From an optimization exercise on the open Yosys and OpenROAD flow, aimed at small area and a short achievable clock period; shortcuts taken in it are not production practice.
Only simulation tests tie the RTL to the original design; equivalence was not proved.
Some runs may be left out. An edit can pass the tests and still lose a function that they never use.
Power is estimated from default activity; no workload was simulated.

==> flow/flow/run.sh <==
#!/bin/bash
# Layout flow: the standard layout (standard.sh, unchanged synthesis and
# ORFS steps), except that the buffers ORFS puts on the input and output ports
# at global placement are sky130_fd_sc_hd__buf_4 rather than the buffer it
# picks by default (sky130_fd_sc_hd__clkdlybuf4s50_1, a slow delay cell).
# make's full output goes to standard.log here; each ORFS step keeps its own
# log under orfs/logs/.
set -euo pipefail
bash standard.sh "BUFFER_PORTS_ARGS=-buffer_cell sky130_fd_sc_hd__buf_4" finish > standard.log 2>&1
==> flow/config.mk <==
export PLATFORM = sky130hd
export DESIGN_NAME = complex_multiplier
export DESIGN_NICKNAME = complex_multiplier
export VERILOG_FILES = /design/flow/design.v
export SDC_FILE = /design/flow/constraint.sdc
export NUM_CORES = 8
export LEC_CHECK = 0
export ABC_AREA = 1
export CAP_MARGIN = 20
export CORE_MARGIN = 2
export CORE_UTILIZATION = 55
export SLEW_MARGIN = 20
==> flow/constraint.sdc <==
create_clock -name core_clock -period 21.0 [get_ports {clk}]
set_input_delay 4.2000 -clock core_clock [delete_from_list [all_inputs] [get_ports {clk}]]
set_output_delay 4.2000 -clock core_clock [all_outputs]
set_load 0.01 [all_outputs]
==> flow/design.v <==
module fpu_adder
(
	input clk,
	input [31:0] a_d,		 
	input [31:0] b_d,
	input sub,			 
	output [31:0] s
);
	wire exchange_d = (b_d[30:0] > a_d[30:0]);
	wire [7:0] ea1 = {a_d[30:24], a_d[23] | ~|a_d[30:23]};
	wire [7:0] eb1 = {b_d[30:24], b_d[23] | ~|b_d[30:23]};
	wire [7:0] dab = ea1 - eb1;
	wire [7:0] dba = eb1 - ea1;
	wire [4:0] tza = tzc24({|a_d[30:23], a_d[22:0]});
	wire [4:0] tzb = tzc24({|b_d[30:23], b_d[22:0]});
	wire big_ab = (dab >= 8'd26);
	wire big_ba = (dba >= 8'd26);
	wire [5:0] shc_ab = big_ab ? 6'd26 : {1'b0, dab[4:0]};
	wire [5:0] shc_ba = big_ba ? 6'd26 : {1'b0, dba[4:0]};
	wire sticky_ab = ({1'b0, tzb} + 6'd3 <= shc_ab);
	wire sticky_ba = ({1'b0, tza} + 6'd3 <= shc_ba);
	wire big_shift_d = exchange_d ? big_ba : big_ab;
	wire [4:0] sh5_d = exchange_d ? dba[4:0] : dab[4:0];
	wire sticky_d = exchange_d ? sticky_ba : sticky_ab;
	wire a_expo_is_ff = &a_d[30:23];
	wire b_expo_is_ff = &b_d[30:23];
	wire a_frac_is_00 = ~|a_d[22:0];
	wire b_frac_is_00 = ~|b_d[22:0];
	wire a_is_inf = a_expo_is_ff & a_frac_is_00;
	wire b_is_inf = b_expo_is_ff & b_frac_is_00;
	wire a_is_nan = a_expo_is_ff & ~a_frac_is_00;
	wire b_is_nan = b_expo_is_ff & ~b_frac_is_00;
	wire s_is_inf_d = a_is_inf | b_is_inf;
	wire s_is_nan_d = a_is_nan | b_is_nan | ((sub ^ a_d[31] ^ b_d[31]) & a_is_inf & b_is_inf);
	wire [21:0] nan_frac = (a_d[22:0] > b_d[22:0]) ? a_d[21:0] : b_d[21:0];
	reg [31:0] fp_large, fp_small;
	reg exchange, big_shift, sticky, nan_q0, inf_q0;
	reg [4:0] sh5;
	always @(posedge clk) begin
		fp_large <= s_is_nan_d ? {9'h0ff, 1'b0, nan_frac} : exchange_d ? b_d : a_d;
		fp_small <= s_is_nan_d ? 32'h0 : exchange_d ? a_d : b_d;
		exchange <= exchange_d;
		big_shift <= big_shift_d;
		sh5 <= sh5_d;
		sticky <= sticky_d & ~s_is_nan_d;
		nan_q0 <= s_is_nan_d;
		inf_q0 <= s_is_inf_d;
	end
	wire [23:0] large_frac24 = {|fp_large[30:23], fp_large[22:0]};
	wire [23:0] small_frac24 = {|fp_small[30:23], fp_small[22:0]};
	wire [7:0] temp_exp = fp_large[30:23];
	wire sign = fp_large[31] ^ (exchange & sub);
	wire op_sub = sub ^ fp_large[31] ^ fp_small[31];
	wire [25:0] small_hi = big_shift ? 26'h0 : {small_frac24, 2'b00} >> sh5;
	wire [27:0] aligned_large_frac = {1'b0, large_frac24, 3'b000};
	wire [27:0] aligned_small_frac = {1'b0, small_hi, sticky};
	wire [27:0] cal_frac = aligned_large_frac + (aligned_small_frac ^ {28{op_sub}}) + op_sub;
	reg [27:0] cal_q;
	reg [7:0] te_q;
	reg sign_q, nan_q, inf_q;
	always @(posedge clk) begin
		cal_q <= cal_frac;
		te_q <= temp_exp;
		sign_q <= sign;
		nan_q <= nan_q0;
		inf_q <= inf_q0;
	end
	wire [4:0] zeros = lzc27(cal_q[26:0]);
	wire [7:0] lim = (te_q == 8'h0) ? 8'h0 : te_q - 8'h1;
	wire [4:0] sh = ({3'h0, zeros} < lim) ? zeros : lim[4:0];
	wire [26:0] f0 = cal_q[26:0] << sh;
	wire [26:0] frac0 = cal_q[27] ? cal_q[27:1] : f0;
	wire [7:0] exp0 = cal_q[27] ? te_q + 8'h1 : f0[26] ? te_q - sh : 8'h0;
	wire frac_plus_1 = frac0[2] & (frac0[1] | frac0[0]) | (frac0[2] | frac0[1] | frac0[0]) & sign_q;
	reg [23:0] fh_q;
	reg [7:0] e0_q;
	reg p1_q, sign_q2, nan_q2, inf_q2;
	always @(posedge clk) begin
		fh_q <= frac0[26:3];
		p1_q <= frac_plus_1;
		e0_q <= exp0;
		sign_q2 <= sign_q;
		nan_q2 <= nan_q;
		inf_q2 <= inf_q;
	end
	wire [24:0] frac_round = {1'b0, fh_q} + p1_q;
	wire [7:0] exponent = frac_round[24] ? e0_q + 8'h1 : e0_q;
	wire overflow = &e0_q | &exponent;
	reg [31:0] res;
	always @(posedge clk) begin
		if (nan_q2)
			res <= {1'b1, 8'hff, 1'b1, frac_round[21:0]};
		else if (overflow | inf_q2)
			res <= {sign_q2, 8'hff, 23'h0};
		else
			res <= {sign_q2, exponent, frac_round[22:0]};
	end
	assign s = res;
	function [4:0] tzc24;
		input [23:0] v;
		reg [31:0] w;
		reg [15:0] z1;
		reg [15:0] c1;
		reg [7:0] z2;
		reg [15:0] c2;
		reg [3:0] z3;
		reg [11:0] c3;
		reg [1:0] z4;
		reg [7:0] c4;
		integer g;
		begin
			w = {8'hff, v};
			for (g = 0; g < 16; g = g + 1) begin
				z1[g] = ~(w[2*g+1] | w[2*g]);
				c1[g] = ~w[2*g];
			end
			for (g = 0; g < 8; g = g + 1) begin
				z2[g] = z1[2*g+1] & z1[2*g];
				c2[2*g +: 2] = z1[2*g] ? {1'b1, c1[2*g+1]} : {1'b0, c1[2*g]};
			end
			for (g = 0; g < 4; g = g + 1) begin
				z3[g] = z2[2*g+1] & z2[2*g];
				c3[3*g +: 3] = z2[2*g] ? {1'b1, c2[2*(2*g+1) +: 2]} : {1'b0, c2[2*(2*g) +: 2]};
			end
			for (g = 0; g < 2; g = g + 1) begin
				z4[g] = z3[2*g+1] & z3[2*g];
				c4[4*g +: 4] = z3[2*g] ? {1'b1, c3[3*(2*g+1) +: 3]} : {1'b0, c3[3*(2*g) +: 3]};
			end
			tzc24 = z4[0] ? {1'b1, c4[7:4]} : {1'b0, c4[3:0]};
		end
	endfunction
	function [4:0] lzc27;
		input [26:0] v;
		integer i;
		begin
			lzc27 = 5'd31;
			for (i = 0; i < 27; i = i + 1)
				if (v[i]) lzc27 = 26 - i;
		end
	endfunction
endmodule
module pipelined_fpu_mul_eff
(
	input clk,
	input [31:0] a, b,
	input [12:0] b_one, b_two,
	output [31:0] s
);
	wire [7:0] ea = a[30:23];
	wire [7:0] eb = b[30:23];
	wire a_expo_is_00 = ~|ea;
	wire b_expo_is_00 = ~|eb;
	wire a_expo_is_ff = &ea;
	wire b_expo_is_ff = &eb;
	wire a_frac_is_00 = ~|a[22:0];
	wire b_frac_is_00 = ~|b[22:0];
	wire a_is_inf = a_expo_is_ff & a_frac_is_00;
	wire a_is_nan = a_expo_is_ff & ~a_frac_is_00;
	wire a_is_0 = a_expo_is_00 & a_frac_is_00;
	wire b_is_inf = b_expo_is_ff & b_frac_is_00;
	wire b_is_nan = b_expo_is_ff & ~b_frac_is_00;
	wire b_is_0 = b_expo_is_00 & b_frac_is_00;
	wire is_nan = a_is_nan | b_is_nan | (a_is_inf & b_is_0) | (b_is_inf & a_is_0);
	wire is_inf = a_is_inf | b_is_inf;
	wire [21:0] nan_frac = (a[21:0] > b[21:0]) ? a[21:0] : b[21:0];
	wire [23:0] a_frac24 = {~a_expo_is_00, a[22:0]};
	wire [23:0] b_frac24 = {~b_expo_is_00, b[22:0]};
	wire [12:0] b_neg = {1'b0, b_frac24[23], b_frac24[21], b_frac24[19], b_frac24[17], b_frac24[15],
		b_frac24[13], b_frac24[11], b_frac24[9], b_frac24[7], b_frac24[5], b_frac24[3], b_frac24[1]};
	wire [47:0] ra, rb;
	mant_mul24 mm(.x(a_frac24), .one(b_one), .two(b_two), .neg(b_neg), .ra(ra), .rb(rb));
	wire [8:0] S = {1'b0, ea[7:1], ea[0] | a_expo_is_00} + {1'b0, eb[7:1], eb[0] | b_expo_is_00};
	wire [5:0] lzs = lzc24(a_frac24) + lzc24(b_frac24);
	reg [47:0] ra_q, rb_q;
	reg [8:0] S_q;
	reg [5:0] lzs_q;
	reg sign_q, nan_q, inf_q;
	always @(posedge clk) begin
		ra_q <= {ra[47:22], is_nan ? nan_frac : ra[21:0]};
		rb_q <= {rb[47:22], is_nan ? 22'h0 : rb[21:0]};
		S_q <= S;
		lzs_q <= lzs;
		sign_q <= a[31] ^ b[31];
		nan_q <= is_nan;
		inf_q <= is_inf;
	end
	wire [47:0] z;
	add48 cpa(.a(ra_q), .b(rb_q), .s(z));
	wire [9:0] rA = 10'd535 - lzs_q;
	wire [9:0] rB = 10'd663 - S_q;
	wire [9:0] rM = (rA > rB) ? rA : rB;
	wire [6:0] r = ~rM[9] ? 7'd0 : (rM[8:7] != 2'b00) ? 7'd127 : rM[6:0];
	wire [9:0] EmL = {1'b0, S_q} + 10'd385 - lzs_q;
	wire [8:0] Eb = (EmL < 10'd513) ? 9'd1 : EmL[8:0];
	wire L0 = (lzs_q == 6'd0);
	wire fA1 = L0 & (S_q == 9'd126);
	wire fA2 = L0 & (S_q < 9'd126);
	reg [47:0] z_q;
	reg [6:0] r_q;
	reg [8:0] Eb_q;
	reg fA1_q, fA2_q, sign_q2, nan_q2, inf_q2;
	always @(posedge clk) begin
		z_q <= z;
		r_q <= r;
		Eb_q <= Eb;
		fA1_q <= fA1;
		fA2_q <= fA2;
		sign_q2 <= sign_q;
		nan_q2 <= nan_q;
		inf_q2 <= inf_q;
	end
	wire [70:0] zz = {z_q, 23'h0} >> r_q;
	wire [47:0] y = zz[47:0];
	wire zA = fA1_q & z_q[47];
	wire [46:0] frac0 = zA ? z_q[47:1] : y[47] ? y[47:1] : y[46:0];
	wire frac_plus_1 = frac0[2] & (frac0[1] | frac0[0] | frac0[3]);
	wire [9:0] exp0 = zA ? 10'h0 : (y[47] | y[46]) ? {1'b0, Eb_q} + y[47] : 10'h0;
	reg [23:0] fh_q;
	reg [9:0] e0_q;
	reg p1_q, sign_q3, nan_q3, inf_q3, ovfA_q3;
	always @(posedge clk) begin
		fh_q <= nan_q2 ? {2'b00, z_q[21:0]} : frac0[46:23];
		p1_q <= frac_plus_1 & ~nan_q2;
		e0_q <= exp0;
		sign_q3 <= sign_q2;
		nan_q3 <= nan_q2;
		inf_q3 <= inf_q2;
		ovfA_q3 <= fA2_q & z_q[47];
	end
	wire [24:0] frac_round = {1'b0, fh_q} + p1_q;
	wire [9:0] exp1 = frac_round[24] ? e0_q + 10'h1 : e0_q;
	wire overflow = (e0_q >= 10'h0ff) | (exp1 >= 10'h0ff) | ovfA_q3;
	reg [31:0] prod;
	always @(posedge clk) begin
		if (nan_q3)
			prod <= {1'b1, 8'hff, 1'b1, frac_round[21:0]};
		else if (overflow | inf_q3)
			prod <= {sign_q3, 8'hff, 23'h0};
		else
			prod <= {sign_q3, exp1[7:0], frac_round[22:0]};
	end
	assign s = prod;
	function [4:0] lzc24;
		input [23:0] v;
		reg [31:0] w;
		reg [15:0] z1;
		reg [15:0] c1;
		reg [7:0] z2;
		reg [15:0] c2;
		reg [3:0] z3;
		reg [11:0] c3;
		reg [1:0] z4;
		reg [7:0] c4;
		integer g;
		begin
			w = {v, 8'hff};
			for (g = 0; g < 16; g = g + 1) begin
				z1[g] = ~(w[2*g+1] | w[2*g]);
				c1[g] = ~w[2*g+1];
			end
			for (g = 0; g < 8; g = g + 1) begin
				z2[g] = z1[2*g+1] & z1[2*g];
				c2[2*g +: 2] = z1[2*g+1] ? {1'b1, c1[2*g]} : {1'b0, c1[2*g+1]};
			end
			for (g = 0; g < 4; g = g + 1) begin
				z3[g] = z2[2*g+1] & z2[2*g];
				c3[3*g +: 3] = z2[2*g+1] ? {1'b1, c2[2*(2*g) +: 2]} : {1'b0, c2[2*(2*g+1) +: 2]};
			end
			for (g = 0; g < 2; g = g + 1) begin
				z4[g] = z3[2*g+1] & z3[2*g];
				c4[4*g +: 4] = z3[2*g+1] ? {1'b1, c3[3*(2*g) +: 3]} : {1'b0, c3[3*(2*g+1) +: 3]};
			end
			lzc24 = z4[1] ? {1'b1, c4[3:0]} : {1'b0, c4[7:4]};
		end
	endfunction
endmodule
module mant_mul24(input [23:0] x, input [12:0] one, input [12:0] two, input [12:0] neg, output [47:0] ra, output [47:0] rb);
wire pp1;
wire pp2;
wire pp3;
wire pp4;
wire pp5;
wire pp6;
wire pp7;
wire pp8;
wire pp9;
wire pp10;
wire pp11;
wire pp12;
wire pp13;
wire pp14;
wire pp15;
wire pp16;
wire pp17;
wire pp18;
wire pp19;
wire pp20;
wire pp21;
wire pp22;
wire pp23;
wire pp24;
wire pp25;
wire nn26;
wire pp27;
wire pp28;
wire pp29;
wire pp30;
wire pp31;
wire pp32;
wire pp33;
wire pp34;
wire pp35;
wire pp36;
wire pp37;
wire pp38;
wire pp39;
wire pp40;
wire pp41;
wire pp42;
wire pp43;
wire pp44;
wire pp45;
wire pp46;
wire pp47;
wire pp48;
wire pp49;
wire pp50;
wire pp51;
wire nn52;
wire pp53;
wire pp54;
wire pp55;
wire pp56;
wire pp57;
wire pp58;
wire pp59;
wire pp60;
wire pp61;
wire pp62;
wire pp63;
wire pp64;
wire pp65;
wire pp66;
wire pp67;
wire pp68;
wire pp69;
wire pp70;
wire pp71;
wire pp72;
wire pp73;
wire pp74;
wire pp75;
wire pp76;
wire pp77;
wire nn78;
wire pp79;
wire pp80;
wire pp81;
wire pp82;
wire pp83;
wire pp84;
wire pp85;
wire pp86;
wire pp87;
wire pp88;
wire pp89;
wire pp90;
wire pp91;
wire pp92;
wire pp93;
wire pp94;
wire pp95;
wire pp96;
wire pp97;
wire pp98;
wire pp99;
wire pp100;
wire pp101;
wire pp102;
wire pp103;
wire nn104;
wire pp105;
wire pp106;
wire pp107;
wire pp108;
wire pp109;
wire pp110;
wire pp111;
wire pp112;
wire pp113;
wire pp114;
wire pp115;
wire pp116;
wire pp117;
wire pp118;
wire pp119;
wire pp120;
wire pp121;
wire pp122;
wire pp123;
wire pp124;
wire pp125;
wire pp126;
wire pp127;
wire pp128;
wire pp129;
wire nn130;
wire pp131;
wire pp132;
wire pp133;
wire pp134;
wire pp135;
wire pp136;
wire pp137;
wire pp138;
wire pp139;
wire pp140;
wire pp141;
wire pp142;
wire pp143;
wire pp144;
wire pp145;
wire pp146;
wire pp147;
wire pp148;
wire pp149;
wire pp150;
wire pp151;
wire pp152;
wire pp153;
wire pp154;
wire pp155;
wire nn156;
wire pp157;
wire pp158;
wire pp159;
wire pp160;
wire pp161;
wire pp162;
wire pp163;
wire pp164;
wire pp165;
wire pp166;
wire pp167;
wire pp168;
wire pp169;
wire pp170;
wire pp171;
wire pp172;
wire pp173;
wire pp174;
wire pp175;
wire pp176;
wire pp177;
wire pp178;
wire pp179;
wire pp180;
wire pp181;
wire nn182;
wire pp183;
wire pp184;
wire pp185;
wire pp186;
wire pp187;
wire pp188;
wire pp189;
wire pp190;
wire pp191;
wire pp192;
wire pp193;
wire pp194;
wire pp195;
wire pp196;
wire pp197;
wire pp198;
wire pp199;
wire pp200;
wire pp201;
wire pp202;
wire pp203;
wire pp204;
wire pp205;
wire pp206;
wire pp207;
wire nn208;
wire pp209;
wire pp210;
wire pp211;
wire pp212;
wire pp213;
wire pp214;
wire pp215;
wire pp216;
wire pp217;
wire pp218;
wire pp219;
wire pp220;
wire pp221;
wire pp222;
wire pp223;
wire pp224;
wire pp225;
wire pp226;
wire pp227;
wire pp228;
wire pp229;
wire pp230;
wire pp231;
wire pp232;
wire pp233;
wire nn234;
wire pp235;
wire pp236;
wire pp237;
wire pp238;
wire pp239;
wire pp240;
wire pp241;
wire pp242;
wire pp243;
wire pp244;
wire pp245;
wire pp246;
wire pp247;
wire pp248;
wire pp249;
wire pp250;
wire pp251;
wire pp252;
wire pp253;
wire pp254;
wire pp255;
wire pp256;
wire pp257;
wire pp258;
wire pp259;
wire nn260;
wire pp261;
wire pp262;
wire pp263;
wire pp264;
wire pp265;
wire pp266;
wire pp267;
wire pp268;
wire pp269;
wire pp270;
wire pp271;
wire pp272;
wire pp273;
wire pp274;
wire pp275;
wire pp276;
wire pp277;
wire pp278;
wire pp279;
wire pp280;
wire pp281;
wire pp282;
wire pp283;
wire pp284;
wire pp285;
wire nn286;
wire pp287;
wire pp288;
wire pp289;
wire pp290;
wire pp291;
wire pp292;
wire pp293;
wire pp294;
wire pp295;
wire pp296;
wire pp297;
wire pp298;
wire pp299;
wire pp300;
wire pp301;
wire pp302;
wire pp303;
wire pp304;
wire pp305;
wire pp306;
wire pp307;
wire pp308;
wire pp309;
wire pp310;
wire pp311;
wire nn312;
wire pp313;
wire pp314;
wire pp315;
wire pp316;
wire pp317;
wire pp318;
wire pp319;
wire pp320;
wire pp321;
wire pp322;
wire pp323;
wire pp324;
wire pp325;
wire pp326;
wire pp327;
wire pp328;
wire pp329;
wire pp330;
wire pp331;
wire pp332;
wire pp333;
wire pp334;
wire pp335;
wire pp336;
wire s337;
wire c338;
wire s339;
wire c340;
wire s341;
wire c342;
wire t343;
wire s344;
wire c345;
wire s346;
wire c347;
wire t348;
wire s349;
wire c350;
wire s351;
wire c352;
wire t353;
wire s354;
wire c355;
wire t356;
wire s357;
wire c358;
wire s359;
wire c360;
wire t361;
wire s362;
wire c363;
wire t364;
wire s365;
wire c366;
wire s367;
wire c368;
wire t369;
wire s370;
wire c371;
wire t372;
wire s373;
wire c374;
wire t375;
wire s376;
wire c377;
wire s378;
wire c379;
wire t380;
wire s381;
wire c382;
wire t383;
wire s384;
wire c385;
wire t386;
wire s387;
wire c388;
wire s389;
wire c390;
wire t391;
wire s392;
wire c393;
wire t394;
wire s395;
wire c396;
wire t397;
wire s398;
wire c399;
wire t400;
wire s401;
wire c402;
wire t403;
wire s404;
wire c405;
wire t406;
wire s407;
wire c408;
wire t409;
wire s410;
wire c411;
wire t412;
wire s413;
wire c414;
wire t415;
wire s416;
wire c417;
wire t418;
wire s419;
wire c420;
wire t421;
wire s422;
wire c423;
wire t424;
wire s425;
wire c426;
wire t427;
wire s428;
wire c429;
wire t430;
wire s431;
wire c432;
wire t433;
wire s434;
wire c435;
wire t436;
wire s437;
wire c438;
wire t439;
wire s440;
wire c441;
wire t442;
wire s443;
wire c444;
wire t445;
wire s446;
wire c447;
wire s448;
wire c449;
wire t450;
wire s451;
wire c452;
wire t453;
wire s454;
wire c455;
wire t456;
wire s457;
wire c458;
wire t459;
wire s460;
wire c461;
wire t462;
wire s463;
wire c464;
wire s465;
wire c466;
wire t467;
wire s468;
wire c469;
wire t470;
wire s471;
wire c472;
wire t473;
wire s474;
wire c475;
wire s476;
wire c477;
wire t478;
wire s479;
wire c480;
wire s481;
wire c482;
wire s483;
wire c484;
wire s485;
wire c486;
wire t487;
wire s488;
wire c489;
wire s490;
wire c491;
wire t492;
wire s493;
wire c494;
wire s495;
wire c496;
wire t497;
wire s498;
wire c499;
wire t500;
wire s501;
wire c502;
wire s503;
wire c504;
wire t505;
wire s506;
wire c507;
wire t508;
wire s509;
wire c510;
wire s511;
wire c512;
wire t513;
wire s514;
wire c515;
wire t516;
wire s517;
wire c518;
wire t519;
wire s520;
wire c521;
wire t522;
wire s523;
wire c524;
wire t525;
wire s526;
wire c527;
wire t528;
wire s529;
wire c530;
wire t531;
wire s532;
wire c533;
wire t534;
wire s535;
wire c536;
wire t537;
wire s538;
wire c539;
wire t540;
wire s541;
wire c542;
wire t543;
wire s544;
wire c545;
wire t546;
wire s547;
wire c548;
wire t549;
wire s550;
wire c551;
wire t552;
wire s553;
wire c554;
wire t555;
wire s556;
wire c557;
wire t558;
wire s559;
wire c560;
wire t561;
wire s562;
wire c563;
wire t564;
wire s565;
wire c566;
wire t567;
wire s568;
wire c569;
wire t570;
wire s571;
wire c572;
wire t573;
wire s574;
wire c575;
wire t576;
wire s577;
wire c578;
wire t579;
wire s580;
wire c581;
wire t582;
wire s583;
wire c584;
wire t585;
wire s586;
wire c587;
wire t588;
wire s589;
wire c590;
wire t591;
wire s592;
wire c593;
wire t594;
wire s595;
wire c596;
wire t597;
wire s598;
wire c599;
wire t600;
wire s601;
wire c602;
wire t603;
wire s604;
wire c605;
wire t606;
wire s607;
wire c608;
wire t609;
wire s610;
wire c611;
wire t612;
wire s613;
wire c614;
wire t615;
wire s616;
wire c617;
wire t618;
wire s619;
wire c620;
wire t621;
wire s622;
wire c623;
wire t624;
wire s625;
wire c626;
wire t627;
wire s628;
wire c629;
wire t630;
wire s631;
wire c632;
wire t633;
wire s634;
wire c635;
wire t636;
wire s637;
wire c638;
wire t639;
wire s640;
wire c641;
wire t642;
wire s643;
wire c644;
wire t645;
wire s646;
wire c647;
wire t648;
wire s649;
wire c650;
wire t651;
wire s652;
wire c653;
wire t654;
wire s655;
wire c656;
wire t657;
wire s658;
wire c659;
wire t660;
wire s661;
wire c662;
wire t663;
wire s664;
wire c665;
wire t666;
wire s667;
wire c668;
wire t669;
wire s670;
wire c671;
wire t672;
wire s673;
wire c674;
wire t675;
wire s676;
wire c677;
wire t678;
wire s679;
wire c680;
wire t681;
wire s682;
wire c683;
wire t684;
wire s685;
wire c686;
wire t687;
wire s688;
wire c689;
wire t690;
wire s691;
wire c692;
wire t693;
wire s694;
wire c695;
wire t696;
wire s697;
wire c698;
wire s699;
wire c700;
wire t701;
wire s702;
wire c703;
wire t704;
wire s705;
wire c706;
wire t707;
wire s708;
wire c709;
wire s710;
wire c711;
wire t712;
wire s713;
wire c714;
wire s715;
wire c716;
wire s717;
wire c718;
wire s719;
wire c720;
wire t721;
wire s722;
wire c723;
wire s724;
wire c725;
wire t726;
wire s727;
wire c728;
wire s729;
wire c730;
wire t731;
wire s732;
wire c733;
wire t734;
wire s735;
wire c736;
wire t737;
wire s738;
wire c739;
wire t740;
wire s741;
wire c742;
wire t743;
wire s744;
wire c745;
wire t746;
wire s747;
wire c748;
wire t749;
wire s750;
wire c751;
wire t752;
wire s753;
wire c754;
wire t755;
wire s756;
wire c757;
wire t758;
wire s759;
wire c760;
wire t761;
wire s762;
wire c763;
wire t764;
wire s765;
wire c766;
wire t767;
wire s768;
wire c769;
wire t770;
wire s771;
wire c772;
wire t773;
wire s774;
wire c775;
wire t776;
wire s777;
wire c778;
wire t779;
wire s780;
wire c781;
wire t782;
wire s783;
wire c784;
wire t785;
wire s786;
wire c787;
wire t788;
wire s789;
wire c790;
wire t791;
wire s792;
wire c793;
wire t794;
wire s795;
wire c796;
wire t797;
wire s798;
wire c799;
wire t800;
wire s801;
wire c802;
wire t803;
wire s804;
wire c805;
wire t806;
wire s807;
wire c808;
wire t809;
wire s810;
wire c811;
wire t812;
wire s813;
wire c814;
wire t815;
wire s816;
wire c817;
wire t818;
wire s819;
wire c820;
wire t821;
wire s822;
wire c823;
wire t824;
wire s825;
wire c826;
wire t827;
wire s828;
wire c829;
wire t830;
wire s831;
wire c832;
wire t833;
wire s834;
wire c835;
wire t836;
wire s837;
wire c838;
wire t839;
wire s840;
wire c841;
wire t842;
wire s843;
wire c844;
wire t845;
wire s846;
wire c847;
wire t848;
wire s849;
wire c850;
wire t851;
wire s852;
wire c853;
wire t854;
wire s855;
wire c856;
wire t857;
wire s858;
wire c859;
wire t860;
wire s861;
wire c862;
wire t863;
wire s864;
wire c865;
wire t866;
wire s867;
wire c868;
wire t869;
wire s870;
wire c871;
wire t872;
wire s873;
wire c874;
wire t875;
wire s876;
wire c877;
wire t878;
wire s879;
wire c880;
wire t881;
wire s882;
wire c883;
wire t884;
wire s885;
wire c886;
wire t887;
wire s888;
wire c889;
wire t890;
wire s891;
wire c892;
wire t893;
wire s894;
wire c895;
wire t896;
wire s897;
wire c898;
wire t899;
wire s900;
wire c901;
wire t902;
wire s903;
wire c904;
wire t905;
wire s906;
wire c907;
wire t908;
wire s909;
wire c910;
wire t911;
wire s912;
wire c913;
wire t914;
wire s915;
wire c916;
wire t917;
wire s918;
wire c919;
wire t920;
wire s921;
wire c922;
wire t923;
wire s924;
wire c925;
wire s926;
wire c927;
wire t928;
wire s929;
wire c930;
wire s931;
wire c932;
wire s933;
wire c934;
wire s935;
wire c936;
wire t937;
wire s938;
wire c939;
wire t940;
wire s941;
wire c942;
wire t943;
wire s944;
wire c945;
wire t946;
wire s947;
wire c948;
wire t949;
wire s950;
wire c951;
wire t952;
wire s953;
wire c954;
wire t955;
wire s956;
wire c957;
wire t958;
wire s959;
wire c960;
wire t961;
wire s962;
wire c963;
wire t964;
wire s965;
wire c966;
wire t967;
wire s968;
wire c969;
wire t970;
wire s971;
wire c972;
wire t973;
wire s974;
wire c975;
wire t976;
wire s977;
wire c978;
wire t979;
wire s980;
wire c981;
wire t982;
wire s983;
wire c984;
wire t985;
wire s986;
wire c987;
wire t988;
wire s989;
wire c990;
wire t991;
wire s992;
wire c993;
wire t994;
wire s995;
wire c996;
wire t997;
wire s998;
wire c999;
wire t1000;
wire s1001;
wire c1002;
wire t1003;
wire s1004;
wire c1005;
wire t1006;
wire s1007;
wire c1008;
wire t1009;
wire s1010;
wire c1011;
wire t1012;
wire s1013;
wire c1014;
wire t1015;
wire s1016;
wire c1017;
wire t1018;
wire s1019;
wire c1020;
wire t1021;
wire s1022;
wire c1023;
wire t1024;
wire s1025;
wire c1026;
wire t1027;
wire s1028;
wire c1029;
wire t1030;
wire s1031;
wire c1032;
wire t1033;
wire s1034;
wire c1035;
wire t1036;
wire s1037;
wire c1038;
wire t1039;
wire s1040;
wire c1041;
wire t1042;
wire s1043;
wire c1044;
wire t1045;
wire s1046;
wire c1047;
wire t1048;
wire s1049;
wire c1050;
wire t1051;
wire s1052;
wire c1053;
wire t1054;
wire s1055;
wire c1056;
wire s1057;
wire c1058;
wire s1059;
wire c1060;
wire s1061;
wire c1062;
wire t1063;
wire s1064;
wire c1065;
wire t1066;
wire s1067;
wire c1068;
wire t1069;
wire s1070;
wire c1071;
wire t1072;
wire s1073;
wire c1074;
wire t1075;
wire s1076;
wire c1077;
wire t1078;
wire s1079;
wire c1080;
wire t1081;
wire s1082;
wire c1083;
wire t1084;
wire s1085;
wire c1086;
wire t1087;
wire s1088;
wire c1089;
wire t1090;
wire s1091;
wire c1092;
wire t1093;
wire s1094;
wire c1095;
wire t1096;
wire s1097;
wire c1098;
wire t1099;
wire s1100;
wire c1101;
wire t1102;
wire s1103;
wire c1104;
wire t1105;
wire s1106;
wire c1107;
wire t1108;
wire s1109;
wire c1110;
wire t1111;
wire s1112;
wire c1113;
wire t1114;
wire s1115;
wire c1116;
wire t1117;
wire s1118;
wire c1119;
wire t1120;
wire s1121;
wire c1122;
wire t1123;
wire s1124;
wire c1125;
wire t1126;
wire s1127;
wire c1128;
wire t1129;
wire s1130;
wire c1131;
wire t1132;
wire s1133;
wire c1134;
wire t1135;
wire s1136;
wire c1137;
wire t1138;
wire s1139;
wire c1140;
wire t1141;
wire s1142;
wire c1143;
wire t1144;
wire s1145;
wire c1146;
wire t1147;
wire s1148;
wire c1149;
wire t1150;
wire s1151;
wire c1152;
wire t1153;
wire s1154;
wire c1155;
wire t1156;
wire s1157;
wire c1158;
wire t1159;
wire s1160;
wire c1161;
wire t1162;
wire s1163;
wire c1164;
wire t1165;
wire s1166;
wire c1167;
wire t1168;
wire s1169;
wire c1170;
wire t1171;
wire s1172;
wire c1173;
wire t1174;
wire s1175;
wire c1176;
wire t1177;
wire s1178;
wire c1179;
wire t1180;
wire s1181;
wire c1182;
wire t1183;
wire s1184;
wire c1185;
wire t1186;
wire s1187;
wire c1188;
wire t1189;
wire s1190;
wire c1191;
wire t1192;
assign pp1 = ((one[0] & x[0])) ^ neg[0];
assign pp2 = ((one[0] & x[1]) | (two[0] & x[0])) ^ neg[0];
assign pp3 = ((one[0] & x[2]) | (two[0] & x[1])) ^ neg[0];
assign pp4 = ((one[0] & x[3]) | (two[0] & x[2])) ^ neg[0];
assign pp5 = ((one[0] & x[4]) | (two[0] & x[3])) ^ neg[0];
assign pp6 = ((one[0] & x[5]) | (two[0] & x[4])) ^ neg[0];
assign pp7 = ((one[0] & x[6]) | (two[0] & x[5])) ^ neg[0];
assign pp8 = ((one[0] & x[7]) | (two[0] & x[6])) ^ neg[0];
assign pp9 = ((one[0] & x[8]) | (two[0] & x[7])) ^ neg[0];
assign pp10 = ((one[0] & x[9]) | (two[0] & x[8])) ^ neg[0];
assign pp11 = ((one[0] & x[10]) | (two[0] & x[9])) ^ neg[0];
assign pp12 = ((one[0] & x[11]) | (two[0] & x[10])) ^ neg[0];
assign pp13 = ((one[0] & x[12]) | (two[0] & x[11])) ^ neg[0];
assign pp14 = ((one[0] & x[13]) | (two[0] & x[12])) ^ neg[0];
assign pp15 = ((one[0] & x[14]) | (two[0] & x[13])) ^ neg[0];
assign pp16 = ((one[0] & x[15]) | (two[0] & x[14])) ^ neg[0];
assign pp17 = ((one[0] & x[16]) | (two[0] & x[15])) ^ neg[0];
assign pp18 = ((one[0] & x[17]) | (two[0] & x[16])) ^ neg[0];
assign pp19 = ((one[0] & x[18]) | (two[0] & x[17])) ^ neg[0];
assign pp20 = ((one[0] & x[19]) | (two[0] & x[18])) ^ neg[0];
assign pp21 = ((one[0] & x[20]) | (two[0] & x[19])) ^ neg[0];
assign pp22 = ((one[0] & x[21]) | (two[0] & x[20])) ^ neg[0];
assign pp23 = ((one[0] & x[22]) | (two[0] & x[21])) ^ neg[0];
assign pp24 = ((one[0] & x[23]) | (two[0] & x[22])) ^ neg[0];
assign pp25 = ((two[0] & x[23])) ^ neg[0];
assign nn26 = ~neg[0];
assign pp27 = ((one[1] & x[0])) ^ neg[1];
assign pp28 = ((one[1] & x[1]) | (two[1] & x[0])) ^ neg[1];
assign pp29 = ((one[1] & x[2]) | (two[1] & x[1])) ^ neg[1];
assign pp30 = ((one[1] & x[3]) | (two[1] & x[2])) ^ neg[1];
assign pp31 = ((one[1] & x[4]) | (two[1] & x[3])) ^ neg[1];
assign pp32 = ((one[1] & x[5]) | (two[1] & x[4])) ^ neg[1];
assign pp33 = ((one[1] & x[6]) | (two[1] & x[5])) ^ neg[1];
assign pp34 = ((one[1] & x[7]) | (two[1] & x[6])) ^ neg[1];
assign pp35 = ((one[1] & x[8]) | (two[1] & x[7])) ^ neg[1];
assign pp36 = ((one[1] & x[9]) | (two[1] & x[8])) ^ neg[1];
assign pp37 = ((one[1] & x[10]) | (two[1] & x[9])) ^ neg[1];
assign pp38 = ((one[1] & x[11]) | (two[1] & x[10])) ^ neg[1];
assign pp39 = ((one[1] & x[12]) | (two[1] & x[11])) ^ neg[1];
assign pp40 = ((one[1] & x[13]) | (two[1] & x[12])) ^ neg[1];
assign pp41 = ((one[1] & x[14]) | (two[1] & x[13])) ^ neg[1];
assign pp42 = ((one[1] & x[15]) | (two[1] & x[14])) ^ neg[1];
assign pp43 = ((one[1] & x[16]) | (two[1] & x[15])) ^ neg[1];
assign pp44 = ((one[1] & x[17]) | (two[1] & x[16])) ^ neg[1];
assign pp45 = ((one[1] & x[18]) | (two[1] & x[17])) ^ neg[1];
assign pp46 = ((one[1] & x[19]) | (two[1] & x[18])) ^ neg[1];
assign pp47 = ((one[1] & x[20]) | (two[1] & x[19])) ^ neg[1];
assign pp48 = ((one[1] & x[21]) | (two[1] & x[20])) ^ neg[1];
assign pp49 = ((one[1] & x[22]) | (two[1] & x[21])) ^ neg[1];
assign pp50 = ((one[1] & x[23]) | (two[1] & x[22])) ^ neg[1];
assign pp51 = ((two[1] & x[23])) ^ neg[1];
assign nn52 = ~neg[1];
assign pp53 = ((one[2] & x[0])) ^ neg[2];
assign pp54 = ((one[2] & x[1]) | (two[2] & x[0])) ^ neg[2];
assign pp55 = ((one[2] & x[2]) | (two[2] & x[1])) ^ neg[2];
assign pp56 = ((one[2] & x[3]) | (two[2] & x[2])) ^ neg[2];
assign pp57 = ((one[2] & x[4]) | (two[2] & x[3])) ^ neg[2];
assign pp58 = ((one[2] & x[5]) | (two[2] & x[4])) ^ neg[2];
assign pp59 = ((one[2] & x[6]) | (two[2] & x[5])) ^ neg[2];
assign pp60 = ((one[2] & x[7]) | (two[2] & x[6])) ^ neg[2];
assign pp61 = ((one[2] & x[8]) | (two[2] & x[7])) ^ neg[2];
assign pp62 = ((one[2] & x[9]) | (two[2] & x[8])) ^ neg[2];
assign pp63 = ((one[2] & x[10]) | (two[2] & x[9])) ^ neg[2];
assign pp64 = ((one[2] & x[11]) | (two[2] & x[10])) ^ neg[2];
assign pp65 = ((one[2] & x[12]) | (two[2] & x[11])) ^ neg[2];
assign pp66 = ((one[2] & x[13]) | (two[2] & x[12])) ^ neg[2];
assign pp67 = ((one[2] & x[14]) | (two[2] & x[13])) ^ neg[2];
assign pp68 = ((one[2] & x[15]) | (two[2] & x[14])) ^ neg[2];
assign pp69 = ((one[2] & x[16]) | (two[2] & x[15])) ^ neg[2];
assign pp70 = ((one[2] & x[17]) | (two[2] & x[16])) ^ neg[2];
assign pp71 = ((one[2] & x[18]) | (two[2] & x[17])) ^ neg[2];
assign pp72 = ((one[2] & x[19]) | (two[2] & x[18])) ^ neg[2];
assign pp73 = ((one[2] & x[20]) | (two[2] & x[19])) ^ neg[2];
assign pp74 = ((one[2] & x[21]) | (two[2] & x[20])) ^ neg[2];
assign pp75 = ((one[2] & x[22]) | (two[2] & x[21])) ^ neg[2];
assign pp76 = ((one[2] & x[23]) | (two[2] & x[22])) ^ neg[2];
assign pp77 = ((two[2] & x[23])) ^ neg[2];
assign nn78 = ~neg[2];
assign pp79 = ((one[3] & x[0])) ^ neg[3];
assign pp80 = ((one[3] & x[1]) | (two[3] & x[0])) ^ neg[3];
assign pp81 = ((one[3] & x[2]) | (two[3] & x[1])) ^ neg[3];
assign pp82 = ((one[3] & x[3]) | (two[3] & x[2])) ^ neg[3];
assign pp83 = ((one[3] & x[4]) | (two[3] & x[3])) ^ neg[3];
assign pp84 = ((one[3] & x[5]) | (two[3] & x[4])) ^ neg[3];
assign pp85 = ((one[3] & x[6]) | (two[3] & x[5])) ^ neg[3];
assign pp86 = ((one[3] & x[7]) | (two[3] & x[6])) ^ neg[3];
assign pp87 = ((one[3] & x[8]) | (two[3] & x[7])) ^ neg[3];
assign pp88 = ((one[3] & x[9]) | (two[3] & x[8])) ^ neg[3];
assign pp89 = ((one[3] & x[10]) | (two[3] & x[9])) ^ neg[3];
assign pp90 = ((one[3] & x[11]) | (two[3] & x[10])) ^ neg[3];
assign pp91 = ((one[3] & x[12]) | (two[3] & x[11])) ^ neg[3];
assign pp92 = ((one[3] & x[13]) | (two[3] & x[12])) ^ neg[3];
assign pp93 = ((one[3] & x[14]) | (two[3] & x[13])) ^ neg[3];
assign pp94 = ((one[3] & x[15]) | (two[3] & x[14])) ^ neg[3];
assign pp95 = ((one[3] & x[16]) | (two[3] & x[15])) ^ neg[3];
assign pp96 = ((one[3] & x[17]) | (two[3] & x[16])) ^ neg[3];
assign pp97 = ((one[3] & x[18]) | (two[3] & x[17])) ^ neg[3];
assign pp98 = ((one[3] & x[19]) | (two[3] & x[18])) ^ neg[3];
assign pp99 = ((one[3] & x[20]) | (two[3] & x[19])) ^ neg[3];
assign pp100 = ((one[3] & x[21]) | (two[3] & x[20])) ^ neg[3];
assign pp101 = ((one[3] & x[22]) | (two[3] & x[21])) ^ neg[3];
assign pp102 = ((one[3] & x[23]) | (two[3] & x[22])) ^ neg[3];
assign pp103 = ((two[3] & x[23])) ^ neg[3];
assign nn104 = ~neg[3];
assign pp105 = ((one[4] & x[0])) ^ neg[4];
assign pp106 = ((one[4] & x[1]) | (two[4] & x[0])) ^ neg[4];
assign pp107 = ((one[4] & x[2]) | (two[4] & x[1])) ^ neg[4];
assign pp108 = ((one[4] & x[3]) | (two[4] & x[2])) ^ neg[4];
assign pp109 = ((one[4] & x[4]) | (two[4] & x[3])) ^ neg[4];
assign pp110 = ((one[4] & x[5]) | (two[4] & x[4])) ^ neg[4];
assign pp111 = ((one[4] & x[6]) | (two[4] & x[5])) ^ neg[4];
assign pp112 = ((one[4] & x[7]) | (two[4] & x[6])) ^ neg[4];
assign pp113 = ((one[4] & x[8]) | (two[4] & x[7])) ^ neg[4];
assign pp114 = ((one[4] & x[9]) | (two[4] & x[8])) ^ neg[4];
assign pp115 = ((one[4] & x[10]) | (two[4] & x[9])) ^ neg[4];
assign pp116 = ((one[4] & x[11]) | (two[4] & x[10])) ^ neg[4];
assign pp117 = ((one[4] & x[12]) | (two[4] & x[11])) ^ neg[4];
assign pp118 = ((one[4] & x[13]) | (two[4] & x[12])) ^ neg[4];
assign pp119 = ((one[4] & x[14]) | (two[4] & x[13])) ^ neg[4];
assign pp120 = ((one[4] & x[15]) | (two[4] & x[14])) ^ neg[4];
assign pp121 = ((one[4] & x[16]) | (two[4] & x[15])) ^ neg[4];
assign pp122 = ((one[4] & x[17]) | (two[4] & x[16])) ^ neg[4];
assign pp123 = ((one[4] & x[18]) | (two[4] & x[17])) ^ neg[4];
assign pp124 = ((one[4] & x[19]) | (two[4] & x[18])) ^ neg[4];
assign pp125 = ((one[4] & x[20]) | (two[4] & x[19])) ^ neg[4];
assign pp126 = ((one[4] & x[21]) | (two[4] & x[20])) ^ neg[4];
assign pp127 = ((one[4] & x[22]) | (two[4] & x[21])) ^ neg[4];
assign pp128 = ((one[4] & x[23]) | (two[4] & x[22])) ^ neg[4];
assign pp129 = ((two[4] & x[23])) ^ neg[4];
assign nn130 = ~neg[4];
assign pp131 = ((one[5] & x[0])) ^ neg[5];
assign pp132 = ((one[5] & x[1]) | (two[5] & x[0])) ^ neg[5];
assign pp133 = ((one[5] & x[2]) | (two[5] & x[1])) ^ neg[5];
assign pp134 = ((one[5] & x[3]) | (two[5] & x[2])) ^ neg[5];
assign pp135 = ((one[5] & x[4]) | (two[5] & x[3])) ^ neg[5];
assign pp136 = ((one[5] & x[5]) | (two[5] & x[4])) ^ neg[5];
assign pp137 = ((one[5] & x[6]) | (two[5] & x[5])) ^ neg[5];
assign pp138 = ((one[5] & x[7]) | (two[5] & x[6])) ^ neg[5];
assign pp139 = ((one[5] & x[8]) | (two[5] & x[7])) ^ neg[5];
assign pp140 = ((one[5] & x[9]) | (two[5] & x[8])) ^ neg[5];
assign pp141 = ((one[5] & x[10]) | (two[5] & x[9])) ^ neg[5];
assign pp142 = ((one[5] & x[11]) | (two[5] & x[10])) ^ neg[5];
assign pp143 = ((one[5] & x[12]) | (two[5] & x[11])) ^ neg[5];
assign pp144 = ((one[5] & x[13]) | (two[5] & x[12])) ^ neg[5];
assign pp145 = ((one[5] & x[14]) | (two[5] & x[13])) ^ neg[5];
assign pp146 = ((one[5] & x[15]) | (two[5] & x[14])) ^ neg[5];
assign pp147 = ((one[5] & x[16]) | (two[5] & x[15])) ^ neg[5];
assign pp148 = ((one[5] & x[17]) | (two[5] & x[16])) ^ neg[5];
assign pp149 = ((one[5] & x[18]) | (two[5] & x[17])) ^ neg[5];
assign pp150 = ((one[5] & x[19]) | (two[5] & x[18])) ^ neg[5];
assign pp151 = ((one[5] & x[20]) | (two[5] & x[19])) ^ neg[5];
assign pp152 = ((one[5] & x[21]) | (two[5] & x[20])) ^ neg[5];
assign pp153 = ((one[5] & x[22]) | (two[5] & x[21])) ^ neg[5];
assign pp154 = ((one[5] & x[23]) | (two[5] & x[22])) ^ neg[5];
assign pp155 = ((two[5] & x[23])) ^ neg[5];
assign nn156 = ~neg[5];
assign pp157 = ((one[6] & x[0])) ^ neg[6];
assign pp158 = ((one[6] & x[1]) | (two[6] & x[0])) ^ neg[6];
assign pp159 = ((one[6] & x[2]) | (two[6] & x[1])) ^ neg[6];
assign pp160 = ((one[6] & x[3]) | (two[6] & x[2])) ^ neg[6];
assign pp161 = ((one[6] & x[4]) | (two[6] & x[3])) ^ neg[6];
assign pp162 = ((one[6] & x[5]) | (two[6] & x[4])) ^ neg[6];
assign pp163 = ((one[6] & x[6]) | (two[6] & x[5])) ^ neg[6];
assign pp164 = ((one[6] & x[7]) | (two[6] & x[6])) ^ neg[6];
assign pp165 = ((one[6] & x[8]) | (two[6] & x[7])) ^ neg[6];
assign pp166 = ((one[6] & x[9]) | (two[6] & x[8])) ^ neg[6];
assign pp167 = ((one[6] & x[10]) | (two[6] & x[9])) ^ neg[6];
assign pp168 = ((one[6] & x[11]) | (two[6] & x[10])) ^ neg[6];
assign pp169 = ((one[6] & x[12]) | (two[6] & x[11])) ^ neg[6];
assign pp170 = ((one[6] & x[13]) | (two[6] & x[12])) ^ neg[6];
assign pp171 = ((one[6] & x[14]) | (two[6] & x[13])) ^ neg[6];
assign pp172 = ((one[6] & x[15]) | (two[6] & x[14])) ^ neg[6];
assign pp173 = ((one[6] & x[16]) | (two[6] & x[15])) ^ neg[6];
assign pp174 = ((one[6] & x[17]) | (two[6] & x[16])) ^ neg[6];
assign pp175 = ((one[6] & x[18]) | (two[6] & x[17])) ^ neg[6];
assign pp176 = ((one[6] & x[19]) | (two[6] & x[18])) ^ neg[6];
assign pp177 = ((one[6] & x[20]) | (two[6] & x[19])) ^ neg[6];
assign pp178 = ((one[6] & x[21]) | (two[6] & x[20])) ^ neg[6];
assign pp179 = ((one[6] & x[22]) | (two[6] & x[21])) ^ neg[6];
assign pp180 = ((one[6] & x[23]) | (two[6] & x[22])) ^ neg[6];
assign pp181 = ((two[6] & x[23])) ^ neg[6];
assign nn182 = ~neg[6];
assign pp183 = ((one[7] & x[0])) ^ neg[7];
assign pp184 = ((one[7] & x[1]) | (two[7] & x[0])) ^ neg[7];
assign pp185 = ((one[7] & x[2]) | (two[7] & x[1])) ^ neg[7];
assign pp186 = ((one[7] & x[3]) | (two[7] & x[2])) ^ neg[7];
assign pp187 = ((one[7] & x[4]) | (two[7] & x[3])) ^ neg[7];
assign pp188 = ((one[7] & x[5]) | (two[7] & x[4])) ^ neg[7];
assign pp189 = ((one[7] & x[6]) | (two[7] & x[5])) ^ neg[7];
assign pp190 = ((one[7] & x[7]) | (two[7] & x[6])) ^ neg[7];
assign pp191 = ((one[7] & x[8]) | (two[7] & x[7])) ^ neg[7];
assign pp192 = ((one[7] & x[9]) | (two[7] & x[8])) ^ neg[7];
assign pp193 = ((one[7] & x[10]) | (two[7] & x[9])) ^ neg[7];
assign pp194 = ((one[7] & x[11]) | (two[7] & x[10])) ^ neg[7];
assign pp195 = ((one[7] & x[12]) | (two[7] & x[11])) ^ neg[7];
assign pp196 = ((one[7] & x[13]) | (two[7] & x[12])) ^ neg[7];
assign pp197 = ((one[7] & x[14]) | (two[7] & x[13])) ^ neg[7];
assign pp198 = ((one[7] & x[15]) | (two[7] & x[14])) ^ neg[7];
assign pp199 = ((one[7] & x[16]) | (two[7] & x[15])) ^ neg[7];
assign pp200 = ((one[7] & x[17]) | (two[7] & x[16])) ^ neg[7];
assign pp201 = ((one[7] & x[18]) | (two[7] & x[17])) ^ neg[7];
assign pp202 = ((one[7] & x[19]) | (two[7] & x[18])) ^ neg[7];
assign pp203 = ((one[7] & x[20]) | (two[7] & x[19])) ^ neg[7];
assign pp204 = ((one[7] & x[21]) | (two[7] & x[20])) ^ neg[7];
assign pp205 = ((one[7] & x[22]) | (two[7] & x[21])) ^ neg[7];
assign pp206 = ((one[7] & x[23]) | (two[7] & x[22])) ^ neg[7];
assign pp207 = ((two[7] & x[23])) ^ neg[7];
assign nn208 = ~neg[7];
assign pp209 = ((one[8] & x[0])) ^ neg[8];
assign pp210 = ((one[8] & x[1]) | (two[8] & x[0])) ^ neg[8];
assign pp211 = ((one[8] & x[2]) | (two[8] & x[1])) ^ neg[8];
assign pp212 = ((one[8] & x[3]) | (two[8] & x[2])) ^ neg[8];
assign pp213 = ((one[8] & x[4]) | (two[8] & x[3])) ^ neg[8];
assign pp214 = ((one[8] & x[5]) | (two[8] & x[4])) ^ neg[8];
assign pp215 = ((one[8] & x[6]) | (two[8] & x[5])) ^ neg[8];
assign pp216 = ((one[8] & x[7]) | (two[8] & x[6])) ^ neg[8];
assign pp217 = ((one[8] & x[8]) | (two[8] & x[7])) ^ neg[8];
assign pp218 = ((one[8] & x[9]) | (two[8] & x[8])) ^ neg[8];
assign pp219 = ((one[8] & x[10]) | (two[8] & x[9])) ^ neg[8];
assign pp220 = ((one[8] & x[11]) | (two[8] & x[10])) ^ neg[8];
assign pp221 = ((one[8] & x[12]) | (two[8] & x[11])) ^ neg[8];
assign pp222 = ((one[8] & x[13]) | (two[8] & x[12])) ^ neg[8];
assign pp223 = ((one[8] & x[14]) | (two[8] & x[13])) ^ neg[8];
assign pp224 = ((one[8] & x[15]) | (two[8] & x[14])) ^ neg[8];
assign pp225 = ((one[8] & x[16]) | (two[8] & x[15])) ^ neg[8];
assign pp226 = ((one[8] & x[17]) | (two[8] & x[16])) ^ neg[8];
assign pp227 = ((one[8] & x[18]) | (two[8] & x[17])) ^ neg[8];
assign pp228 = ((one[8] & x[19]) | (two[8] & x[18])) ^ neg[8];
assign pp229 = ((one[8] & x[20]) | (two[8] & x[19])) ^ neg[8];
assign pp230 = ((one[8] & x[21]) | (two[8] & x[20])) ^ neg[8];
assign pp231 = ((one[8] & x[22]) | (two[8] & x[21])) ^ neg[8];
assign pp232 = ((one[8] & x[23]) | (two[8] & x[22])) ^ neg[8];
assign pp233 = ((two[8] & x[23])) ^ neg[8];
assign nn234 = ~neg[8];
assign pp235 = ((one[9] & x[0])) ^ neg[9];
assign pp236 = ((one[9] & x[1]) | (two[9] & x[0])) ^ neg[9];
assign pp237 = ((one[9] & x[2]) | (two[9] & x[1])) ^ neg[9];
assign pp238 = ((one[9] & x[3]) | (two[9] & x[2])) ^ neg[9];
assign pp239 = ((one[9] & x[4]) | (two[9] & x[3])) ^ neg[9];
assign pp240 = ((one[9] & x[5]) | (two[9] & x[4])) ^ neg[9];
assign pp241 = ((one[9] & x[6]) | (two[9] & x[5])) ^ neg[9];
assign pp242 = ((one[9] & x[7]) | (two[9] & x[6])) ^ neg[9];
assign pp243 = ((one[9] & x[8]) | (two[9] & x[7])) ^ neg[9];
assign pp244 = ((one[9] & x[9]) | (two[9] & x[8])) ^ neg[9];
assign pp245 = ((one[9] & x[10]) | (two[9] & x[9])) ^ neg[9];
assign pp246 = ((one[9] & x[11]) | (two[9] & x[10])) ^ neg[9];
assign pp247 = ((one[9] & x[12]) | (two[9] & x[11])) ^ neg[9];
assign pp248 = ((one[9] & x[13]) | (two[9] & x[12])) ^ neg[9];
assign pp249 = ((one[9] & x[14]) | (two[9] & x[13])) ^ neg[9];
assign pp250 = ((one[9] & x[15]) | (two[9] & x[14])) ^ neg[9];
assign pp251 = ((one[9] & x[16]) | (two[9] & x[15])) ^ neg[9];
assign pp252 = ((one[9] & x[17]) | (two[9] & x[16])) ^ neg[9];
assign pp253 = ((one[9] & x[18]) | (two[9] & x[17])) ^ neg[9];
assign pp254 = ((one[9] & x[19]) | (two[9] & x[18])) ^ neg[9];
assign pp255 = ((one[9] & x[20]) | (two[9] & x[19])) ^ neg[9];
assign pp256 = ((one[9] & x[21]) | (two[9] & x[20])) ^ neg[9];
assign pp257 = ((one[9] & x[22]) | (two[9] & x[21])) ^ neg[9];
assign pp258 = ((one[9] & x[23]) | (two[9] & x[22])) ^ neg[9];
assign pp259 = ((two[9] & x[23])) ^ neg[9];
assign nn260 = ~neg[9];
assign pp261 = ((one[10] & x[0])) ^ neg[10];
assign pp262 = ((one[10] & x[1]) | (two[10] & x[0])) ^ neg[10];
assign pp263 = ((one[10] & x[2]) | (two[10] & x[1])) ^ neg[10];
assign pp264 = ((one[10] & x[3]) | (two[10] & x[2])) ^ neg[10];
assign pp265 = ((one[10] & x[4]) | (two[10] & x[3])) ^ neg[10];
assign pp266 = ((one[10] & x[5]) | (two[10] & x[4])) ^ neg[10];
assign pp267 = ((one[10] & x[6]) | (two[10] & x[5])) ^ neg[10];
assign pp268 = ((one[10] & x[7]) | (two[10] & x[6])) ^ neg[10];
assign pp269 = ((one[10] & x[8]) | (two[10] & x[7])) ^ neg[10];
assign pp270 = ((one[10] & x[9]) | (two[10] & x[8])) ^ neg[10];
assign pp271 = ((one[10] & x[10]) | (two[10] & x[9])) ^ neg[10];
assign pp272 = ((one[10] & x[11]) | (two[10] & x[10])) ^ neg[10];
assign pp273 = ((one[10] & x[12]) | (two[10] & x[11])) ^ neg[10];
assign pp274 = ((one[10] & x[13]) | (two[10] & x[12])) ^ neg[10];
assign pp275 = ((one[10] & x[14]) | (two[10] & x[13])) ^ neg[10];
assign pp276 = ((one[10] & x[15]) | (two[10] & x[14])) ^ neg[10];
assign pp277 = ((one[10] & x[16]) | (two[10] & x[15])) ^ neg[10];
assign pp278 = ((one[10] & x[17]) | (two[10] & x[16])) ^ neg[10];
assign pp279 = ((one[10] & x[18]) | (two[10] & x[17])) ^ neg[10];
assign pp280 = ((one[10] & x[19]) | (two[10] & x[18])) ^ neg[10];
assign pp281 = ((one[10] & x[20]) | (two[10] & x[19])) ^ neg[10];
assign pp282 = ((one[10] & x[21]) | (two[10] & x[20])) ^ neg[10];
assign pp283 = ((one[10] & x[22]) | (two[10] & x[21])) ^ neg[10];
assign pp284 = ((one[10] & x[23]) | (two[10] & x[22])) ^ neg[10];
assign pp285 = ((two[10] & x[23])) ^ neg[10];
assign nn286 = ~neg[10];
assign pp287 = ((one[11] & x[0])) ^ neg[11];
assign pp288 = ((one[11] & x[1]) | (two[11] & x[0])) ^ neg[11];
assign pp289 = ((one[11] & x[2]) | (two[11] & x[1])) ^ neg[11];
assign pp290 = ((one[11] & x[3]) | (two[11] & x[2])) ^ neg[11];
assign pp291 = ((one[11] & x[4]) | (two[11] & x[3])) ^ neg[11];
assign pp292 = ((one[11] & x[5]) | (two[11] & x[4])) ^ neg[11];
assign pp293 = ((one[11] & x[6]) | (two[11] & x[5])) ^ neg[11];
assign pp294 = ((one[11] & x[7]) | (two[11] & x[6])) ^ neg[11];
assign pp295 = ((one[11] & x[8]) | (two[11] & x[7])) ^ neg[11];
assign pp296 = ((one[11] & x[9]) | (two[11] & x[8])) ^ neg[11];
assign pp297 = ((one[11] & x[10]) | (two[11] & x[9])) ^ neg[11];
assign pp298 = ((one[11] & x[11]) | (two[11] & x[10])) ^ neg[11];
assign pp299 = ((one[11] & x[12]) | (two[11] & x[11])) ^ neg[11];
assign pp300 = ((one[11] & x[13]) | (two[11] & x[12])) ^ neg[11];
assign pp301 = ((one[11] & x[14]) | (two[11] & x[13])) ^ neg[11];
assign pp302 = ((one[11] & x[15]) | (two[11] & x[14])) ^ neg[11];
assign pp303 = ((one[11] & x[16]) | (two[11] & x[15])) ^ neg[11];
assign pp304 = ((one[11] & x[17]) | (two[11] & x[16])) ^ neg[11];
assign pp305 = ((one[11] & x[18]) | (two[11] & x[17])) ^ neg[11];
assign pp306 = ((one[11] & x[19]) | (two[11] & x[18])) ^ neg[11];
assign pp307 = ((one[11] & x[20]) | (two[11] & x[19])) ^ neg[11];
assign pp308 = ((one[11] & x[21]) | (two[11] & x[20])) ^ neg[11];
assign pp309 = ((one[11] & x[22]) | (two[11] & x[21])) ^ neg[11];
assign pp310 = ((one[11] & x[23]) | (two[11] & x[22])) ^ neg[11];
assign pp311 = ((two[11] & x[23])) ^ neg[11];
assign nn312 = ~neg[11];
assign pp313 = (one[12] & x[0]);
assign pp314 = (one[12] & x[1]) | (two[12] & x[0]);
assign pp315 = (one[12] & x[2]) | (two[12] & x[1]);
assign pp316 = (one[12] & x[3]) | (two[12] & x[2]);
assign pp317 = (one[12] & x[4]) | (two[12] & x[3]);
assign pp318 = (one[12] & x[5]) | (two[12] & x[4]);
assign pp319 = (one[12] & x[6]) | (two[12] & x[5]);
assign pp320 = (one[12] & x[7]) | (two[12] & x[6]);
assign pp321 = (one[12] & x[8]) | (two[12] & x[7]);
assign pp322 = (one[12] & x[9]) | (two[12] & x[8]);
assign pp323 = (one[12] & x[10]) | (two[12] & x[9]);
assign pp324 = (one[12] & x[11]) | (two[12] & x[10]);
assign pp325 = (one[12] & x[12]) | (two[12] & x[11]);
assign pp326 = (one[12] & x[13]) | (two[12] & x[12]);
assign pp327 = (one[12] & x[14]) | (two[12] & x[13]);
assign pp328 = (one[12] & x[15]) | (two[12] & x[14]);
assign pp329 = (one[12] & x[16]) | (two[12] & x[15]);
assign pp330 = (one[12] & x[17]) | (two[12] & x[16]);
assign pp331 = (one[12] & x[18]) | (two[12] & x[17]);
assign pp332 = (one[12] & x[19]) | (two[12] & x[18]);
assign pp333 = (one[12] & x[20]) | (two[12] & x[19]);
assign pp334 = (one[12] & x[21]) | (two[12] & x[20]);
assign pp335 = (one[12] & x[22]) | (two[12] & x[21]);
assign pp336 = (one[12] & x[23]) | (two[12] & x[22]);
assign s337 = pp17 ^ pp41;
assign c338 = pp17 & pp41;
assign s339 = pp18 ^ pp42;
assign c340 = pp18 & pp42;
assign t343 = pp19 ^ pp43;
assign s341 = t343 ^ pp67;
assign c342 = (pp19 & pp43) | (t343 & pp67);
assign s344 = pp91 ^ pp115;
assign c345 = pp91 & pp115;
assign t348 = pp20 ^ pp44;
assign s346 = t348 ^ pp68;
assign c347 = (pp20 & pp44) | (t348 & pp68);
assign s349 = pp92 ^ pp116;
assign c350 = pp92 & pp116;
assign t353 = pp21 ^ pp45;
assign s351 = t353 ^ pp69;
assign c352 = (pp21 & pp45) | (t353 & pp69);
assign t356 = pp93 ^ pp117;
assign s354 = t356 ^ pp141;
assign c355 = (pp93 & pp117) | (t356 & pp141);
assign s357 = pp165 ^ pp189;
assign c358 = pp165 & pp189;
assign t361 = pp22 ^ pp46;
assign s359 = t361 ^ pp70;
assign c360 = (pp22 & pp46) | (t361 & pp70);
assign t364 = pp94 ^ pp118;
assign s362 = t364 ^ pp142;
assign c363 = (pp94 & pp118) | (t364 & pp142);
assign s365 = pp166 ^ pp190;
assign c366 = pp166 & pp190;
assign t369 = pp23 ^ pp47;
assign s367 = t369 ^ pp71;
assign c368 = (pp23 & pp47) | (t369 & pp71);
assign t372 = pp95 ^ pp119;
assign s370 = t372 ^ pp143;
assign c371 = (pp95 & pp119) | (t372 & pp143);
assign t375 = pp167 ^ pp191;
assign s373 = t375 ^ pp215;
assign c374 = (pp167 & pp191) | (t375 & pp215);
assign s376 = pp239 ^ pp263;
assign c377 = pp239 & pp263;
assign t380 = pp24 ^ pp48;
assign s378 = t380 ^ pp72;
assign c379 = (pp24 & pp48) | (t380 & pp72);
assign t383 = pp96 ^ pp120;
assign s381 = t383 ^ pp144;
assign c382 = (pp96 & pp120) | (t383 & pp144);
assign t386 = pp168 ^ pp192;
assign s384 = t386 ^ pp216;
assign c385 = (pp168 & pp192) | (t386 & pp216);
assign s387 = pp240 ^ pp264;
assign c388 = pp240 & pp264;
assign t391 = pp25 ^ pp49;
assign s389 = t391 ^ pp73;
assign c390 = (pp25 & pp49) | (t391 & pp73);
assign t394 = pp97 ^ pp121;
assign s392 = t394 ^ pp145;
assign c393 = (pp97 & pp121) | (t394 & pp145);
assign t397 = pp169 ^ pp193;
assign s395 = t397 ^ pp217;
assign c396 = (pp169 & pp193) | (t397 & pp217);
assign t400 = pp241 ^ pp265;
assign s398 = t400 ^ pp289;
assign c399 = (pp241 & pp265) | (t400 & pp289);
assign t403 = pp50 ^ pp74;
assign s401 = t403 ^ pp98;
assign c402 = (pp50 & pp74) | (t403 & pp98);
assign t406 = pp122 ^ pp146;
assign s404 = t406 ^ pp170;
assign c405 = (pp122 & pp146) | (t406 & pp170);
assign t409 = pp194 ^ pp218;
assign s407 = t409 ^ pp242;
assign c408 = (pp194 & pp218) | (t409 & pp242);
assign t412 = pp266 ^ pp290;
assign s410 = t412 ^ pp314;
assign c411 = (pp266 & pp290) | (t412 & pp314);
assign t415 = pp51 ^ pp75;
assign s413 = t415 ^ pp99;
assign c414 = (pp51 & pp75) | (t415 & pp99);
assign t418 = pp123 ^ pp147;
assign s416 = t418 ^ pp171;
assign c417 = (pp123 & pp147) | (t418 & pp171);
assign t421 = pp195 ^ pp219;
assign s419 = t421 ^ pp243;
assign c420 = (pp195 & pp219) | (t421 & pp243);
assign t424 = pp267 ^ pp291;
assign s422 = t424 ^ pp315;
assign c423 = (pp267 & pp291) | (t424 & pp315);
assign t427 = nn52 ^ pp76;
assign s425 = t427 ^ pp100;
assign c426 = (nn52 & pp76) | (t427 & pp100);
assign t430 = pp124 ^ pp148;
assign s428 = t430 ^ pp172;
assign c429 = (pp124 & pp148) | (t430 & pp172);
assign t433 = pp196 ^ pp220;
assign s431 = t433 ^ pp244;
assign c432 = (pp196 & pp220) | (t433 & pp244);
assign t436 = pp268 ^ pp292;
assign s434 = t436 ^ pp316;
assign c435 = (pp268 & pp292) | (t436 & pp316);
assign t439 = pp77 ^ pp101;
assign s437 = t439 ^ pp125;
assign c438 = (pp77 & pp101) | (t439 & pp125);
assign t442 = pp149 ^ pp173;
assign s440 = t442 ^ pp197;
assign c441 = (pp149 & pp173) | (t442 & pp197);
assign t445 = pp221 ^ pp245;
assign s443 = t445 ^ pp269;
assign c444 = (pp221 & pp245) | (t445 & pp269);
assign s446 = pp293 ^ pp317;
assign c447 = pp293 & pp317;
assign t450 = nn78 ^ pp102;
assign s448 = t450 ^ pp126;
assign c449 = (nn78 & pp102) | (t450 & pp126);
assign t453 = pp150 ^ pp174;
assign s451 = t453 ^ pp198;
assign c452 = (pp150 & pp174) | (t453 & pp198);
assign t456 = pp222 ^ pp246;
assign s454 = t456 ^ pp270;
assign c455 = (pp222 & pp246) | (t456 & pp270);
assign t459 = pp103 ^ pp127;
assign s457 = t459 ^ pp151;
assign c458 = (pp103 & pp127) | (t459 & pp151);
assign t462 = pp175 ^ pp199;
assign s460 = t462 ^ pp223;
assign c461 = (pp175 & pp199) | (t462 & pp223);
assign s463 = pp247 ^ pp271;
assign c464 = pp247 & pp271;
assign t467 = nn104 ^ pp128;
assign s465 = t467 ^ pp152;
assign c466 = (nn104 & pp128) | (t467 & pp152);
assign t470 = pp176 ^ pp200;
assign s468 = t470 ^ pp224;
assign c469 = (pp176 & pp200) | (t470 & pp224);
assign t473 = pp129 ^ pp153;
assign s471 = t473 ^ pp177;
assign c472 = (pp129 & pp153) | (t473 & pp177);
assign s474 = pp201 ^ pp225;
assign c475 = pp201 & pp225;
assign t478 = nn130 ^ pp154;
assign s476 = t478 ^ pp178;
assign c477 = (nn130 & pp154) | (t478 & pp178);
assign s479 = pp155 ^ pp179;
assign c480 = pp155 & pp179;
assign s481 = pp11 ^ pp35;
assign c482 = pp11 & pp35;
assign s483 = pp12 ^ pp36;
assign c484 = pp12 & pp36;
assign t487 = pp13 ^ pp37;
assign s485 = t487 ^ pp61;
assign c486 = (pp13 & pp37) | (t487 & pp61);
assign s488 = pp85 ^ pp109;
assign c489 = pp85 & pp109;
assign t492 = pp14 ^ pp38;
assign s490 = t492 ^ pp62;
assign c491 = (pp14 & pp38) | (t492 & pp62);
assign s493 = pp86 ^ pp110;
assign c494 = pp86 & pp110;
assign t497 = pp15 ^ pp39;
assign s495 = t497 ^ pp63;
assign c496 = (pp15 & pp39) | (t497 & pp63);
assign t500 = pp87 ^ pp111;
assign s498 = t500 ^ pp135;
assign c499 = (pp87 & pp111) | (t500 & pp135);
assign s501 = pp159 ^ pp183;
assign c502 = pp159 & pp183;
assign t505 = pp16 ^ pp40;
assign s503 = t505 ^ pp64;
assign c504 = (pp16 & pp40) | (t505 & pp64);
assign t508 = pp88 ^ pp112;
assign s506 = t508 ^ pp136;
assign c507 = (pp88 & pp112) | (t508 & pp136);
assign s509 = pp160 ^ pp184;
assign c510 = pp160 & pp184;
assign t513 = pp65 ^ pp89;
assign s511 = t513 ^ pp113;
assign c512 = (pp65 & pp89) | (t513 & pp113);
assign t516 = pp137 ^ pp161;
assign s514 = t516 ^ pp185;
assign c515 = (pp137 & pp161) | (t516 & pp185);
assign t519 = pp209 ^ neg[8];
assign s517 = t519 ^ s337;
assign c518 = (pp209 & neg[8]) | (t519 & s337);
assign t522 = pp66 ^ pp90;
assign s520 = t522 ^ pp114;
assign c521 = (pp66 & pp90) | (t522 & pp114);
assign t525 = pp138 ^ pp162;
assign s523 = t525 ^ pp186;
assign c524 = (pp138 & pp162) | (t525 & pp186);
assign t528 = pp210 ^ c338;
assign s526 = t528 ^ s339;
assign c527 = (pp210 & c338) | (t528 & s339);
assign t531 = pp139 ^ pp163;
assign s529 = t531 ^ pp187;
assign c530 = (pp139 & pp163) | (t531 & pp187);
assign t534 = pp211 ^ pp235;
assign s532 = t534 ^ neg[9];
assign c533 = (pp211 & pp235) | (t534 & neg[9]);
assign t537 = c340 ^ s344;
assign s535 = t537 ^ s341;
assign c536 = (c340 & s344) | (t537 & s341);
assign t540 = pp140 ^ pp164;
assign s538 = t540 ^ pp188;
assign c539 = (pp140 & pp164) | (t540 & pp188);
assign t543 = pp212 ^ pp236;
assign s541 = t543 ^ c345;
assign c542 = (pp212 & pp236) | (t543 & c345);
assign t546 = s349 ^ c342;
assign s544 = t546 ^ s346;
assign c545 = (s349 & c342) | (t546 & s346);
assign t549 = pp213 ^ pp237;
assign s547 = t549 ^ pp261;
assign c548 = (pp213 & pp237) | (t549 & pp261);
assign t552 = neg[10] ^ c350;
assign s550 = t552 ^ s357;
assign c551 = (neg[10] & c350) | (t552 & s357);
assign t555 = c347 ^ s351;
assign s553 = t555 ^ s354;
assign c554 = (c347 & s351) | (t555 & s354);
assign t558 = pp214 ^ pp238;
assign s556 = t558 ^ pp262;
assign c557 = (pp214 & pp238) | (t558 & pp262);
assign t561 = c358 ^ s365;
assign s559 = t561 ^ c352;
assign c560 = (c358 & s365) | (t561 & c352);
assign t564 = c355 ^ s359;
assign s562 = t564 ^ s362;
assign c563 = (c355 & s359) | (t564 & s362);
assign t567 = pp287 ^ neg[11];
assign s565 = t567 ^ c366;
assign c566 = (pp287 & neg[11]) | (t567 & c366);
assign t570 = s376 ^ c360;
assign s568 = t570 ^ c363;
assign c569 = (s376 & c360) | (t570 & c363);
assign t573 = s367 ^ s370;
assign s571 = t573 ^ s373;
assign c572 = (s367 & s370) | (t573 & s373);
assign t576 = pp288 ^ c377;
assign s574 = t576 ^ s387;
assign c575 = (pp288 & c377) | (t576 & s387);
assign t579 = c368 ^ c371;
assign s577 = t579 ^ c374;
assign c578 = (c368 & c371) | (t579 & c374);
assign t582 = s378 ^ s381;
assign s580 = t582 ^ s384;
assign c581 = (s378 & s381) | (t582 & s384);
assign t585 = pp313 ^ c388;
assign s583 = t585 ^ c379;
assign c584 = (pp313 & c388) | (t585 & c379);
assign t588 = c382 ^ c385;
assign s586 = t588 ^ s389;
assign c587 = (c382 & c385) | (t588 & s389);
assign t591 = s392 ^ s395;
assign s589 = t591 ^ s398;
assign c590 = (s392 & s395) | (t591 & s398);
assign t594 = neg[0] ^ c390;
assign s592 = t594 ^ c393;
assign c593 = (neg[0] & c390) | (t594 & c393);
assign t597 = c396 ^ c399;
assign s595 = t597 ^ s401;
assign c596 = (c396 & c399) | (t597 & s401);
assign t600 = s404 ^ s407;
assign s598 = t600 ^ s410;
assign c599 = (s404 & s407) | (t600 & s410);
assign t603 = neg[0] ^ c402;
assign s601 = t603 ^ c405;
assign c602 = (neg[0] & c402) | (t603 & c405);
assign t606 = c408 ^ c411;
assign s604 = t606 ^ s413;
assign c605 = (c408 & c411) | (t606 & s413);
assign t609 = s416 ^ s419;
assign s607 = t609 ^ s422;
assign c608 = (s416 & s419) | (t609 & s422);
assign t612 = nn26 ^ c414;
assign s610 = t612 ^ c417;
assign c611 = (nn26 & c414) | (t612 & c417);
assign t615 = c420 ^ c423;
assign s613 = t615 ^ s425;
assign c614 = (c420 & c423) | (t615 & s425);
assign t618 = s428 ^ s431;
assign s616 = t618 ^ s434;
assign c617 = (s428 & s431) | (t618 & s434);
assign t621 = 1'b1 ^ s446;
assign s619 = t621 ^ c426;
assign c620 = (1'b1 & s446) | (t621 & c426);
assign t624 = c429 ^ c432;
assign s622 = t624 ^ c435;
assign c623 = (c429 & c432) | (t624 & c435);
assign t627 = s437 ^ s440;
assign s625 = t627 ^ s443;
assign c626 = (s437 & s440) | (t627 & s443);
assign t630 = pp294 ^ pp318;
assign s628 = t630 ^ c447;
assign c629 = (pp294 & pp318) | (t630 & c447);
assign t633 = c438 ^ c441;
assign s631 = t633 ^ c444;
assign c632 = (c438 & c441) | (t633 & c444);
assign t636 = s448 ^ s451;
assign s634 = t636 ^ s454;
assign c635 = (s448 & s451) | (t636 & s454);
assign t639 = pp295 ^ pp319;
assign s637 = t639 ^ 1'b1;
assign c638 = (pp295 & pp319) | (t639 & 1'b1);
assign t642 = s463 ^ c449;
assign s640 = t642 ^ c452;
assign c641 = (s463 & c449) | (t642 & c452);
assign t645 = c455 ^ s457;
assign s643 = t645 ^ s460;
assign c644 = (c455 & s457) | (t645 & s460);
assign t648 = pp248 ^ pp272;
assign s646 = t648 ^ pp296;
assign c647 = (pp248 & pp272) | (t648 & pp296);
assign t651 = pp320 ^ c464;
assign s649 = t651 ^ c458;
assign c650 = (pp320 & c464) | (t651 & c458);
assign t654 = c461 ^ s465;
assign s652 = t654 ^ s468;
assign c653 = (c461 & s465) | (t654 & s468);
assign t657 = pp249 ^ pp273;
assign s655 = t657 ^ pp297;
assign c656 = (pp249 & pp273) | (t657 & pp297);
assign t660 = pp321 ^ 1'b1;
assign s658 = t660 ^ s474;
assign c659 = (pp321 & 1'b1) | (t660 & s474);
assign t663 = c466 ^ c469;
assign s661 = t663 ^ s471;
assign c662 = (c466 & c469) | (t663 & s471);
assign t666 = pp202 ^ pp226;
assign s664 = t666 ^ pp250;
assign c665 = (pp202 & pp226) | (t666 & pp250);
assign t669 = pp274 ^ pp298;
assign s667 = t669 ^ pp322;
assign c668 = (pp274 & pp298) | (t669 & pp322);
assign t672 = c475 ^ c472;
assign s670 = t672 ^ s476;
assign c671 = (c475 & c472) | (t672 & s476);
assign t675 = pp203 ^ pp227;
assign s673 = t675 ^ pp251;
assign c674 = (pp203 & pp227) | (t675 & pp251);
assign t678 = pp275 ^ pp299;
assign s676 = t678 ^ pp323;
assign c677 = (pp275 & pp299) | (t678 & pp323);
assign t681 = 1'b1 ^ s479;
assign s679 = t681 ^ c477;
assign c680 = (1'b1 & s479) | (t681 & c477);
assign t684 = nn156 ^ pp180;
assign s682 = t684 ^ pp204;
assign c683 = (nn156 & pp180) | (t684 & pp204);
assign t687 = pp228 ^ pp252;
assign s685 = t687 ^ pp276;
assign c686 = (pp228 & pp252) | (t687 & pp276);
assign t690 = pp300 ^ pp324;
assign s688 = t690 ^ c480;
assign c689 = (pp300 & pp324) | (t690 & c480);
assign t693 = pp181 ^ pp205;
assign s691 = t693 ^ pp229;
assign c692 = (pp181 & pp205) | (t693 & pp229);
assign t696 = pp253 ^ pp277;
assign s694 = t696 ^ pp301;
assign c695 = (pp253 & pp277) | (t696 & pp301);
assign s697 = pp325 ^ 1'b1;
assign c698 = pp325 & 1'b1;
assign t701 = nn182 ^ pp206;
assign s699 = t701 ^ pp230;
assign c700 = (nn182 & pp206) | (t701 & pp230);
assign t704 = pp254 ^ pp278;
assign s702 = t704 ^ pp302;
assign c703 = (pp254 & pp278) | (t704 & pp302);
assign t707 = pp207 ^ pp231;
assign s705 = t707 ^ pp255;
assign c706 = (pp207 & pp231) | (t707 & pp255);
assign s708 = pp279 ^ pp303;
assign c709 = pp279 & pp303;
assign t712 = nn208 ^ pp232;
assign s710 = t712 ^ pp256;
assign c711 = (nn208 & pp232) | (t712 & pp256);
assign s713 = pp233 ^ pp257;
assign c714 = pp233 & pp257;
assign s715 = pp7 ^ pp31;
assign c716 = pp7 & pp31;
assign s717 = pp8 ^ pp32;
assign c718 = pp8 & pp32;
assign t721 = pp9 ^ pp33;
assign s719 = t721 ^ pp57;
assign c720 = (pp9 & pp33) | (t721 & pp57);
assign s722 = pp81 ^ pp105;
assign c723 = pp81 & pp105;
assign t726 = pp10 ^ pp34;
assign s724 = t726 ^ pp58;
assign c725 = (pp10 & pp34) | (t726 & pp58);
assign s727 = pp82 ^ pp106;
assign c728 = pp82 & pp106;
assign t731 = pp59 ^ pp83;
assign s729 = t731 ^ pp107;
assign c730 = (pp59 & pp83) | (t731 & pp107);
assign t734 = pp131 ^ neg[5];
assign s732 = t734 ^ s481;
assign c733 = (pp131 & neg[5]) | (t734 & s481);
assign t737 = pp60 ^ pp84;
assign s735 = t737 ^ pp108;
assign c736 = (pp60 & pp84) | (t737 & pp108);
assign t740 = pp132 ^ c482;
assign s738 = t740 ^ s483;
assign c739 = (pp132 & c482) | (t740 & s483);
assign t743 = pp133 ^ pp157;
assign s741 = t743 ^ neg[6];
assign c742 = (pp133 & pp157) | (t743 & neg[6]);
assign t746 = c484 ^ s488;
assign s744 = t746 ^ s485;
assign c745 = (c484 & s488) | (t746 & s485);
assign t749 = pp134 ^ pp158;
assign s747 = t749 ^ c489;
assign c748 = (pp134 & pp158) | (t749 & c489);
assign t752 = s493 ^ c486;
assign s750 = t752 ^ s490;
assign c751 = (s493 & c486) | (t752 & s490);
assign t755 = neg[7] ^ c494;
assign s753 = t755 ^ s501;
assign c754 = (neg[7] & c494) | (t755 & s501);
assign t758 = c491 ^ s495;
assign s756 = t758 ^ s498;
assign c757 = (c491 & s495) | (t758 & s498);
assign t761 = c502 ^ s509;
assign s759 = t761 ^ c496;
assign c760 = (c502 & s509) | (t761 & c496);
assign t764 = c499 ^ s503;
assign s762 = t764 ^ s506;
assign c763 = (c499 & s503) | (t764 & s506);
assign t767 = c510 ^ c504;
assign s765 = t767 ^ c507;
assign c766 = (c510 & c504) | (t767 & c507);
assign t770 = s511 ^ s514;
assign s768 = t770 ^ s517;
assign c769 = (s511 & s514) | (t770 & s517);
assign t773 = c512 ^ c515;
assign s771 = t773 ^ s520;
assign c772 = (c512 & c515) | (t773 & s520);
assign t776 = s523 ^ c518;
assign s774 = t776 ^ s526;
assign c775 = (s523 & c518) | (t776 & s526);
assign t779 = c521 ^ c524;
assign s777 = t779 ^ s529;
assign c778 = (c521 & c524) | (t779 & s529);
assign t782 = s532 ^ c527;
assign s780 = t782 ^ s535;
assign c781 = (s532 & c527) | (t782 & s535);
assign t785 = c530 ^ c533;
assign s783 = t785 ^ s538;
assign c784 = (c530 & c533) | (t785 & s538);
assign t788 = s541 ^ c536;
assign s786 = t788 ^ s544;
assign c787 = (s541 & c536) | (t788 & s544);
assign t791 = c539 ^ s547;
assign s789 = t791 ^ c542;
assign c790 = (c539 & s547) | (t791 & c542);
assign t794 = s550 ^ c545;
assign s792 = t794 ^ s553;
assign c793 = (s550 & c545) | (t794 & s553);
assign t797 = c548 ^ s556;
assign s795 = t797 ^ c551;
assign c796 = (c548 & s556) | (t797 & c551);
assign t800 = c554 ^ s559;
assign s798 = t800 ^ s562;
assign c799 = (c554 & s559) | (t800 & s562);
assign t803 = c557 ^ s565;
assign s801 = t803 ^ c560;
assign c802 = (c557 & s565) | (t803 & c560);
assign t806 = c563 ^ s568;
assign s804 = t806 ^ s571;
assign c805 = (c563 & s568) | (t806 & s571);
assign t809 = c566 ^ c569;
assign s807 = t809 ^ s574;
assign c808 = (c566 & c569) | (t809 & s574);
assign t812 = c572 ^ s577;
assign s810 = t812 ^ s580;
assign c811 = (c572 & s577) | (t812 & s580);
assign t815 = c575 ^ c578;
assign s813 = t815 ^ c581;
assign c814 = (c575 & c578) | (t815 & c581);
assign t818 = s583 ^ s586;
assign s816 = t818 ^ s589;
assign c817 = (s583 & s586) | (t818 & s589);
assign t821 = c584 ^ c587;
assign s819 = t821 ^ c590;
assign c820 = (c584 & c587) | (t821 & c590);
assign t824 = s592 ^ s595;
assign s822 = t824 ^ s598;
assign c823 = (s592 & s595) | (t824 & s598);
assign t827 = c593 ^ c596;
assign s825 = t827 ^ c599;
assign c826 = (c593 & c596) | (t827 & c599);
assign t830 = s601 ^ s604;
assign s828 = t830 ^ s607;
assign c829 = (s601 & s604) | (t830 & s607);
assign t833 = c602 ^ c605;
assign s831 = t833 ^ c608;
assign c832 = (c602 & c605) | (t833 & c608);
assign t836 = s610 ^ s613;
assign s834 = t836 ^ s616;
assign c835 = (s610 & s613) | (t836 & s616);
assign t839 = c611 ^ c614;
assign s837 = t839 ^ c617;
assign c838 = (c611 & c614) | (t839 & c617);
assign t842 = s619 ^ s622;
assign s840 = t842 ^ s625;
assign c841 = (s619 & s622) | (t842 & s625);
assign t845 = s628 ^ c620;
assign s843 = t845 ^ c623;
assign c844 = (s628 & c620) | (t845 & c623);
assign t848 = c626 ^ s631;
assign s846 = t848 ^ s634;
assign c847 = (c626 & s631) | (t848 & s634);
assign t851 = s637 ^ c629;
assign s849 = t851 ^ c632;
assign c850 = (s637 & c629) | (t851 & c632);
assign t854 = c635 ^ s640;
assign s852 = t854 ^ s643;
assign c853 = (c635 & s640) | (t854 & s643);
assign t857 = c638 ^ s646;
assign s855 = t857 ^ c641;
assign c856 = (c638 & s646) | (t857 & c641);
assign t860 = c644 ^ s649;
assign s858 = t860 ^ s652;
assign c859 = (c644 & s649) | (t860 & s652);
assign t863 = c647 ^ s655;
assign s861 = t863 ^ c650;
assign c862 = (c647 & s655) | (t863 & c650);
assign t866 = s658 ^ c653;
assign s864 = t866 ^ s661;
assign c865 = (s658 & c653) | (t866 & s661);
assign t869 = c656 ^ s664;
assign s867 = t869 ^ s667;
assign c868 = (c656 & s664) | (t869 & s667);
assign t872 = c659 ^ c662;
assign s870 = t872 ^ s670;
assign c871 = (c659 & c662) | (t872 & s670);
assign t875 = c665 ^ c668;
assign s873 = t875 ^ s673;
assign c874 = (c665 & c668) | (t875 & s673);
assign t878 = s676 ^ c671;
assign s876 = t878 ^ s679;
assign c877 = (s676 & c671) | (t878 & s679);
assign t881 = c674 ^ c677;
assign s879 = t881 ^ s682;
assign c880 = (c674 & c677) | (t881 & s682);
assign t884 = s685 ^ s688;
assign s882 = t884 ^ c680;
assign c883 = (s685 & s688) | (t884 & c680);
assign t887 = s697 ^ c683;
assign s885 = t887 ^ c686;
assign c886 = (s697 & c683) | (t887 & c686);
assign t890 = s691 ^ s694;
assign s888 = t890 ^ c689;
assign c889 = (s691 & s694) | (t890 & c689);
assign t893 = pp326 ^ c698;
assign s891 = t893 ^ c692;
assign c892 = (pp326 & c698) | (t893 & c692);
assign t896 = c695 ^ s699;
assign s894 = t896 ^ s702;
assign c895 = (c695 & s699) | (t896 & s702);
assign t899 = pp327 ^ 1'b1;
assign s897 = t899 ^ s708;
assign c898 = (pp327 & 1'b1) | (t899 & s708);
assign t902 = c700 ^ c703;
assign s900 = t902 ^ s705;
assign c901 = (c700 & c703) | (t902 & s705);
assign t905 = pp280 ^ pp304;
assign s903 = t905 ^ pp328;
assign c904 = (pp280 & pp304) | (t905 & pp328);
assign t908 = c709 ^ c706;
assign s906 = t908 ^ s710;
assign c907 = (c709 & c706) | (t908 & s710);
assign t911 = pp281 ^ pp305;
assign s909 = t911 ^ pp329;
assign c910 = (pp281 & pp305) | (t911 & pp329);
assign t914 = 1'b1 ^ s713;
assign s912 = t914 ^ c711;
assign c913 = (1'b1 & s713) | (t914 & c711);
assign t917 = nn234 ^ pp258;
assign s915 = t917 ^ pp282;
assign c916 = (nn234 & pp258) | (t917 & pp282);
assign t920 = pp306 ^ pp330;
assign s918 = t920 ^ c714;
assign c919 = (pp306 & pp330) | (t920 & c714);
assign t923 = pp259 ^ pp283;
assign s921 = t923 ^ pp307;
assign c922 = (pp259 & pp283) | (t923 & pp307);
assign s924 = pp331 ^ 1'b1;
assign c925 = pp331 & 1'b1;
assign t928 = nn260 ^ pp284;
assign s926 = t928 ^ pp308;
assign c927 = (nn260 & pp284) | (t928 & pp308);
assign s929 = pp285 ^ pp309;
assign c930 = pp285 & pp309;
assign s931 = pp5 ^ pp29;
assign c932 = pp5 & pp29;
assign s933 = pp6 ^ pp30;
assign c934 = pp6 & pp30;
assign t937 = pp55 ^ pp79;
assign s935 = t937 ^ neg[3];
assign c936 = (pp55 & pp79) | (t937 & neg[3]);
assign t940 = pp56 ^ pp80;
assign s938 = t940 ^ c716;
assign c939 = (pp56 & pp80) | (t940 & c716);
assign t943 = neg[4] ^ c718;
assign s941 = t943 ^ s722;
assign c942 = (neg[4] & c718) | (t943 & s722);
assign t946 = c723 ^ s727;
assign s944 = t946 ^ c720;
assign c945 = (c723 & s727) | (t946 & c720);
assign t949 = c728 ^ c725;
assign s947 = t949 ^ s729;
assign c948 = (c728 & c725) | (t949 & s729);
assign t952 = c730 ^ s735;
assign s950 = t952 ^ c733;
assign c951 = (c730 & s735) | (t952 & c733);
assign t955 = c736 ^ s741;
assign s953 = t955 ^ c739;
assign c954 = (c736 & s741) | (t955 & c739);
assign t958 = c742 ^ s747;
assign s956 = t958 ^ c745;
assign c957 = (c742 & s747) | (t958 & c745);
assign t961 = c748 ^ s753;
assign s959 = t961 ^ c751;
assign c960 = (c748 & s753) | (t961 & c751);
assign t964 = c754 ^ c757;
assign s962 = t964 ^ s759;
assign c963 = (c754 & c757) | (t964 & s759);
assign t967 = c760 ^ c763;
assign s965 = t967 ^ s765;
assign c966 = (c760 & c763) | (t967 & s765);
assign t970 = c766 ^ s771;
assign s968 = t970 ^ c769;
assign c969 = (c766 & s771) | (t970 & c769);
assign t973 = c772 ^ s777;
assign s971 = t973 ^ c775;
assign c972 = (c772 & s777) | (t973 & c775);
assign t976 = c778 ^ s783;
assign s974 = t976 ^ c781;
assign c975 = (c778 & s783) | (t976 & c781);
assign t979 = c784 ^ s789;
assign s977 = t979 ^ c787;
assign c978 = (c784 & s789) | (t979 & c787);
assign t982 = c790 ^ s795;
assign s980 = t982 ^ c793;
assign c981 = (c790 & s795) | (t982 & c793);
assign t985 = c796 ^ s801;
assign s983 = t985 ^ c799;
assign c984 = (c796 & s801) | (t985 & c799);
assign t988 = c802 ^ s807;
assign s986 = t988 ^ c805;
assign c987 = (c802 & s807) | (t988 & c805);
assign t991 = c808 ^ c811;
assign s989 = t991 ^ s813;
assign c990 = (c808 & c811) | (t991 & s813);
assign t994 = c814 ^ c817;
assign s992 = t994 ^ s819;
assign c993 = (c814 & c817) | (t994 & s819);
assign t997 = c820 ^ c823;
assign s995 = t997 ^ s825;
assign c996 = (c820 & c823) | (t997 & s825);
assign t1000 = c826 ^ c829;
assign s998 = t1000 ^ s831;
assign c999 = (c826 & c829) | (t1000 & s831);
assign t1003 = c832 ^ c835;
assign s1001 = t1003 ^ s837;
assign c1002 = (c832 & c835) | (t1003 & s837);
assign t1006 = c838 ^ s843;
assign s1004 = t1006 ^ c841;
assign c1005 = (c838 & s843) | (t1006 & c841);
assign t1009 = c844 ^ s849;
assign s1007 = t1009 ^ c847;
assign c1008 = (c844 & s849) | (t1009 & c847);
assign t1012 = c850 ^ s855;
assign s1010 = t1012 ^ c853;
assign c1011 = (c850 & s855) | (t1012 & c853);
assign t1015 = c856 ^ s861;
assign s1013 = t1015 ^ c859;
assign c1014 = (c856 & s861) | (t1015 & c859);
assign t1018 = s867 ^ c862;
assign s1016 = t1018 ^ c865;
assign c1017 = (s867 & c862) | (t1018 & c865);
assign t1021 = c868 ^ s873;
assign s1019 = t1021 ^ c871;
assign c1020 = (c868 & s873) | (t1021 & c871);
assign t1024 = c874 ^ s879;
assign s1022 = t1024 ^ c877;
assign c1023 = (c874 & s879) | (t1024 & c877);
assign t1027 = c880 ^ s885;
assign s1025 = t1027 ^ s888;
assign c1026 = (c880 & s885) | (t1027 & s888);
assign t1030 = c886 ^ s891;
assign s1028 = t1030 ^ s894;
assign c1029 = (c886 & s891) | (t1030 & s894);
assign t1033 = c892 ^ s897;
assign s1031 = t1033 ^ c895;
assign c1032 = (c892 & s897) | (t1033 & c895);
assign t1036 = s903 ^ c898;
assign s1034 = t1036 ^ c901;
assign c1035 = (s903 & c898) | (t1036 & c901);
assign t1039 = c904 ^ s909;
assign s1037 = t1039 ^ c907;
assign c1038 = (c904 & s909) | (t1039 & c907);
assign t1042 = c910 ^ s915;
assign s1040 = t1042 ^ s918;
assign c1041 = (c910 & s915) | (t1042 & s918);
assign t1045 = s924 ^ c916;
assign s1043 = t1045 ^ s921;
assign c1044 = (s924 & c916) | (t1045 & s921);
assign t1048 = pp332 ^ c925;
assign s1046 = t1048 ^ c922;
assign c1047 = (pp332 & c925) | (t1048 & c922);
assign t1051 = pp333 ^ 1'b1;
assign s1049 = t1051 ^ s929;
assign c1050 = (pp333 & 1'b1) | (t1051 & s929);
assign t1054 = nn286 ^ pp310;
assign s1052 = t1054 ^ pp334;
assign c1053 = (nn286 & pp310) | (t1054 & pp334);
assign s1055 = pp311 ^ pp335;
assign c1056 = pp311 & pp335;
assign s1057 = pp3 ^ pp27;
assign c1058 = pp3 & pp27;
assign s1059 = pp4 ^ pp28;
assign c1060 = pp4 & pp28;
assign t1063 = pp53 ^ neg[2];
assign s1061 = t1063 ^ s931;
assign c1062 = (pp53 & neg[2]) | (t1063 & s931);
assign t1066 = pp54 ^ c932;
assign s1064 = t1066 ^ s933;
assign c1065 = (pp54 & c932) | (t1066 & s933);
assign t1069 = c934 ^ s715;
assign s1067 = t1069 ^ s935;
assign c1068 = (c934 & s715) | (t1069 & s935);
assign t1072 = s717 ^ c936;
assign s1070 = t1072 ^ s938;
assign c1071 = (s717 & c936) | (t1072 & s938);
assign t1075 = s719 ^ c939;
assign s1073 = t1075 ^ s941;
assign c1074 = (s719 & c939) | (t1075 & s941);
assign t1078 = s724 ^ c942;
assign s1076 = t1078 ^ s944;
assign c1077 = (s724 & c942) | (t1078 & s944);
assign t1081 = c945 ^ s732;
assign s1079 = t1081 ^ s947;
assign c1080 = (c945 & s732) | (t1081 & s947);
assign t1084 = s738 ^ c948;
assign s1082 = t1084 ^ s950;
assign c1083 = (s738 & c948) | (t1084 & s950);
assign t1087 = s744 ^ c951;
assign s1085 = t1087 ^ s953;
assign c1086 = (s744 & c951) | (t1087 & s953);
assign t1090 = s750 ^ c954;
assign s1088 = t1090 ^ s956;
assign c1089 = (s750 & c954) | (t1090 & s956);
assign t1093 = s756 ^ c957;
assign s1091 = t1093 ^ s959;
assign c1092 = (s756 & c957) | (t1093 & s959);
assign t1096 = s762 ^ c960;
assign s1094 = t1096 ^ s962;
assign c1095 = (s762 & c960) | (t1096 & s962);
assign t1099 = c963 ^ s768;
assign s1097 = t1099 ^ s965;
assign c1098 = (c963 & s768) | (t1099 & s965);
assign t1102 = c966 ^ s774;
assign s1100 = t1102 ^ s968;
assign c1101 = (c966 & s774) | (t1102 & s968);
assign t1105 = s780 ^ c969;
assign s1103 = t1105 ^ s971;
assign c1104 = (s780 & c969) | (t1105 & s971);
assign t1108 = s786 ^ c972;
assign s1106 = t1108 ^ s974;
assign c1107 = (s786 & c972) | (t1108 & s974);
assign t1111 = s792 ^ c975;
assign s1109 = t1111 ^ s977;
assign c1110 = (s792 & c975) | (t1111 & s977);
assign t1114 = s798 ^ c978;
assign s1112 = t1114 ^ s980;
assign c1113 = (s798 & c978) | (t1114 & s980);
assign t1117 = s804 ^ c981;
assign s1115 = t1117 ^ s983;
assign c1116 = (s804 & c981) | (t1117 & s983);
assign t1120 = s810 ^ c984;
assign s1118 = t1120 ^ s986;
assign c1119 = (s810 & c984) | (t1120 & s986);
assign t1123 = s816 ^ c987;
assign s1121 = t1123 ^ s989;
assign c1122 = (s816 & c987) | (t1123 & s989);
assign t1126 = s822 ^ c990;
assign s1124 = t1126 ^ s992;
assign c1125 = (s822 & c990) | (t1126 & s992);
assign t1129 = s828 ^ c993;
assign s1127 = t1129 ^ s995;
assign c1128 = (s828 & c993) | (t1129 & s995);
assign t1132 = s834 ^ c996;
assign s1130 = t1132 ^ s998;
assign c1131 = (s834 & c996) | (t1132 & s998);
assign t1135 = s840 ^ c999;
assign s1133 = t1135 ^ s1001;
assign c1134 = (s840 & c999) | (t1135 & s1001);
assign t1138 = s846 ^ c1002;
assign s1136 = t1138 ^ s1004;
assign c1137 = (s846 & c1002) | (t1138 & s1004);
assign t1141 = s852 ^ c1005;
assign s1139 = t1141 ^ s1007;
assign c1140 = (s852 & c1005) | (t1141 & s1007);
assign t1144 = s858 ^ c1008;
assign s1142 = t1144 ^ s1010;
assign c1143 = (s858 & c1008) | (t1144 & s1010);
assign t1147 = s864 ^ c1011;
assign s1145 = t1147 ^ s1013;
assign c1146 = (s864 & c1011) | (t1147 & s1013);
assign t1150 = s870 ^ c1014;
assign s1148 = t1150 ^ s1016;
assign c1149 = (s870 & c1014) | (t1150 & s1016);
assign t1153 = s876 ^ c1017;
assign s1151 = t1153 ^ s1019;
assign c1152 = (s876 & c1017) | (t1153 & s1019);
assign t1156 = s882 ^ c1020;
assign s1154 = t1156 ^ s1022;
assign c1155 = (s882 & c1020) | (t1156 & s1022);
assign t1159 = c883 ^ s1025;
assign s1157 = t1159 ^ c1023;
assign c1158 = (c883 & s1025) | (t1159 & c1023);
assign t1162 = c889 ^ s1028;
assign s1160 = t1162 ^ c1026;
assign c1161 = (c889 & s1028) | (t1162 & c1026);
assign t1165 = s900 ^ c1029;
assign s1163 = t1165 ^ s1031;
assign c1164 = (s900 & c1029) | (t1165 & s1031);
assign t1168 = s906 ^ c1032;
assign s1166 = t1168 ^ s1034;
assign c1167 = (s906 & c1032) | (t1168 & s1034);
assign t1171 = s912 ^ c1035;
assign s1169 = t1171 ^ s1037;
assign c1170 = (s912 & c1035) | (t1171 & s1037);
assign t1174 = c913 ^ s1040;
assign s1172 = t1174 ^ c1038;
assign c1173 = (c913 & s1040) | (t1174 & c1038);
assign t1177 = c919 ^ s1043;
assign s1175 = t1177 ^ c1041;
assign c1176 = (c919 & s1043) | (t1177 & c1041);
assign t1180 = s926 ^ c1044;
assign s1178 = t1180 ^ s1046;
assign c1179 = (s926 & c1044) | (t1180 & s1046);
assign t1183 = c927 ^ c1047;
assign s1181 = t1183 ^ s1049;
assign c1182 = (c927 & c1047) | (t1183 & s1049);
assign t1186 = c930 ^ s1052;
assign s1184 = t1186 ^ c1050;
assign c1185 = (c930 & s1052) | (t1186 & c1050);
assign t1189 = 1'b1 ^ s1055;
assign s1187 = t1189 ^ c1053;
assign c1188 = (1'b1 & s1055) | (t1189 & c1053);
assign t1192 = nn312 ^ pp336;
assign s1190 = t1192 ^ c1056;
assign c1191 = (nn312 & pp336) | (t1192 & c1056);
assign ra = {c1188, c1185, c1182, c1179, c1176, c1173, c1170, c1167, c1164, c1161, c1158, c1155, c1152, c1149, c1146, c1143, c1140, c1137, c1134, c1131, c1128, c1125, c1122, c1119, c1116, c1113, c1110, c1107, c1104, c1101, c1098, c1095, c1092, c1089, c1086, c1083, c1080, c1077, c1074, c1071, c1068, c1065, c1062, c1060, c1058, s1057, pp2, pp1};
assign rb = {s1190, s1187, s1184, s1181, s1178, s1175, s1172, s1169, s1166, s1163, s1160, s1157, s1154, s1151, s1148, s1145, s1142, s1139, s1136, s1133, s1130, s1127, s1124, s1121, s1118, s1115, s1112, s1109, s1106, s1103, s1100, s1097, s1094, s1091, s1088, s1085, s1082, s1079, s1076, s1073, s1070, s1067, s1064, s1061, s1059, neg[1], 1'b0, neg[0]};
endmodule
module add48(input [47:0] a, input [47:0] b, output [47:0] s);
wire ag0 = a[0] & b[0];
wire ap0 = a[0] ^ b[0];
wire ag1 = a[1] & b[1];
wire ap1 = a[1] ^ b[1];
wire ag2 = a[2] & b[2];
wire ap2 = a[2] ^ b[2];
wire ag3 = a[3] & b[3];
wire ap3 = a[3] ^ b[3];
wire ag4 = a[4] & b[4];
wire ap4 = a[4] ^ b[4];
wire ag5 = a[5] & b[5];
wire ap5 = a[5] ^ b[5];
wire ag6 = a[6] & b[6];
wire ap6 = a[6] ^ b[6];
wire ag7 = a[7] & b[7];
wire ap7 = a[7] ^ b[7];
wire ag8 = a[8] & b[8];
wire ap8 = a[8] ^ b[8];
wire ag9 = a[9] & b[9];
wire ap9 = a[9] ^ b[9];
wire ag10 = a[10] & b[10];
wire ap10 = a[10] ^ b[10];
wire ag11 = a[11] & b[11];
wire ap11 = a[11] ^ b[11];
wire ag12 = a[12] & b[12];
wire ap12 = a[12] ^ b[12];
wire ag13 = a[13] & b[13];
wire ap13 = a[13] ^ b[13];
wire ag14 = a[14] & b[14];
wire ap14 = a[14] ^ b[14];
wire ag15 = a[15] & b[15];
wire ap15 = a[15] ^ b[15];
wire ag16 = a[16] & b[16];
wire ap16 = a[16] ^ b[16];
wire ag17 = a[17] & b[17];
wire ap17 = a[17] ^ b[17];
wire ag18 = a[18] & b[18];
wire ap18 = a[18] ^ b[18];
wire ag19 = a[19] & b[19];
wire ap19 = a[19] ^ b[19];
wire ag20 = a[20] & b[20];
wire ap20 = a[20] ^ b[20];
wire ag21 = a[21] & b[21];
wire ap21 = a[21] ^ b[21];
wire ag22 = a[22] & b[22];
wire ap22 = a[22] ^ b[22];
wire ag23 = a[23] & b[23];
wire ap23 = a[23] ^ b[23];
wire ag24 = a[24] & b[24];
wire ap24 = a[24] ^ b[24];
wire ag25 = a[25] & b[25];
wire ap25 = a[25] ^ b[25];
wire ag26 = a[26] & b[26];
wire ap26 = a[26] ^ b[26];
wire ag27 = a[27] & b[27];
wire ap27 = a[27] ^ b[27];
wire ag28 = a[28] & b[28];
wire ap28 = a[28] ^ b[28];
wire ag29 = a[29] & b[29];
wire ap29 = a[29] ^ b[29];
wire ag30 = a[30] & b[30];
wire ap30 = a[30] ^ b[30];
wire ag31 = a[31] & b[31];
wire ap31 = a[31] ^ b[31];
wire ag32 = a[32] & b[32];
wire ap32 = a[32] ^ b[32];
wire ag33 = a[33] & b[33];
wire ap33 = a[33] ^ b[33];
wire ag34 = a[34] & b[34];
wire ap34 = a[34] ^ b[34];
wire ag35 = a[35] & b[35];
wire ap35 = a[35] ^ b[35];
wire ag36 = a[36] & b[36];
wire ap36 = a[36] ^ b[36];
wire ag37 = a[37] & b[37];
wire ap37 = a[37] ^ b[37];
wire ag38 = a[38] & b[38];
wire ap38 = a[38] ^ b[38];
wire ag39 = a[39] & b[39];
wire ap39 = a[39] ^ b[39];
wire ag40 = a[40] & b[40];
wire ap40 = a[40] ^ b[40];
wire ag41 = a[41] & b[41];
wire ap41 = a[41] ^ b[41];
wire ag42 = a[42] & b[42];
wire ap42 = a[42] ^ b[42];
wire ag43 = a[43] & b[43];
wire ap43 = a[43] ^ b[43];
wire ag44 = a[44] & b[44];
wire ap44 = a[44] ^ b[44];
wire ag45 = a[45] & b[45];
wire ap45 = a[45] ^ b[45];
wire ag46 = a[46] & b[46];
wire ap46 = a[46] ^ b[46];
wire ag47 = a[47] & b[47];
wire ap47 = a[47] ^ b[47];
wire aG1 = ag1 | (ap1 & ag0);
wire aP1 = ap1 & ap0;
wire aG2 = ag3 | (ap3 & ag2);
wire aP2 = ap3 & ap2;
wire aG3 = ag5 | (ap5 & ag4);
wire aP3 = ap5 & ap4;
wire aG4 = ag7 | (ap7 & ag6);
wire aP4 = ap7 & ap6;
wire aG5 = ag9 | (ap9 & ag8);
wire aP5 = ap9 & ap8;
wire aG6 = ag11 | (ap11 & ag10);
wire aP6 = ap11 & ap10;
wire aG7 = ag13 | (ap13 & ag12);
wire aP7 = ap13 & ap12;
wire aG8 = ag15 | (ap15 & ag14);
wire aP8 = ap15 & ap14;
wire aG9 = ag17 | (ap17 & ag16);
wire aP9 = ap17 & ap16;
wire aG10 = ag19 | (ap19 & ag18);
wire aP10 = ap19 & ap18;
wire aG11 = ag21 | (ap21 & ag20);
wire aP11 = ap21 & ap20;
wire aG12 = ag23 | (ap23 & ag22);
wire aP12 = ap23 & ap22;
wire aG13 = ag25 | (ap25 & ag24);
wire aP13 = ap25 & ap24;
wire aG14 = ag27 | (ap27 & ag26);
wire aP14 = ap27 & ap26;
wire aG15 = ag29 | (ap29 & ag28);
wire aP15 = ap29 & ap28;
wire aG16 = ag31 | (ap31 & ag30);
wire aP16 = ap31 & ap30;
wire aG17 = ag33 | (ap33 & ag32);
wire aP17 = ap33 & ap32;
wire aG18 = ag35 | (ap35 & ag34);
wire aP18 = ap35 & ap34;
wire aG19 = ag37 | (ap37 & ag36);
wire aP19 = ap37 & ap36;
wire aG20 = ag39 | (ap39 & ag38);
wire aP20 = ap39 & ap38;
wire aG21 = ag41 | (ap41 & ag40);
wire aP21 = ap41 & ap40;
wire aG22 = ag43 | (ap43 & ag42);
wire aP22 = ap43 & ap42;
wire aG23 = ag45 | (ap45 & ag44);
wire aP23 = ap45 & ap44;
wire aG24 = ag47 | (ap47 & ag46);
wire aP24 = ap47 & ap46;
wire aG25 = ag2 | (ap2 & aG1);
wire aP25 = ap2 & aP1;
wire aG26 = aG2 | (aP2 & aG1);
wire aP26 = aP2 & aP1;
wire aG27 = ag6 | (ap6 & aG3);
wire aP27 = ap6 & aP3;
wire aG28 = aG4 | (aP4 & aG3);
wire aP28 = aP4 & aP3;
wire aG29 = ag10 | (ap10 & aG5);
wire aP29 = ap10 & aP5;
wire aG30 = aG6 | (aP6 & aG5);
wire aP30 = aP6 & aP5;
wire aG31 = ag14 | (ap14 & aG7);
wire aP31 = ap14 & aP7;
wire aG32 = aG8 | (aP8 & aG7);
wire aP32 = aP8 & aP7;
wire aG33 = ag18 | (ap18 & aG9);
wire aP33 = ap18 & aP9;
wire aG34 = aG10 | (aP10 & aG9);
wire aP34 = aP10 & aP9;
wire aG35 = ag22 | (ap22 & aG11);
wire aP35 = ap22 & aP11;
wire aG36 = aG12 | (aP12 & aG11);
wire aP36 = aP12 & aP11;
wire aG37 = ag26 | (ap26 & aG13);
wire aP37 = ap26 & aP13;
wire aG38 = aG14 | (aP14 & aG13);
wire aP38 = aP14 & aP13;
wire aG39 = ag30 | (ap30 & aG15);
wire aP39 = ap30 & aP15;
wire aG40 = aG16 | (aP16 & aG15);
wire aP40 = aP16 & aP15;
wire aG41 = ag34 | (ap34 & aG17);
wire aP41 = ap34 & aP17;
wire aG42 = aG18 | (aP18 & aG17);
wire aP42 = aP18 & aP17;
wire aG43 = ag38 | (ap38 & aG19);
wire aP43 = ap38 & aP19;
wire aG44 = aG20 | (aP20 & aG19);
wire aP44 = aP20 & aP19;
wire aG45 = ag42 | (ap42 & aG21);
wire aP45 = ap42 & aP21;
wire aG46 = aG22 | (aP22 & aG21);
wire aP46 = aP22 & aP21;
wire aG47 = ag46 | (ap46 & aG23);
wire aP47 = ap46 & aP23;
wire aG48 = aG24 | (aP24 & aG23);
wire aP48 = aP24 & aP23;
wire aG49 = ag4 | (ap4 & aG26);
wire aP49 = ap4 & aP26;
wire aG50 = aG3 | (aP3 & aG26);
wire aP50 = aP3 & aP26;
wire aG51 = aG27 | (aP27 & aG26);
wire aP51 = aP27 & aP26;
wire aG52 = aG28 | (aP28 & aG26);
wire aP52 = aP28 & aP26;
wire aG53 = ag12 | (ap12 & aG30);
wire aP53 = ap12 & aP30;
wire aG54 = aG7 | (aP7 & aG30);
wire aP54 = aP7 & aP30;
wire aG55 = aG31 | (aP31 & aG30);
wire aP55 = aP31 & aP30;
wire aG56 = aG32 | (aP32 & aG30);
wire aP56 = aP32 & aP30;
wire aG57 = ag20 | (ap20 & aG34);
wire aP57 = ap20 & aP34;
wire aG58 = aG11 | (aP11 & aG34);
wire aP58 = aP11 & aP34;
wire aG59 = aG35 | (aP35 & aG34);
wire aP59 = aP35 & aP34;
wire aG60 = aG36 | (aP36 & aG34);
wire aP60 = aP36 & aP34;
wire aG61 = ag28 | (ap28 & aG38);
wire aP61 = ap28 & aP38;
wire aG62 = aG15 | (aP15 & aG38);
wire aP62 = aP15 & aP38;
wire aG63 = aG39 | (aP39 & aG38);
wire aP63 = aP39 & aP38;
wire aG64 = aG40 | (aP40 & aG38);
wire aP64 = aP40 & aP38;
wire aG65 = ag36 | (ap36 & aG42);
wire aP65 = ap36 & aP42;
wire aG66 = aG19 | (aP19 & aG42);
wire aP66 = aP19 & aP42;
wire aG67 = aG43 | (aP43 & aG42);
wire aP67 = aP43 & aP42;
wire aG68 = aG44 | (aP44 & aG42);
wire aP68 = aP44 & aP42;
wire aG69 = ag44 | (ap44 & aG46);
wire aP69 = ap44 & aP46;
wire aG70 = aG23 | (aP23 & aG46);
wire aP70 = aP23 & aP46;
wire aG71 = aG47 | (aP47 & aG46);
wire aP71 = aP47 & aP46;
wire aG72 = aG48 | (aP48 & aG46);
wire aP72 = aP48 & aP46;
wire aG73 = ag8 | (ap8 & aG52);
wire aP73 = ap8 & aP52;
wire aG74 = aG5 | (aP5 & aG52);
wire aP74 = aP5 & aP52;
wire aG75 = aG29 | (aP29 & aG52);
wire aP75 = aP29 & aP52;
wire aG76 = aG30 | (aP30 & aG52);
wire aP76 = aP30 & aP52;
wire aG77 = aG53 | (aP53 & aG52);
wire aP77 = aP53 & aP52;
wire aG78 = aG54 | (aP54 & aG52);
wire aP78 = aP54 & aP52;
wire aG79 = aG55 | (aP55 & aG52);
wire aP79 = aP55 & aP52;
wire aG80 = aG56 | (aP56 & aG52);
wire aP80 = aP56 & aP52;
wire aG81 = ag24 | (ap24 & aG60);
wire aP81 = ap24 & aP60;
wire aG82 = aG13 | (aP13 & aG60);
wire aP82 = aP13 & aP60;
wire aG83 = aG37 | (aP37 & aG60);
wire aP83 = aP37 & aP60;
wire aG84 = aG38 | (aP38 & aG60);
wire aP84 = aP38 & aP60;
wire aG85 = aG61 | (aP61 & aG60);
wire aP85 = aP61 & aP60;
wire aG86 = aG62 | (aP62 & aG60);
wire aP86 = aP62 & aP60;
wire aG87 = aG63 | (aP63 & aG60);
wire aP87 = aP63 & aP60;
wire aG88 = aG64 | (aP64 & aG60);
wire aP88 = aP64 & aP60;
wire aG89 = ag40 | (ap40 & aG68);
wire aP89 = ap40 & aP68;
wire aG90 = aG21 | (aP21 & aG68);
wire aP90 = aP21 & aP68;
wire aG91 = aG45 | (aP45 & aG68);
wire aP91 = aP45 & aP68;
wire aG92 = aG46 | (aP46 & aG68);
wire aP92 = aP46 & aP68;
wire aG93 = aG69 | (aP69 & aG68);
wire aP93 = aP69 & aP68;
wire aG94 = aG70 | (aP70 & aG68);
wire aP94 = aP70 & aP68;
wire aG95 = aG71 | (aP71 & aG68);
wire aP95 = aP71 & aP68;
wire aG96 = aG72 | (aP72 & aG68);
wire aP96 = aP72 & aP68;
wire aG97 = ag16 | (ap16 & aG80);
wire aP97 = ap16 & aP80;
wire aG98 = aG9 | (aP9 & aG80);
wire aP98 = aP9 & aP80;
wire aG99 = aG33 | (aP33 & aG80);
wire aP99 = aP33 & aP80;
wire aG100 = aG34 | (aP34 & aG80);
wire aP100 = aP34 & aP80;
wire aG101 = aG57 | (aP57 & aG80);
wire aP101 = aP57 & aP80;
wire aG102 = aG58 | (aP58 & aG80);
wire aP102 = aP58 & aP80;
wire aG103 = aG59 | (aP59 & aG80);
wire aP103 = aP59 & aP80;
wire aG104 = aG60 | (aP60 & aG80);
wire aP104 = aP60 & aP80;
wire aG105 = aG81 | (aP81 & aG80);
wire aP105 = aP81 & aP80;
wire aG106 = aG82 | (aP82 & aG80);
wire aP106 = aP82 & aP80;
wire aG107 = aG83 | (aP83 & aG80);
wire aP107 = aP83 & aP80;
wire aG108 = aG84 | (aP84 & aG80);
wire aP108 = aP84 & aP80;
wire aG109 = aG85 | (aP85 & aG80);
wire aP109 = aP85 & aP80;
wire aG110 = aG86 | (aP86 & aG80);
wire aP110 = aP86 & aP80;
wire aG111 = aG87 | (aP87 & aG80);
wire aP111 = aP87 & aP80;
wire aG112 = aG88 | (aP88 & aG80);
wire aP112 = aP88 & aP80;
wire aG113 = ag32 | (ap32 & aG112);
wire aP113 = ap32 & aP112;
wire aG114 = aG17 | (aP17 & aG112);
wire aP114 = aP17 & aP112;
wire aG115 = aG41 | (aP41 & aG112);
wire aP115 = aP41 & aP112;
wire aG116 = aG42 | (aP42 & aG112);
wire aP116 = aP42 & aP112;
wire aG117 = aG65 | (aP65 & aG112);
wire aP117 = aP65 & aP112;
wire aG118 = aG66 | (aP66 & aG112);
wire aP118 = aP66 & aP112;
wire aG119 = aG67 | (aP67 & aG112);
wire aP119 = aP67 & aP112;
wire aG120 = aG68 | (aP68 & aG112);
wire aP120 = aP68 & aP112;
wire aG121 = aG89 | (aP89 & aG112);
wire aP121 = aP89 & aP112;
wire aG122 = aG90 | (aP90 & aG112);
wire aP122 = aP90 & aP112;
wire aG123 = aG91 | (aP91 & aG112);
wire aP123 = aP91 & aP112;
wire aG124 = aG92 | (aP92 & aG112);
wire aP124 = aP92 & aP112;
wire aG125 = aG93 | (aP93 & aG112);
wire aP125 = aP93 & aP112;
wire aG126 = aG94 | (aP94 & aG112);
wire aP126 = aP94 & aP112;
wire aG127 = aG95 | (aP95 & aG112);
wire aP127 = aP95 & aP112;
wire aG128 = aG96 | (aP96 & aG112);
wire aP128 = aP96 & aP112;
assign s = {(ap47 ^ aG127), (ap46 ^ aG126), (ap45 ^ aG125), (ap44 ^ aG124), (ap43 ^ aG123), (ap42 ^ aG122), (ap41 ^ aG121), (ap40 ^ aG120), (ap39 ^ aG119), (ap38 ^ aG118), (ap37 ^ aG117), (ap36 ^ aG116), (ap35 ^ aG115), (ap34 ^ aG114), (ap33 ^ aG113), (ap32 ^ aG112), (ap31 ^ aG111), (ap30 ^ aG110), (ap29 ^ aG109), (ap28 ^ aG108), (ap27 ^ aG107), (ap26 ^ aG106), (ap25 ^ aG105), (ap24 ^ aG104), (ap23 ^ aG103), (ap22 ^ aG102), (ap21 ^ aG101), (ap20 ^ aG100), (ap19 ^ aG99), (ap18 ^ aG98), (ap17 ^ aG97), (ap16 ^ aG80), (ap15 ^ aG79), (ap14 ^ aG78), (ap13 ^ aG77), (ap12 ^ aG76), (ap11 ^ aG75), (ap10 ^ aG74), (ap9 ^ aG73), (ap8 ^ aG52), (ap7 ^ aG51), (ap6 ^ aG50), (ap5 ^ aG49), (ap4 ^ aG26), (ap3 ^ aG25), (ap2 ^ aG1), (ap1 ^ ag0), ap0};
endmodule
module complex_multiplier
(
	input clk, rst,
	input in_valid,
	input [31:0] x_real, x_imag, y_real, y_imag,
	output out_valid,
	output [31:0] xy_real, xy_imag
);
	reg [8:0] valid_pipe;
	always @(posedge clk) begin
		if (rst)
			valid_pipe <= 9'b0;
		else
			valid_pipe <= {valid_pipe[7:0], in_valid};
	end
	assign out_valid = valid_pipe[8];
	reg [31:0] xr, xi, yr, yi;
	reg [12:0] yr_one, yr_two, yi_one, yi_two;
	always @(posedge clk) begin
		xr <= x_real;
		xi <= x_imag;
		yr <= y_real;
		yi <= y_imag;
		yr_one <= booth_one(y_real);
		yr_two <= booth_two(y_real);
		yi_one <= booth_one(y_imag);
		yi_two <= booth_two(y_imag);
	end
	wire [31:0] rr, ri, ir, ii;
	pipelined_fpu_mul_eff mrr(.clk(clk), .a(xr), .b(yr), .b_one(yr_one), .b_two(yr_two), .s(rr));
	pipelined_fpu_mul_eff mri(.clk(clk), .a(xr), .b(yi), .b_one(yi_one), .b_two(yi_two), .s(ri));
	pipelined_fpu_mul_eff mir(.clk(clk), .a(xi), .b(yr), .b_one(yr_one), .b_two(yr_two), .s(ir));
	pipelined_fpu_mul_eff mii(.clk(clk), .a(xi), .b(yi), .b_one(yi_one), .b_two(yi_two), .s(ii));
	fpu_adder realpart(.clk(clk), .a_d(rr), .b_d(ii), .sub(1'b1), .s(xy_real));
	fpu_adder imagpart(.clk(clk), .a_d(ri), .b_d(ir), .sub(1'b0), .s(xy_imag));
	function [25:0] booth_digits;
		input [31:0] f;
		reg [26:0] m;
		integer i;
		begin
			m = {2'b00, |f[30:23], f[22:0], 1'b0};
			for (i = 0; i < 13; i = i + 1) begin
				booth_digits[i] = m[2*i+1] ^ m[2*i];
				booth_digits[13+i] = (m[2*i+2] & ~m[2*i+1] & ~m[2*i]) | (~m[2*i+2] & m[2*i+1] & m[2*i]);
			end
		end
	endfunction
	function [12:0] booth_one;
		input [31:0] f;
		booth_one = booth_digits(f) >> 0;
	endfunction
	function [12:0] booth_two;
		input [31:0] f;
		booth_two = booth_digits(f) >> 13;
	endfunction
endmodule
==> flow/standard.sh <==
#!/bin/bash
# synth_recipe.tcl (not shown) runs the flow's synth.tcl, then flattens the netlist and writes it again
# the make line also repeats each setting of config.mk as NAME=value (left out here)
make -C /OpenROAD-flow-scripts/flow DESIGN_CONFIG=/design/flow/config.mk WORK_HOME=/design/flow/orfs CLKGATE_MAP_FILE= SYNTH_SCRIPT=/design/flow/synth_recipe.tcl "${@:-finish}"
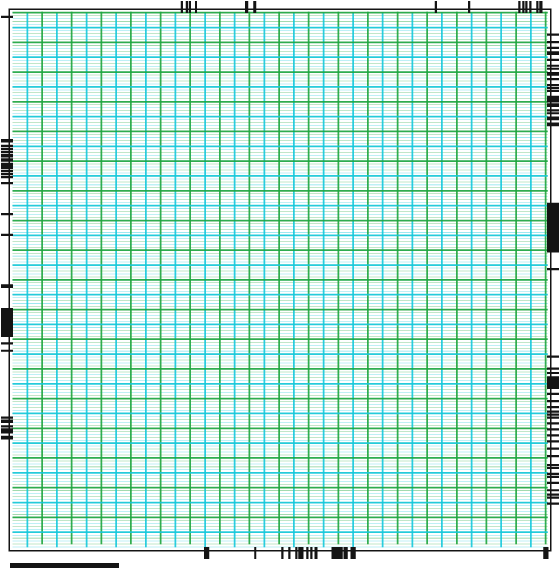
*Power grid, run 1*
Scale bar: 100 um. Pins as bars on the die edge.
[VSS] cyan
[VDD] green
signal pins: 196
met5 straps: 36
rows: 180
met4 straps: 36
met1 rails: 181

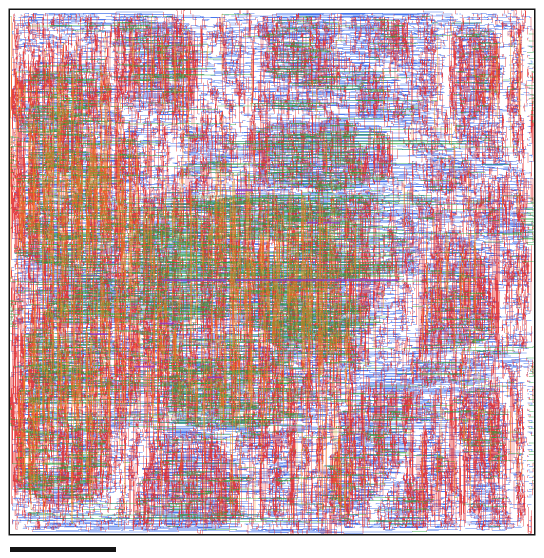
*Routed metal, one colour a layer, run 1*
Scale bar: 100 um.
[M4] orange | wire length: 35.1 mm
[M2] red | wire length: 208 mm
[M5] purple | wire length: 313 um
[M1] blue | wire length: 200 mm
[M3] green | wire length: 62.7 mm

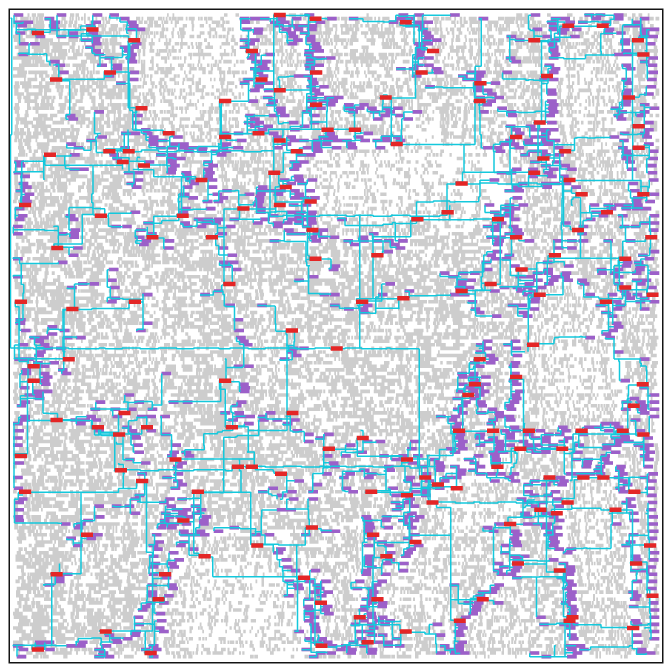
*Clock wires, drivers and flops, run 1*
[clock-net drivers] red | count: 175
[clock wires] cyan | length: 21.2 mm
[flip-flops] purple | count: 1558
flops lie: all over the die

==> flow_summary.toml, run 1 <==
[outcome]
run_status = "no timing/DRC/antenna violations"

[grt]
grt_start_max_net_pins = 85

[pwr]
top_power_group = "combinational logic"
p_sw_mw = 13.5
leakage_nw = 65.8
switching_share = 0.518
powerComb_mw = 17.2

[routing]
vias = 121000
post-route-drc-count = 0

[timing]
finalCriticalPeriod_ns = 5.49
worst_slew_margin_relative_to_its_limit = 0.131
achievable_frequency_ghz = 0.182
rsz0062_at_grt = "false"
hold_violations = 0
finalMaxSlewViolations = 0

[logic_synthesis]
synth.avg_cell_area_um2 = 7.81
synth_compound_gate_area_share = 0.168
synth_simple_gate_area_share = 0.147
netlist-cell-type-count = 84
ys_seq_elements = 1558
asyncSetResetFlopFracSynth = 0
synth-edff-count = 0
yosys-top-cells-area = "sky130_fd_sc_hd__dfxtp_1 (24%), sky130_fd_sc_hd__fa_1 (16%), sky130_fd_sc_hd__xor2_1 (10%)"
synth_mux_area_frac = 0.00957

[worst_setup_path]
timing_worst_setup_path_type = "flip-flop to output port"
crit_path_max_incr_delay_ns = 0.30
cp_cell_sequence = "buf_4"
cp.buffers_inverters = 1

[clocking]
path_clk_slew_ns = 0.06
cts_h_tree_lvls = 4
clock_sinks = 1558
cts_root_buf = "sky130_fd_sc_hd__clkbuf_16"

[finish]
numSequentialCells = 1558
nNetsFinal = 18600
nonClockBufferCount = 470
multi_input_gate_share_of_total_cell_area = 0.624

[floorplanning]
floorplan.core_area_um2 = 240000
die_width_um = 495
-- run 1: worst paths after layout --
kind               startpoint      endpoint  slack [ns]  cells after the start
max          realpart.res[28]   xy_real[28]       15.51                      1
min                 mrr.nan_q    mrr.nan_q2        0.32                      0
max reg2reg            xr[28]  mri.rb_q[27]       15.78                     11
min reg2reg         mrr.nan_q    mrr.nan_q2        0.32                      0
-- run 1: state kept, by name, summed over array words and instances (netlist names), 32 cells and up --
name,flops
mri.rb_q,47
mri.ra_q,48
mri.prod,32
mrr.rb_q,47
xi,32
realpart.res,32
xr,32
mrr.z_q,48
mrr.prod,32
imagpart.fp_large,32
realpart.fp_large,32
imagpart.fp_small,32
mii.z_q,48
mir.prod,32
mii.prod,32
mir.rb_q,47
mii.rb_q,47
mrr.ra_q,48
mri.z_q,48
realpart.fp_small,32
mir.z_q,48
imagpart.res,32
mir.ra_q,48
mii.ra_q,48
-- run 1: layout by cell type (no fill, tap or decap), drive strengths merged, types with 10 or more instances in the layout --
master       n
o22ai     1189
a22oi       13
clkinvlp    16
xnor2      152
o21ai     1407
a31oi       54
inv       2259
a21boi      10
dfxtp     1558
o221ai      62
a211oi      36
bufinv      18
o2111ai     14
mux2i      103
xor2      1536
a21oi      715
o211ai     137
o31ai       11
nand4      102
mux2        21
fa        1034
nor3       154
nand3      600
nor3b       31
buf        470
ha         830
nand2     2472
a221oi      23
o21bai      47
nand3b      18
clkbuf     227
diode       25
a21o        18
nor4        59
nor2      1143
clkinv      73
or2         33
-- run 1: per-layer routing --
metal,vias up,global-route usage,part of all wire
li1,55000,-,-
met1,56900,0.529,0.40
met2,7447,0.592,0.41
met3,1963,0.127,0.12
met4,20,0.232,0.069
met5,-,0.00196,0.00062
-- run 1: per-stage QoR --
| step | total power [mW] | area (um2) | cells | setup WS (ns) |
|---|---|---|---|---|
| 2_1_floorplan | 17.2 | 132000 | 17000 | 16.19 |
| 3_3_place_gp | 22.2 | 136000 | 19600 | 15.28 |
| 3_5_place_dp | 22.3 | 136000 | 19600 | 15.36 |
| 4_1_cts | 25.7 | 142000 | 19900 | 15.46 |
| 5_1_grt | 28.4 | 142000 | 19900 | 15.43 |
| 6_report | 26.0 | 142000 | 20000 | 15.51 |
### Cell classes on the final placement, run 1

Scale bar: 100 um.
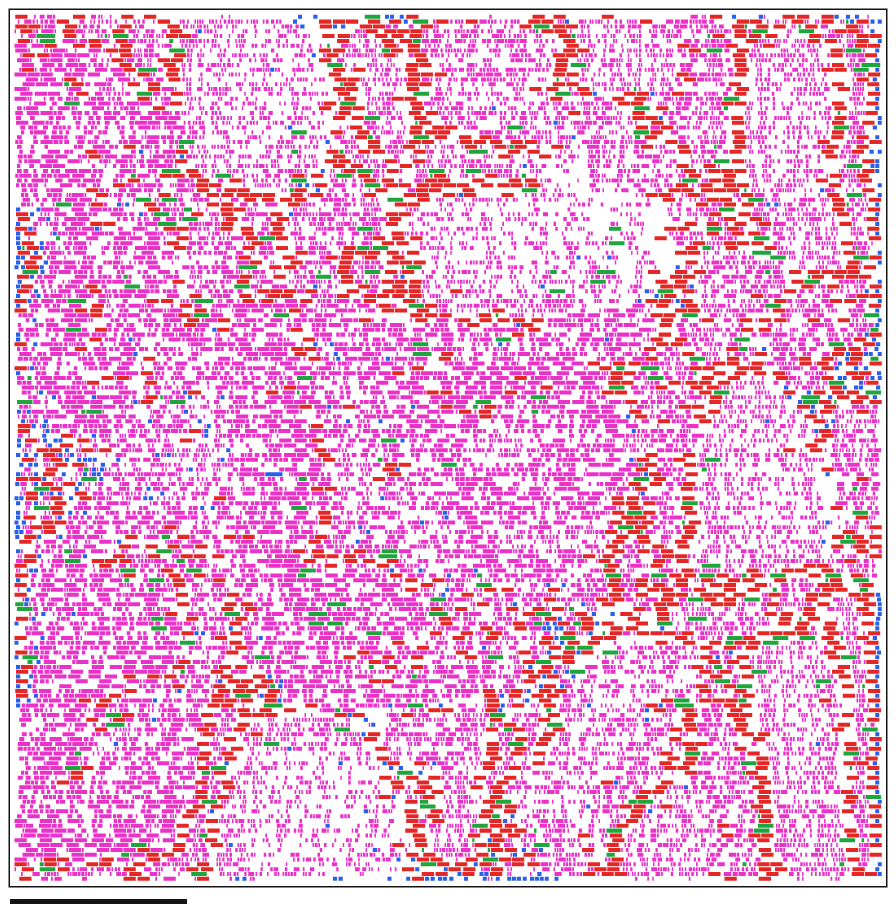

## Run 2: what changed since run 1
--- a/flow/design.v
+++ b/flow/design.v
@@ -34,11 +34,18 @@
 	wire s_is_nan_d = a_is_nan | b_is_nan | ((sub ^ a_d[31] ^ b_d[31]) & a_is_inf & b_is_inf);
 	wire [21:0] nan_frac = (a_d[22:0] > b_d[22:0]) ? a_d[21:0] : b_d[21:0];
-	reg [31:0] fp_large, fp_small;
-	reg exchange, big_shift, sticky, nan_q0, inf_q0;
+	wire [31:0] large_d = exchange_d ? b_d : a_d;
+	wire [31:0] small_d = exchange_d ? a_d : b_d;
+	reg sign, op_sub, s_hid;
+	reg [7:0] temp_exp;
+	reg [22:0] l_frac, s_frac;
+	reg big_shift, sticky, nan_q0, inf_q0;
 	reg [4:0] sh5;
 	always @(posedge clk) begin
-		fp_large <= s_is_nan_d ? {9'h0ff, 1'b0, nan_frac} : exchange_d ? b_d : a_d;
-		fp_small <= s_is_nan_d ? 32'h0 : exchange_d ? a_d : b_d;
-		exchange <= exchange_d;
+		sign <= exchange_d ? sub ^ b_d[31] : a_d[31];
+		op_sub <= sub ^ a_d[31] ^ b_d[31];
+		temp_exp <= s_is_nan_d ? 8'hff : large_d[30:23];
+		l_frac <= s_is_nan_d ? {1'b0, nan_frac} : large_d[22:0];
+		s_hid <= ~s_is_nan_d & (|small_d[30:23]);
+		s_frac <= s_is_nan_d ? 23'h0 : small_d[22:0];
 		big_shift <= big_shift_d;
 		sh5 <= sh5_d;
@@ -47,9 +54,6 @@
 		inf_q0 <= s_is_inf_d;
 	end
-	wire [23:0] large_frac24 = {|fp_large[30:23], fp_large[22:0]};
-	wire [23:0] small_frac24 = {|fp_small[30:23], fp_small[22:0]};
-	wire [7:0] temp_exp = fp_large[30:23];
-	wire sign = fp_large[31] ^ (exchange & sub);
-	wire op_sub = sub ^ fp_large[31] ^ fp_small[31];
+	wire [23:0] large_frac24 = {|temp_exp, l_frac};
+	wire [23:0] small_frac24 = {s_hid, s_frac};
 	wire [25:0] small_hi = big_shift ? 26'h0 : {small_frac24, 2'b00} >> sh5;
 	wire [27:0] aligned_large_frac = {1'b0, large_frac24, 3'b000};
@@ -144,4 +148,5 @@
 	input clk,
 	input [31:0] a, b,
+	input a_h, b_h,			 
 	input [12:0] b_one, b_two,
 	output [31:0] s
@@ -149,6 +154,6 @@
 	wire [7:0] ea = a[30:23];
 	wire [7:0] eb = b[30:23];
-	wire a_expo_is_00 = ~|ea;
-	wire b_expo_is_00 = ~|eb;
+	wire a_expo_is_00 = ~a_h;
+	wire b_expo_is_00 = ~b_h;
 	wire a_expo_is_ff = &ea;
 	wire b_expo_is_ff = &eb;
@@ -215,7 +220,7 @@
 	wire [46:0] frac0 = zA ? z_q[47:1] : y[47] ? y[47:1] : y[46:0];
 	wire frac_plus_1 = frac0[2] & (frac0[1] | frac0[0] | frac0[3]);
-	wire [9:0] exp0 = zA ? 10'h0 : (y[47] | y[46]) ? {1'b0, Eb_q} + y[47] : 10'h0;
+	wire [8:0] exp0 = zA ? 9'h0 : (y[47] | y[46]) ? Eb_q + y[47] : 9'h0;
 	reg [23:0] fh_q;
-	reg [9:0] e0_q;
+	reg [8:0] e0_q;
 	reg p1_q, sign_q3, nan_q3, inf_q3, ovfA_q3;
 	always @(posedge clk) begin
@@ -229,6 +234,6 @@
 	end
 	wire [24:0] frac_round = {1'b0, fh_q} + p1_q;
-	wire [9:0] exp1 = frac_round[24] ? e0_q + 10'h1 : e0_q;
-	wire overflow = (e0_q >= 10'h0ff) | (exp1 >= 10'h0ff) | ovfA_q3;
+	wire [8:0] exp1 = frac_round[24] ? e0_q + 9'h1 : e0_q;
+	wire overflow = (e0_q >= 9'h0ff) | (exp1 >= 9'h0ff) | ovfA_q3;
 	reg [31:0] prod;
 	always @(posedge clk) begin
@@ -3035,4 +3040,5 @@
 	assign out_valid = valid_pipe[8];
 	reg [31:0] xr, xi, yr, yi;
+	reg xr_h, xi_h, yr_h, yi_h;		 
 	reg [12:0] yr_one, yr_two, yi_one, yi_two;
 	always @(posedge clk) begin
@@ -3041,4 +3047,8 @@
 		yr <= y_real;
 		yi <= y_imag;
+		xr_h <= |x_real[30:23];
+		xi_h <= |x_imag[30:23];
+		yr_h <= |y_real[30:23];
+		yi_h <= |y_imag[30:23];
 		yr_one <= booth_one(y_real);
 		yr_two <= booth_two(y_real);
@@ -3047,8 +3057,8 @@
 	end
 	wire [31:0] rr, ri, ir, ii;
-	pipelined_fpu_mul_eff mrr(.clk(clk), .a(xr), .b(yr), .b_one(yr_one), .b_two(yr_two), .s(rr));
-	pipelined_fpu_mul_eff mri(.clk(clk), .a(xr), .b(yi), .b_one(yi_one), .b_two(yi_two), .s(ri));
-	pipelined_fpu_mul_eff mir(.clk(clk), .a(xi), .b(yr), .b_one(yr_one), .b_two(yr_two), .s(ir));
-	pipelined_fpu_mul_eff mii(.clk(clk), .a(xi), .b(yi), .b_one(yi_one), .b_two(yi_two), .s(ii));
+	pipelined_fpu_mul_eff mrr(.clk(clk), .a(xr), .a_h(xr_h), .b(yr), .b_h(yr_h), .b_one(yr_one), .b_two(yr_two), .s(rr));
+	pipelined_fpu_mul_eff mri(.clk(clk), .a(xr), .a_h(xr_h), .b(yi), .b_h(yi_h), .b_one(yi_one), .b_two(yi_two), .s(ri));
+	pipelined_fpu_mul_eff mir(.clk(clk), .a(xi), .a_h(xi_h), .b(yr), .b_h(yr_h), .b_one(yr_one), .b_two(yr_two), .s(ir));
+	pipelined_fpu_mul_eff mii(.clk(clk), .a(xi), .a_h(xi_h), .b(yi), .b_h(yi_h), .b_one(yi_one), .b_two(yi_two), .s(ii));
 	fpu_adder realpart(.clk(clk), .a_d(rr), .b_d(ii), .sub(1'b1), .s(xy_real));
 	fpu_adder imagpart(.clk(clk), .a_d(ri), .b_d(ir), .sub(1'b0), .s(xy_imag));
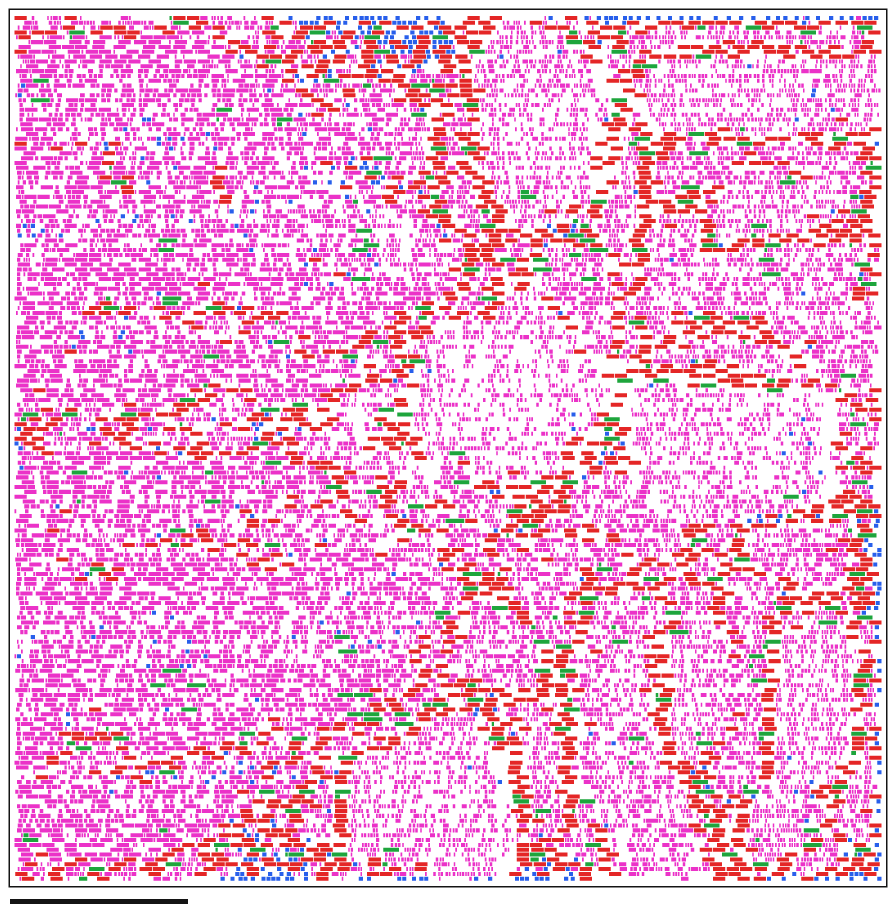
*Cell classes on the final placement, run 2*
Scale bar: 100 um.
[remaining buffers and delay cells] blue | cells: 476 | share of their area: 2.6%
[clock drivers and dummy loads] green | cells: 323 | share of their area: 4.5%
[remaining logic cells] magenta | cells: 14329 | share of their area: 70%
[registers] red | cells: 1541 | share of their area: 22%

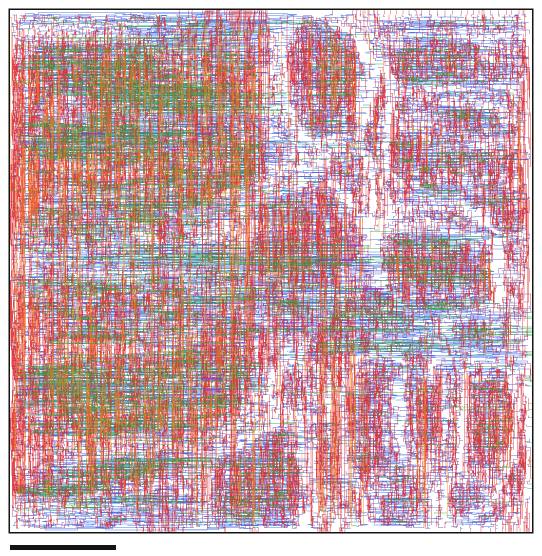
*Routed metal, one colour a layer, run 2*
Scale bar: 100 um.
[M1] blue | wire length: 196 mm
[M4] orange | wire length: 33.8 mm
[M2] red | wire length: 202 mm
[M5] purple | wire length: 166 um
[M3] green | wire length: 56.8 mm

==> flow_summary.toml, run 2 <==
[floorplanning]
floorplan.core_area_um2 = 238000
die_width_um = 493

[worst_setup_path]
cp.buffers_inverters = 1
timing.rr.end = "mii.rb_q[19]"
r2r.worst_path.cells = 10
crit_path_max_delay_family = "flip-flops"
timing_worst_setup_path_type = "flip-flop to output port"
r2r_start = "xi[17]"
cp_cell_sequence = "buf_4"
worst-r2r-setup-slack_ns = 15.70
crit_path_max_incr_delay_ns = 0.30

[routing]
detailedRoute.firstIterationViolations = 14200
m1WireLength_um = 196000
post-route-drc-count = 0
route.met2.wl_um = 202000
vias = 119000
topRoutingLayerUsed = "met5"
met3WireLength_um = 56800

[grt]
met2_capacity_usage_during_global_routing = 0.566
grt_overflow_total = 0
grt_busiest_layer = "met2"
grt_use_met3 = 0.107
grt_start_max_net_pins = 116
globalRouteMet1Util = 0.526

[logic_synthesis]
ys_seq_elements = 1541
netlist-cell-type-count = 80
synth.avg_cell_area_um2 = 7.79
most_instantiated_flip_flop_cell_in_the_synthesis_netlist = "sky130_fd_sc_hd__dfxtp_1"
yosys-top-cells-area = "sky130_fd_sc_hd__dfxtp_1 (23%), sky130_fd_sc_hd__fa_1 (16%), sky130_fd_sc_hd__xor2_1 (11%)"
synth_warnings = 3
synth.most_common_cell = "sky130_fd_sc_hd__nand2_1"
yosysTopAreaCell = "sky130_fd_sc_hd__dfxtp_1"

[pwr]
p_sw_mw = 12.9
leakage_nw = 65.7
switching_share = 0.516
p_total_mw = 25.1

[clocking]
cts_h_tree_lvls = 4
cts_post_setup_buffers_inserted = 0
path_clk_slew_ns = 0.07
cts_root_buf = "sky130_fd_sc_hd__clkbuf_16"

[outcome]
run_status = "no timing/DRC/antenna violations"

[timing]
achievable_frequency_ghz = 0.182
finalMaxSlewViolations = 0
worstMarginPinSlew_ns = 1.34
worst_slew_margin_relative_to_its_limit = 0.102
rsz0062_at_grt = "false"
finalCriticalPeriod_ns = 5.50
hold_violations = 0

[worst_hold_path]
worst_hold_path.endpoint = "mii.nan_q2"
holdPathStages = 0
hold_path.startpoint = "mii.nan_q"

[finish]
stdcell_area_um2 = 142000
nNetsFinal = 18500
most_common_cell_after_layout_fill_and_taps_aside = "sky130_fd_sc_hd__nand2_1"
commonest_cells_after_routing_fill_and_taps_aside = "sky130_fd_sc_hd__nand2_1 (2487), sky130_fd_sc_hd__inv_1 (2125), sky130_fd_sc_hd__xor2_1 (1572), sky130_fd_sc_hd__dfxtp_1 (1524), sky130_fd_sc_hd__o21ai_0 (1321)"
post_layout_nonfiller_instances = 19900

[place]
placement.cell_area_um2 = 135000
placed_cells_incl_taps = 19500
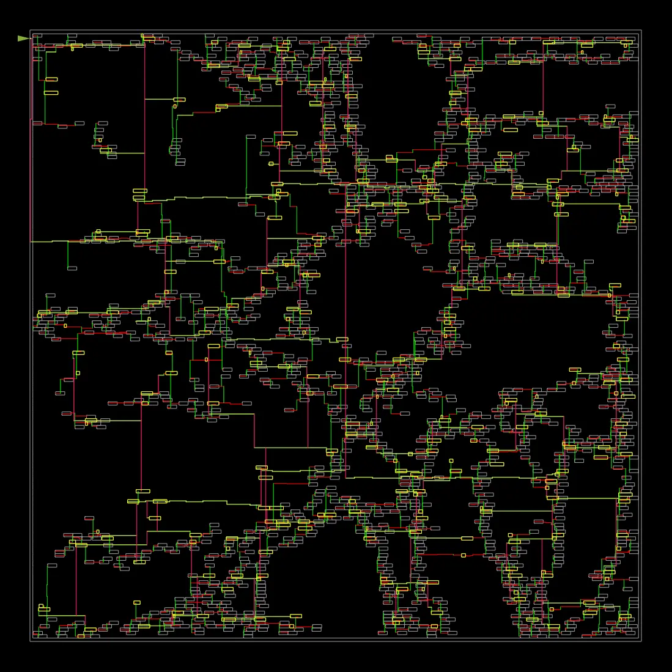
*The clock network, run 2*
Clk Latency, worst-skew pair: 0.86 ns
power of the clock network: 3.27 mW
Setup Skew: 0.0541 ns
TritonCTS sink count: 1541
sequential cell count of the final layout: 1541

## run 2: cell types whose count changed after synthesis, sizes merged, moves of 13 or more
cell    before   now
xnor2      152   116
nor4        59    72
nand2     2472  2509
buf        283   307
nor3       154   138
a31oi       54    68
xor2      1536  1575
nor2      1143  1087
clkbuf     729   675
dfxtp     1558  1541
o21ai     1407  1350
a21oi      715   733
## run 2: how the worst max path moves through the flow
stage | startpoint | end | slack [ns] | depth (start not counted)
CTS | imagpart.res[22] | xy_imag[22] | 15.43 | 1
finish | imagpart.res[17] | xy_imag[17] | 15.50 | 1
global route | imagpart.res[22] | xy_imag[22] | 15.43 | 1
floorplan | y_imag[24] | yi_two[11] | 16.19 | 3
detailed placement | y_imag[24] | yi_two[11] | 15.05 | 4
global placement | y_imag[24] | yi_two[11] | 15.01 | 5
## run 2: power groups by stage
| stage | clock, mW | combinational, mW | sequential (mW) |
|---|---|---|---|
| floorplan | 0 | 11.5 | 4.91 |
| detailed placement | 0 | 16.0 | 5.42 |
| global placement | 0 | 16.0 | 5.41 |
| finish | 3.27 | 16.4 | 5.41 |
| CTS | 3.33 | 16.1 | 5.36 |
| global route | 3.45 | 18.4 | 5.49 |
## run 2: stage by stage
| stage | utilization | worst slack, ns |
|---|---|---|
| 3_5_place_dp | 0.569 | 15.05 |
| 2_1_floorplan | - | 16.19 |
| 3_3_place_gp | 0.569 | 15.01 |
| 5_1_grt | 0.595 | 15.43 |
| 4_1_cts | 0.595 | 15.43 |
| 6_report | 0.596 | 15.50 |
## run 2: logic make-up (layout without fill, tap and decap cells)
logic type / after synthesis / after routing / synth area share
flops: 1541 / 1541 / 0.235
simple gates: 4602 / 4602 / 0.146
compound gates: 3782 / 3782 / 0.167
fa+ha+maj: 1868 / 1868 / 0.237
other cells: 0 / 34 / 0
buf+inv: 3247 / 3064 / 0.0936
xor+xnor: 1691 / 1691 / 0.113
mux: 121 / 121 / 0.00940
## run 2: final cells by class
| class | instances | area [um2] |
|---|---|---|
| fillers | 22400 | 96100 |
| multi-input cells | 12100 | 88300 |
| flip-flops and latches | 1541 | 30900 |
| inverters | 2265 | 8510 |
| clock buffers | 229 | 4930 |
| well taps | 3167 | 3960 |
| repair buffers | 476 | 3570 |
| clock inverters | 94 | 1310 |
| diodes | 34 | 85.1 |
## Run 3: what changed since run 2
--- a/flow/config.mk
+++ b/flow/config.mk
@@ -9,4 +9,4 @@
 export CAP_MARGIN = 20
 export CORE_MARGIN = 2
-export CORE_UTILIZATION = 55
+export CORE_UTILIZATION = 70
 export SLEW_MARGIN = 20
==> flow_summary.toml, run 3 <==
[outcome]
run_status = "stopped before the end"
haltStage = "5_1_grt"
run.stop_error = "[ERROR GRT-0232] Routing congestion too high. Check the congestion heatmap in the GUI."

[floorplanning]
die_width_um = 437
row_count = 158
num_io_pins = 196
starting_density_of_the_core = 0.706
fp.dieH_um = 437

[place]
place_ws_ns = 14.87
gpl.final_weighted_congestion = 1.08
post-dp-hpwl_um = 369000
place.port_buffers = 195

[clocking]
max-clock-path-buffers = 3
clock_sinks = 1541
cts_hold_buf = 0
cts_root_buf = "sky130_fd_sc_hd__clkbuf_16"
cts_post_setup_buffers_inserted = 0
numCtsBuffers = 166
cts_h_tree_lvls = 4
post_cts.resized_instances = 0

[logic_synthesis]
synth_warnings = 3
synth-edff-count = 0
synth.avg_cell_area_um2 = 7.79
yosys-top-cells-area = "sky130_fd_sc_hd__dfxtp_1 (23%), sky130_fd_sc_hd__fa_1 (16%), sky130_fd_sc_hd__xor2_1 (11%)"
netlist_instances = 16900
post_synth_design_cell_area_um2 = 131000
yosysTopAreaCellShare = 0.235
asyncSetResetFlopFracSynth = 0
synthesis.nets = 18900
ys_seq_elements = 1541
synth.most_common_cell = "sky130_fd_sc_hd__nand2_1"
synth_common_cells = "sky130_fd_sc_hd__nand2_1 (2493), sky130_fd_sc_hd__inv_1 (2172), sky130_fd_sc_hd__xor2_1 (1575)"
yosysTopAreaCell = "sky130_fd_sc_hd__dfxtp_1"
synth_sequential_area_ratio = 0.235
most_instantiated_flip_flop_cell_in_the_synthesis_netlist = "sky130_fd_sc_hd__dfxtp_1"
netlist-cell-type-count = 80

[grt]
global_route.usage.total = 0.618
antenna_found_initial = 85
grt_overflow_total = 152
grt_start_max_net_pins = 115
[run 3: cell counts after synthesis]
No cell type changed its count.
[run 3: cells by family after synthesis]
kind of cell | synth area share
AND/OR/NAND/NOR | 0.146
AO/OA/AOI/OAI | 0.167
buffers and inverters | 0.0936
adder cells (fa/ha/maj) | 0.237
XOR/XNOR | 0.113
flip-flops | 0.235
multiplexers | 0.00940
[run 3: power groups by stage]
stage | combinational [mW] | sequential (mW) | clock (mW)
floorplan | 11.5 | 4.91 | 0
global placement | 15.8 | 5.35 | 0
detailed placement | 16.6 | 5.38 | 0
CTS | 17.0 | 5.34 | 3.15
[run 3: stage by stage]
stage	power [mW]	cells	hold slack (ns)	area (um2)	util
after detailed placement	22.0	18800	0.312	134000	0.721
after floorplan	16.4	16900	0.310	131000	-
after global placement	21.1	18800	0.310	134000	0.721
after CTS	25.5	19100	0.310	140000	0.752
[run 3: metal layers]
layer	overflow	track usage
met3	11	0.426
met5	2	0.262
met4	45	0.497
met2	79	0.790
met1	15	0.674
[run 3: worst max-delay path by stage]
stage,slack (ns),cells after the start,startpoint,to
floorplan,16.19,3,y_imag[24],yi_two[11]
global placement,14.92,4,y_real[28],yr_two[11]
detailed placement,14.87,5,y_real[28],yr_two[11]
CTS,15.46,1,imagpart.res[7],xy_imag[7]
## Run 4: what changed since run 3
--- a/flow/config.mk
+++ b/flow/config.mk
@@ -9,4 +9,4 @@
 export CAP_MARGIN = 20
 export CORE_MARGIN = 2
-export CORE_UTILIZATION = 70
+export CORE_UTILIZATION = 62
 export SLEW_MARGIN = 20
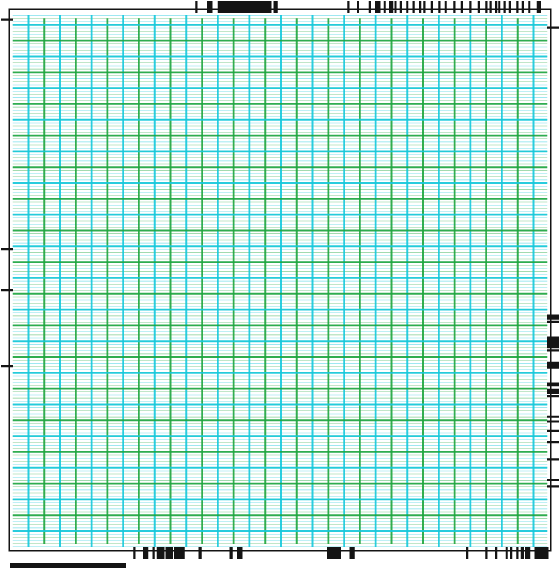
*Power grid, run 4*
Scale bar: 100 um. Pins as bars on the die edge.
[VSS] cyan
[VDD] green
signal pins: 196
met4 straps: 33
rows: 168
met5 straps: 33
met1 rails: 169

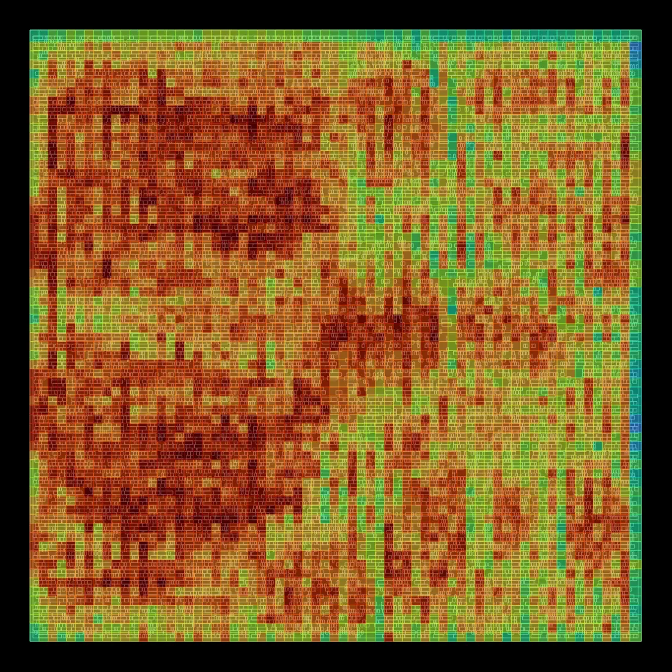
*Routing congestion, run 4*
met3 global-route usage: 0.153
utilization after layout: 0.670
Overall Global Routing Usage: 0.433
average wire per standard cell: 24.4 um
Top Usage Layer GRT: met2

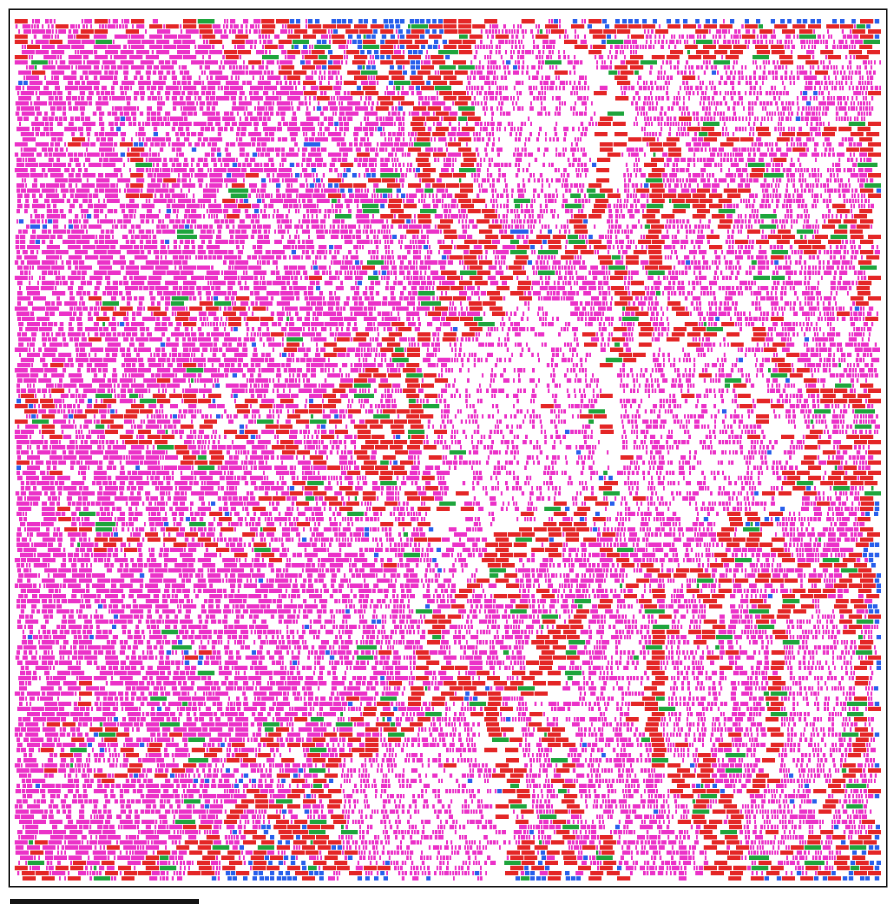
*Cell classes on the final placement, run 4*
Scale bar: 100 um.
[remaining buffers and delay cells] blue | cells: 463 | share of their area: 2.6%
[registers] red | cells: 1541 | share of their area: 23%
[remaining logic cells] magenta | cells: 14329 | share of their area: 71%
[clock drivers and dummy loads] green | cells: 302 | share of their area: 4.3%

==> flow_summary.toml, run 4 <==
[finish]
most_common_cell_after_layout_fill_and_taps_aside = "sky130_fd_sc_hd__nand2_1"
nNetsFinal = 18500
commonest_cells_after_routing_fill_and_taps_aside = "sky130_fd_sc_hd__nand2_1 (2487), sky130_fd_sc_hd__inv_1 (2128), sky130_fd_sc_hd__xor2_1 (1575), sky130_fd_sc_hd__dfxtp_1 (1524), sky130_fd_sc_hd__o21ai_0 (1321)"
regArea_um2 = 30900
multi_input_logic_area_um2 = 88300
post_layout_nonfiller_instances = 19500

[clocking]
clock_latency_ns = 0.85
max-clock-path-buffers = 3
numCtsBuffers = 169
cts_h_tree_lvls = 4
path_clk_slew_ns = 0.07
clock_sinks = 1541

[logic_synthesis]
most_instantiated_flip_flop_cell_in_the_synthesis_netlist = "sky130_fd_sc_hd__dfxtp_1"
synth.most_common_cell = "sky130_fd_sc_hd__nand2_1"
post_synth_design_cell_area_um2 = 131000
ys_seq_elements = 1541
yosysTopAreaCellShare = 0.235
asyncSetResetFlopFracSynth = 0
synth-edff-count = 0
yosysTopAreaCell = "sky130_fd_sc_hd__dfxtp_1"
yosys-top-cells-area = "sky130_fd_sc_hd__dfxtp_1 (23%), sky130_fd_sc_hd__fa_1 (16%), sky130_fd_sc_hd__xor2_1 (11%)"
synth.avg_cell_area_um2 = 7.79
synthesis.nets = 18900

[place]
gpl.final_weighted_congestion = 1.08
place_ws_ns = 15.03
post-dp-hpwl_um = 343000
place.port_buffers = 195
placed_cells_incl_taps = 19100

[grt]
antenna_found_initial = 49
met2_capacity_usage_during_global_routing = 0.612
globalRouteMet1Util = 0.553
grt_start_max_net_pins = 116

[pwr]
leakage_nw = 65.5

[routing]
post-route-drc-count = 0
vias = 122000
detailedRoute.firstIterationViolations = 16400

[floorplanning]
num_io_pins = 196
fp.dieH_um = 464
starting_density_of_the_core = 0.626
floorplan.core_area_um2 = 210000
die_width_um = 464
row_count = 168

[worst_setup_path]
r2r.worst_path.cells = 17
cp_cell_sequence = "buf_4"
cp.depth = 1
timing_worst_setup_path_type = "flip-flop to output port"
crit_path_max_delay_family = "flip-flops"
cp.buffers_inverters = 1

[timing]
worstMarginPinSlew_ns = 1.37
rsz0062_at_grt = "false"
finalMaxSlewViolations = 0
worst_slew_margin_relative_to_its_limit = 0.0831
final_critical_path_setup_slack_ns = 15.50
hold_violations = 0

[outcome]
run_status = "no timing/DRC/antenna violations"

[worst_hold_path]
holdPathStages = 0
run 4: cell counts after synthesis:
Identical to the previous run, type by type.
run 4: power by group:
group | internal (mW) | switching [mW] | total [mW]
clock network | 1.85 | 1.31 | 3.16
registers | 4.33 | 1.11 | 5.44
logic | 5.89 | 10.5 | 16.4
total | 12.1 | 12.9 | 25.0
run 4: logic make-up (layout without fill, tap and decap cells):
logic type | count (synthesis) | after routing | synth area share
buffers and inverters | 3247 | 3030 | 0.0936
flip-flops | 1541 | 1541 | 0.235
AO/OA/AOI/OAI | 3782 | 3782 | 0.167
AND/OR/NAND/NOR | 4602 | 4602 | 0.146
multiplexers | 121 | 121 | 0.00940
other | 0 | 48 | 0
adder cells (fa/ha/maj) | 1868 | 1868 | 0.237
XOR/XNOR | 1691 | 1691 | 0.113
run 4: path summary, 6_finish.rpt:
path / from / slack [ns] / endpoint
worst max-delay path: realpart.res[12] / 15.50 / xy_real[12]
worst min-delay path: imagpart.inf_q0 / 0.32 / imagpart.inf_q
worst max register to register: xi[12] / 15.86 / mii.lzs_q[5]
worst min register to register: imagpart.inf_q0 / 0.32 / imagpart.inf_q
run 4: metrics by stage:
step	total power, mW	hold slack, ns	cell area, um2
CTS	24.6	0.322	141000
detailed placement	21.3	0.312	135000
floorplan	16.4	0.310	131000
global route	27.2	0.329	141000
finish	25.0	0.322	141000
global placement	21.1	0.309	135000
run 4: area by class of cell:
cell class / instances / area share
antenna: 48 / 0.000854
clock buffer: 221 / 0.0339
clock inverter: 81 / 0.00819
inverter: 2265 / 0.0605
multi-input combinational: 12100 / 0.627
sequential: 1541 / 0.219
tap: 2805 / 0.0249
timing repair buffer: 463 / 0.0250
run 4: layer usage:
layer  part of all wire  routed length (um)
met5            0.00097                 460
met4              0.083               39400
met3               0.14               65000
met2               0.40              191000
met1               0.38              180000
### Routed metal, one colour a layer, run 4

Scale bar: 100 um.
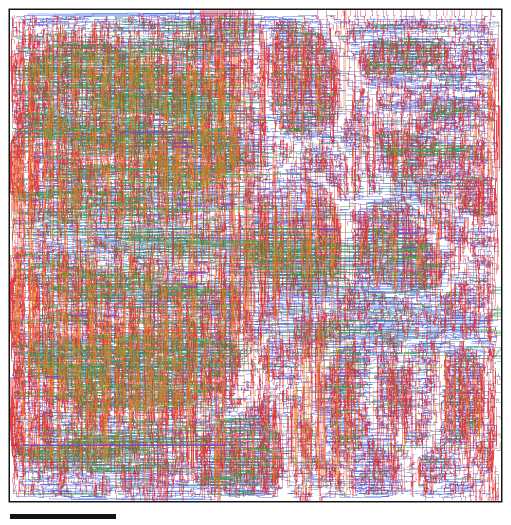

## Run 5: what changed since run 4
--- a/flow/config.mk
+++ b/flow/config.mk
@@ -9,4 +9,6 @@
 export CAP_MARGIN = 20
 export CORE_MARGIN = 2
-export CORE_UTILIZATION = 62
+export CORE_UTILIZATION = 55
+export CTS_CLUSTER_DIAMETER = 200
+export CTS_CLUSTER_SIZE = 18
 export SLEW_MARGIN = 20
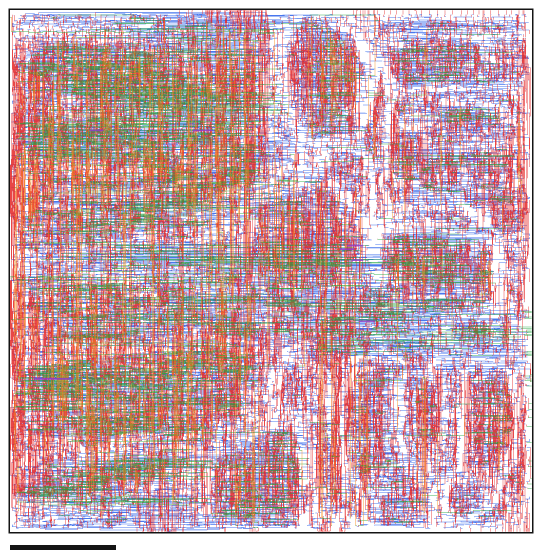
*Routed metal, one colour a layer, run 5*
Scale bar: 100 um.
[M2] red | wire length: 200 mm
[M5] purple | wire length: 122 um
[M3] green | wire length: 56.9 mm
[M4] orange | wire length: 34.0 mm
[M1] blue | wire length: 195 mm

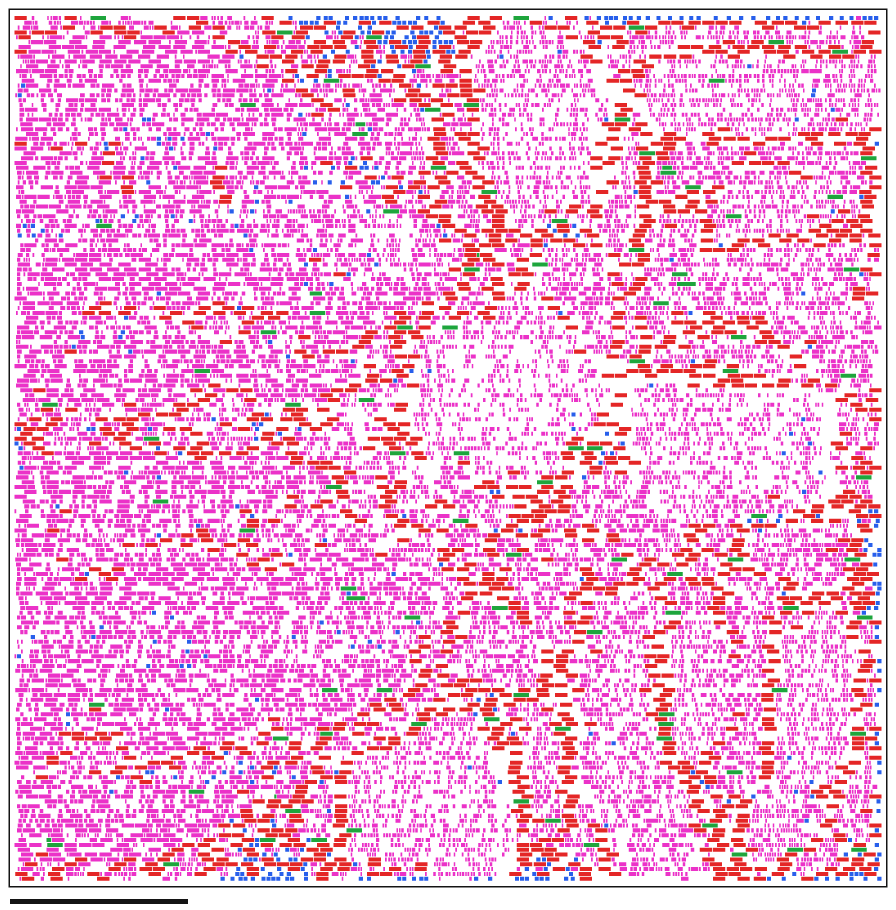
*Cell classes on the final placement, run 5*
Scale bar: 100 um.
[remaining logic cells] magenta | cells: 14329 | share of their area: 72%
[clock drivers and dummy loads] green | cells: 106 | share of their area: 1.9%
[remaining buffers and delay cells] blue | cells: 476 | share of their area: 2.7%
[registers] red | cells: 1541 | share of their area: 23%

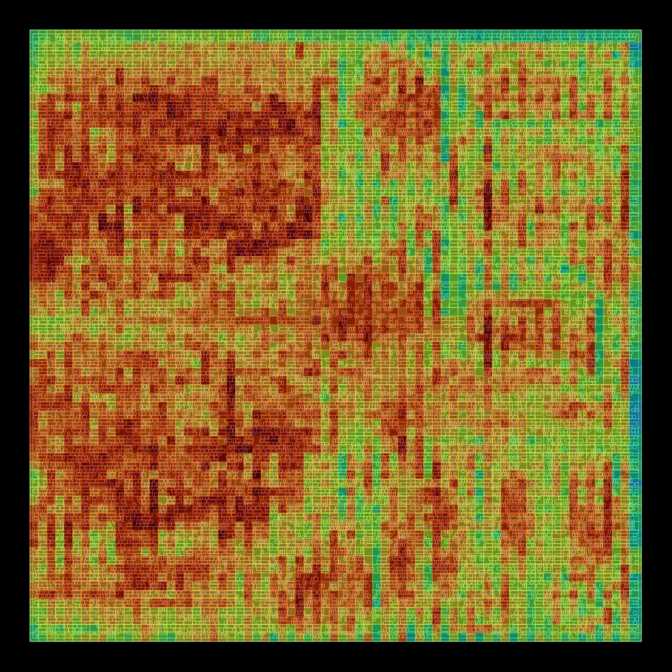
*Routing congestion, run 5*
average wire per standard cell: 24.7 um
Overall Global Routing Usage: 0.391
GRT met1 Usage: 0.523

==> flow_summary.toml, run 5 <==
[clocking]
numCtsBuffers = 95
clock_sinks = 1541
max-clock-path-buffers = 3
post_cts.resized_instances = 0
path_clk_slew_ns = 0.09
cts_post_setup_buffers_inserted = 0
clock_latency_ns = 0.81
cts_root_buf = "sky130_fd_sc_hd__clkbuf_16"

[grt]
antenna_found_initial = 36
grt_start_max_net_pins = 116
grt_overflow_total = 0
grt_use_met3 = 0.103

[timing]
finalMaxSlewViolations = 0
final_critical_path_setup_slack_ns = 15.57
achievable_frequency_ghz = 0.184
fin_worst_skew_ns = 0.0532

[finish]
most_common_cell_after_layout_fill_and_taps_aside = "sky130_fd_sc_hd__nand2_1"
post_layout_nonfiller_instances = 19700

[logic_synthesis]
synthesis.nets = 18900
most_instantiated_flip_flop_cell_in_the_synthesis_netlist = "sky130_fd_sc_hd__dfxtp_1"
yosysTopAreaCell = "sky130_fd_sc_hd__dfxtp_1"
post_synth_design_cell_area_um2 = 131000
synth.most_common_cell = "sky130_fd_sc_hd__nand2_1"
asyncSetResetFlopFracSynth = 0
synth_sequential_area_ratio = 0.235
ys_seq_elements = 1541
synth_warnings = 3
netlist_instances = 16900
synth-edff-count = 0

[place]
place_ws_ns = 15.05
placement.cell_area_um2 = 135000
placed_cells_incl_taps = 19500
gpl.final_weighted_congestion = 1.03
place.port_buffers = 195

[outcome]
run_status = "no timing/DRC/antenna violations"

[floorplanning]
fp.dieH_um = 493
num_io_pins = 196
starting_density_of_the_core = 0.553
die_width_um = 493
row_count = 179

[routing]
post-route-drc-count = 0
detailedRoute.firstIterationViolations = 14100
vias = 118000

[worst_setup_path]
cp_cell_sequence = "buf_4"
cp.buffers_inverters = 1

[pwr]
p_total_mw = 23.7
## run 5: cell counts after synthesis
No cell type changed its count.
## run 5: cells by family (layout without fill, tap and decap cells)
group | count (synthesis) | count (layout) | share of synthesized area
mux | 121 | 121 | 0.00940
buf+inv | 3247 | 2847 | 0.0936
other cells | 0 | 39 | 0
compound gates | 3782 | 3782 | 0.167
simple gates | 4602 | 4602 | 0.146
flops | 1541 | 1541 | 0.235
xor+xnor | 1691 | 1691 | 0.113
fa+ha+maj | 1868 | 1868 | 0.237
## run 5: layer usage
layer / vias up / wire length, um / part of all wire
li1: 54500 / - / -
met1: 55700 / 195000 / 0.40
met2: 6724 / 200000 / 0.41
met3: 1477 / 56900 / 0.12
met4: 16 / 34000 / 0.070
met5: - / 122 / 0.00025
## run 5: area by class of cell
class	count	area (um2)
antenna	39	97.6
clock buffer	99	2410
clock inverter	7	141
fill	22800	99700
inverter	2265	8510
multi-input combinational	12100	88300
sequential	1541	30900
tap	3167	3960
timing repair buffer	476	3570
## run 5: per-stage QoR
stage | util | hold slack (ns)
CTS | 0.580 | 0.299
detailed placement | 0.569 | 0.312
global route | 0.580 | 0.319
global placement | 0.569 | 0.310
finish | 0.580 | 0.314
floorplan | - | 0.310
## run 5: path summary, 6_finish.rpt
kind	startpoint	endpoint	slack [ns]	depth (start not counted)
max	imagpart.res[3]	xy_imag[3]	15.57	1
min	mri.nan_q	mri.nan_q2	0.31	0
max reg2reg	xi[17]	mii.rb_q[19]	15.70	10
min reg2reg	mri.nan_q	mri.nan_q2	0.31	0
## run 5: power by group
part	switching [mW]	total [mW]	internal, mW
logic	10.5	16.4	5.89
clock network	1.06	1.88	0.822
registers	1.08	5.40	4.32
total	12.6	23.7	11.0
### Power grid, run 5

Scale bar: 100 um. Pins as bars on the die edge.
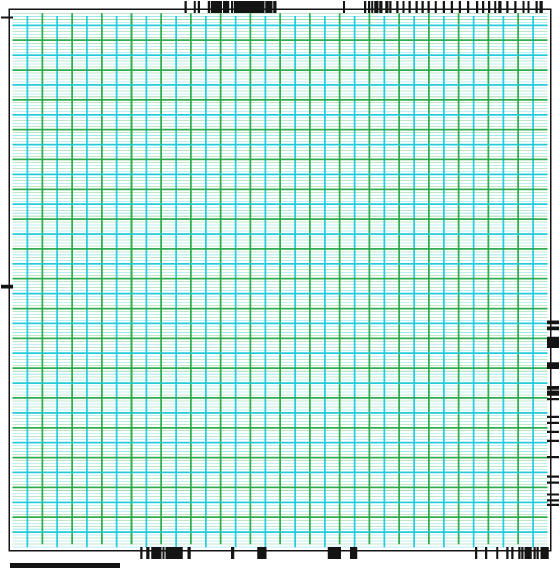

## Run 6: what changed since run 5
--- a/flow/design.v
+++ b/flow/design.v
@@ -182,6 +182,6 @@
 	reg sign_q, nan_q, inf_q;
 	always @(posedge clk) begin
-		ra_q <= {ra[47:22], is_nan ? nan_frac : ra[21:0]};
-		rb_q <= {rb[47:22], is_nan ? 22'h0 : rb[21:0]};
+		ra_q <= ~{ra[47:22], is_nan ? nan_frac : ra[21:0]};
+		rb_q <= ~{rb[47:22], is_nan ? 22'h0 : rb[21:0]};
 		S_q <= S;
 		lzs_q <= lzs;
@@ -190,6 +190,7 @@
 		inf_q <= is_inf;
 	end
-	wire [47:0] z;
-	add48 cpa(.a(ra_q), .b(rb_q), .s(z));
+	wire [47:0] nz;
+	add48 cpa(.a(ra_q), .b(rb_q), .s(nz));
+	wire [47:0] z = ~nz;
 	wire [9:0] rA = 10'd535 - lzs_q;
 	wire [9:0] rB = 10'd663 - S_q;
@@ -2668,5 +2669,5 @@
 assign rb = {s1190, s1187, s1184, s1181, s1178, s1175, s1172, s1169, s1166, s1163, s1160, s1157, s1154, s1151, s1148, s1145, s1142, s1139, s1136, s1133, s1130, s1127, s1124, s1121, s1118, s1115, s1112, s1109, s1106, s1103, s1100, s1097, s1094, s1091, s1088, s1085, s1082, s1079, s1076, s1073, s1070, s1067, s1064, s1061, s1059, neg[1], 1'b0, neg[0]};
 endmodule
-module add48(input [47:0] a, input [47:0] b, output [47:0] s);
+module add48(input [47:0] a, input [47:0] b, output [47:0] s);   
 wire ag0 = a[0] & b[0];
 wire ap0 = a[0] ^ b[0];
@@ -3021,5 +3022,5 @@
 wire aG128 = aG96 | (aP96 & aG112);
 wire aP128 = aP96 & aP112;
-assign s = {(ap47 ^ aG127), (ap46 ^ aG126), (ap45 ^ aG125), (ap44 ^ aG124), (ap43 ^ aG123), (ap42 ^ aG122), (ap41 ^ aG121), (ap40 ^ aG120), (ap39 ^ aG119), (ap38 ^ aG118), (ap37 ^ aG117), (ap36 ^ aG116), (ap35 ^ aG115), (ap34 ^ aG114), (ap33 ^ aG113), (ap32 ^ aG112), (ap31 ^ aG111), (ap30 ^ aG110), (ap29 ^ aG109), (ap28 ^ aG108), (ap27 ^ aG107), (ap26 ^ aG106), (ap25 ^ aG105), (ap24 ^ aG104), (ap23 ^ aG103), (ap22 ^ aG102), (ap21 ^ aG101), (ap20 ^ aG100), (ap19 ^ aG99), (ap18 ^ aG98), (ap17 ^ aG97), (ap16 ^ aG80), (ap15 ^ aG79), (ap14 ^ aG78), (ap13 ^ aG77), (ap12 ^ aG76), (ap11 ^ aG75), (ap10 ^ aG74), (ap9 ^ aG73), (ap8 ^ aG52), (ap7 ^ aG51), (ap6 ^ aG50), (ap5 ^ aG49), (ap4 ^ aG26), (ap3 ^ aG25), (ap2 ^ aG1), (ap1 ^ ag0), ap0};
+assign s = {(ap47 ^ (aG127 | aP127)), (ap46 ^ (aG126 | aP126)), (ap45 ^ (aG125 | aP125)), (ap44 ^ (aG124 | aP124)), (ap43 ^ (aG123 | aP123)), (ap42 ^ (aG122 | aP122)), (ap41 ^ (aG121 | aP121)), (ap40 ^ (aG120 | aP120)), (ap39 ^ (aG119 | aP119)), (ap38 ^ (aG118 | aP118)), (ap37 ^ (aG117 | aP117)), (ap36 ^ (aG116 | aP116)), (ap35 ^ (aG115 | aP115)), (ap34 ^ (aG114 | aP114)), (ap33 ^ (aG113 | aP113)), (ap32 ^ (aG112 | aP112)), (ap31 ^ (aG111 | aP111)), (ap30 ^ (aG110 | aP110)), (ap29 ^ (aG109 | aP109)), (ap28 ^ (aG108 | aP108)), (ap27 ^ (aG107 | aP107)), (ap26 ^ (aG106 | aP106)), (ap25 ^ (aG105 | aP105)), (ap24 ^ (aG104 | aP104)), (ap23 ^ (aG103 | aP103)), (ap22 ^ (aG102 | aP102)), (ap21 ^ (aG101 | aP101)), (ap20 ^ (aG100 | aP100)), (ap19 ^ (aG99 | aP99)), (ap18 ^ (aG98 | aP98)), (ap17 ^ (aG97 | aP97)), (ap16 ^ (aG80 | aP80)), (ap15 ^ (aG79 | aP79)), (ap14 ^ (aG78 | aP78)), (ap13 ^ (aG77 | aP77)), (ap12 ^ (aG76 | aP76)), (ap11 ^ (aG75 | aP75)), (ap10 ^ (aG74 | aP74)), (ap9 ^ (aG73 | aP73)), (ap8 ^ (aG52 | aP52)), (ap7 ^ (aG51 | aP51)), (ap6 ^ (aG50 | aP50)), (ap5 ^ (aG49 | aP49)), (ap4 ^ (aG26 | aP26)), (ap3 ^ (aG25 | aP25)), (ap2 ^ (aG1 | aP1)), (ap1 ^ (ag0 | ap0)), ~ap0};
 endmodule
 module complex_multiplier
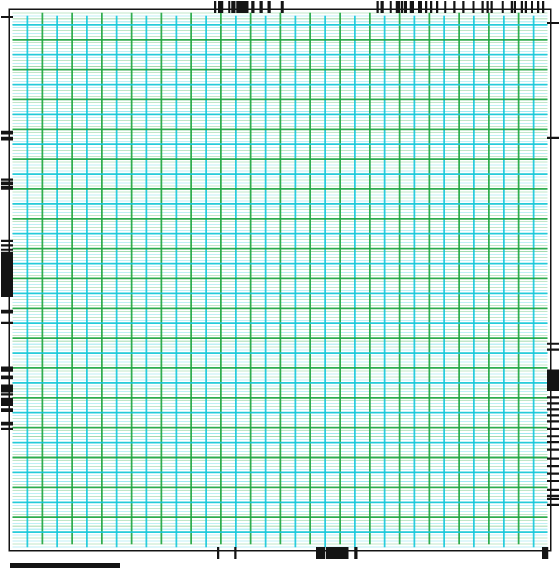
*Power grid, run 6*
Scale bar: 100 um. Pins as bars on the die edge.
[VSS] cyan
[VDD] green
met1 rails: 180
rows: 179
met4 straps: 35
met5 straps: 35
signal pins: 196

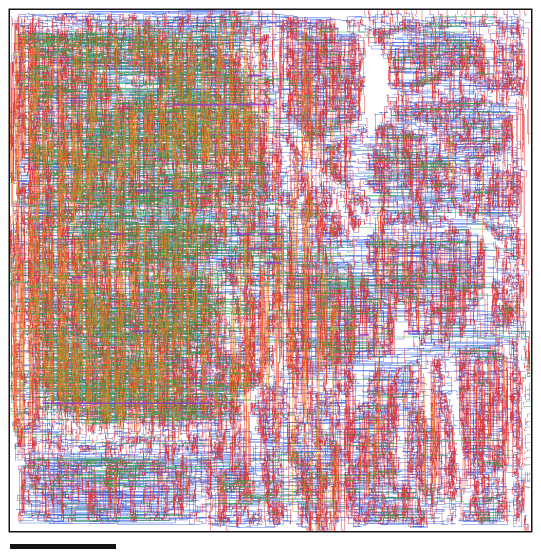
*Routed metal, one colour a layer, run 6*
Scale bar: 100 um.
[M3] green | wire length: 71.5 mm
[M5] purple | wire length: 454 um
[M2] red | wire length: 210 mm
[M1] blue | wire length: 195 mm
[M4] orange | wire length: 39.1 mm

==> flow_summary.toml, run 6 <==
[outcome]
run_status = "no timing/DRC/antenna violations"

[clocking]
path_clk_slew_ns = 0.09
clock_latency_ns = 0.87
post_cts.resized_instances = 0
clock_sinks = 1541

[grt]
antenna_found_initial = 47
grt_overflow_total = 0
grt_start_max_net_pins = 114

[worst_hold_path]
hold_path.startpoint = "mii.inf_q"

[logic_synthesis]
yosysTopAreaCell = "sky130_fd_sc_hd__dfxtp_1"
most_instantiated_flip_flop_cell_in_the_synthesis_netlist = "sky130_fd_sc_hd__dfxtp_1"
yosys-top-cells-area = "sky130_fd_sc_hd__dfxtp_1 (24%), sky130_fd_sc_hd__fa_1 (15%), sky130_fd_sc_hd__xor2_1 (10%)"
synthesis.nets = 18700
synth_common_cells = "sky130_fd_sc_hd__nand2_1 (2579), sky130_fd_sc_hd__inv_1 (1837), sky130_fd_sc_hd__xor2_1 (1564)"
synth_warnings = 3
synth_sequential_area_ratio = 0.235
netlist_instances = 16700
synth-edff-count = 0
post_synth_design_cell_area_um2 = 131000

[routing]
post-route-drc-count = 0
detailedRoute.firstIterationViolations = 15900
vias = 124000
wl_per_cell_um = 26.5

[place]
gpl.final_weighted_congestion = 1.01
placement.cell_area_um2 = 134000

[timing]
worst_slew_margin_relative_to_its_limit = 0.186
finalCriticalPeriod_ns = 5.58
hold_violations = 0

[worst_setup_path]
cp.buffers_inverters = 4
crit_path_max_delay_family = "compound AO/OA/AOI/OAI gates"
timing_worst_setup_path_type = "flip-flop to flip-flop"

[finish]
most_common_cell_after_layout_fill_and_taps_aside = "sky130_fd_sc_hd__nand2_1"
stdcell_area_um2 = 137000

[floorplanning]
num_io_pins = 196

[pwr]
p_total_mw = 24.4
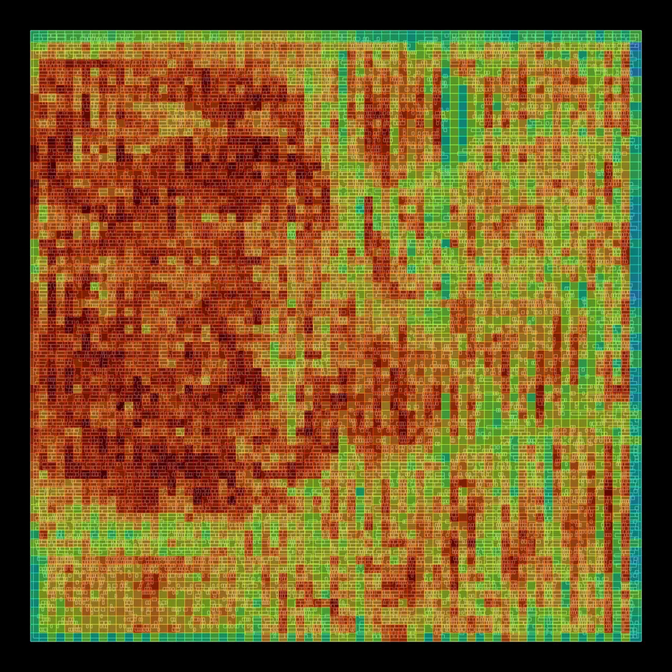
*Routing congestion, run 6*
met3 global-route usage: 0.156
utilization after layout: 0.578
Overall Global Routing Usage: 0.413
GRT met1 Usage: 0.521
met2 capacity usage during global routing: 0.595

[run 6: final timing paths]
path	to	cells past startpoint
worst min register to register	mii.inf_q2	0
worst max-delay path	mri.ra_q[10]	17
worst min-delay path	mii.inf_q2	0
worst max register to register	mri.ra_q[10]	17
[run 6: layout make-up]
class	count	area [um2]	area share
Multi-Input combinational cell	12200	89000	0.649
Sequential cell	1541	30900	0.225
Inverter	1979	7440	0.0542
Tap cell	3167	3960	0.0289
Timing Repair Buffer	430	3270	0.0238
Clock buffer	99	2430	0.0178
Clock inverter	5	101	0.000739
Antenna cell	29	72.6	0.000529
[run 6: worst reg2reg max path, delay by kind of cell (launching register included)]
kind	cells	cell delay, ns
AND/OR/NAND/NOR	2	0.58
flip-flops	1	0.31
buffers and inverters	4	2.07
AO/OA/AOI/OAI	10	2.17
adder cells (fa/ha/maj)	1	0.37
[run 6: cells by family after synthesis]
logic type	Yosys count	synth area share
and+or+nand+nor	4782	0.154
DFF	1541	0.235
AOI/OAI and AO/OA	3798	0.168
adders and majority gates	1848	0.234
muxes	114	0.00889
xor gates and xnor gates	1697	0.113
buffers and inverters	2967	0.0863
[run 6: through the flow]
step,std cells,setup slack [ns],utilization
after floorplan,16700,16.19,-
after global placement,19400,15.33,0.566
after detailed placement,19400,15.42,0.566
after CTS,19500,15.48,0.577
after global routing,19500,15.38,0.577
final,19500,15.42,0.578
[run 6: routing by layer]
| metal | vias up | GRT usage | share of wire |
|---|---|---|---|
| met1 | 58400 | 0.521 | 0.38 |
| met3 | 2523 | 0.156 | 0.14 |
| li1 | 54500 | - | - |
| met2 | 8646 | 0.595 | 0.41 |
| met4 | 34 | 0.252 | 0.076 |
| met5 | - | 0.00254 | 0.00088 |
[run 6: report_power, final]
group | internal [mW] | switching, mW
Sequential | 4.34 | 1.10
Combinational | 6.02 | 11.0
Clock | 0.824 | 1.07
Total | 11.2 | 13.2
### Cell classes on the final placement, run 6

Scale bar: 100 um.
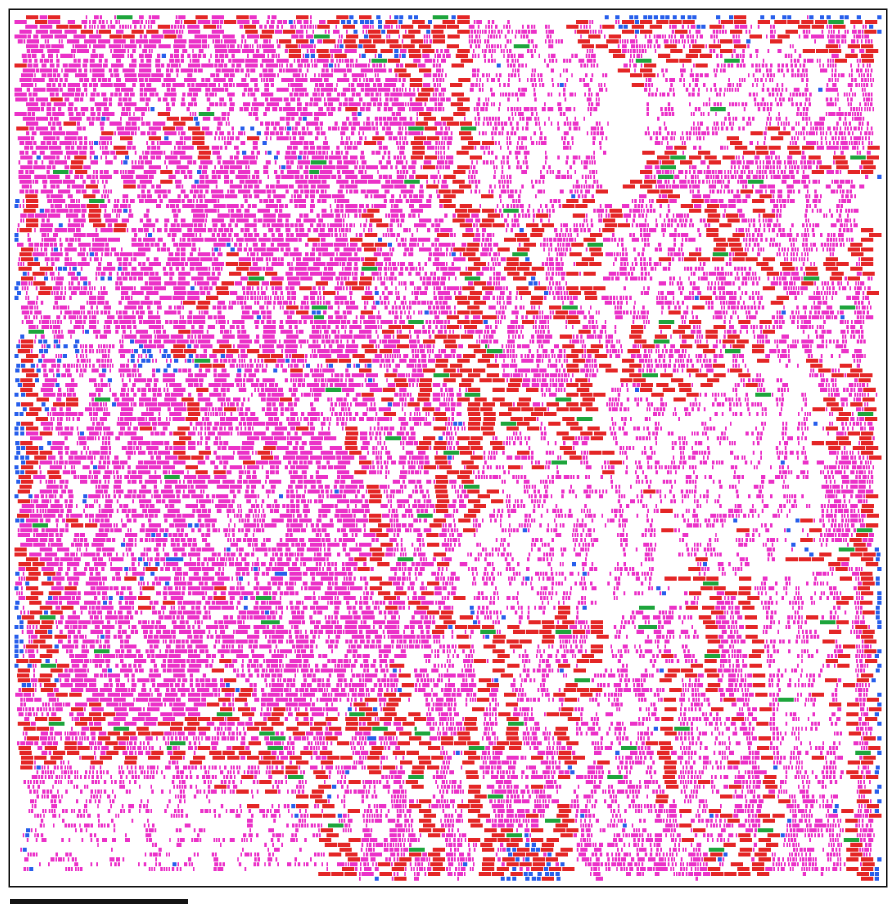

## Run 7: what changed since run 6
--- a/flow/design.v
+++ b/flow/design.v
@@ -168,5 +168,5 @@
 	wire is_nan = a_is_nan | b_is_nan | (a_is_inf & b_is_0) | (b_is_inf & a_is_0);
 	wire is_inf = a_is_inf | b_is_inf;
-	wire [21:0] nan_frac = (a[21:0] > b[21:0]) ? a[21:0] : b[21:0];
+	wire nan_a = (a[21:0] > b[21:0]);
 	wire [23:0] a_frac24 = {~a_expo_is_00, a[22:0]};
 	wire [23:0] b_frac24 = {~b_expo_is_00, b[22:0]};
@@ -180,8 +180,9 @@
 	reg [8:0] S_q;
 	reg [5:0] lzs_q;
-	reg sign_q, nan_q, inf_q;
+	reg sign_q, nan_q, inf_q, nan_a_q;
 	always @(posedge clk) begin
-		ra_q <= ~{ra[47:22], is_nan ? nan_frac : ra[21:0]};
-		rb_q <= ~{rb[47:22], is_nan ? 22'h0 : rb[21:0]};
+		ra_q <= ~{is_nan ? a[21:0] : ra[47:26], ra[25:0]};
+		rb_q <= ~{is_nan ? b[21:0] : rb[47:26], rb[25:0]};
+		nan_a_q <= nan_a;
 		S_q <= S;
 		lzs_q <= lzs;
@@ -207,5 +208,5 @@
 	reg fA1_q, fA2_q, sign_q2, nan_q2, inf_q2;
 	always @(posedge clk) begin
-		z_q <= z;
+		z_q <= {z[47:22], ~(nan_q ? (nan_a_q ? ra_q[47:26] : rb_q[47:26]) : nz[21:0])};
 		r_q <= r;
 		Eb_q <= Eb;
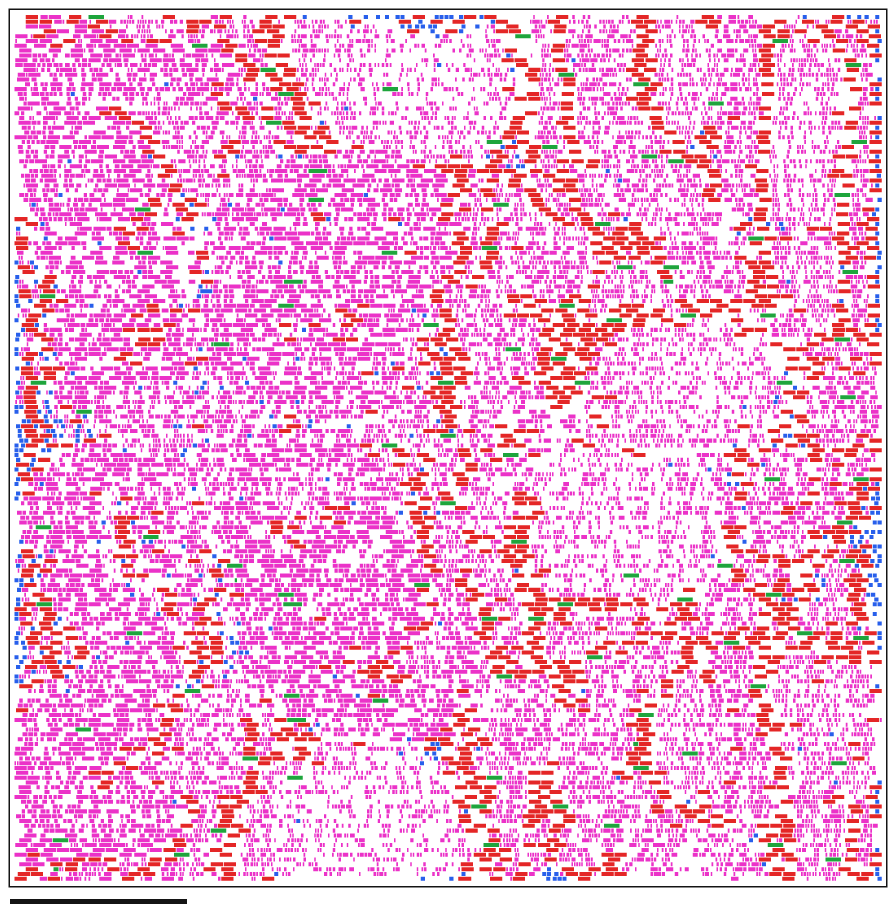
*Cell classes on the final placement, run 7*
Scale bar: 100 um.
[registers] red | cells: 1541 | share of their area: 23%
[clock drivers and dummy loads] green | cells: 104 | share of their area: 1.9%
[remaining logic cells] magenta | cells: 14540 | share of their area: 73%
[remaining buffers and delay cells] blue | cells: 446 | share of their area: 2.5%

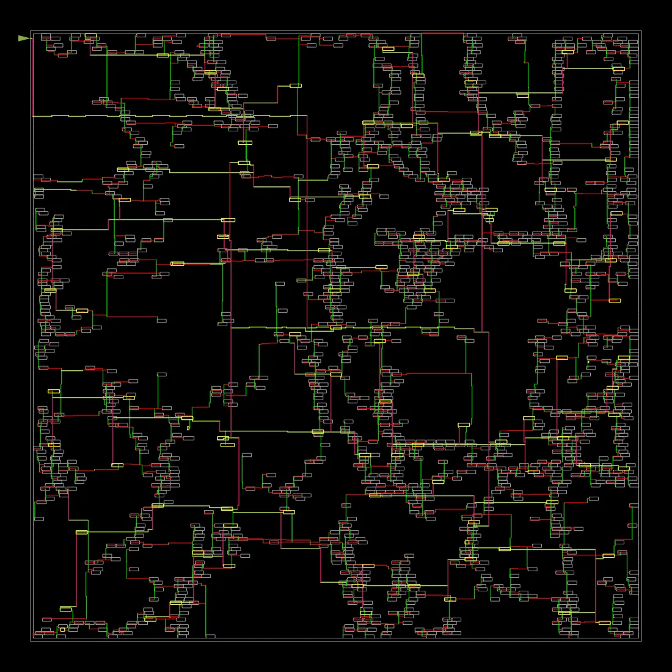
*The clock network, run 7*
clock buf count: 97
clock buffer count from CTS: 95
Clk Latency, worst-skew pair: 0.82 ns
Setup Skew: 0.0699 ns

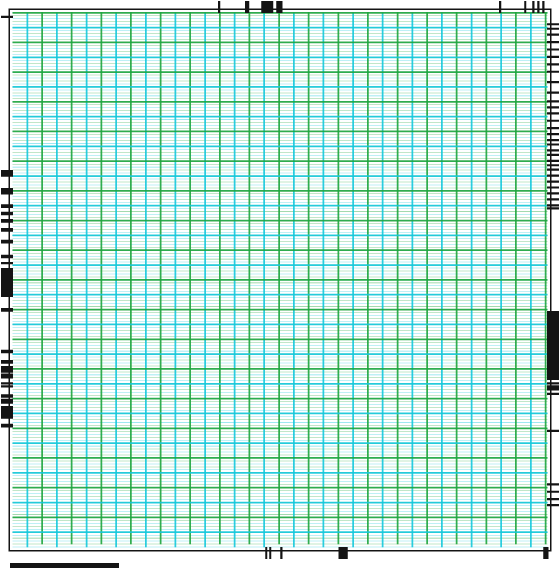
*Power grid, run 7*
Scale bar: 100 um. Pins as bars on the die edge.
[VSS] cyan
[VDD] green
rows: 180
signal pins: 196
met1 rails: 181
met4 straps: 36

==> flow_summary.toml, run 7 <==
[outcome]
run_status = "no timing/DRC/antenna violations"

[grt]
antenna_found_initial = 16
global_route.usage.total = 0.402
grt_start_max_net_pins = 115
grt_overflow_total = 0

[pwr]
portion_of_total_power_attributed_to_the_clock_network = 0.077
leakage_nw = 63.4
power.internal_mw = 11.4
sequential_group_share_of_total_power = 0.227
switching_share = 0.535

[clocking]
cts_hold_buf = 0
cts_root_buf = "sky130_fd_sc_hd__clkbuf_16"
cts_post_setup_buffers_inserted = 0
post_cts.resized_instances = 0
clock_sinks = 1541
cts_h_tree_lvls = 3

[finish]
most_common_cell_after_layout_fill_and_taps_aside = "sky130_fd_sc_hd__nand2_1"
post_layout_nonfiller_instances = 19800
fillerInstances = 22900
multi_input_logic_area_um2 = 90100
regArea_um2 = 30900
fin_util = 0.577
nNetsFinal = 18600

[place]
post-dp-hpwl_um = 372000
place.port_buffers = 195
gpl.final_weighted_congestion = 1.01
placement.cell_area_um2 = 136000
placed_cells_incl_taps = 19700
place_ws_ns = 15.41

[floorplanning]
row_count = 180
fp.dieH_um = 495
floorplan.core_area_um2 = 240000
num_io_pins = 196

[logic_synthesis]
synth_warnings = 3
synth-edff-count = 0
asyncSetResetFlopFracSynth = 0
synth.avg_cell_area_um2 = 7.75
ys_seq_elements = 1541
most_instantiated_flip_flop_cell_in_the_synthesis_netlist = "sky130_fd_sc_hd__dfxtp_1"
post_synth_design_cell_area_um2 = 133000
yosys-top-cells-area = "sky130_fd_sc_hd__dfxtp_1 (23%), sky130_fd_sc_hd__fa_1 (15%), sky130_fd_sc_hd__xor2_1 (10%)"
synth_sequential_area_ratio = 0.233
yosysTopAreaCell = "sky130_fd_sc_hd__dfxtp_1"
synthesis.nets = 19100

[timing]
rsz0062_at_grt = "false"
hold_violations = 0
achievable_frequency_ghz = 0.183
worst_slew_margin_relative_to_its_limit = 0.168
finalCriticalPeriod_ns = 5.46
final_critical_path_setup_slack_ns = 15.54
worst_hold_margin_ns = 0.307
finalMaxSlewViolations = 0

[worst_setup_path]
timing_worst_setup_path_type = "flip-flop to output port"
cp.buffers_inverters = 1
crit_path_max_delay_family = "flip-flops"
cp_cell_sequence = "buf_4"

[routing]
post-route-drc-count = 0
vias = 121000
wl_per_cell_um = 25.5
run 7: cell count changes after synthesis, sizes merged, moves of 27 or more:
| cell | previous run | this run |
|---|---|---|
| nor2 | 989 | 1103 |
| a21oi | 721 | 750 |
| inv | 1934 | 2030 |
| mux2 | 20 | 62 |
| nand2 | 2601 | 2720 |
| xnor2 | 133 | 106 |
| nand3 | 685 | 640 |
| clkinv | 45 | 15 |
| o21ai | 1384 | 1431 |
run 7: final timing paths:
| path | startpoint | end | slack, ns | cells after the start |
|---|---|---|---|---|
| worst min-delay path | imagpart.temp_exp[0] | imagpart.te_q[0] | 0.31 | 0 |
| worst max-delay path | realpart.res[5] | xy_real[5] | 15.54 | 1 |
| worst min register to register | imagpart.temp_exp[0] | imagpart.te_q[0] | 0.31 | 0 |
| worst max register to register | xi[8] | mir.rb_q[29] | 15.55 | 11 |
run 7: area by class of cell:
type / instances / area share
antenna: 9 / 0.000163
clock buffer: 97 / 0.0172
clock inverter: 7 / 0.00111
inverter: 2045 / 0.0554
multi-input combinational: 12500 / 0.650
sequential: 1541 / 0.223
tap: 3185 / 0.0288
timing repair buffer: 446 / 0.0243
run 7: cell families after synthesis:
| group | after synthesis | share of synthesized area |
|---|---|---|
| fa+ha+maj | 1848 | 0.232 |
| compound gates | 3910 | 0.171 |
| flops | 1541 | 0.233 |
| simple gates | 4933 | 0.155 |
| xor+xnor | 1647 | 0.109 |
| buf+inv | 3060 | 0.0878 |
| mux | 157 | 0.0124 |
run 7: routing by layer:
layer  wire length (um)  vias up  global-route usage
li1                   -    55600                   -
met3              64700     1735               0.130
met5                 95        -                   0
met4              33300       14               0.220
met1             201000    56700               0.527
met2             206000     7330               0.583
run 7: power groups by stage:
| stage | clock, mW | sequential, mW | combinational [mW] |
|---|---|---|---|
| 6_report | 1.90 | 5.56 | 17.1 |
| 5_1_grt | 2.03 | 5.63 | 19.1 |
| 4_1_cts | 1.93 | 5.50 | 16.7 |
| 3_5_place_dp | 0 | 5.56 | 16.6 |
| 3_3_place_gp | 0 | 5.56 | 16.5 |
| 2_1_floorplan | 0 | 4.94 | 11.9 |
### Routing congestion, run 7

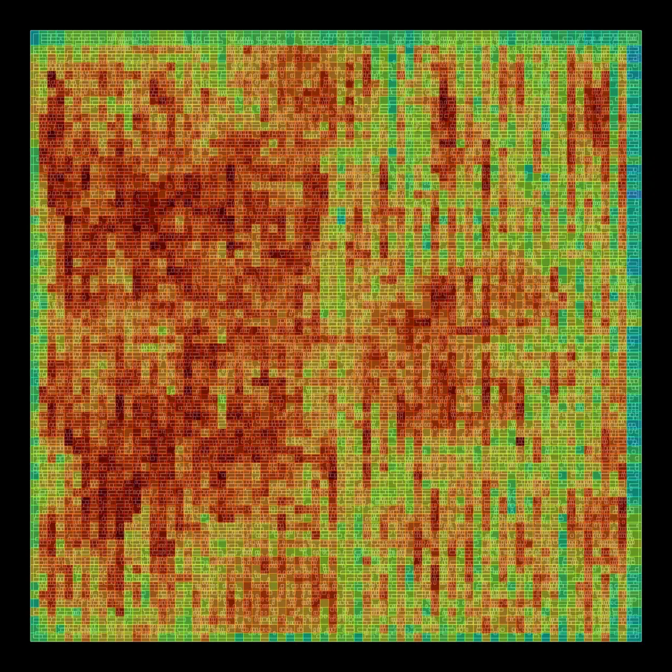

## Run 8: what changed since run 7
--- a/flow/design.v
+++ b/flow/design.v
@@ -182,6 +182,6 @@
 	reg sign_q, nan_q, inf_q, nan_a_q;
 	always @(posedge clk) begin
-		ra_q <= ~{is_nan ? a[21:0] : ra[47:26], ra[25:0]};
-		rb_q <= ~{is_nan ? b[21:0] : rb[47:26], rb[25:0]};
+		ra_q <= ~{ra[47:22], is_nan ? a[21:0] : ra[21:0]};
+		rb_q <= ~{rb[47:22], is_nan ? b[21:0] : rb[21:0]};
 		nan_a_q <= nan_a;
 		S_q <= S;
@@ -208,5 +208,5 @@
 	reg fA1_q, fA2_q, sign_q2, nan_q2, inf_q2;
 	always @(posedge clk) begin
-		z_q <= {z[47:22], ~(nan_q ? (nan_a_q ? ra_q[47:26] : rb_q[47:26]) : nz[21:0])};
+		z_q <= {z[47:22], ~(nan_q ? (nan_a_q ? ra_q[21:0] : rb_q[21:0]) : nz[21:0])};
 		r_q <= r;
 		Eb_q <= Eb;
==> flow/flow/run.sh (replaced) <==
#!/bin/bash
# Layout flow: the standard layout (standard.sh: unchanged synthesis and
# ORFS steps, the design's SDC and clock period) with two ORFS settings given
# to make on its command line:
#  - BUFFER_PORTS_ARGS: the buffers ORFS puts on the input and output ports at
#    global placement are sky130_fd_sc_hd__buf_4 rather than the buffer it
#    picks by default (sky130_fd_sc_hd__clkdlybuf4s50_1, a slow delay cell);
#  - SETUP_SLACK_MARGIN: ORFS's repair_timing steps (after CTS and after global
#    routing) aim for 15.65 ns of setup slack instead of 0, so they also size
#    and buffer the slowest register-to-register paths (the clock period and
#    constraints are unchanged).
# make's full output goes to standard.log here; each ORFS step keeps its own
# log under orfs/logs/.
set -euo pipefail
bash standard.sh \
  "BUFFER_PORTS_ARGS=-buffer_cell sky130_fd_sc_hd__buf_4" \
  "SETUP_SLACK_MARGIN=15.65" \
  finish > standard.log 2>&1
--- a/flow/config.mk
+++ b/flow/config.mk
@@ -9,5 +9,5 @@
 export CAP_MARGIN = 20
 export CORE_MARGIN = 2
-export CORE_UTILIZATION = 55
+export CORE_UTILIZATION = 62
 export CTS_CLUSTER_DIAMETER = 200
 export CTS_CLUSTER_SIZE = 18
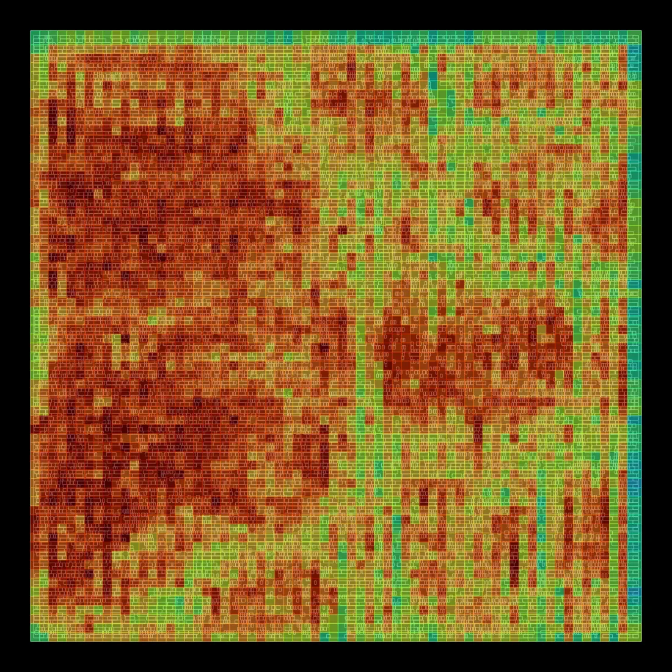
*Routing congestion, run 8*
GRT met1 Usage: 0.568
utilization after layout: 0.652
average wire per standard cell: 25.2 um
Overall Global Routing Usage: 0.440

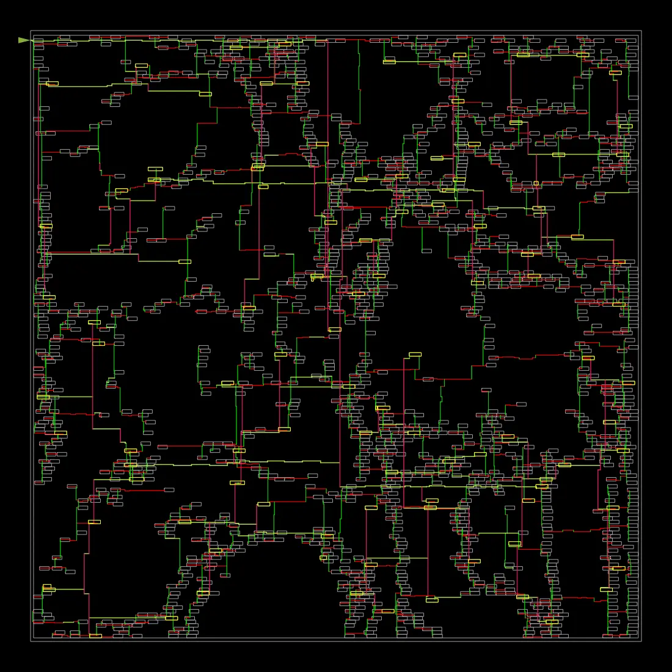
*The clock network, run 8*
clock buffer count from CTS: 96
sequential cell count of the final layout: 1549
TritonCTS sink count: 1549

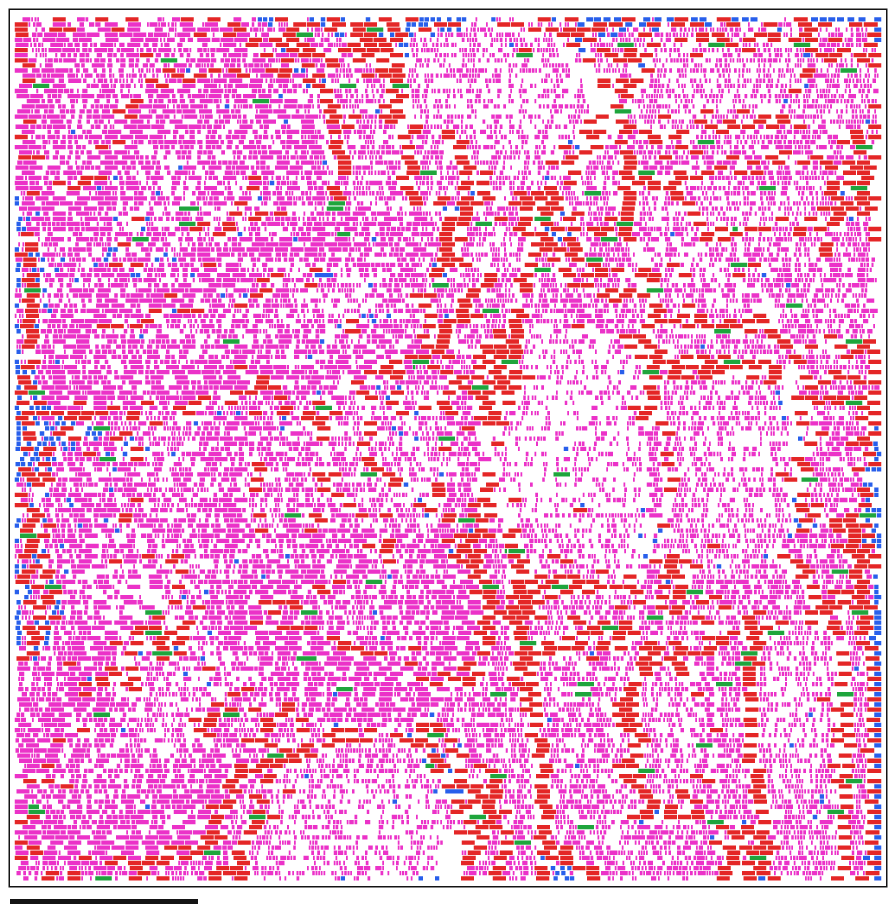
*Cell classes on the final placement, run 8*
Scale bar: 100 um.
total core area: 212000 um2
cell row count: 169
fraction of area in registers: 0.225
post-route cell area: 138000 um2

==> flow_summary.toml, run 8 <==
[outcome]
run_status = "no timing/DRC/antenna violations"

[place]
place_ws_ns = 15.45
gpl.final_weighted_congestion = 1.07
post-dp-hpwl_um = 355000
place.port_buffers = 195

[clocking]
cts_post_setup_buffers_inserted = 0
cts_h_tree_lvls = 3
path_clk_slew_ns = 0.09
max-clock-path-buffers = 3
clock_latency_ns = 0.83
cts_root_buf = "sky130_fd_sc_hd__clkbuf_16"

[routing]
post-route-drc-count = 0
detailedRoute.firstIterationViolations = 16300

[logic_synthesis]
yosysTopAreaCell = "sky130_fd_sc_hd__dfxtp_1"
synth_sequential_area_ratio = 0.234
synthesis.nets = 19100
yosysTopAreaCellShare = 0.234
synth_warnings = 3
netlist_instances = 17100
asyncSetResetFlopFracSynth = 0
post_synth_design_cell_area_um2 = 132000
most_instantiated_flip_flop_cell_in_the_synthesis_netlist = "sky130_fd_sc_hd__dfxtp_1"
synth.most_common_cell = "sky130_fd_sc_hd__nand2_1"
synth.avg_cell_area_um2 = 7.74
netlist-cell-type-count = 78
synth_common_cells = "sky130_fd_sc_hd__nand2_1 (2806), sky130_fd_sc_hd__inv_1 (1907), sky130_fd_sc_hd__dfxtp_1 (1549)"

[timing]
finalMaxSlewViolations = 0
worst_slew_margin_relative_to_its_limit = 0.121
achievable_frequency_ghz = 0.184
finalCriticalPeriod_ns = 5.44
fin_worst_skew_ns = 0.0581
hold_violations = 0
final_critical_path_setup_slack_ns = 15.56

[grt]
grt_overflow_total = 0
antenna_found_initial = 36
grt_start_max_net_pins = 94

[finish]
fillerInstances = 18900
commonest_cells_after_routing_fill_and_taps_aside = "sky130_fd_sc_hd__nand2_1 (2801), sky130_fd_sc_hd__inv_1 (1870), sky130_fd_sc_hd__xor2_1 (1535), sky130_fd_sc_hd__o21ai_0 (1485), sky130_fd_sc_hd__dfxtp_1 (1471)"
nNetsFinal = 18600

[worst_setup_path]
cp.buffers_inverters = 1
crit_path_max_delay_family = "flip-flops"
cp_cell_sequence = "buf_6"
crit_path_max_incr_delay_ns = 0.33

[pwr]
switching_share = 0.533
power_frac_comb = 0.685
p_sw_mw = 12.6
sequential_group_share_of_total_power = 0.234
power.internal_mw = 11.1

[floorplanning]
starting_density_of_the_core = 0.624
==> run 8: cell families (layout without fill, tap and decap cells) <==
logic type,count (synthesis),in the layout,share of synthesized area
buffers and inverters,3026,2564,0.0873
adders and majority gates,1852,1852,0.233
xor gates and xnor gates,1660,1660,0.110
AOI/OAI and AO/OA,3953,3953,0.172
muxes,116,116,0.00896
other,0,21,0
and+or+nand+nor,4951,4951,0.155
DFF,1549,1549,0.234
==> run 8: repair_timing <==
| action | 4_1_cts | 5_1_grt |
|---|---|---|
| gates resized for setup | 108 | 32 |
| cloned | 0 | 3 |
| endpoints found under the setup margin | 71 | 114 |
| hold buffers | 0 | 0 |
==> run 8: per-layer routing <==
metal,global-route usage,vias to the layer above,wire length [um]
li1,-,55600,-
met1,0.568,57500,188000
met2,0.622,8597,195000
met3,0.167,2285,70200
met4,0.262,25,37600
met5,0.00264,-,284
==> run 8: worst paths after layout <==
kind / start / end / slack, ns / cells after the start
hold reg to reg: realpart.inf_q0 / realpart.inf_q / 0.33 / 0
setup reg to reg: xi[12] / mii.ra_q[19] / 15.61 / 13
setup / recovery: valid_pipe[8] / out_valid / 15.56 / 1
hold / removal: realpart.inf_q0 / realpart.inf_q / 0.33 / 0
==> run 8: power by group through the flow <==
| stage | Combinational, mW | Sequential [mW] | Clock [mW] |
|---|---|---|---|
| global placement | 15.4 | 5.50 | 0 |
| global route | 18.1 | 5.60 | 2.04 |
| finish | 16.2 | 5.53 | 1.93 |
| detailed placement | 15.6 | 5.50 | 0 |
| CTS | 15.8 | 5.46 | 1.95 |
| floorplan | 11.4 | 4.93 | 0 |
==> run 8: final cells by class <==
type | count | area, um2 | share of cell area
antenna | 21 | 52.6 | 0.000380
clock buffer | 101 | 2470 | 0.0179
clock inverter | 6 | 135 | 0.000977
inverter | 2012 | 7580 | 0.0548
multi-input combinational | 12500 | 89800 | 0.649
sequential | 1549 | 31100 | 0.225
tap | 2821 | 3530 | 0.0255
timing repair buffer | 442 | 3600 | 0.0260
timing repair inverter | 3 | 20.0 | 0.000145
==> run 8: metrics by stage <==
step / util / hold slack, ns / instance area (um2) / cells
after floorplan: - / 0.310 / 132000 / 17100
after global placement: 0.638 / 0.311 / 135000 / 19400
final: 0.652 / 0.329 / 138000 / 19500
after global routing: 0.652 / 0.340 / 138000 / 19500
after CTS: 0.651 / 0.329 / 138000 / 19500
after detailed placement: 0.638 / 0.312 / 135000 / 19400
### Clock wires, drivers and flops, run 8

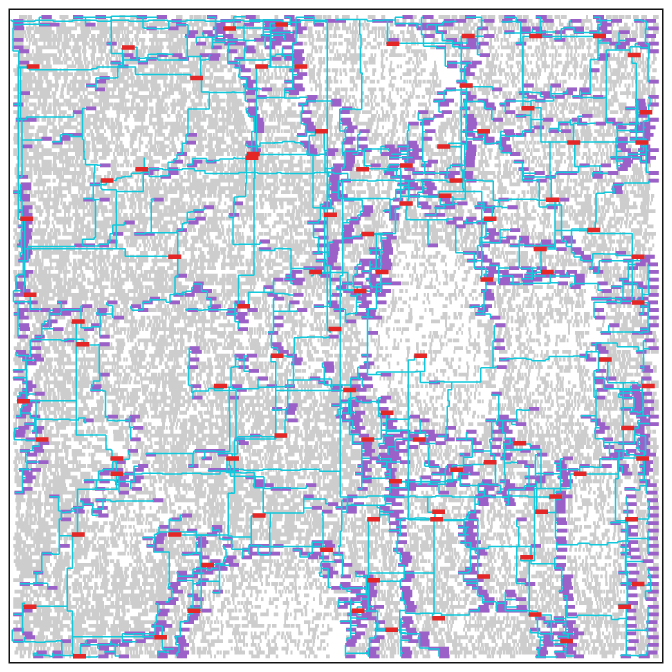

## Run 9: what changed since run 8
--- a/flow/design.v
+++ b/flow/design.v
@@ -3043,5 +3043,5 @@
 	reg [31:0] xr, xi, yr, yi;
 	reg xr_h, xi_h, yr_h, yi_h;		 
-	reg [12:0] yr_one, yr_two, yi_one, yi_two;
+	wire [12:0] yr_one, yr_two, yi_one, yi_two;
 	always @(posedge clk) begin
 		xr <= x_real;
@@ -3053,9 +3053,9 @@
 		yr_h <= |y_real[30:23];
 		yi_h <= |y_imag[30:23];
-		yr_one <= booth_one(y_real);
-		yr_two <= booth_two(y_real);
-		yi_one <= booth_one(y_imag);
-		yi_two <= booth_two(y_imag);
 	end
+	assign yr_one = booth_one({yr_h, yr[22:0]});
+	assign yr_two = booth_two({yr_h, yr[22:0]});
+	assign yi_one = booth_one({yi_h, yi[22:0]});
+	assign yi_two = booth_two({yi_h, yi[22:0]});
 	wire [31:0] rr, ri, ir, ii;
 	pipelined_fpu_mul_eff mrr(.clk(clk), .a(xr), .a_h(xr_h), .b(yr), .b_h(yr_h), .b_one(yr_one), .b_two(yr_two), .s(rr));
@@ -3066,9 +3066,9 @@
 	fpu_adder imagpart(.clk(clk), .a_d(ri), .b_d(ir), .sub(1'b0), .s(xy_imag));
 	function [25:0] booth_digits;
-		input [31:0] f;
+		input [23:0] f;
 		reg [26:0] m;
 		integer i;
 		begin
-			m = {2'b00, |f[30:23], f[22:0], 1'b0};
+			m = {2'b00, f, 1'b0};
 			for (i = 0; i < 13; i = i + 1) begin
 				booth_digits[i] = m[2*i+1] ^ m[2*i];
@@ -3078,9 +3078,9 @@
 	endfunction
 	function [12:0] booth_one;
-		input [31:0] f;
+		input [23:0] f;
 		booth_one = booth_digits(f) >> 0;
 	endfunction
 	function [12:0] booth_two;
-		input [31:0] f;
+		input [23:0] f;
 		booth_two = booth_digits(f) >> 13;
 	endfunction
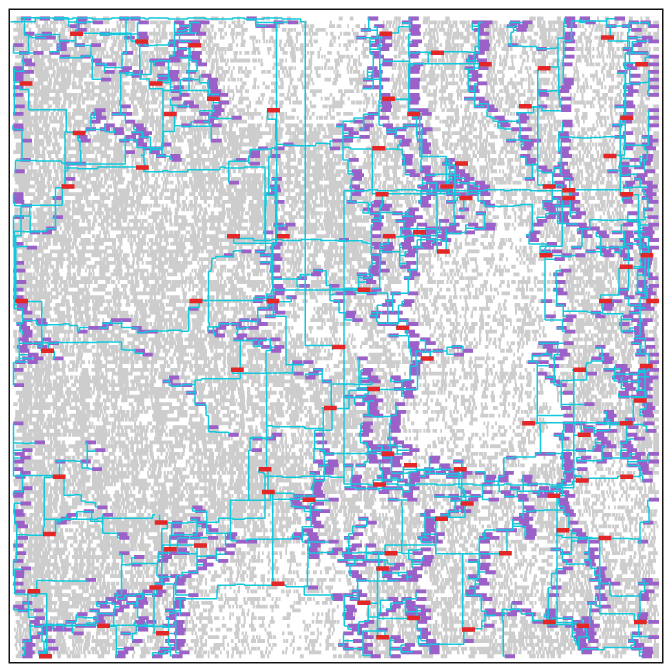
*Clock wires, drivers and flops, run 9*
[flip-flops] purple | count: 1503
[clock-net drivers] red | count: 93
[clock wires] cyan | length: 18400 um
flops lie: all over the die
routed clock nets: 94

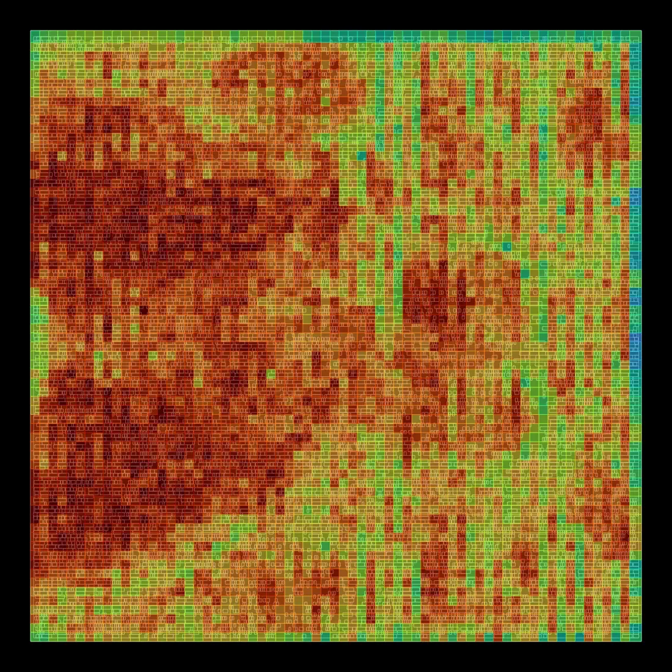
*Routing congestion, run 9*
met2 capacity usage during global routing: 0.631
utilization after layout: 0.655
GRT met1 Usage: 0.570
average wire per standard cell: 25.5 um
met3 global-route usage: 0.170

==> flow_summary.toml, run 9 <==
[outcome]
run_status = "no timing/DRC/antenna violations"

[pwr]
sequential_group_share_of_total_power = 0.229
power_frac_comb = 0.693
power.internal_mw = 10.9
p_sw_mw = 12.8

[routing]
detailedRoute.firstIterationViolations = 17100
post-route-drc-count = 0
route.met2.wl_um = 197000
m1WireLength_um = 185000

[logic_synthesis]
ys_seq_elements = 1503
post_synth_design_cell_area_um2 = 131000
synth-edff-count = 0
synth_sequential_area_ratio = 0.229
most_instantiated_flip_flop_cell_in_the_synthesis_netlist = "sky130_fd_sc_hd__dfxtp_1"
asyncSetResetFlopFracSynth = 0
synth_warnings = 3
synth.avg_cell_area_um2 = 7.69
yosysTopAreaCellShare = 0.229
synthesis.nets = 19100
netlist_instances = 17100

[finish]
regArea_um2 = 30200
nNetsFinal = 18600
fillerInstances = 18500

[worst_setup_path]
crit_path_max_incr_delay_ns = 0.88
crit_path_max_delay_family = "adder cells"
r2r.worst_path.cells = 11
timing_worst_setup_path_type = "flip-flop to flip-flop"
cp.buffers_inverters = 1

[clocking]
cts_h_tree_lvls = 3
clock_sinks = 1503
cts_hold_buf = 0

[grt]
global_route.usage.total = 0.446
antenna_found_initial = 48
grt_start_max_net_pins = 119
grt_overflow_total = 0

[place]
gpl.final_weighted_congestion = 1.05
post-dp-hpwl_um = 357000
placed_cells_incl_taps = 19300
place.port_buffers = 195

[timing]
rsz0062_at_grt = "true"
fin_worst_skew_ns = 0.0889
achievable_frequency_ghz = 0.180
hold_violations = 0
finalMaxSlewViolations = 0
worst_slew_margin_relative_to_its_limit = 0.145
final_critical_path_setup_slack_ns = 15.45

[worst_hold_path]
hold_path.startpoint = "imagpart.nan_q0"

[floorplanning]
starting_density_of_the_core = 0.625
fp.dieH_um = 464
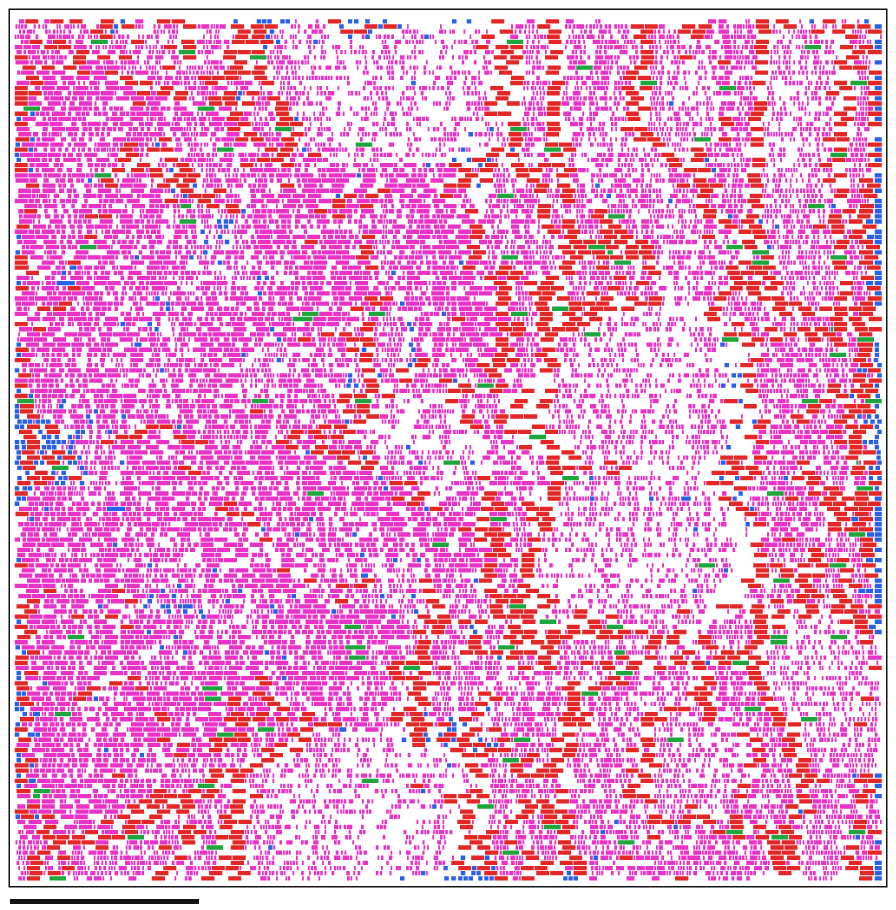
*Cell classes on the final placement, run 9*
Scale bar: 100 um.
total core area: 210000 um2
fraction of area in registers: 0.219
cell row count: 168
post-route cell area: 138000 um2

[run 9: cell count changes after synthesis, sizes merged, moves of 16 or more]
| cell | before | now |
|---|---|---|
| mux2 | 20 | 2 |
| nor4 | 91 | 69 |
| a21oi | 727 | 764 |
| dfxtp | 1549 | 1503 |
| clkbuf | 688 | 836 |
| xnor2 | 125 | 141 |
| nor2 | 1042 | 1104 |
| a31oi | 86 | 70 |
| xor2 | 1535 | 1472 |
| o21ai | 1515 | 1563 |
| buf | 326 | 218 |
| inv | 1991 | 1931 |
| nand2 | 2819 | 2799 |
[run 9: kinds of logic (layout without fill, tap and decap cells)]
family,count (synthesis),after routing,share of synthesized area
other,0,18,0
muxes,99,99,0.00756
adders and majority gates,1852,1852,0.234
buffers and inverters,3009,2523,0.0874
AOI/OAI and AO/OA,4025,4031,0.177
xor gates and xnor gates,1613,1613,0.108
DFF,1503,1503,0.229
and+or+nand+nor,4980,4980,0.158
[run 9: layout make-up]
cell class	instances	share of cell area
diodes	18	0.000327
clock buffers	96	0.0171
clock inverters	7	0.00104
inverters	1955	0.0537
multi-input cells	12600	0.655
flip-flops and latches	1503	0.219
well taps	2805	0.0255
repair buffers	461	0.0275
repair inverters	4	0.000164
[run 9: through the flow]
stage,hold WS (ns),area (um2)
after floorplan,0.310,131000
after global placement,0.310,134000
after detailed placement,0.312,134000
after CTS,0.330,137000
after global routing,0.333,138000
final,0.328,138000
[run 9: worst max path at each step]
stage | endpoint | slack (ns) | cells past startpoint
floorplan | xi_h | 16.37 | 2
global placement | mrr.ra_q[18] | 15.72 | 10
detailed placement | mrr.ra_q[18] | 15.66 | 10
CTS | xy_imag[31] | 15.51 | 1
global route | xy_imag[31] | 15.51 | 1
finish | mrr.ra_q[18] | 15.45 | 11
[run 9: power groups by stage]
| stage | Combinational, mW | Clock, mW | Sequential (mW) |
|---|---|---|---|
| after floorplan | 11.3 | 0 | 4.82 |
| after global placement | 15.4 | 0 | 5.40 |
| after detailed placement | 15.7 | 0 | 5.40 |
| after CTS | 15.9 | 1.86 | 5.36 |
| after global routing | 18.2 | 1.96 | 5.49 |
| final | 16.4 | 1.84 | 5.43 |
[run 9: timing repair]
action,CTS,global route
setup endpoints to repair,66,242
gates cloned,0,10
setup buffers,0,7
gates resized for setup,101,66
pin swaps,0,6
### The clock network, run 9

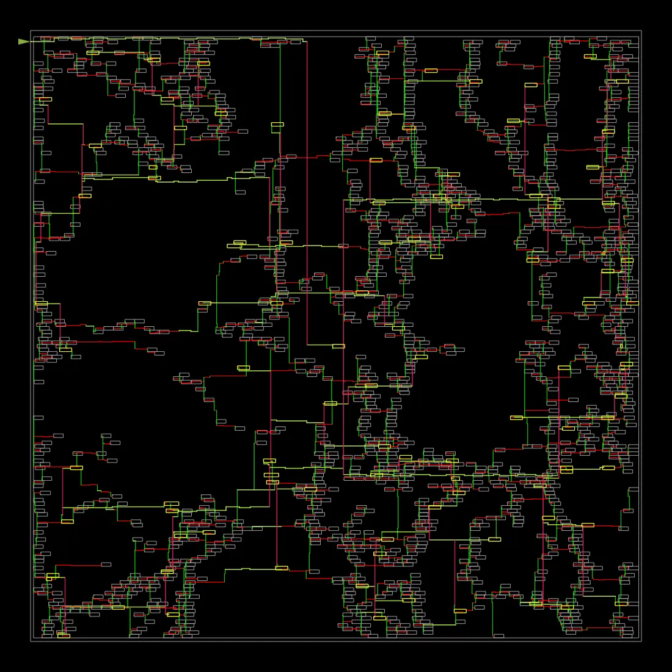

## Run 10: what changed since run 9
--- a/flow/design.v
+++ b/flow/design.v
@@ -182,6 +182,6 @@
 	reg sign_q, nan_q, inf_q, nan_a_q;
 	always @(posedge clk) begin
-		ra_q <= ~{ra[47:22], is_nan ? a[21:0] : ra[21:0]};
-		rb_q <= ~{rb[47:22], is_nan ? b[21:0] : rb[21:0]};
+		ra_q <= ~{is_nan ? a[21:0] : ra[47:26], ra[25:0]};
+		rb_q <= ~{is_nan ? b[21:0] : rb[47:26], rb[25:0]};
 		nan_a_q <= nan_a;
 		S_q <= S;
@@ -208,5 +208,5 @@
 	reg fA1_q, fA2_q, sign_q2, nan_q2, inf_q2;
 	always @(posedge clk) begin
-		z_q <= {z[47:22], ~(nan_q ? (nan_a_q ? ra_q[21:0] : rb_q[21:0]) : nz[21:0])};
+		z_q <= {z[47:22], ~(nan_q ? (nan_a_q ? ra_q[47:26] : rb_q[47:26]) : nz[21:0])};
 		r_q <= r;
 		Eb_q <= Eb;
@@ -3043,5 +3043,5 @@
 	reg [31:0] xr, xi, yr, yi;
 	reg xr_h, xi_h, yr_h, yi_h;		 
-	wire [12:0] yr_one, yr_two, yi_one, yi_two;
+	reg [12:0] yr_one, yr_two, yi_one, yi_two;
 	always @(posedge clk) begin
 		xr <= x_real;
@@ -3053,9 +3053,9 @@
 		yr_h <= |y_real[30:23];
 		yi_h <= |y_imag[30:23];
+		yr_one <= booth_one(y_real);
+		yr_two <= booth_two(y_real);
+		yi_one <= booth_one(y_imag);
+		yi_two <= booth_two(y_imag);
 	end
-	assign yr_one = booth_one({yr_h, yr[22:0]});
-	assign yr_two = booth_two({yr_h, yr[22:0]});
-	assign yi_one = booth_one({yi_h, yi[22:0]});
-	assign yi_two = booth_two({yi_h, yi[22:0]});
 	wire [31:0] rr, ri, ir, ii;
 	pipelined_fpu_mul_eff mrr(.clk(clk), .a(xr), .a_h(xr_h), .b(yr), .b_h(yr_h), .b_one(yr_one), .b_two(yr_two), .s(rr));
@@ -3066,9 +3066,9 @@
 	fpu_adder imagpart(.clk(clk), .a_d(ri), .b_d(ir), .sub(1'b0), .s(xy_imag));
 	function [25:0] booth_digits;
-		input [23:0] f;
+		input [31:0] f;
 		reg [26:0] m;
 		integer i;
 		begin
-			m = {2'b00, f, 1'b0};
+			m = {2'b00, |f[30:23], f[22:0], 1'b0};
 			for (i = 0; i < 13; i = i + 1) begin
 				booth_digits[i] = m[2*i+1] ^ m[2*i];
@@ -3078,9 +3078,9 @@
 	endfunction
 	function [12:0] booth_one;
-		input [23:0] f;
+		input [31:0] f;
 		booth_one = booth_digits(f) >> 0;
 	endfunction
 	function [12:0] booth_two;
-		input [23:0] f;
+		input [31:0] f;
 		booth_two = booth_digits(f) >> 13;
 	endfunction
--- a/flow/config.mk
+++ b/flow/config.mk
@@ -9,6 +9,6 @@
 export CAP_MARGIN = 20
 export CORE_MARGIN = 2
-export CORE_UTILIZATION = 62
-export CTS_CLUSTER_DIAMETER = 200
-export CTS_CLUSTER_SIZE = 18
+export CORE_UTILIZATION = 55
+export CTS_CLUSTER_DIAMETER = 150
+export CTS_CLUSTER_SIZE = 16
 export SLEW_MARGIN = 20
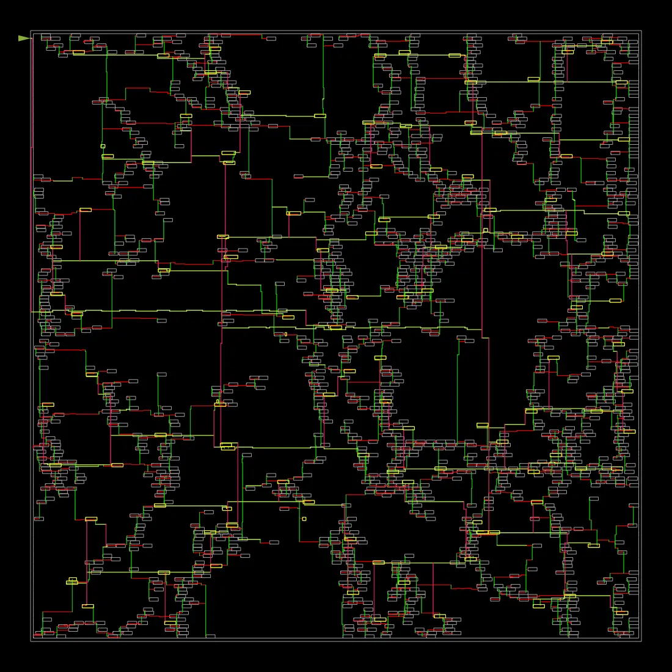
*The clock network, run 10*
sequential cell count of the final layout: 1541
power of the clock network: 2.04 mW
clock buf count: 110
Clk Latency, worst-skew pair: 0.85 ns

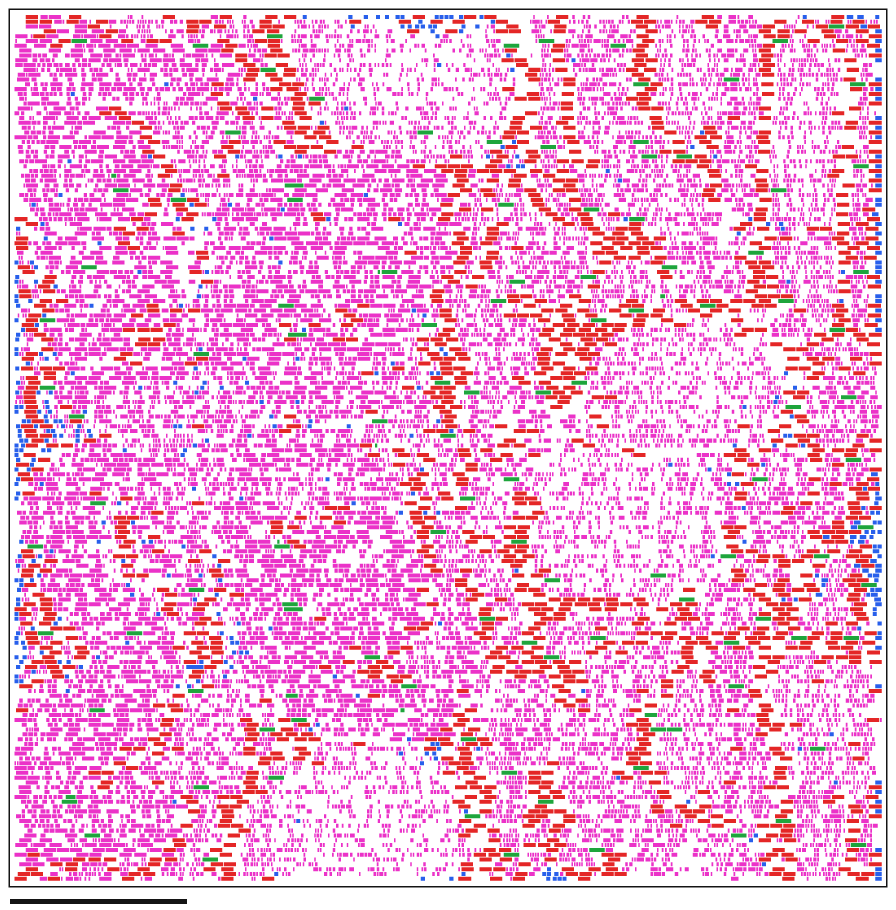
*Cell classes on the final placement, run 10*
Scale bar: 100 um.
[clock drivers and dummy loads] green | cells: 120 | share of their area: 2.1%
[registers] red | cells: 1541 | share of their area: 23%
[remaining buffers and delay cells] blue | cells: 446 | share of their area: 2.7%
[remaining logic cells] magenta | cells: 14541 | share of their area: 72%

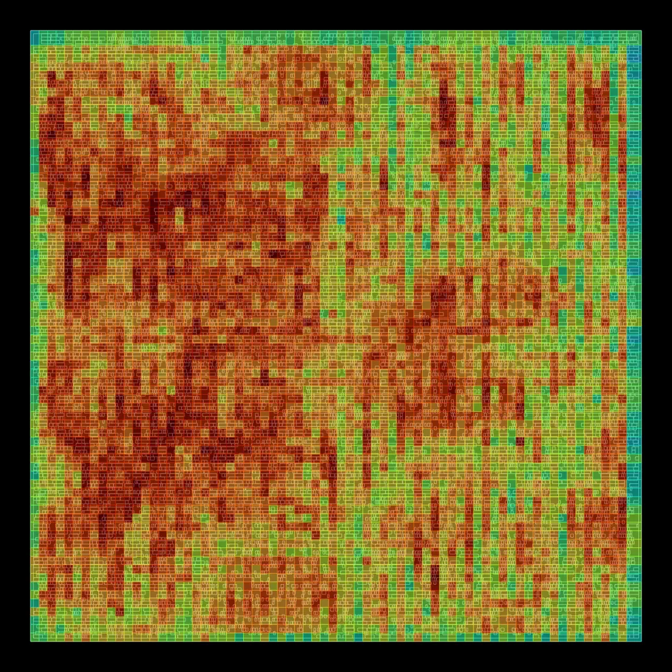
*Routing congestion, run 10*
met2 capacity usage during global routing: 0.584
GRT met1 Usage: 0.527
Overall Global Routing Usage: 0.402

==> flow_summary.toml, run 10 <==
[finish]
post_layout_nonfiller_instances = 19800
commonest_cells_after_routing_fill_and_taps_aside = "sky130_fd_sc_hd__nand2_1 (2699), sky130_fd_sc_hd__inv_1 (1900), sky130_fd_sc_hd__xor2_1 (1541), sky130_fd_sc_hd__dfxtp_1 (1460), sky130_fd_sc_hd__o21ai_0 (1402)"
fin_util = 0.580
nNetsFinal = 18600
stdcell_area_um2 = 139000
fillerInstances = 22800
most_common_cell_after_layout_fill_and_taps_aside = "sky130_fd_sc_hd__nand2_1"

[routing]
wl_per_cell_um = 25.5
detailedRoute.firstIterationViolations = 14500
vias_per_cell = 6.13

[worst_setup_path]
crit_path_max_incr_delay_ns = 0.33
timing_worst_setup_path_type = "flip-flop to output port"
cp_cell_sequence = "buf_6"
worst-r2r-setup-slack_ns = 15.76

[logic_synthesis]
synth_sequential_area_ratio = 0.233
synth-edff-count = 0
yosysTopAreaCellShare = 0.233
netlist_instances = 17100
synthesis.nets = 19100
netlist-cell-type-count = 81
yosys-top-cells-area = "sky130_fd_sc_hd__dfxtp_1 (23%), sky130_fd_sc_hd__fa_1 (15%), sky130_fd_sc_hd__xor2_1 (10%)"
ys_seq_elements = 1541
synth_common_cells = "sky130_fd_sc_hd__nand2_1 (2703), sky130_fd_sc_hd__inv_1 (1946), sky130_fd_sc_hd__dfxtp_1 (1541), sky130_fd_sc_hd__xor2_1 (1541), sky130_fd_sc_hd__o21ai_0 (1402)"
synth.avg_cell_area_um2 = 7.75
most_instantiated_flip_flop_cell_in_the_synthesis_netlist = "sky130_fd_sc_hd__dfxtp_1"
synth.most_common_cell = "sky130_fd_sc_hd__nand2_1"
post_synth_design_cell_area_um2 = 133000

[timing]
hold_violations = 0
worst_slew_margin_relative_to_its_limit = 0.163
rsz0062_at_grt = "true"
worstMarginPinSlew_ns = 1.26
fin_worst_skew_ns = 0.0752
worst_hold_margin_ns = 0.328
achievable_frequency_ghz = 0.183
finalMaxSlewViolations = 0

[grt]
antenna_found_initial = 15
grt_start_max_net_pins = 115
grt_overflow_total = 0

[clocking]
cts_root_buf = "sky130_fd_sc_hd__clkbuf_16"
clock_sinks = 1541
path_clk_slew_ns = 0.09
cts_post_setup_buffers_inserted = 0
cts_h_tree_lvls = 3
max-clock-path-buffers = 3

[place]
placement.cell_area_um2 = 136000
place.port_buffers = 195
placed_cells_incl_taps = 19700
post-dp-hpwl_um = 372000
gpl.final_weighted_congestion = 1.01

[floorplanning]
floorplan.core_area_um2 = 240000
num_io_pins = 196
fp.dieH_um = 495
starting_density_of_the_core = 0.552

[pwr]
leakage_nw = 63.7

[outcome]
run_status = "no timing/DRC/antenna violations"
==> run 10: changes by cell type after synthesis, sizes merged, moves of 60 or more <==
cell	delta
mux2	+60
inv	+99
clkbuf	-140
o21ai	-132
xor2	+69
nand2	-79
buf	+101
==> run 10: cell type report <==
type / count / area share
inverter: 2045 / 0.0552
antenna: 12 / 0.000216
timing repair buffer: 446 / 0.0259
clock buffer: 110 / 0.0195
sequential: 1541 / 0.222
timing repair inverter: 1 / 0.0000539
clock inverter: 10 / 0.00127
tap: 3185 / 0.0286
multi-input combinational: 12500 / 0.647
==> run 10: timing repair <==
action                                  in CTS  in global routing
endpoints found under the setup margin      65                123
gates resized for setup                    109                 27
cloned                                       0                  1
pin swaps                                    0                  0
==> run 10: worst paths after layout <==
kind | end | cells past startpoint | start
worst max-delay path | xy_real[22] | 1 | realpart.res[22]
worst min-delay path | mrr.sign_q3 | 0 | mrr.sign_q2
worst max register to register | mri.rb_q[31] | 11 | xr_h
worst min register to register | mrr.sign_q3 | 0 | mrr.sign_q2
==> run 10: logic make-up (layout without fill, tap and decap cells) <==
logic type | after synthesis | in the layout | share of synthesized area
AND/OR/NAND/NOR | 4933 | 4933 | 0.155
other | 0 | 12 | 0
adder cells (fa/ha/maj) | 1848 | 1848 | 0.232
multiplexers | 157 | 157 | 0.0124
AO/OA/AOI/OAI | 3910 | 3910 | 0.171
XOR/XNOR | 1647 | 1647 | 0.109
flip-flops | 1541 | 1541 | 0.233
buffers and inverters | 3060 | 2612 | 0.0878
==> run 10: through the flow <==
stage                     total power [mW]  worst slack, ns
after floorplan                       16.8            16.19
after CTS                             24.4            15.48
after detailed placement              22.2            15.41
after global placement                22.1            15.37
after global routing                  26.9            15.50
final                                 24.8            15.54
==> run 10: power by group <==
group / switching, mW / internal, mW
Sequential: 1.25 / 4.34
Combinational: 10.8 / 6.31
Clock: 1.12 / 0.920
Total: 13.2 / 11.6
==> run 10: per-layer routing <==
metal	wire length (um)	track usage
met3	63600	0.130
met4	34200	0.225
met1	202000	0.527
met2	207000	0.584
met5	105	0
### Routed metal, one colour a layer, run 10

Scale bar: 100 um.
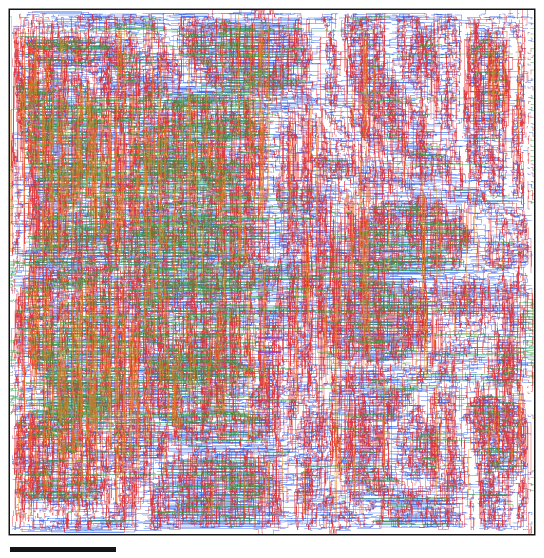

## Run 11: what changed since run 10
--- a/flow/config.mk
+++ b/flow/config.mk
@@ -10,5 +10,5 @@
 export CORE_MARGIN = 2
 export CORE_UTILIZATION = 55
-export CTS_CLUSTER_DIAMETER = 150
-export CTS_CLUSTER_SIZE = 16
+export CTS_CLUSTER_DIAMETER = 200
+export CTS_CLUSTER_SIZE = 18
 export SLEW_MARGIN = 20
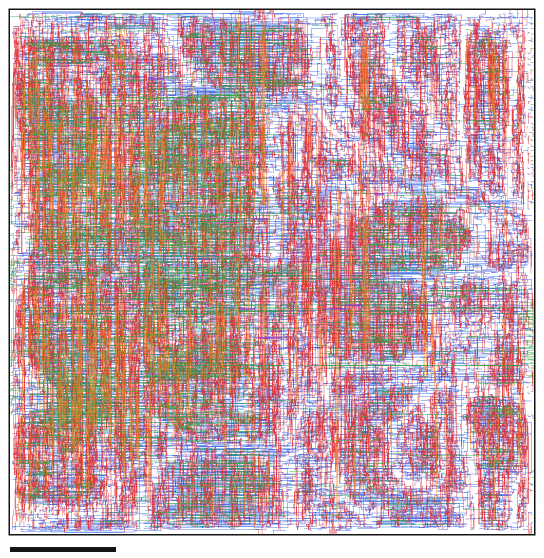
*Routed metal, one colour a layer, run 11*
Scale bar: 100 um.
vias post-DR: 121000
wirelength, routed: 506000 um
Overall Global Routing Usage: 0.402
average wire per standard cell: 25.5 um

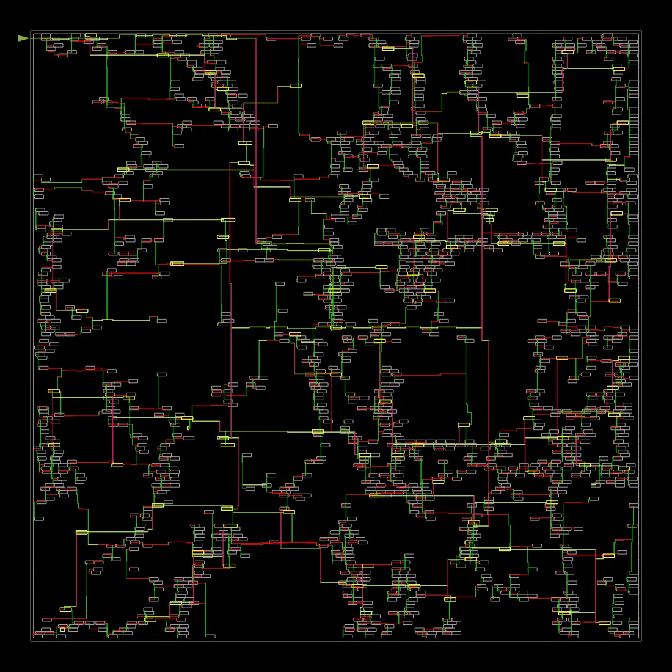
*The clock network, run 11*
TritonCTS sink count: 1541
clock buf count: 97
Clk Latency, worst-skew pair: 0.82 ns
Setup Skew: 0.0695 ns

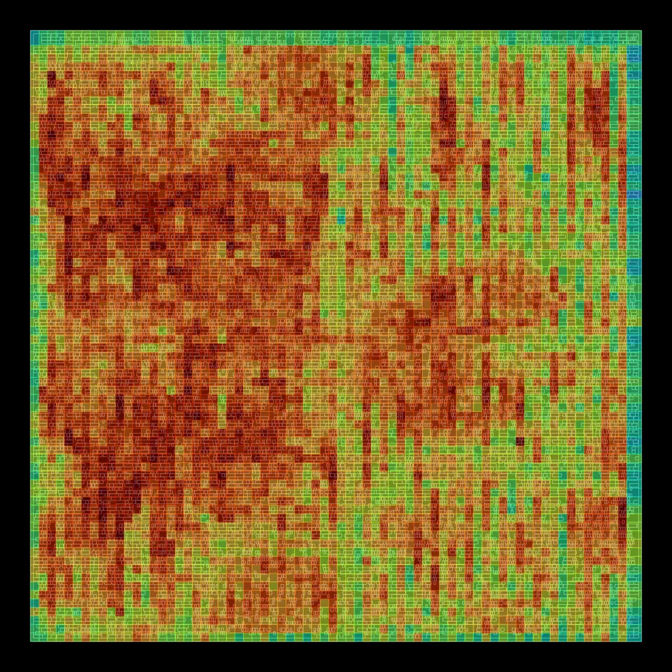
*Routing congestion, run 11*
met2 capacity usage during global routing: 0.584
GRT met1 Usage: 0.527
met3 global-route usage: 0.130
utilization after layout: 0.578

==> flow_summary.toml, run 11 <==
[outcome]
run_status = "no timing/DRC/antenna violations"

[clocking]
cts_root_buf = "sky130_fd_sc_hd__clkbuf_16"

[logic_synthesis]
synth_simple_gate_area_share = 0.155
yosys-top-cells-area = "sky130_fd_sc_hd__dfxtp_1 (23%), sky130_fd_sc_hd__fa_1 (15%), sky130_fd_sc_hd__xor2_1 (10%)"
synth.most_common_cell = "sky130_fd_sc_hd__nand2_1"
yosysTopAreaCell = "sky130_fd_sc_hd__dfxtp_1"
synth_mux_area_frac = 0.0124
netlist_instances = 17100
synth.avg_cell_area_um2 = 7.75
ys_seq_elements = 1541
asyncSetResetFlopFracSynth = 0
synth_top_family_by_area = "adder cells"
synth-edff-count = 0
netlist-cell-type-count = 81
yosysTopAreaCellShare = 0.233
synth_fa_ha_area_frac = 0.232
synth_compound_gate_area_share = 0.171
most_instantiated_flip_flop_cell_in_the_synthesis_netlist = "sky130_fd_sc_hd__dfxtp_1"

[timing]
rsz0062_at_grt = "true"

[finish]
regArea_um2 = 31000
fillerInstances = 22800
commonest_cells_after_routing_fill_and_taps_aside = "sky130_fd_sc_hd__nand2_1 (2699), sky130_fd_sc_hd__inv_1 (1900), sky130_fd_sc_hd__xor2_1 (1541), sky130_fd_sc_hd__dfxtp_1 (1460), sky130_fd_sc_hd__o21ai_0 (1402)"

[worst_setup_path]
cp.buffers_inverters = 1
crit_path_max_incr_delay_ns = 0.33
cp_cell_sequence = "buf_6"
timing_worst_setup_path_type = "flip-flop to output port"
crit_path_max_delay_family = "flip-flops"

[grt]
grt_overflow_total = 0
grt_start_max_net_pins = 115

[place]
post-dp-hpwl_um = 372000
gpl.final_weighted_congestion = 1.01

[floorplanning]
row_count = 180
starting_density_of_the_core = 0.552

[pwr]
p_total_mw = 24.6
leakage_nw = 63.5

[routing]
post-route-drc-count = 0
detailedRoute.firstIterationViolations = 14200
topRoutingLayerUsed = "met5"
-- run 11: cell count changes in the layout (fill, tap and decap cells not counted) --
| cell | previous run | this run |
|---|---|---|
| sky130_fd_sc_hd__buf_16 | 1 | 0 |
| sky130_fd_sc_hd__clkbuf_16 | 108 | 95 |
| sky130_fd_sc_hd__clkinv_16 | 3 | 4 |
| sky130_fd_sc_hd__clkinv_2 | 1 | 0 |
| sky130_fd_sc_hd__clkinvlp_4 | 6 | 5 |
| sky130_fd_sc_hd__diode_2 | 12 | 11 |
| sky130_fd_sc_hd__inv_16 | 2 | 0 |
| sky130_fd_sc_hd__nor2_1 | 1084 | 1083 |
| sky130_fd_sc_hd__nor2_2 | 15 | 16 |
-- run 11: kinds of logic (layout without fill, tap and decap cells) --
logic type	Yosys count	after routing
and+or+nand+nor	4933	4933
muxes	157	157
buffers and inverters	3060	2595
AOI/OAI and AO/OA	3910	3910
DFF	1541	1541
xor gates and xnor gates	1647	1647
other	0	11
adders and majority gates	1848	1848
-- run 11: area by class of cell --
type                            instances  share of cell area
Timing Repair inverter                  1           0.0000541
Timing Repair Buffer                  445              0.0258
Clock buffer                           97              0.0172
Sequential cell                      1541               0.223
Inverter                             2045              0.0554
Clock inverter                          7             0.00111
Tap cell                             3185              0.0287
Multi-Input combinational cell      12500               0.649
Antenna cell                           11            0.000198
-- run 11: power by group --
group          switching (mW)  internal [mW]  total [mW]
clock                    1.09          0.815        1.90
sequential               1.25           4.34        5.59
combinational            10.8           6.32        17.1
total                    13.2           11.5        24.6
-- run 11: final timing paths --
check	from	end	slack, ns	depth (start not counted)
worst max register to register	xr_h	mri.rb_q[34]	15.74	11
worst min-delay path	imagpart.temp_exp[0]	imagpart.te_q[0]	0.31	0
worst max-delay path	imagpart.res[16]	xy_imag[16]	15.56	1
worst min register to register	imagpart.temp_exp[0]	imagpart.te_q[0]	0.31	0
-- run 11: per-layer routing --
metal | GRT usage | vias to the layer above
met4 | 0.220 | 18
met3 | 0.130 | 1700
met5 | 0 | -
li1 | - | 55600
met1 | 0.527 | 56900
met2 | 0.584 | 7289
-- run 11: through the flow --
step	setup WS (ns)	cell area, um2	cells	hold slack, ns
after floorplan	16.19	133000	17100	0.310
after global placement	15.37	136000	19700	0.311
after detailed placement	15.41	136000	19700	0.312
after CTS	15.49	139000	19800	0.296
after global routing	15.51	139000	19800	0.309
final	15.56	139000	19800	0.306
### Clock wires, drivers and flops, run 11

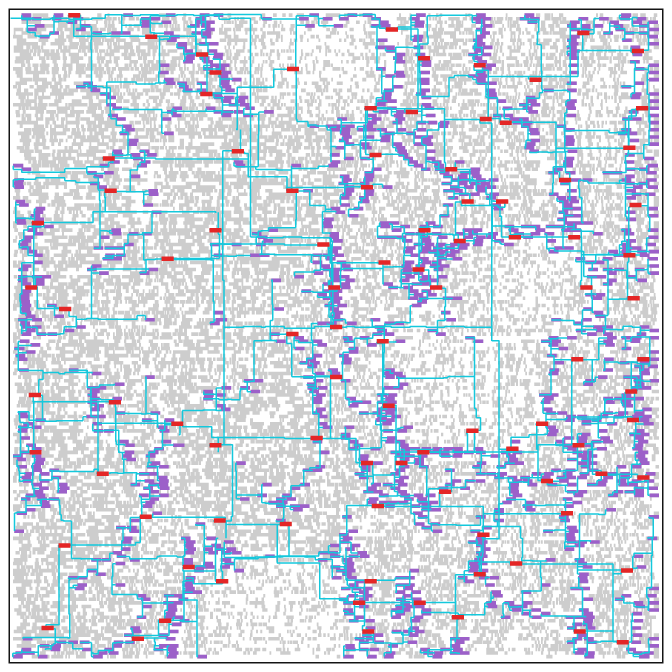

## Run 12: what changed since run 11
--- a/flow/design.v
+++ b/flow/design.v
@@ -149,4 +149,7 @@
 	input [31:0] a, b,
 	input a_h, b_h,			 
+	input a_nan, a_inf, a_0,	 
+	input b_nan, b_inf, b_0,
+	input [4:0] a_lz, b_lz,		 
 	input [12:0] b_one, b_two,
 	output [31:0] s
@@ -156,16 +159,6 @@
 	wire a_expo_is_00 = ~a_h;
 	wire b_expo_is_00 = ~b_h;
-	wire a_expo_is_ff = &ea;
-	wire b_expo_is_ff = &eb;
-	wire a_frac_is_00 = ~|a[22:0];
-	wire b_frac_is_00 = ~|b[22:0];
-	wire a_is_inf = a_expo_is_ff & a_frac_is_00;
-	wire a_is_nan = a_expo_is_ff & ~a_frac_is_00;
-	wire a_is_0 = a_expo_is_00 & a_frac_is_00;
-	wire b_is_inf = b_expo_is_ff & b_frac_is_00;
-	wire b_is_nan = b_expo_is_ff & ~b_frac_is_00;
-	wire b_is_0 = b_expo_is_00 & b_frac_is_00;
-	wire is_nan = a_is_nan | b_is_nan | (a_is_inf & b_is_0) | (b_is_inf & a_is_0);
-	wire is_inf = a_is_inf | b_is_inf;
+	wire is_nan = a_nan | b_nan | (a_inf & b_0) | (b_inf & a_0);
+	wire is_inf = a_inf | b_inf;
 	wire nan_a = (a[21:0] > b[21:0]);
 	wire [23:0] a_frac24 = {~a_expo_is_00, a[22:0]};
@@ -176,5 +169,5 @@
 	mant_mul24 mm(.x(a_frac24), .one(b_one), .two(b_two), .neg(b_neg), .ra(ra), .rb(rb));
 	wire [8:0] S = {1'b0, ea[7:1], ea[0] | a_expo_is_00} + {1'b0, eb[7:1], eb[0] | b_expo_is_00};
-	wire [5:0] lzs = lzc24(a_frac24) + lzc24(b_frac24);
+	wire [5:0] lzs = a_lz + b_lz;
 	reg [47:0] ra_q, rb_q;
 	reg [8:0] S_q;
@@ -248,37 +241,4 @@
 	end
 	assign s = prod;
-	function [4:0] lzc24;
-		input [23:0] v;
-		reg [31:0] w;
-		reg [15:0] z1;
-		reg [15:0] c1;
-		reg [7:0] z2;
-		reg [15:0] c2;
-		reg [3:0] z3;
-		reg [11:0] c3;
-		reg [1:0] z4;
-		reg [7:0] c4;
-		integer g;
-		begin
-			w = {v, 8'hff};
-			for (g = 0; g < 16; g = g + 1) begin
-				z1[g] = ~(w[2*g+1] | w[2*g]);
-				c1[g] = ~w[2*g+1];
-			end
-			for (g = 0; g < 8; g = g + 1) begin
-				z2[g] = z1[2*g+1] & z1[2*g];
-				c2[2*g +: 2] = z1[2*g+1] ? {1'b1, c1[2*g]} : {1'b0, c1[2*g+1]};
-			end
-			for (g = 0; g < 4; g = g + 1) begin
-				z3[g] = z2[2*g+1] & z2[2*g];
-				c3[3*g +: 3] = z2[2*g+1] ? {1'b1, c2[2*(2*g) +: 2]} : {1'b0, c2[2*(2*g+1) +: 2]};
-			end
-			for (g = 0; g < 2; g = g + 1) begin
-				z4[g] = z3[2*g+1] & z3[2*g];
-				c4[4*g +: 4] = z3[2*g+1] ? {1'b1, c3[3*(2*g) +: 3]} : {1'b0, c3[3*(2*g+1) +: 3]};
-			end
-			lzc24 = z4[1] ? {1'b1, c4[3:0]} : {1'b0, c4[7:4]};
-		end
-	endfunction
 endmodule
 module mant_mul24(input [23:0] x, input [12:0] one, input [12:0] two, input [12:0] neg, output [47:0] ra, output [47:0] rb);
@@ -3042,6 +3002,10 @@
 	assign out_valid = valid_pipe[8];
 	reg [31:0] xr, xi, yr, yi;
-	reg xr_h, xi_h, yr_h, yi_h;		 
-	reg [12:0] yr_one, yr_two, yi_one, yi_two;
+	reg xr_h, xi_h, yr_h, yi_h;
+	reg xr_nan, xi_nan, yr_nan, yi_nan;
+	reg xr_inf, xi_inf, yr_inf, yi_inf;
+	reg xr_0, xi_0, yr_0, yi_0;
+	reg [4:0] xr_lz, xi_lz, yr_lz, yi_lz;
+	reg [12:0] yr_one, yr_two, yi_one, yi_two;	 
 	always @(posedge clk) begin
 		xr <= x_real;
@@ -3053,22 +3017,81 @@
 		yr_h <= |y_real[30:23];
 		yi_h <= |y_imag[30:23];
-		yr_one <= booth_one(y_real);
-		yr_two <= booth_two(y_real);
-		yi_one <= booth_one(y_imag);
-		yi_two <= booth_two(y_imag);
+		yr_one <= booth_one({|y_real[30:23], y_real[22:0]});
+		yr_two <= booth_two({|y_real[30:23], y_real[22:0]});
+		yi_one <= booth_one({|y_imag[30:23], y_imag[22:0]});
+		yi_two <= booth_two({|y_imag[30:23], y_imag[22:0]});
+		{xr_nan, xr_inf, xr_0, xr_lz} <= classify(x_real);
+		{xi_nan, xi_inf, xi_0, xi_lz} <= classify(x_imag);
+		{yr_nan, yr_inf, yr_0, yr_lz} <= classify(y_real);
+		{yi_nan, yi_inf, yi_0, yi_lz} <= classify(y_imag);
 	end
 	wire [31:0] rr, ri, ir, ii;
-	pipelined_fpu_mul_eff mrr(.clk(clk), .a(xr), .a_h(xr_h), .b(yr), .b_h(yr_h), .b_one(yr_one), .b_two(yr_two), .s(rr));
-	pipelined_fpu_mul_eff mri(.clk(clk), .a(xr), .a_h(xr_h), .b(yi), .b_h(yi_h), .b_one(yi_one), .b_two(yi_two), .s(ri));
-	pipelined_fpu_mul_eff mir(.clk(clk), .a(xi), .a_h(xi_h), .b(yr), .b_h(yr_h), .b_one(yr_one), .b_two(yr_two), .s(ir));
-	pipelined_fpu_mul_eff mii(.clk(clk), .a(xi), .a_h(xi_h), .b(yi), .b_h(yi_h), .b_one(yi_one), .b_two(yi_two), .s(ii));
+	pipelined_fpu_mul_eff mrr(.clk(clk),
+		.a_nan(xr_nan), .a_inf(xr_inf), .a_0(xr_0), .a_lz(xr_lz),
+		.b_nan(yr_nan), .b_inf(yr_inf), .b_0(yr_0), .b_lz(yr_lz),
+		.a(xr), .a_h(xr_h), .b(yr), .b_h(yr_h), .b_one(yr_one), .b_two(yr_two), .s(rr));
+	pipelined_fpu_mul_eff mri(.clk(clk),
+		.a_nan(xr_nan), .a_inf(xr_inf), .a_0(xr_0), .a_lz(xr_lz),
+		.b_nan(yi_nan), .b_inf(yi_inf), .b_0(yi_0), .b_lz(yi_lz),
+		.a(xr), .a_h(xr_h), .b(yi), .b_h(yi_h), .b_one(yi_one), .b_two(yi_two), .s(ri));
+	pipelined_fpu_mul_eff mir(.clk(clk),
+		.a_nan(xi_nan), .a_inf(xi_inf), .a_0(xi_0), .a_lz(xi_lz),
+		.b_nan(yr_nan), .b_inf(yr_inf), .b_0(yr_0), .b_lz(yr_lz),
+		.a(xi), .a_h(xi_h), .b(yr), .b_h(yr_h), .b_one(yr_one), .b_two(yr_two), .s(ir));
+	pipelined_fpu_mul_eff mii(.clk(clk),
+		.a_nan(xi_nan), .a_inf(xi_inf), .a_0(xi_0), .a_lz(xi_lz),
+		.b_nan(yi_nan), .b_inf(yi_inf), .b_0(yi_0), .b_lz(yi_lz),
+		.a(xi), .a_h(xi_h), .b(yi), .b_h(yi_h), .b_one(yi_one), .b_two(yi_two), .s(ii));
 	fpu_adder realpart(.clk(clk), .a_d(rr), .b_d(ii), .sub(1'b1), .s(xy_real));
 	fpu_adder imagpart(.clk(clk), .a_d(ri), .b_d(ir), .sub(1'b0), .s(xy_imag));
-	function [25:0] booth_digits;
+	function [7:0] classify;
 		input [31:0] f;
+		reg e00, eff, f00;
+		begin
+			e00 = ~|f[30:23];
+			eff = &f[30:23];
+			f00 = ~|f[22:0];
+			classify = {eff & ~f00, eff & f00, e00 & f00, lzc24({~e00, f[22:0]})};
+		end
+	endfunction
+	function [4:0] lzc24;
+		input [23:0] v;
+		reg [31:0] w;
+		reg [15:0] z1;
+		reg [15:0] c1;
+		reg [7:0] z2;
+		reg [15:0] c2;
+		reg [3:0] z3;
+		reg [11:0] c3;
+		reg [1:0] z4;
+		reg [7:0] c4;
+		integer g;
+		begin
+			w = {v, 8'hff};
+			for (g = 0; g < 16; g = g + 1) begin
+				z1[g] = ~(w[2*g+1] | w[2*g]);
+				c1[g] = ~w[2*g+1];
+			end
+			for (g = 0; g < 8; g = g + 1) begin
+				z2[g] = z1[2*g+1] & z1[2*g];
+				c2[2*g +: 2] = z1[2*g+1] ? {1'b1, c1[2*g]} : {1'b0, c1[2*g+1]};
+			end
+			for (g = 0; g < 4; g = g + 1) begin
+				z3[g] = z2[2*g+1] & z2[2*g];
+				c3[3*g +: 3] = z2[2*g+1] ? {1'b1, c2[2*(2*g) +: 2]} : {1'b0, c2[2*(2*g+1) +: 2]};
+			end
+			for (g = 0; g < 2; g = g + 1) begin
+				z4[g] = z3[2*g+1] & z3[2*g];
+				c4[4*g +: 4] = z3[2*g+1] ? {1'b1, c3[3*(2*g) +: 3]} : {1'b0, c3[3*(2*g+1) +: 3]};
+			end
+			lzc24 = z4[1] ? {1'b1, c4[3:0]} : {1'b0, c4[7:4]};
+		end
+	endfunction
+	function [25:0] booth_digits;
+		input [23:0] f;
 		reg [26:0] m;
 		integer i;
 		begin
-			m = {2'b00, |f[30:23], f[22:0], 1'b0};
+			m = {2'b00, f, 1'b0};
 			for (i = 0; i < 13; i = i + 1) begin
 				booth_digits[i] = m[2*i+1] ^ m[2*i];
@@ -3078,9 +3101,9 @@
 	endfunction
 	function [12:0] booth_one;
-		input [31:0] f;
+		input [23:0] f;
 		booth_one = booth_digits(f) >> 0;
 	endfunction
 	function [12:0] booth_two;
-		input [31:0] f;
+		input [23:0] f;
 		booth_two = booth_digits(f) >> 13;
 	endfunction
--- a/flow/flow/run.sh
+++ b/flow/flow/run.sh
@@ -7,5 +7,5 @@
 #    picks by default (sky130_fd_sc_hd__clkdlybuf4s50_1, a slow delay cell);
 #  - SETUP_SLACK_MARGIN: ORFS's repair_timing steps (after CTS and after global
-#    routing) aim for 15.65 ns of setup slack instead of 0, so they also size
+#    routing) aim for 15.8 ns of setup slack instead of 0, so they also size
 #    and buffer the slowest register-to-register paths (the clock period and
 #    constraints are unchanged).
@@ -15,4 +15,4 @@
 bash standard.sh \
   "BUFFER_PORTS_ARGS=-buffer_cell sky130_fd_sc_hd__buf_4" \
-  "SETUP_SLACK_MARGIN=15.65" \
+  "SETUP_SLACK_MARGIN=15.8" \
   finish > standard.log 2>&1
--- a/flow/config.mk
+++ b/flow/config.mk
@@ -9,5 +9,5 @@
 export CAP_MARGIN = 20
 export CORE_MARGIN = 2
-export CORE_UTILIZATION = 55
+export CORE_UTILIZATION = 62
 export CTS_CLUSTER_DIAMETER = 200
 export CTS_CLUSTER_SIZE = 18
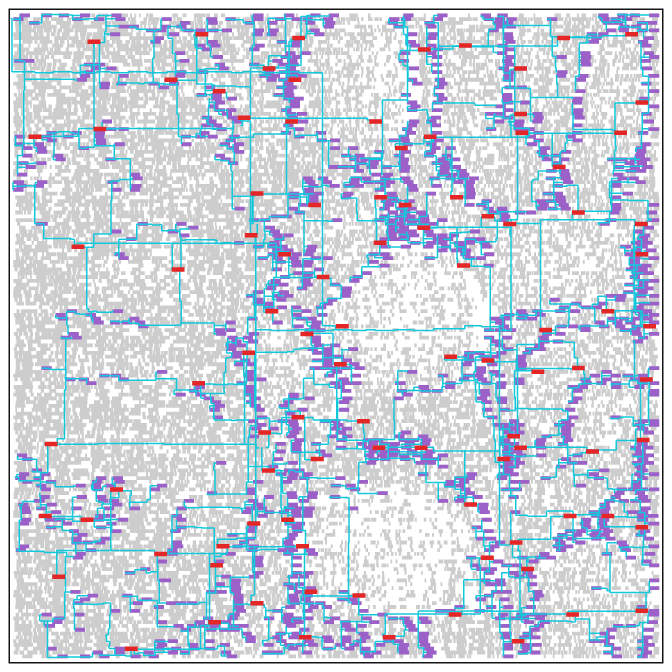
*Clock wires, drivers and flops, run 12*
[flip-flops] purple | count: 1571
[clock-net drivers] red | count: 97
[clock wires] cyan | length: 19300 um
flops lie: all over the die

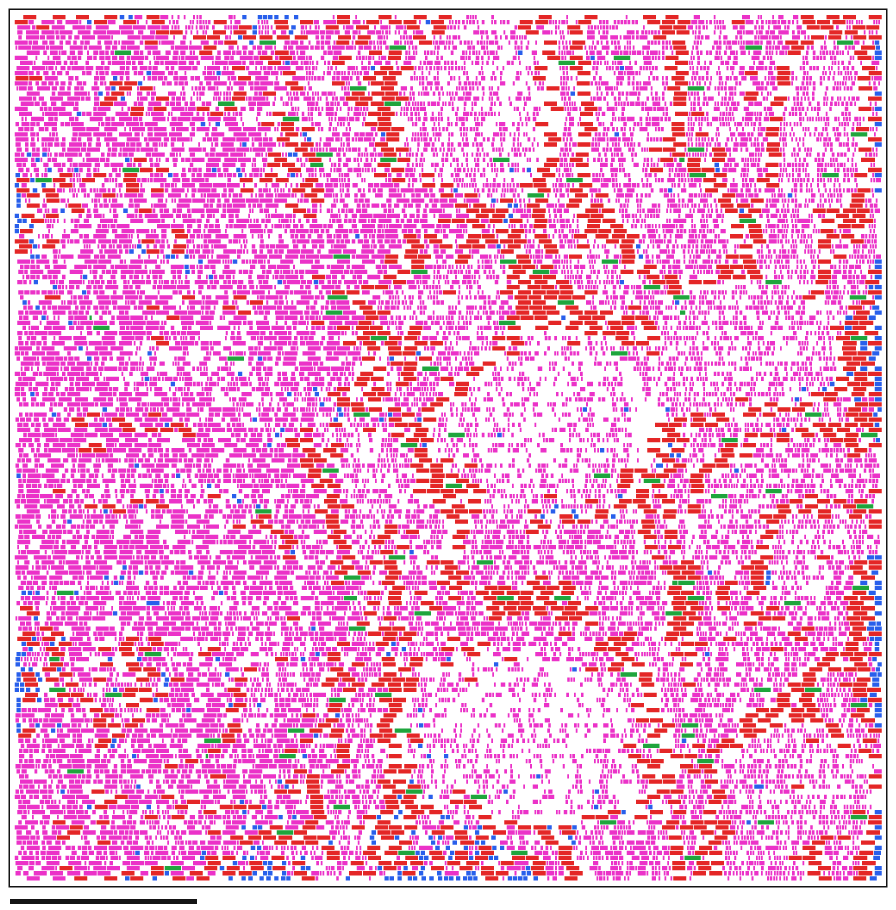
*Cell classes on the final placement, run 12*
Scale bar: 100 um.
[remaining buffers and delay cells] blue | cells: 466 | share of their area: 2.8%
[clock drivers and dummy loads] green | cells: 107 | share of their area: 1.9%
[registers] red | cells: 1571 | share of their area: 23%
[remaining logic cells] magenta | cells: 14647 | share of their area: 72%

==> flow_summary.toml, run 12 <==
[floorplanning]
fp.dieH_um = 468
row_count = 170
starting_density_of_the_core = 0.622
num_io_pins = 196

[worst_hold_path]
hold_path.startpoint = "imagpart.nan_q"
holdPathStages = 0
worst_hold_path.endpoint = "imagpart.nan_q2"

[place]
place_ws_ns = 14.61
place.port_buffers = 195
post-dp-hpwl_um = 375000

[pwr]
switching_share = 0.537
power_frac_comb = 0.701
leakage_nw = 64.0
power.internal_mw = 11.8
top_power_group = "combinational logic"
clockNetworkPower_mw = 1.93
portion_of_total_power_attributed_to_the_clock_network = 0.076

[timing]
hold_violations = 0
worst_slew_margin_relative_to_its_limit = 0.143

[clocking]
path_clk_slew_ns = 0.08
cts_h_tree_lvls = 3
numCtsBuffers = 97
clock_latency_ns = 0.83

[logic_synthesis]
most_instantiated_flip_flop_cell_in_the_synthesis_netlist = "sky130_fd_sc_hd__dfxtp_1"
netlist-cell-type-count = 81
synth-edff-count = 0
synth.most_common_cell = "sky130_fd_sc_hd__nand2_1"
synth_common_cells = "sky130_fd_sc_hd__nand2_1 (2761), sky130_fd_sc_hd__inv_1 (1950), sky130_fd_sc_hd__dfxtp_1 (1571)"
yosys-top-cells-area = "sky130_fd_sc_hd__dfxtp_1 (24%), sky130_fd_sc_hd__fa_1 (15%), sky130_fd_sc_hd__xor2_1 (10%)"
netlist_instances = 17200
yosysTopAreaCell = "sky130_fd_sc_hd__dfxtp_1"
asyncSetResetFlopFracSynth = 0

[grt]
grt_overflow_total = 0
globalRouteMet1Util = 0.569

[worst_setup_path]
r2r_start = "xi[19]"

[finish]
fillerInstances = 19100
most_common_cell_after_layout_fill_and_taps_aside = "sky130_fd_sc_hd__nand2_1"
regArea_um2 = 31600
multi_input_logic_area_um2 = 90400
stdcell_area_um2 = 140000

[routing]
vias_per_cell = 6.37
post-route-drc-count = 0
detail_route.wirelength_um = 513000
met3WireLength_um = 76400
route.met2.wl_um = 206000

[outcome]
run_status = "no timing/DRC/antenna violations"
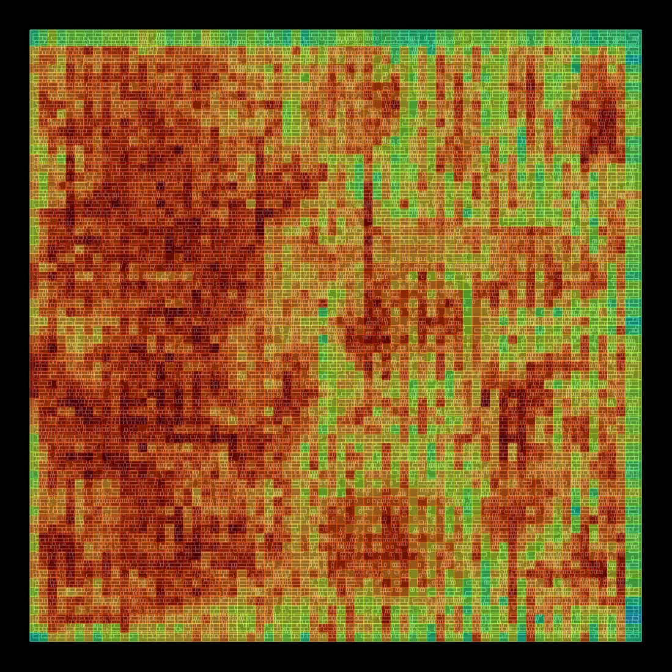
*Routing congestion, run 12*
met3 global-route usage: 0.183
met2 capacity usage during global routing: 0.655
average wire per standard cell: 26.1 um

[run 12: worst register-to-register path, stage by stage (launching register included)]
cell	delay (ns)
sky130_fd_sc_hd__dfxtp_1	0.32
sky130_fd_sc_hd__buf_4	0.25
sky130_fd_sc_hd__clkinv_1	0.60
sky130_fd_sc_hd__buf_4	0.59
sky130_fd_sc_hd__o22ai_1	0.29
sky130_fd_sc_hd__xor2_1	0.26
sky130_fd_sc_hd__fa_1	0.46
sky130_fd_sc_hd__fa_1	0.46
sky130_fd_sc_hd__fa_1	0.46
sky130_fd_sc_hd__fa_1	0.50
sky130_fd_sc_hd__fa_1	0.41
sky130_fd_sc_hd__nor2_1	0.44
sky130_fd_sc_hd__a21oi_1	0.11
[run 12: cell families (layout without fill, tap and decap cells)]
logic type | Yosys count | in the layout | share of synthesized area
xor gates and xnor gates | 1660 | 1660 | 0.109
muxes | 95 | 95 | 0.00718
DFF | 1571 | 1571 | 0.236
and+or+nand+nor | 5058 | 5058 | 0.158
other | 0 | 19 | 0
buffers and inverters | 3051 | 2619 | 0.0875
adders and majority gates | 1848 | 1848 | 0.231
AOI/OAI and AO/OA | 3940 | 3940 | 0.171
[run 12: per-stage QoR]
stage / total power, mW / hold slack [ns]
final: 25.4 / 0.329
after CTS: 24.7 / 0.330
after detailed placement: 22.7 / 0.312
after floorplan: 17.2 / 0.310
after global placement: 22.4 / 0.310
after global routing: 27.4 / 0.336
[run 12: area by class of cell]
cell class	count	share of cell area
Sequential cell	1571	0.226
Multi-Input combinational cell	12600	0.647
Inverter	2044	0.0554
Antenna cell	19	0.000341
Tap cell	2838	0.0254
Timing Repair Buffer	466	0.0270
Clock inverter	8	0.000950
Timing Repair inverter	2	0.0000717
Clock buffer	99	0.0174
[run 12: worst max path at each step]
stage,startpoint,end,slack [ns],cells after the start
after floorplan,x_real[19],xr_lz[2],15.67,10
after global placement,y_imag[3],yi_lz[3],14.58,8
after detailed placement,y_imag[3],yi_lz[3],14.61,8
after CTS,imagpart.res[7],xy_imag[7],15.53,1
after global routing,imagpart.res[25],xy_imag[25],15.54,1
final,imagpart.res[7],xy_imag[7],15.57,1
[run 12: what timing repair did]
| action | in CTS | in global routing |
|---|---|---|
| buffers inserted | 0 | 2 |
| resized for setup | 115 | 40 |
| setup endpoints to repair | 101 | 145 |
| hold buffers | 0 | 0 |
| cloned | 0 | 2 |
| pin swaps | 0 | 0 |
### The clock network, run 12

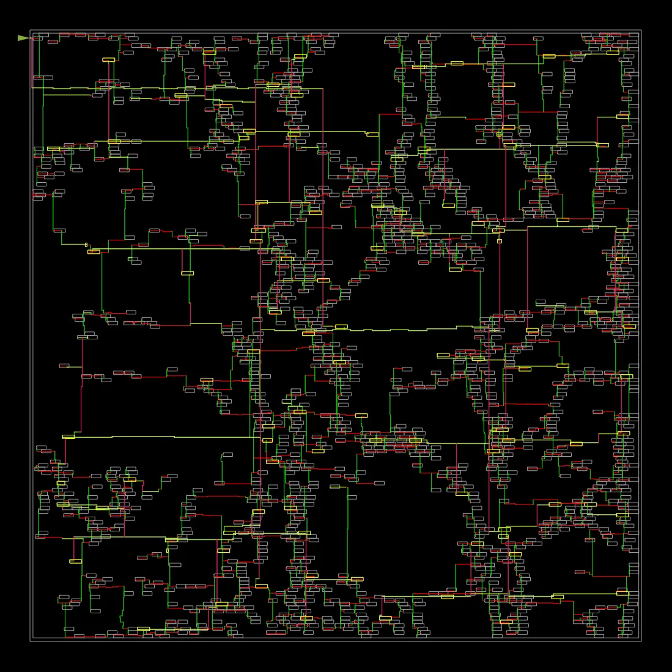

## Run 13: what changed since run 12
--- a/flow/flow/run.sh
+++ b/flow/flow/run.sh
@@ -7,5 +7,5 @@
 #    picks by default (sky130_fd_sc_hd__clkdlybuf4s50_1, a slow delay cell);
 #  - SETUP_SLACK_MARGIN: ORFS's repair_timing steps (after CTS and after global
-#    routing) aim for 15.8 ns of setup slack instead of 0, so they also size
+#    routing) aim for 15.65 ns of setup slack instead of 0, so they also size
 #    and buffer the slowest register-to-register paths (the clock period and
 #    constraints are unchanged).
@@ -15,4 +15,4 @@
 bash standard.sh \
   "BUFFER_PORTS_ARGS=-buffer_cell sky130_fd_sc_hd__buf_4" \
-  "SETUP_SLACK_MARGIN=15.8" \
+  "SETUP_SLACK_MARGIN=15.65" \
   finish > standard.log 2>&1
--- a/flow/config.mk
+++ b/flow/config.mk
@@ -9,6 +9,6 @@
 export CAP_MARGIN = 20
 export CORE_MARGIN = 2
-export CORE_UTILIZATION = 62
-export CTS_CLUSTER_DIAMETER = 200
-export CTS_CLUSTER_SIZE = 18
+export CORE_UTILIZATION = 55
+export CTS_CLUSTER_DIAMETER = 150
+export CTS_CLUSTER_SIZE = 16
 export SLEW_MARGIN = 20
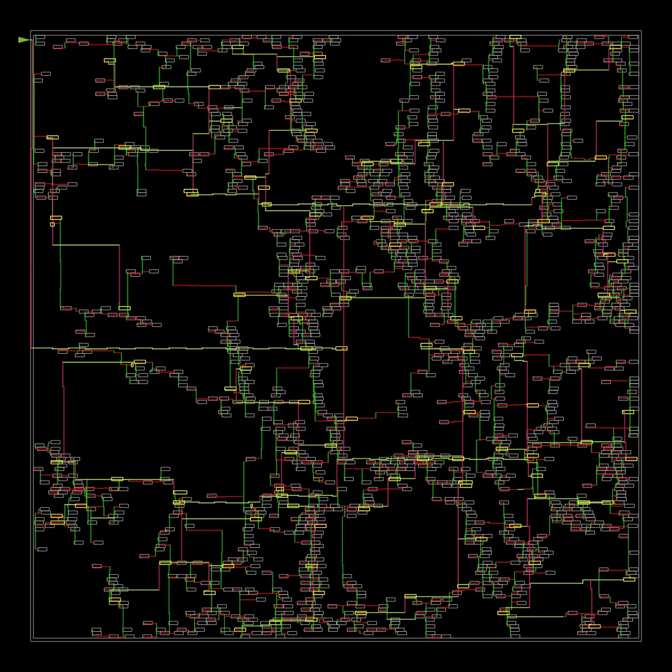
*The clock network, run 13*
Setup Skew: 0.0662 ns
TritonCTS sink count: 1571
clock buf count: 111

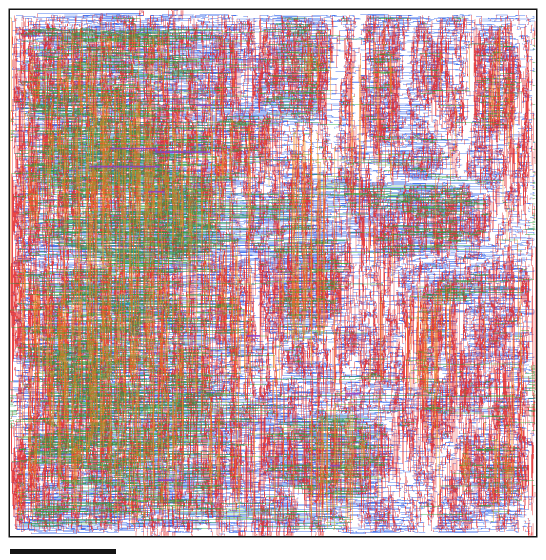
*Routed metal, one colour a layer, run 13*
Scale bar: 100 um.
[M5] purple | wire length: 233 um
[M4] orange | wire length: 38.9 mm
[M1] blue | wire length: 205 mm
[M2] red | wire length: 215 mm
[M3] green | wire length: 68.7 mm

==> flow_summary.toml, run 13 <==
[logic_synthesis]
synth.most_common_cell = "sky130_fd_sc_hd__nand2_1"
synth_xor_area_frac = 0.109
synthesis.nets = 19200
netlist-cell-type-count = 81
yosys-top-cells-area = "sky130_fd_sc_hd__dfxtp_1 (24%), sky130_fd_sc_hd__fa_1 (15%), sky130_fd_sc_hd__xor2_1 (10%)"
synth_mux_area_frac = 0.00718
most_instantiated_flip_flop_cell_in_the_synthesis_netlist = "sky130_fd_sc_hd__dfxtp_1"
synth_simple_gate_area_share = 0.158
synth_fa_ha_area_frac = 0.231
netlist_instances = 17200

[timing]
worst_hold_margin_ns = 0.299
worst_slew_margin_relative_to_its_limit = 0.175
worstMarginPinSlew_ns = 1.22

[place]
placed_cells_incl_taps = 19900
place.port_buffers = 195
gpl.final_weighted_congestion = 1.03

[finish]
stdcell_area_um2 = 140000
multi_input_logic_area_um2 = 90200
most_common_cell_after_layout_fill_and_taps_aside = "sky130_fd_sc_hd__nand2_1"

[clocking]
cts_h_tree_lvls = 3
numCtsBuffers = 108
path_clk_slew_ns = 0.08

[routing]
met3WireLength_um = 68700
wl_per_cell_um = 26.4
detail_route.wirelength_um = 528000

[grt]
global_route.usage.total = 0.418

[floorplanning]
starting_density_of_the_core = 0.553

[outcome]
run_status = "no timing/DRC/antenna violations"

[pwr]
leakage_nw = 64.1
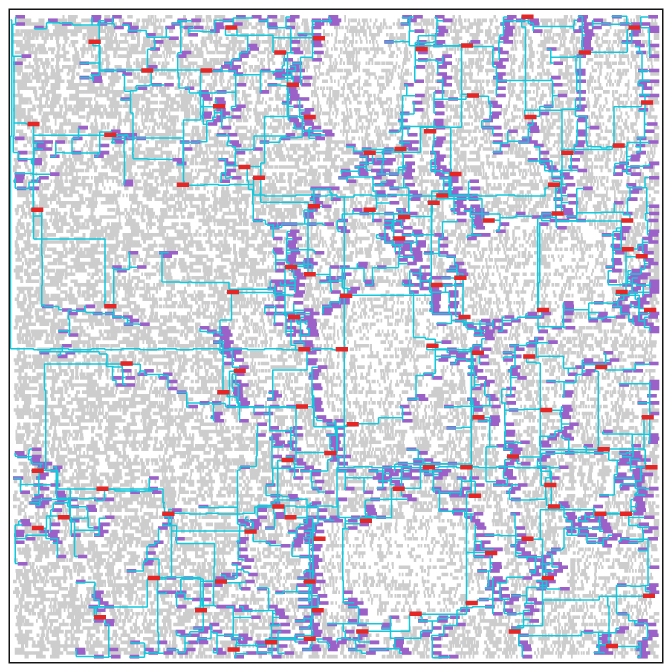
*Clock wires, drivers and flops, run 13*
[flip-flops] purple | count: 1571
[clock wires] cyan | length: 20.4 mm
[clock-net drivers] red | count: 108
flops lie: all over the die
routed clock nets: 109

## run 13: worst paths after layout
| path | start | endpoint | depth (start not counted) |
|---|---|---|---|
| max | realpart.res[22] | xy_real[22] | 1 |
| min | mrr.inf_q2 | mrr.inf_q3 | 0 |
| min reg2reg | mrr.inf_q2 | mrr.inf_q3 | 0 |
| max reg2reg | xi[18] | mii.rb_q[34] | 12 |
## run 13: power groups by stage
| stage | logic [mW] | registers, mW | clock network (mW) |
|---|---|---|---|
| after floorplan | 12.2 | 4.99 | 0 |
| after detailed placement | 17.3 | 5.60 | 0 |
| after global placement | 17.2 | 5.60 | 0 |
| final | 18.0 | 5.63 | 2.06 |
| after CTS | 17.4 | 5.55 | 2.10 |
| after global routing | 19.9 | 5.70 | 2.19 |
## run 13: routing by layer
metal,vias to the layer above,GRT usage
li1,56100,-
met1,58000,0.538
met2,7744,0.604
met3,1773,0.143
met4,16,0.252
met5,-,0.00444
## run 13: through the flow
| stage | power (mW) | utilization | setup WS (ns) |
|---|---|---|---|
| finish | 25.7 | 0.582 | 15.53 |
| global route | 27.7 | 0.582 | 15.48 |
| CTS | 25.0 | 0.582 | 15.47 |
| detailed placement | 22.9 | 0.569 | 14.45 |
| global placement | 22.8 | 0.569 | 14.46 |
| floorplan | 17.2 | - | 15.62 |
## run 13: final cells by class
type,count,area share
sequential,1571,0.225
timing repair buffer,472,0.0272
clock inverter,8,0.00124
multi-input combinational,12600,0.643
clock buffer,111,0.0195
tap,3185,0.0284
antenna,23,0.000410
inverter,2044,0.0549
## run 13: kinds of logic (layout without fill, tap and decap cells)
logic type	after synthesis	after routing
and+or+nand+nor	5058	5058
DFF	1571	1571
adders and majority gates	1848	1848
muxes	95	95
other	0	23
buffers and inverters	3051	2635
xor gates and xnor gates	1660	1660
AOI/OAI and AO/OA	3940	3940
## run 13: repair_timing
action | CTS | global route
pin swaps | 0 | 0
endpoints found under the setup margin | 69 | 89
gates resized for setup | 117 | 22

[static timing again, ports no longer ideal]
In the flow no input, the clock included, has a driving cell. The finished layouts below were timed again as built, in two steps.
Step 1 (the two cells are an assumption about what drives the block):
set clk [get_ports {clk}]
set_driving_cell -lib_cell sky130_fd_sc_hd__clkbuf_16 $clk
set_driving_cell -lib_cell sky130_fd_sc_hd__buf_2 [delete_from_list [all_inputs] $clk]
Step 2 times the ports against the registers' clock, not the clock port: input delays grow and output delays shrink by t, the midpoint of the rising clock arrivals with the driver on.
a / b / c = ideal / step 1 / step 2; a / b = the first two.
| run | shift t [ns] | setup slack, ns | hold WS [ns] | worst slew at a driven data input, ns |
|---|---|---|---|---|
| run 1 | 0.956 | 15.511 / 15.403 / 15.262 | 0.317 / 0.317 / 0.317 | 0.17 |
| run 2 | 0.943 | 15.501 / 15.395 / 15.079 | 0.319 / 0.319 / 0.319 | 0.13 |
| run 4 | 0.931 | 15.497 / 15.394 / 15.021 | 0.322 / 0.322 / 0.322 | 0.12 |
| run 5 | 0.892 | 15.566 / 15.461 / 14.998 | 0.314 / 0.314 / 0.314 | 0.17 |
| run 6 | 0.928 | 15.422 / 15.422 / 15.422 | 0.327 / 0.327 / 0.327 | 0.18 |
| run 7 | 0.900 | 15.542 / 15.428 / 15.325 | 0.307 / 0.307 / 0.307 | 0.10 |
| run 8 | 0.905 | 15.563 / 15.459 / 15.501 | 0.329 / 0.329 / 0.329 | 0.15 |
| run 9 | 0.917 | 15.446 / 15.446 / 15.446 | 0.328 / 0.328 / 0.328 | 0.09 |
| run 10 | 0.922 | 15.537 / 15.432 / 15.337 | 0.328 / 0.328 / 0.328 | 0.10 |
| run 11 | 0.891 | 15.555 / 15.449 / 15.297 | 0.306 / 0.306 / 0.306 | 0.09 |
| run 12 | 0.904 | 15.570 / 15.460 / 15.089 | 0.329 / 0.329 / 0.329 | 0.19 |
| run 13 | 0.916 | 15.530 / 15.421 / 14.858 | 0.299 / 0.299 / 0.299 | 0.14 |
After both steps every run listed still meets setup and hold. The setup slack of run 13, which loses most, moves by -0.109 ns with the drivers and by -0.672 ns with both steps.
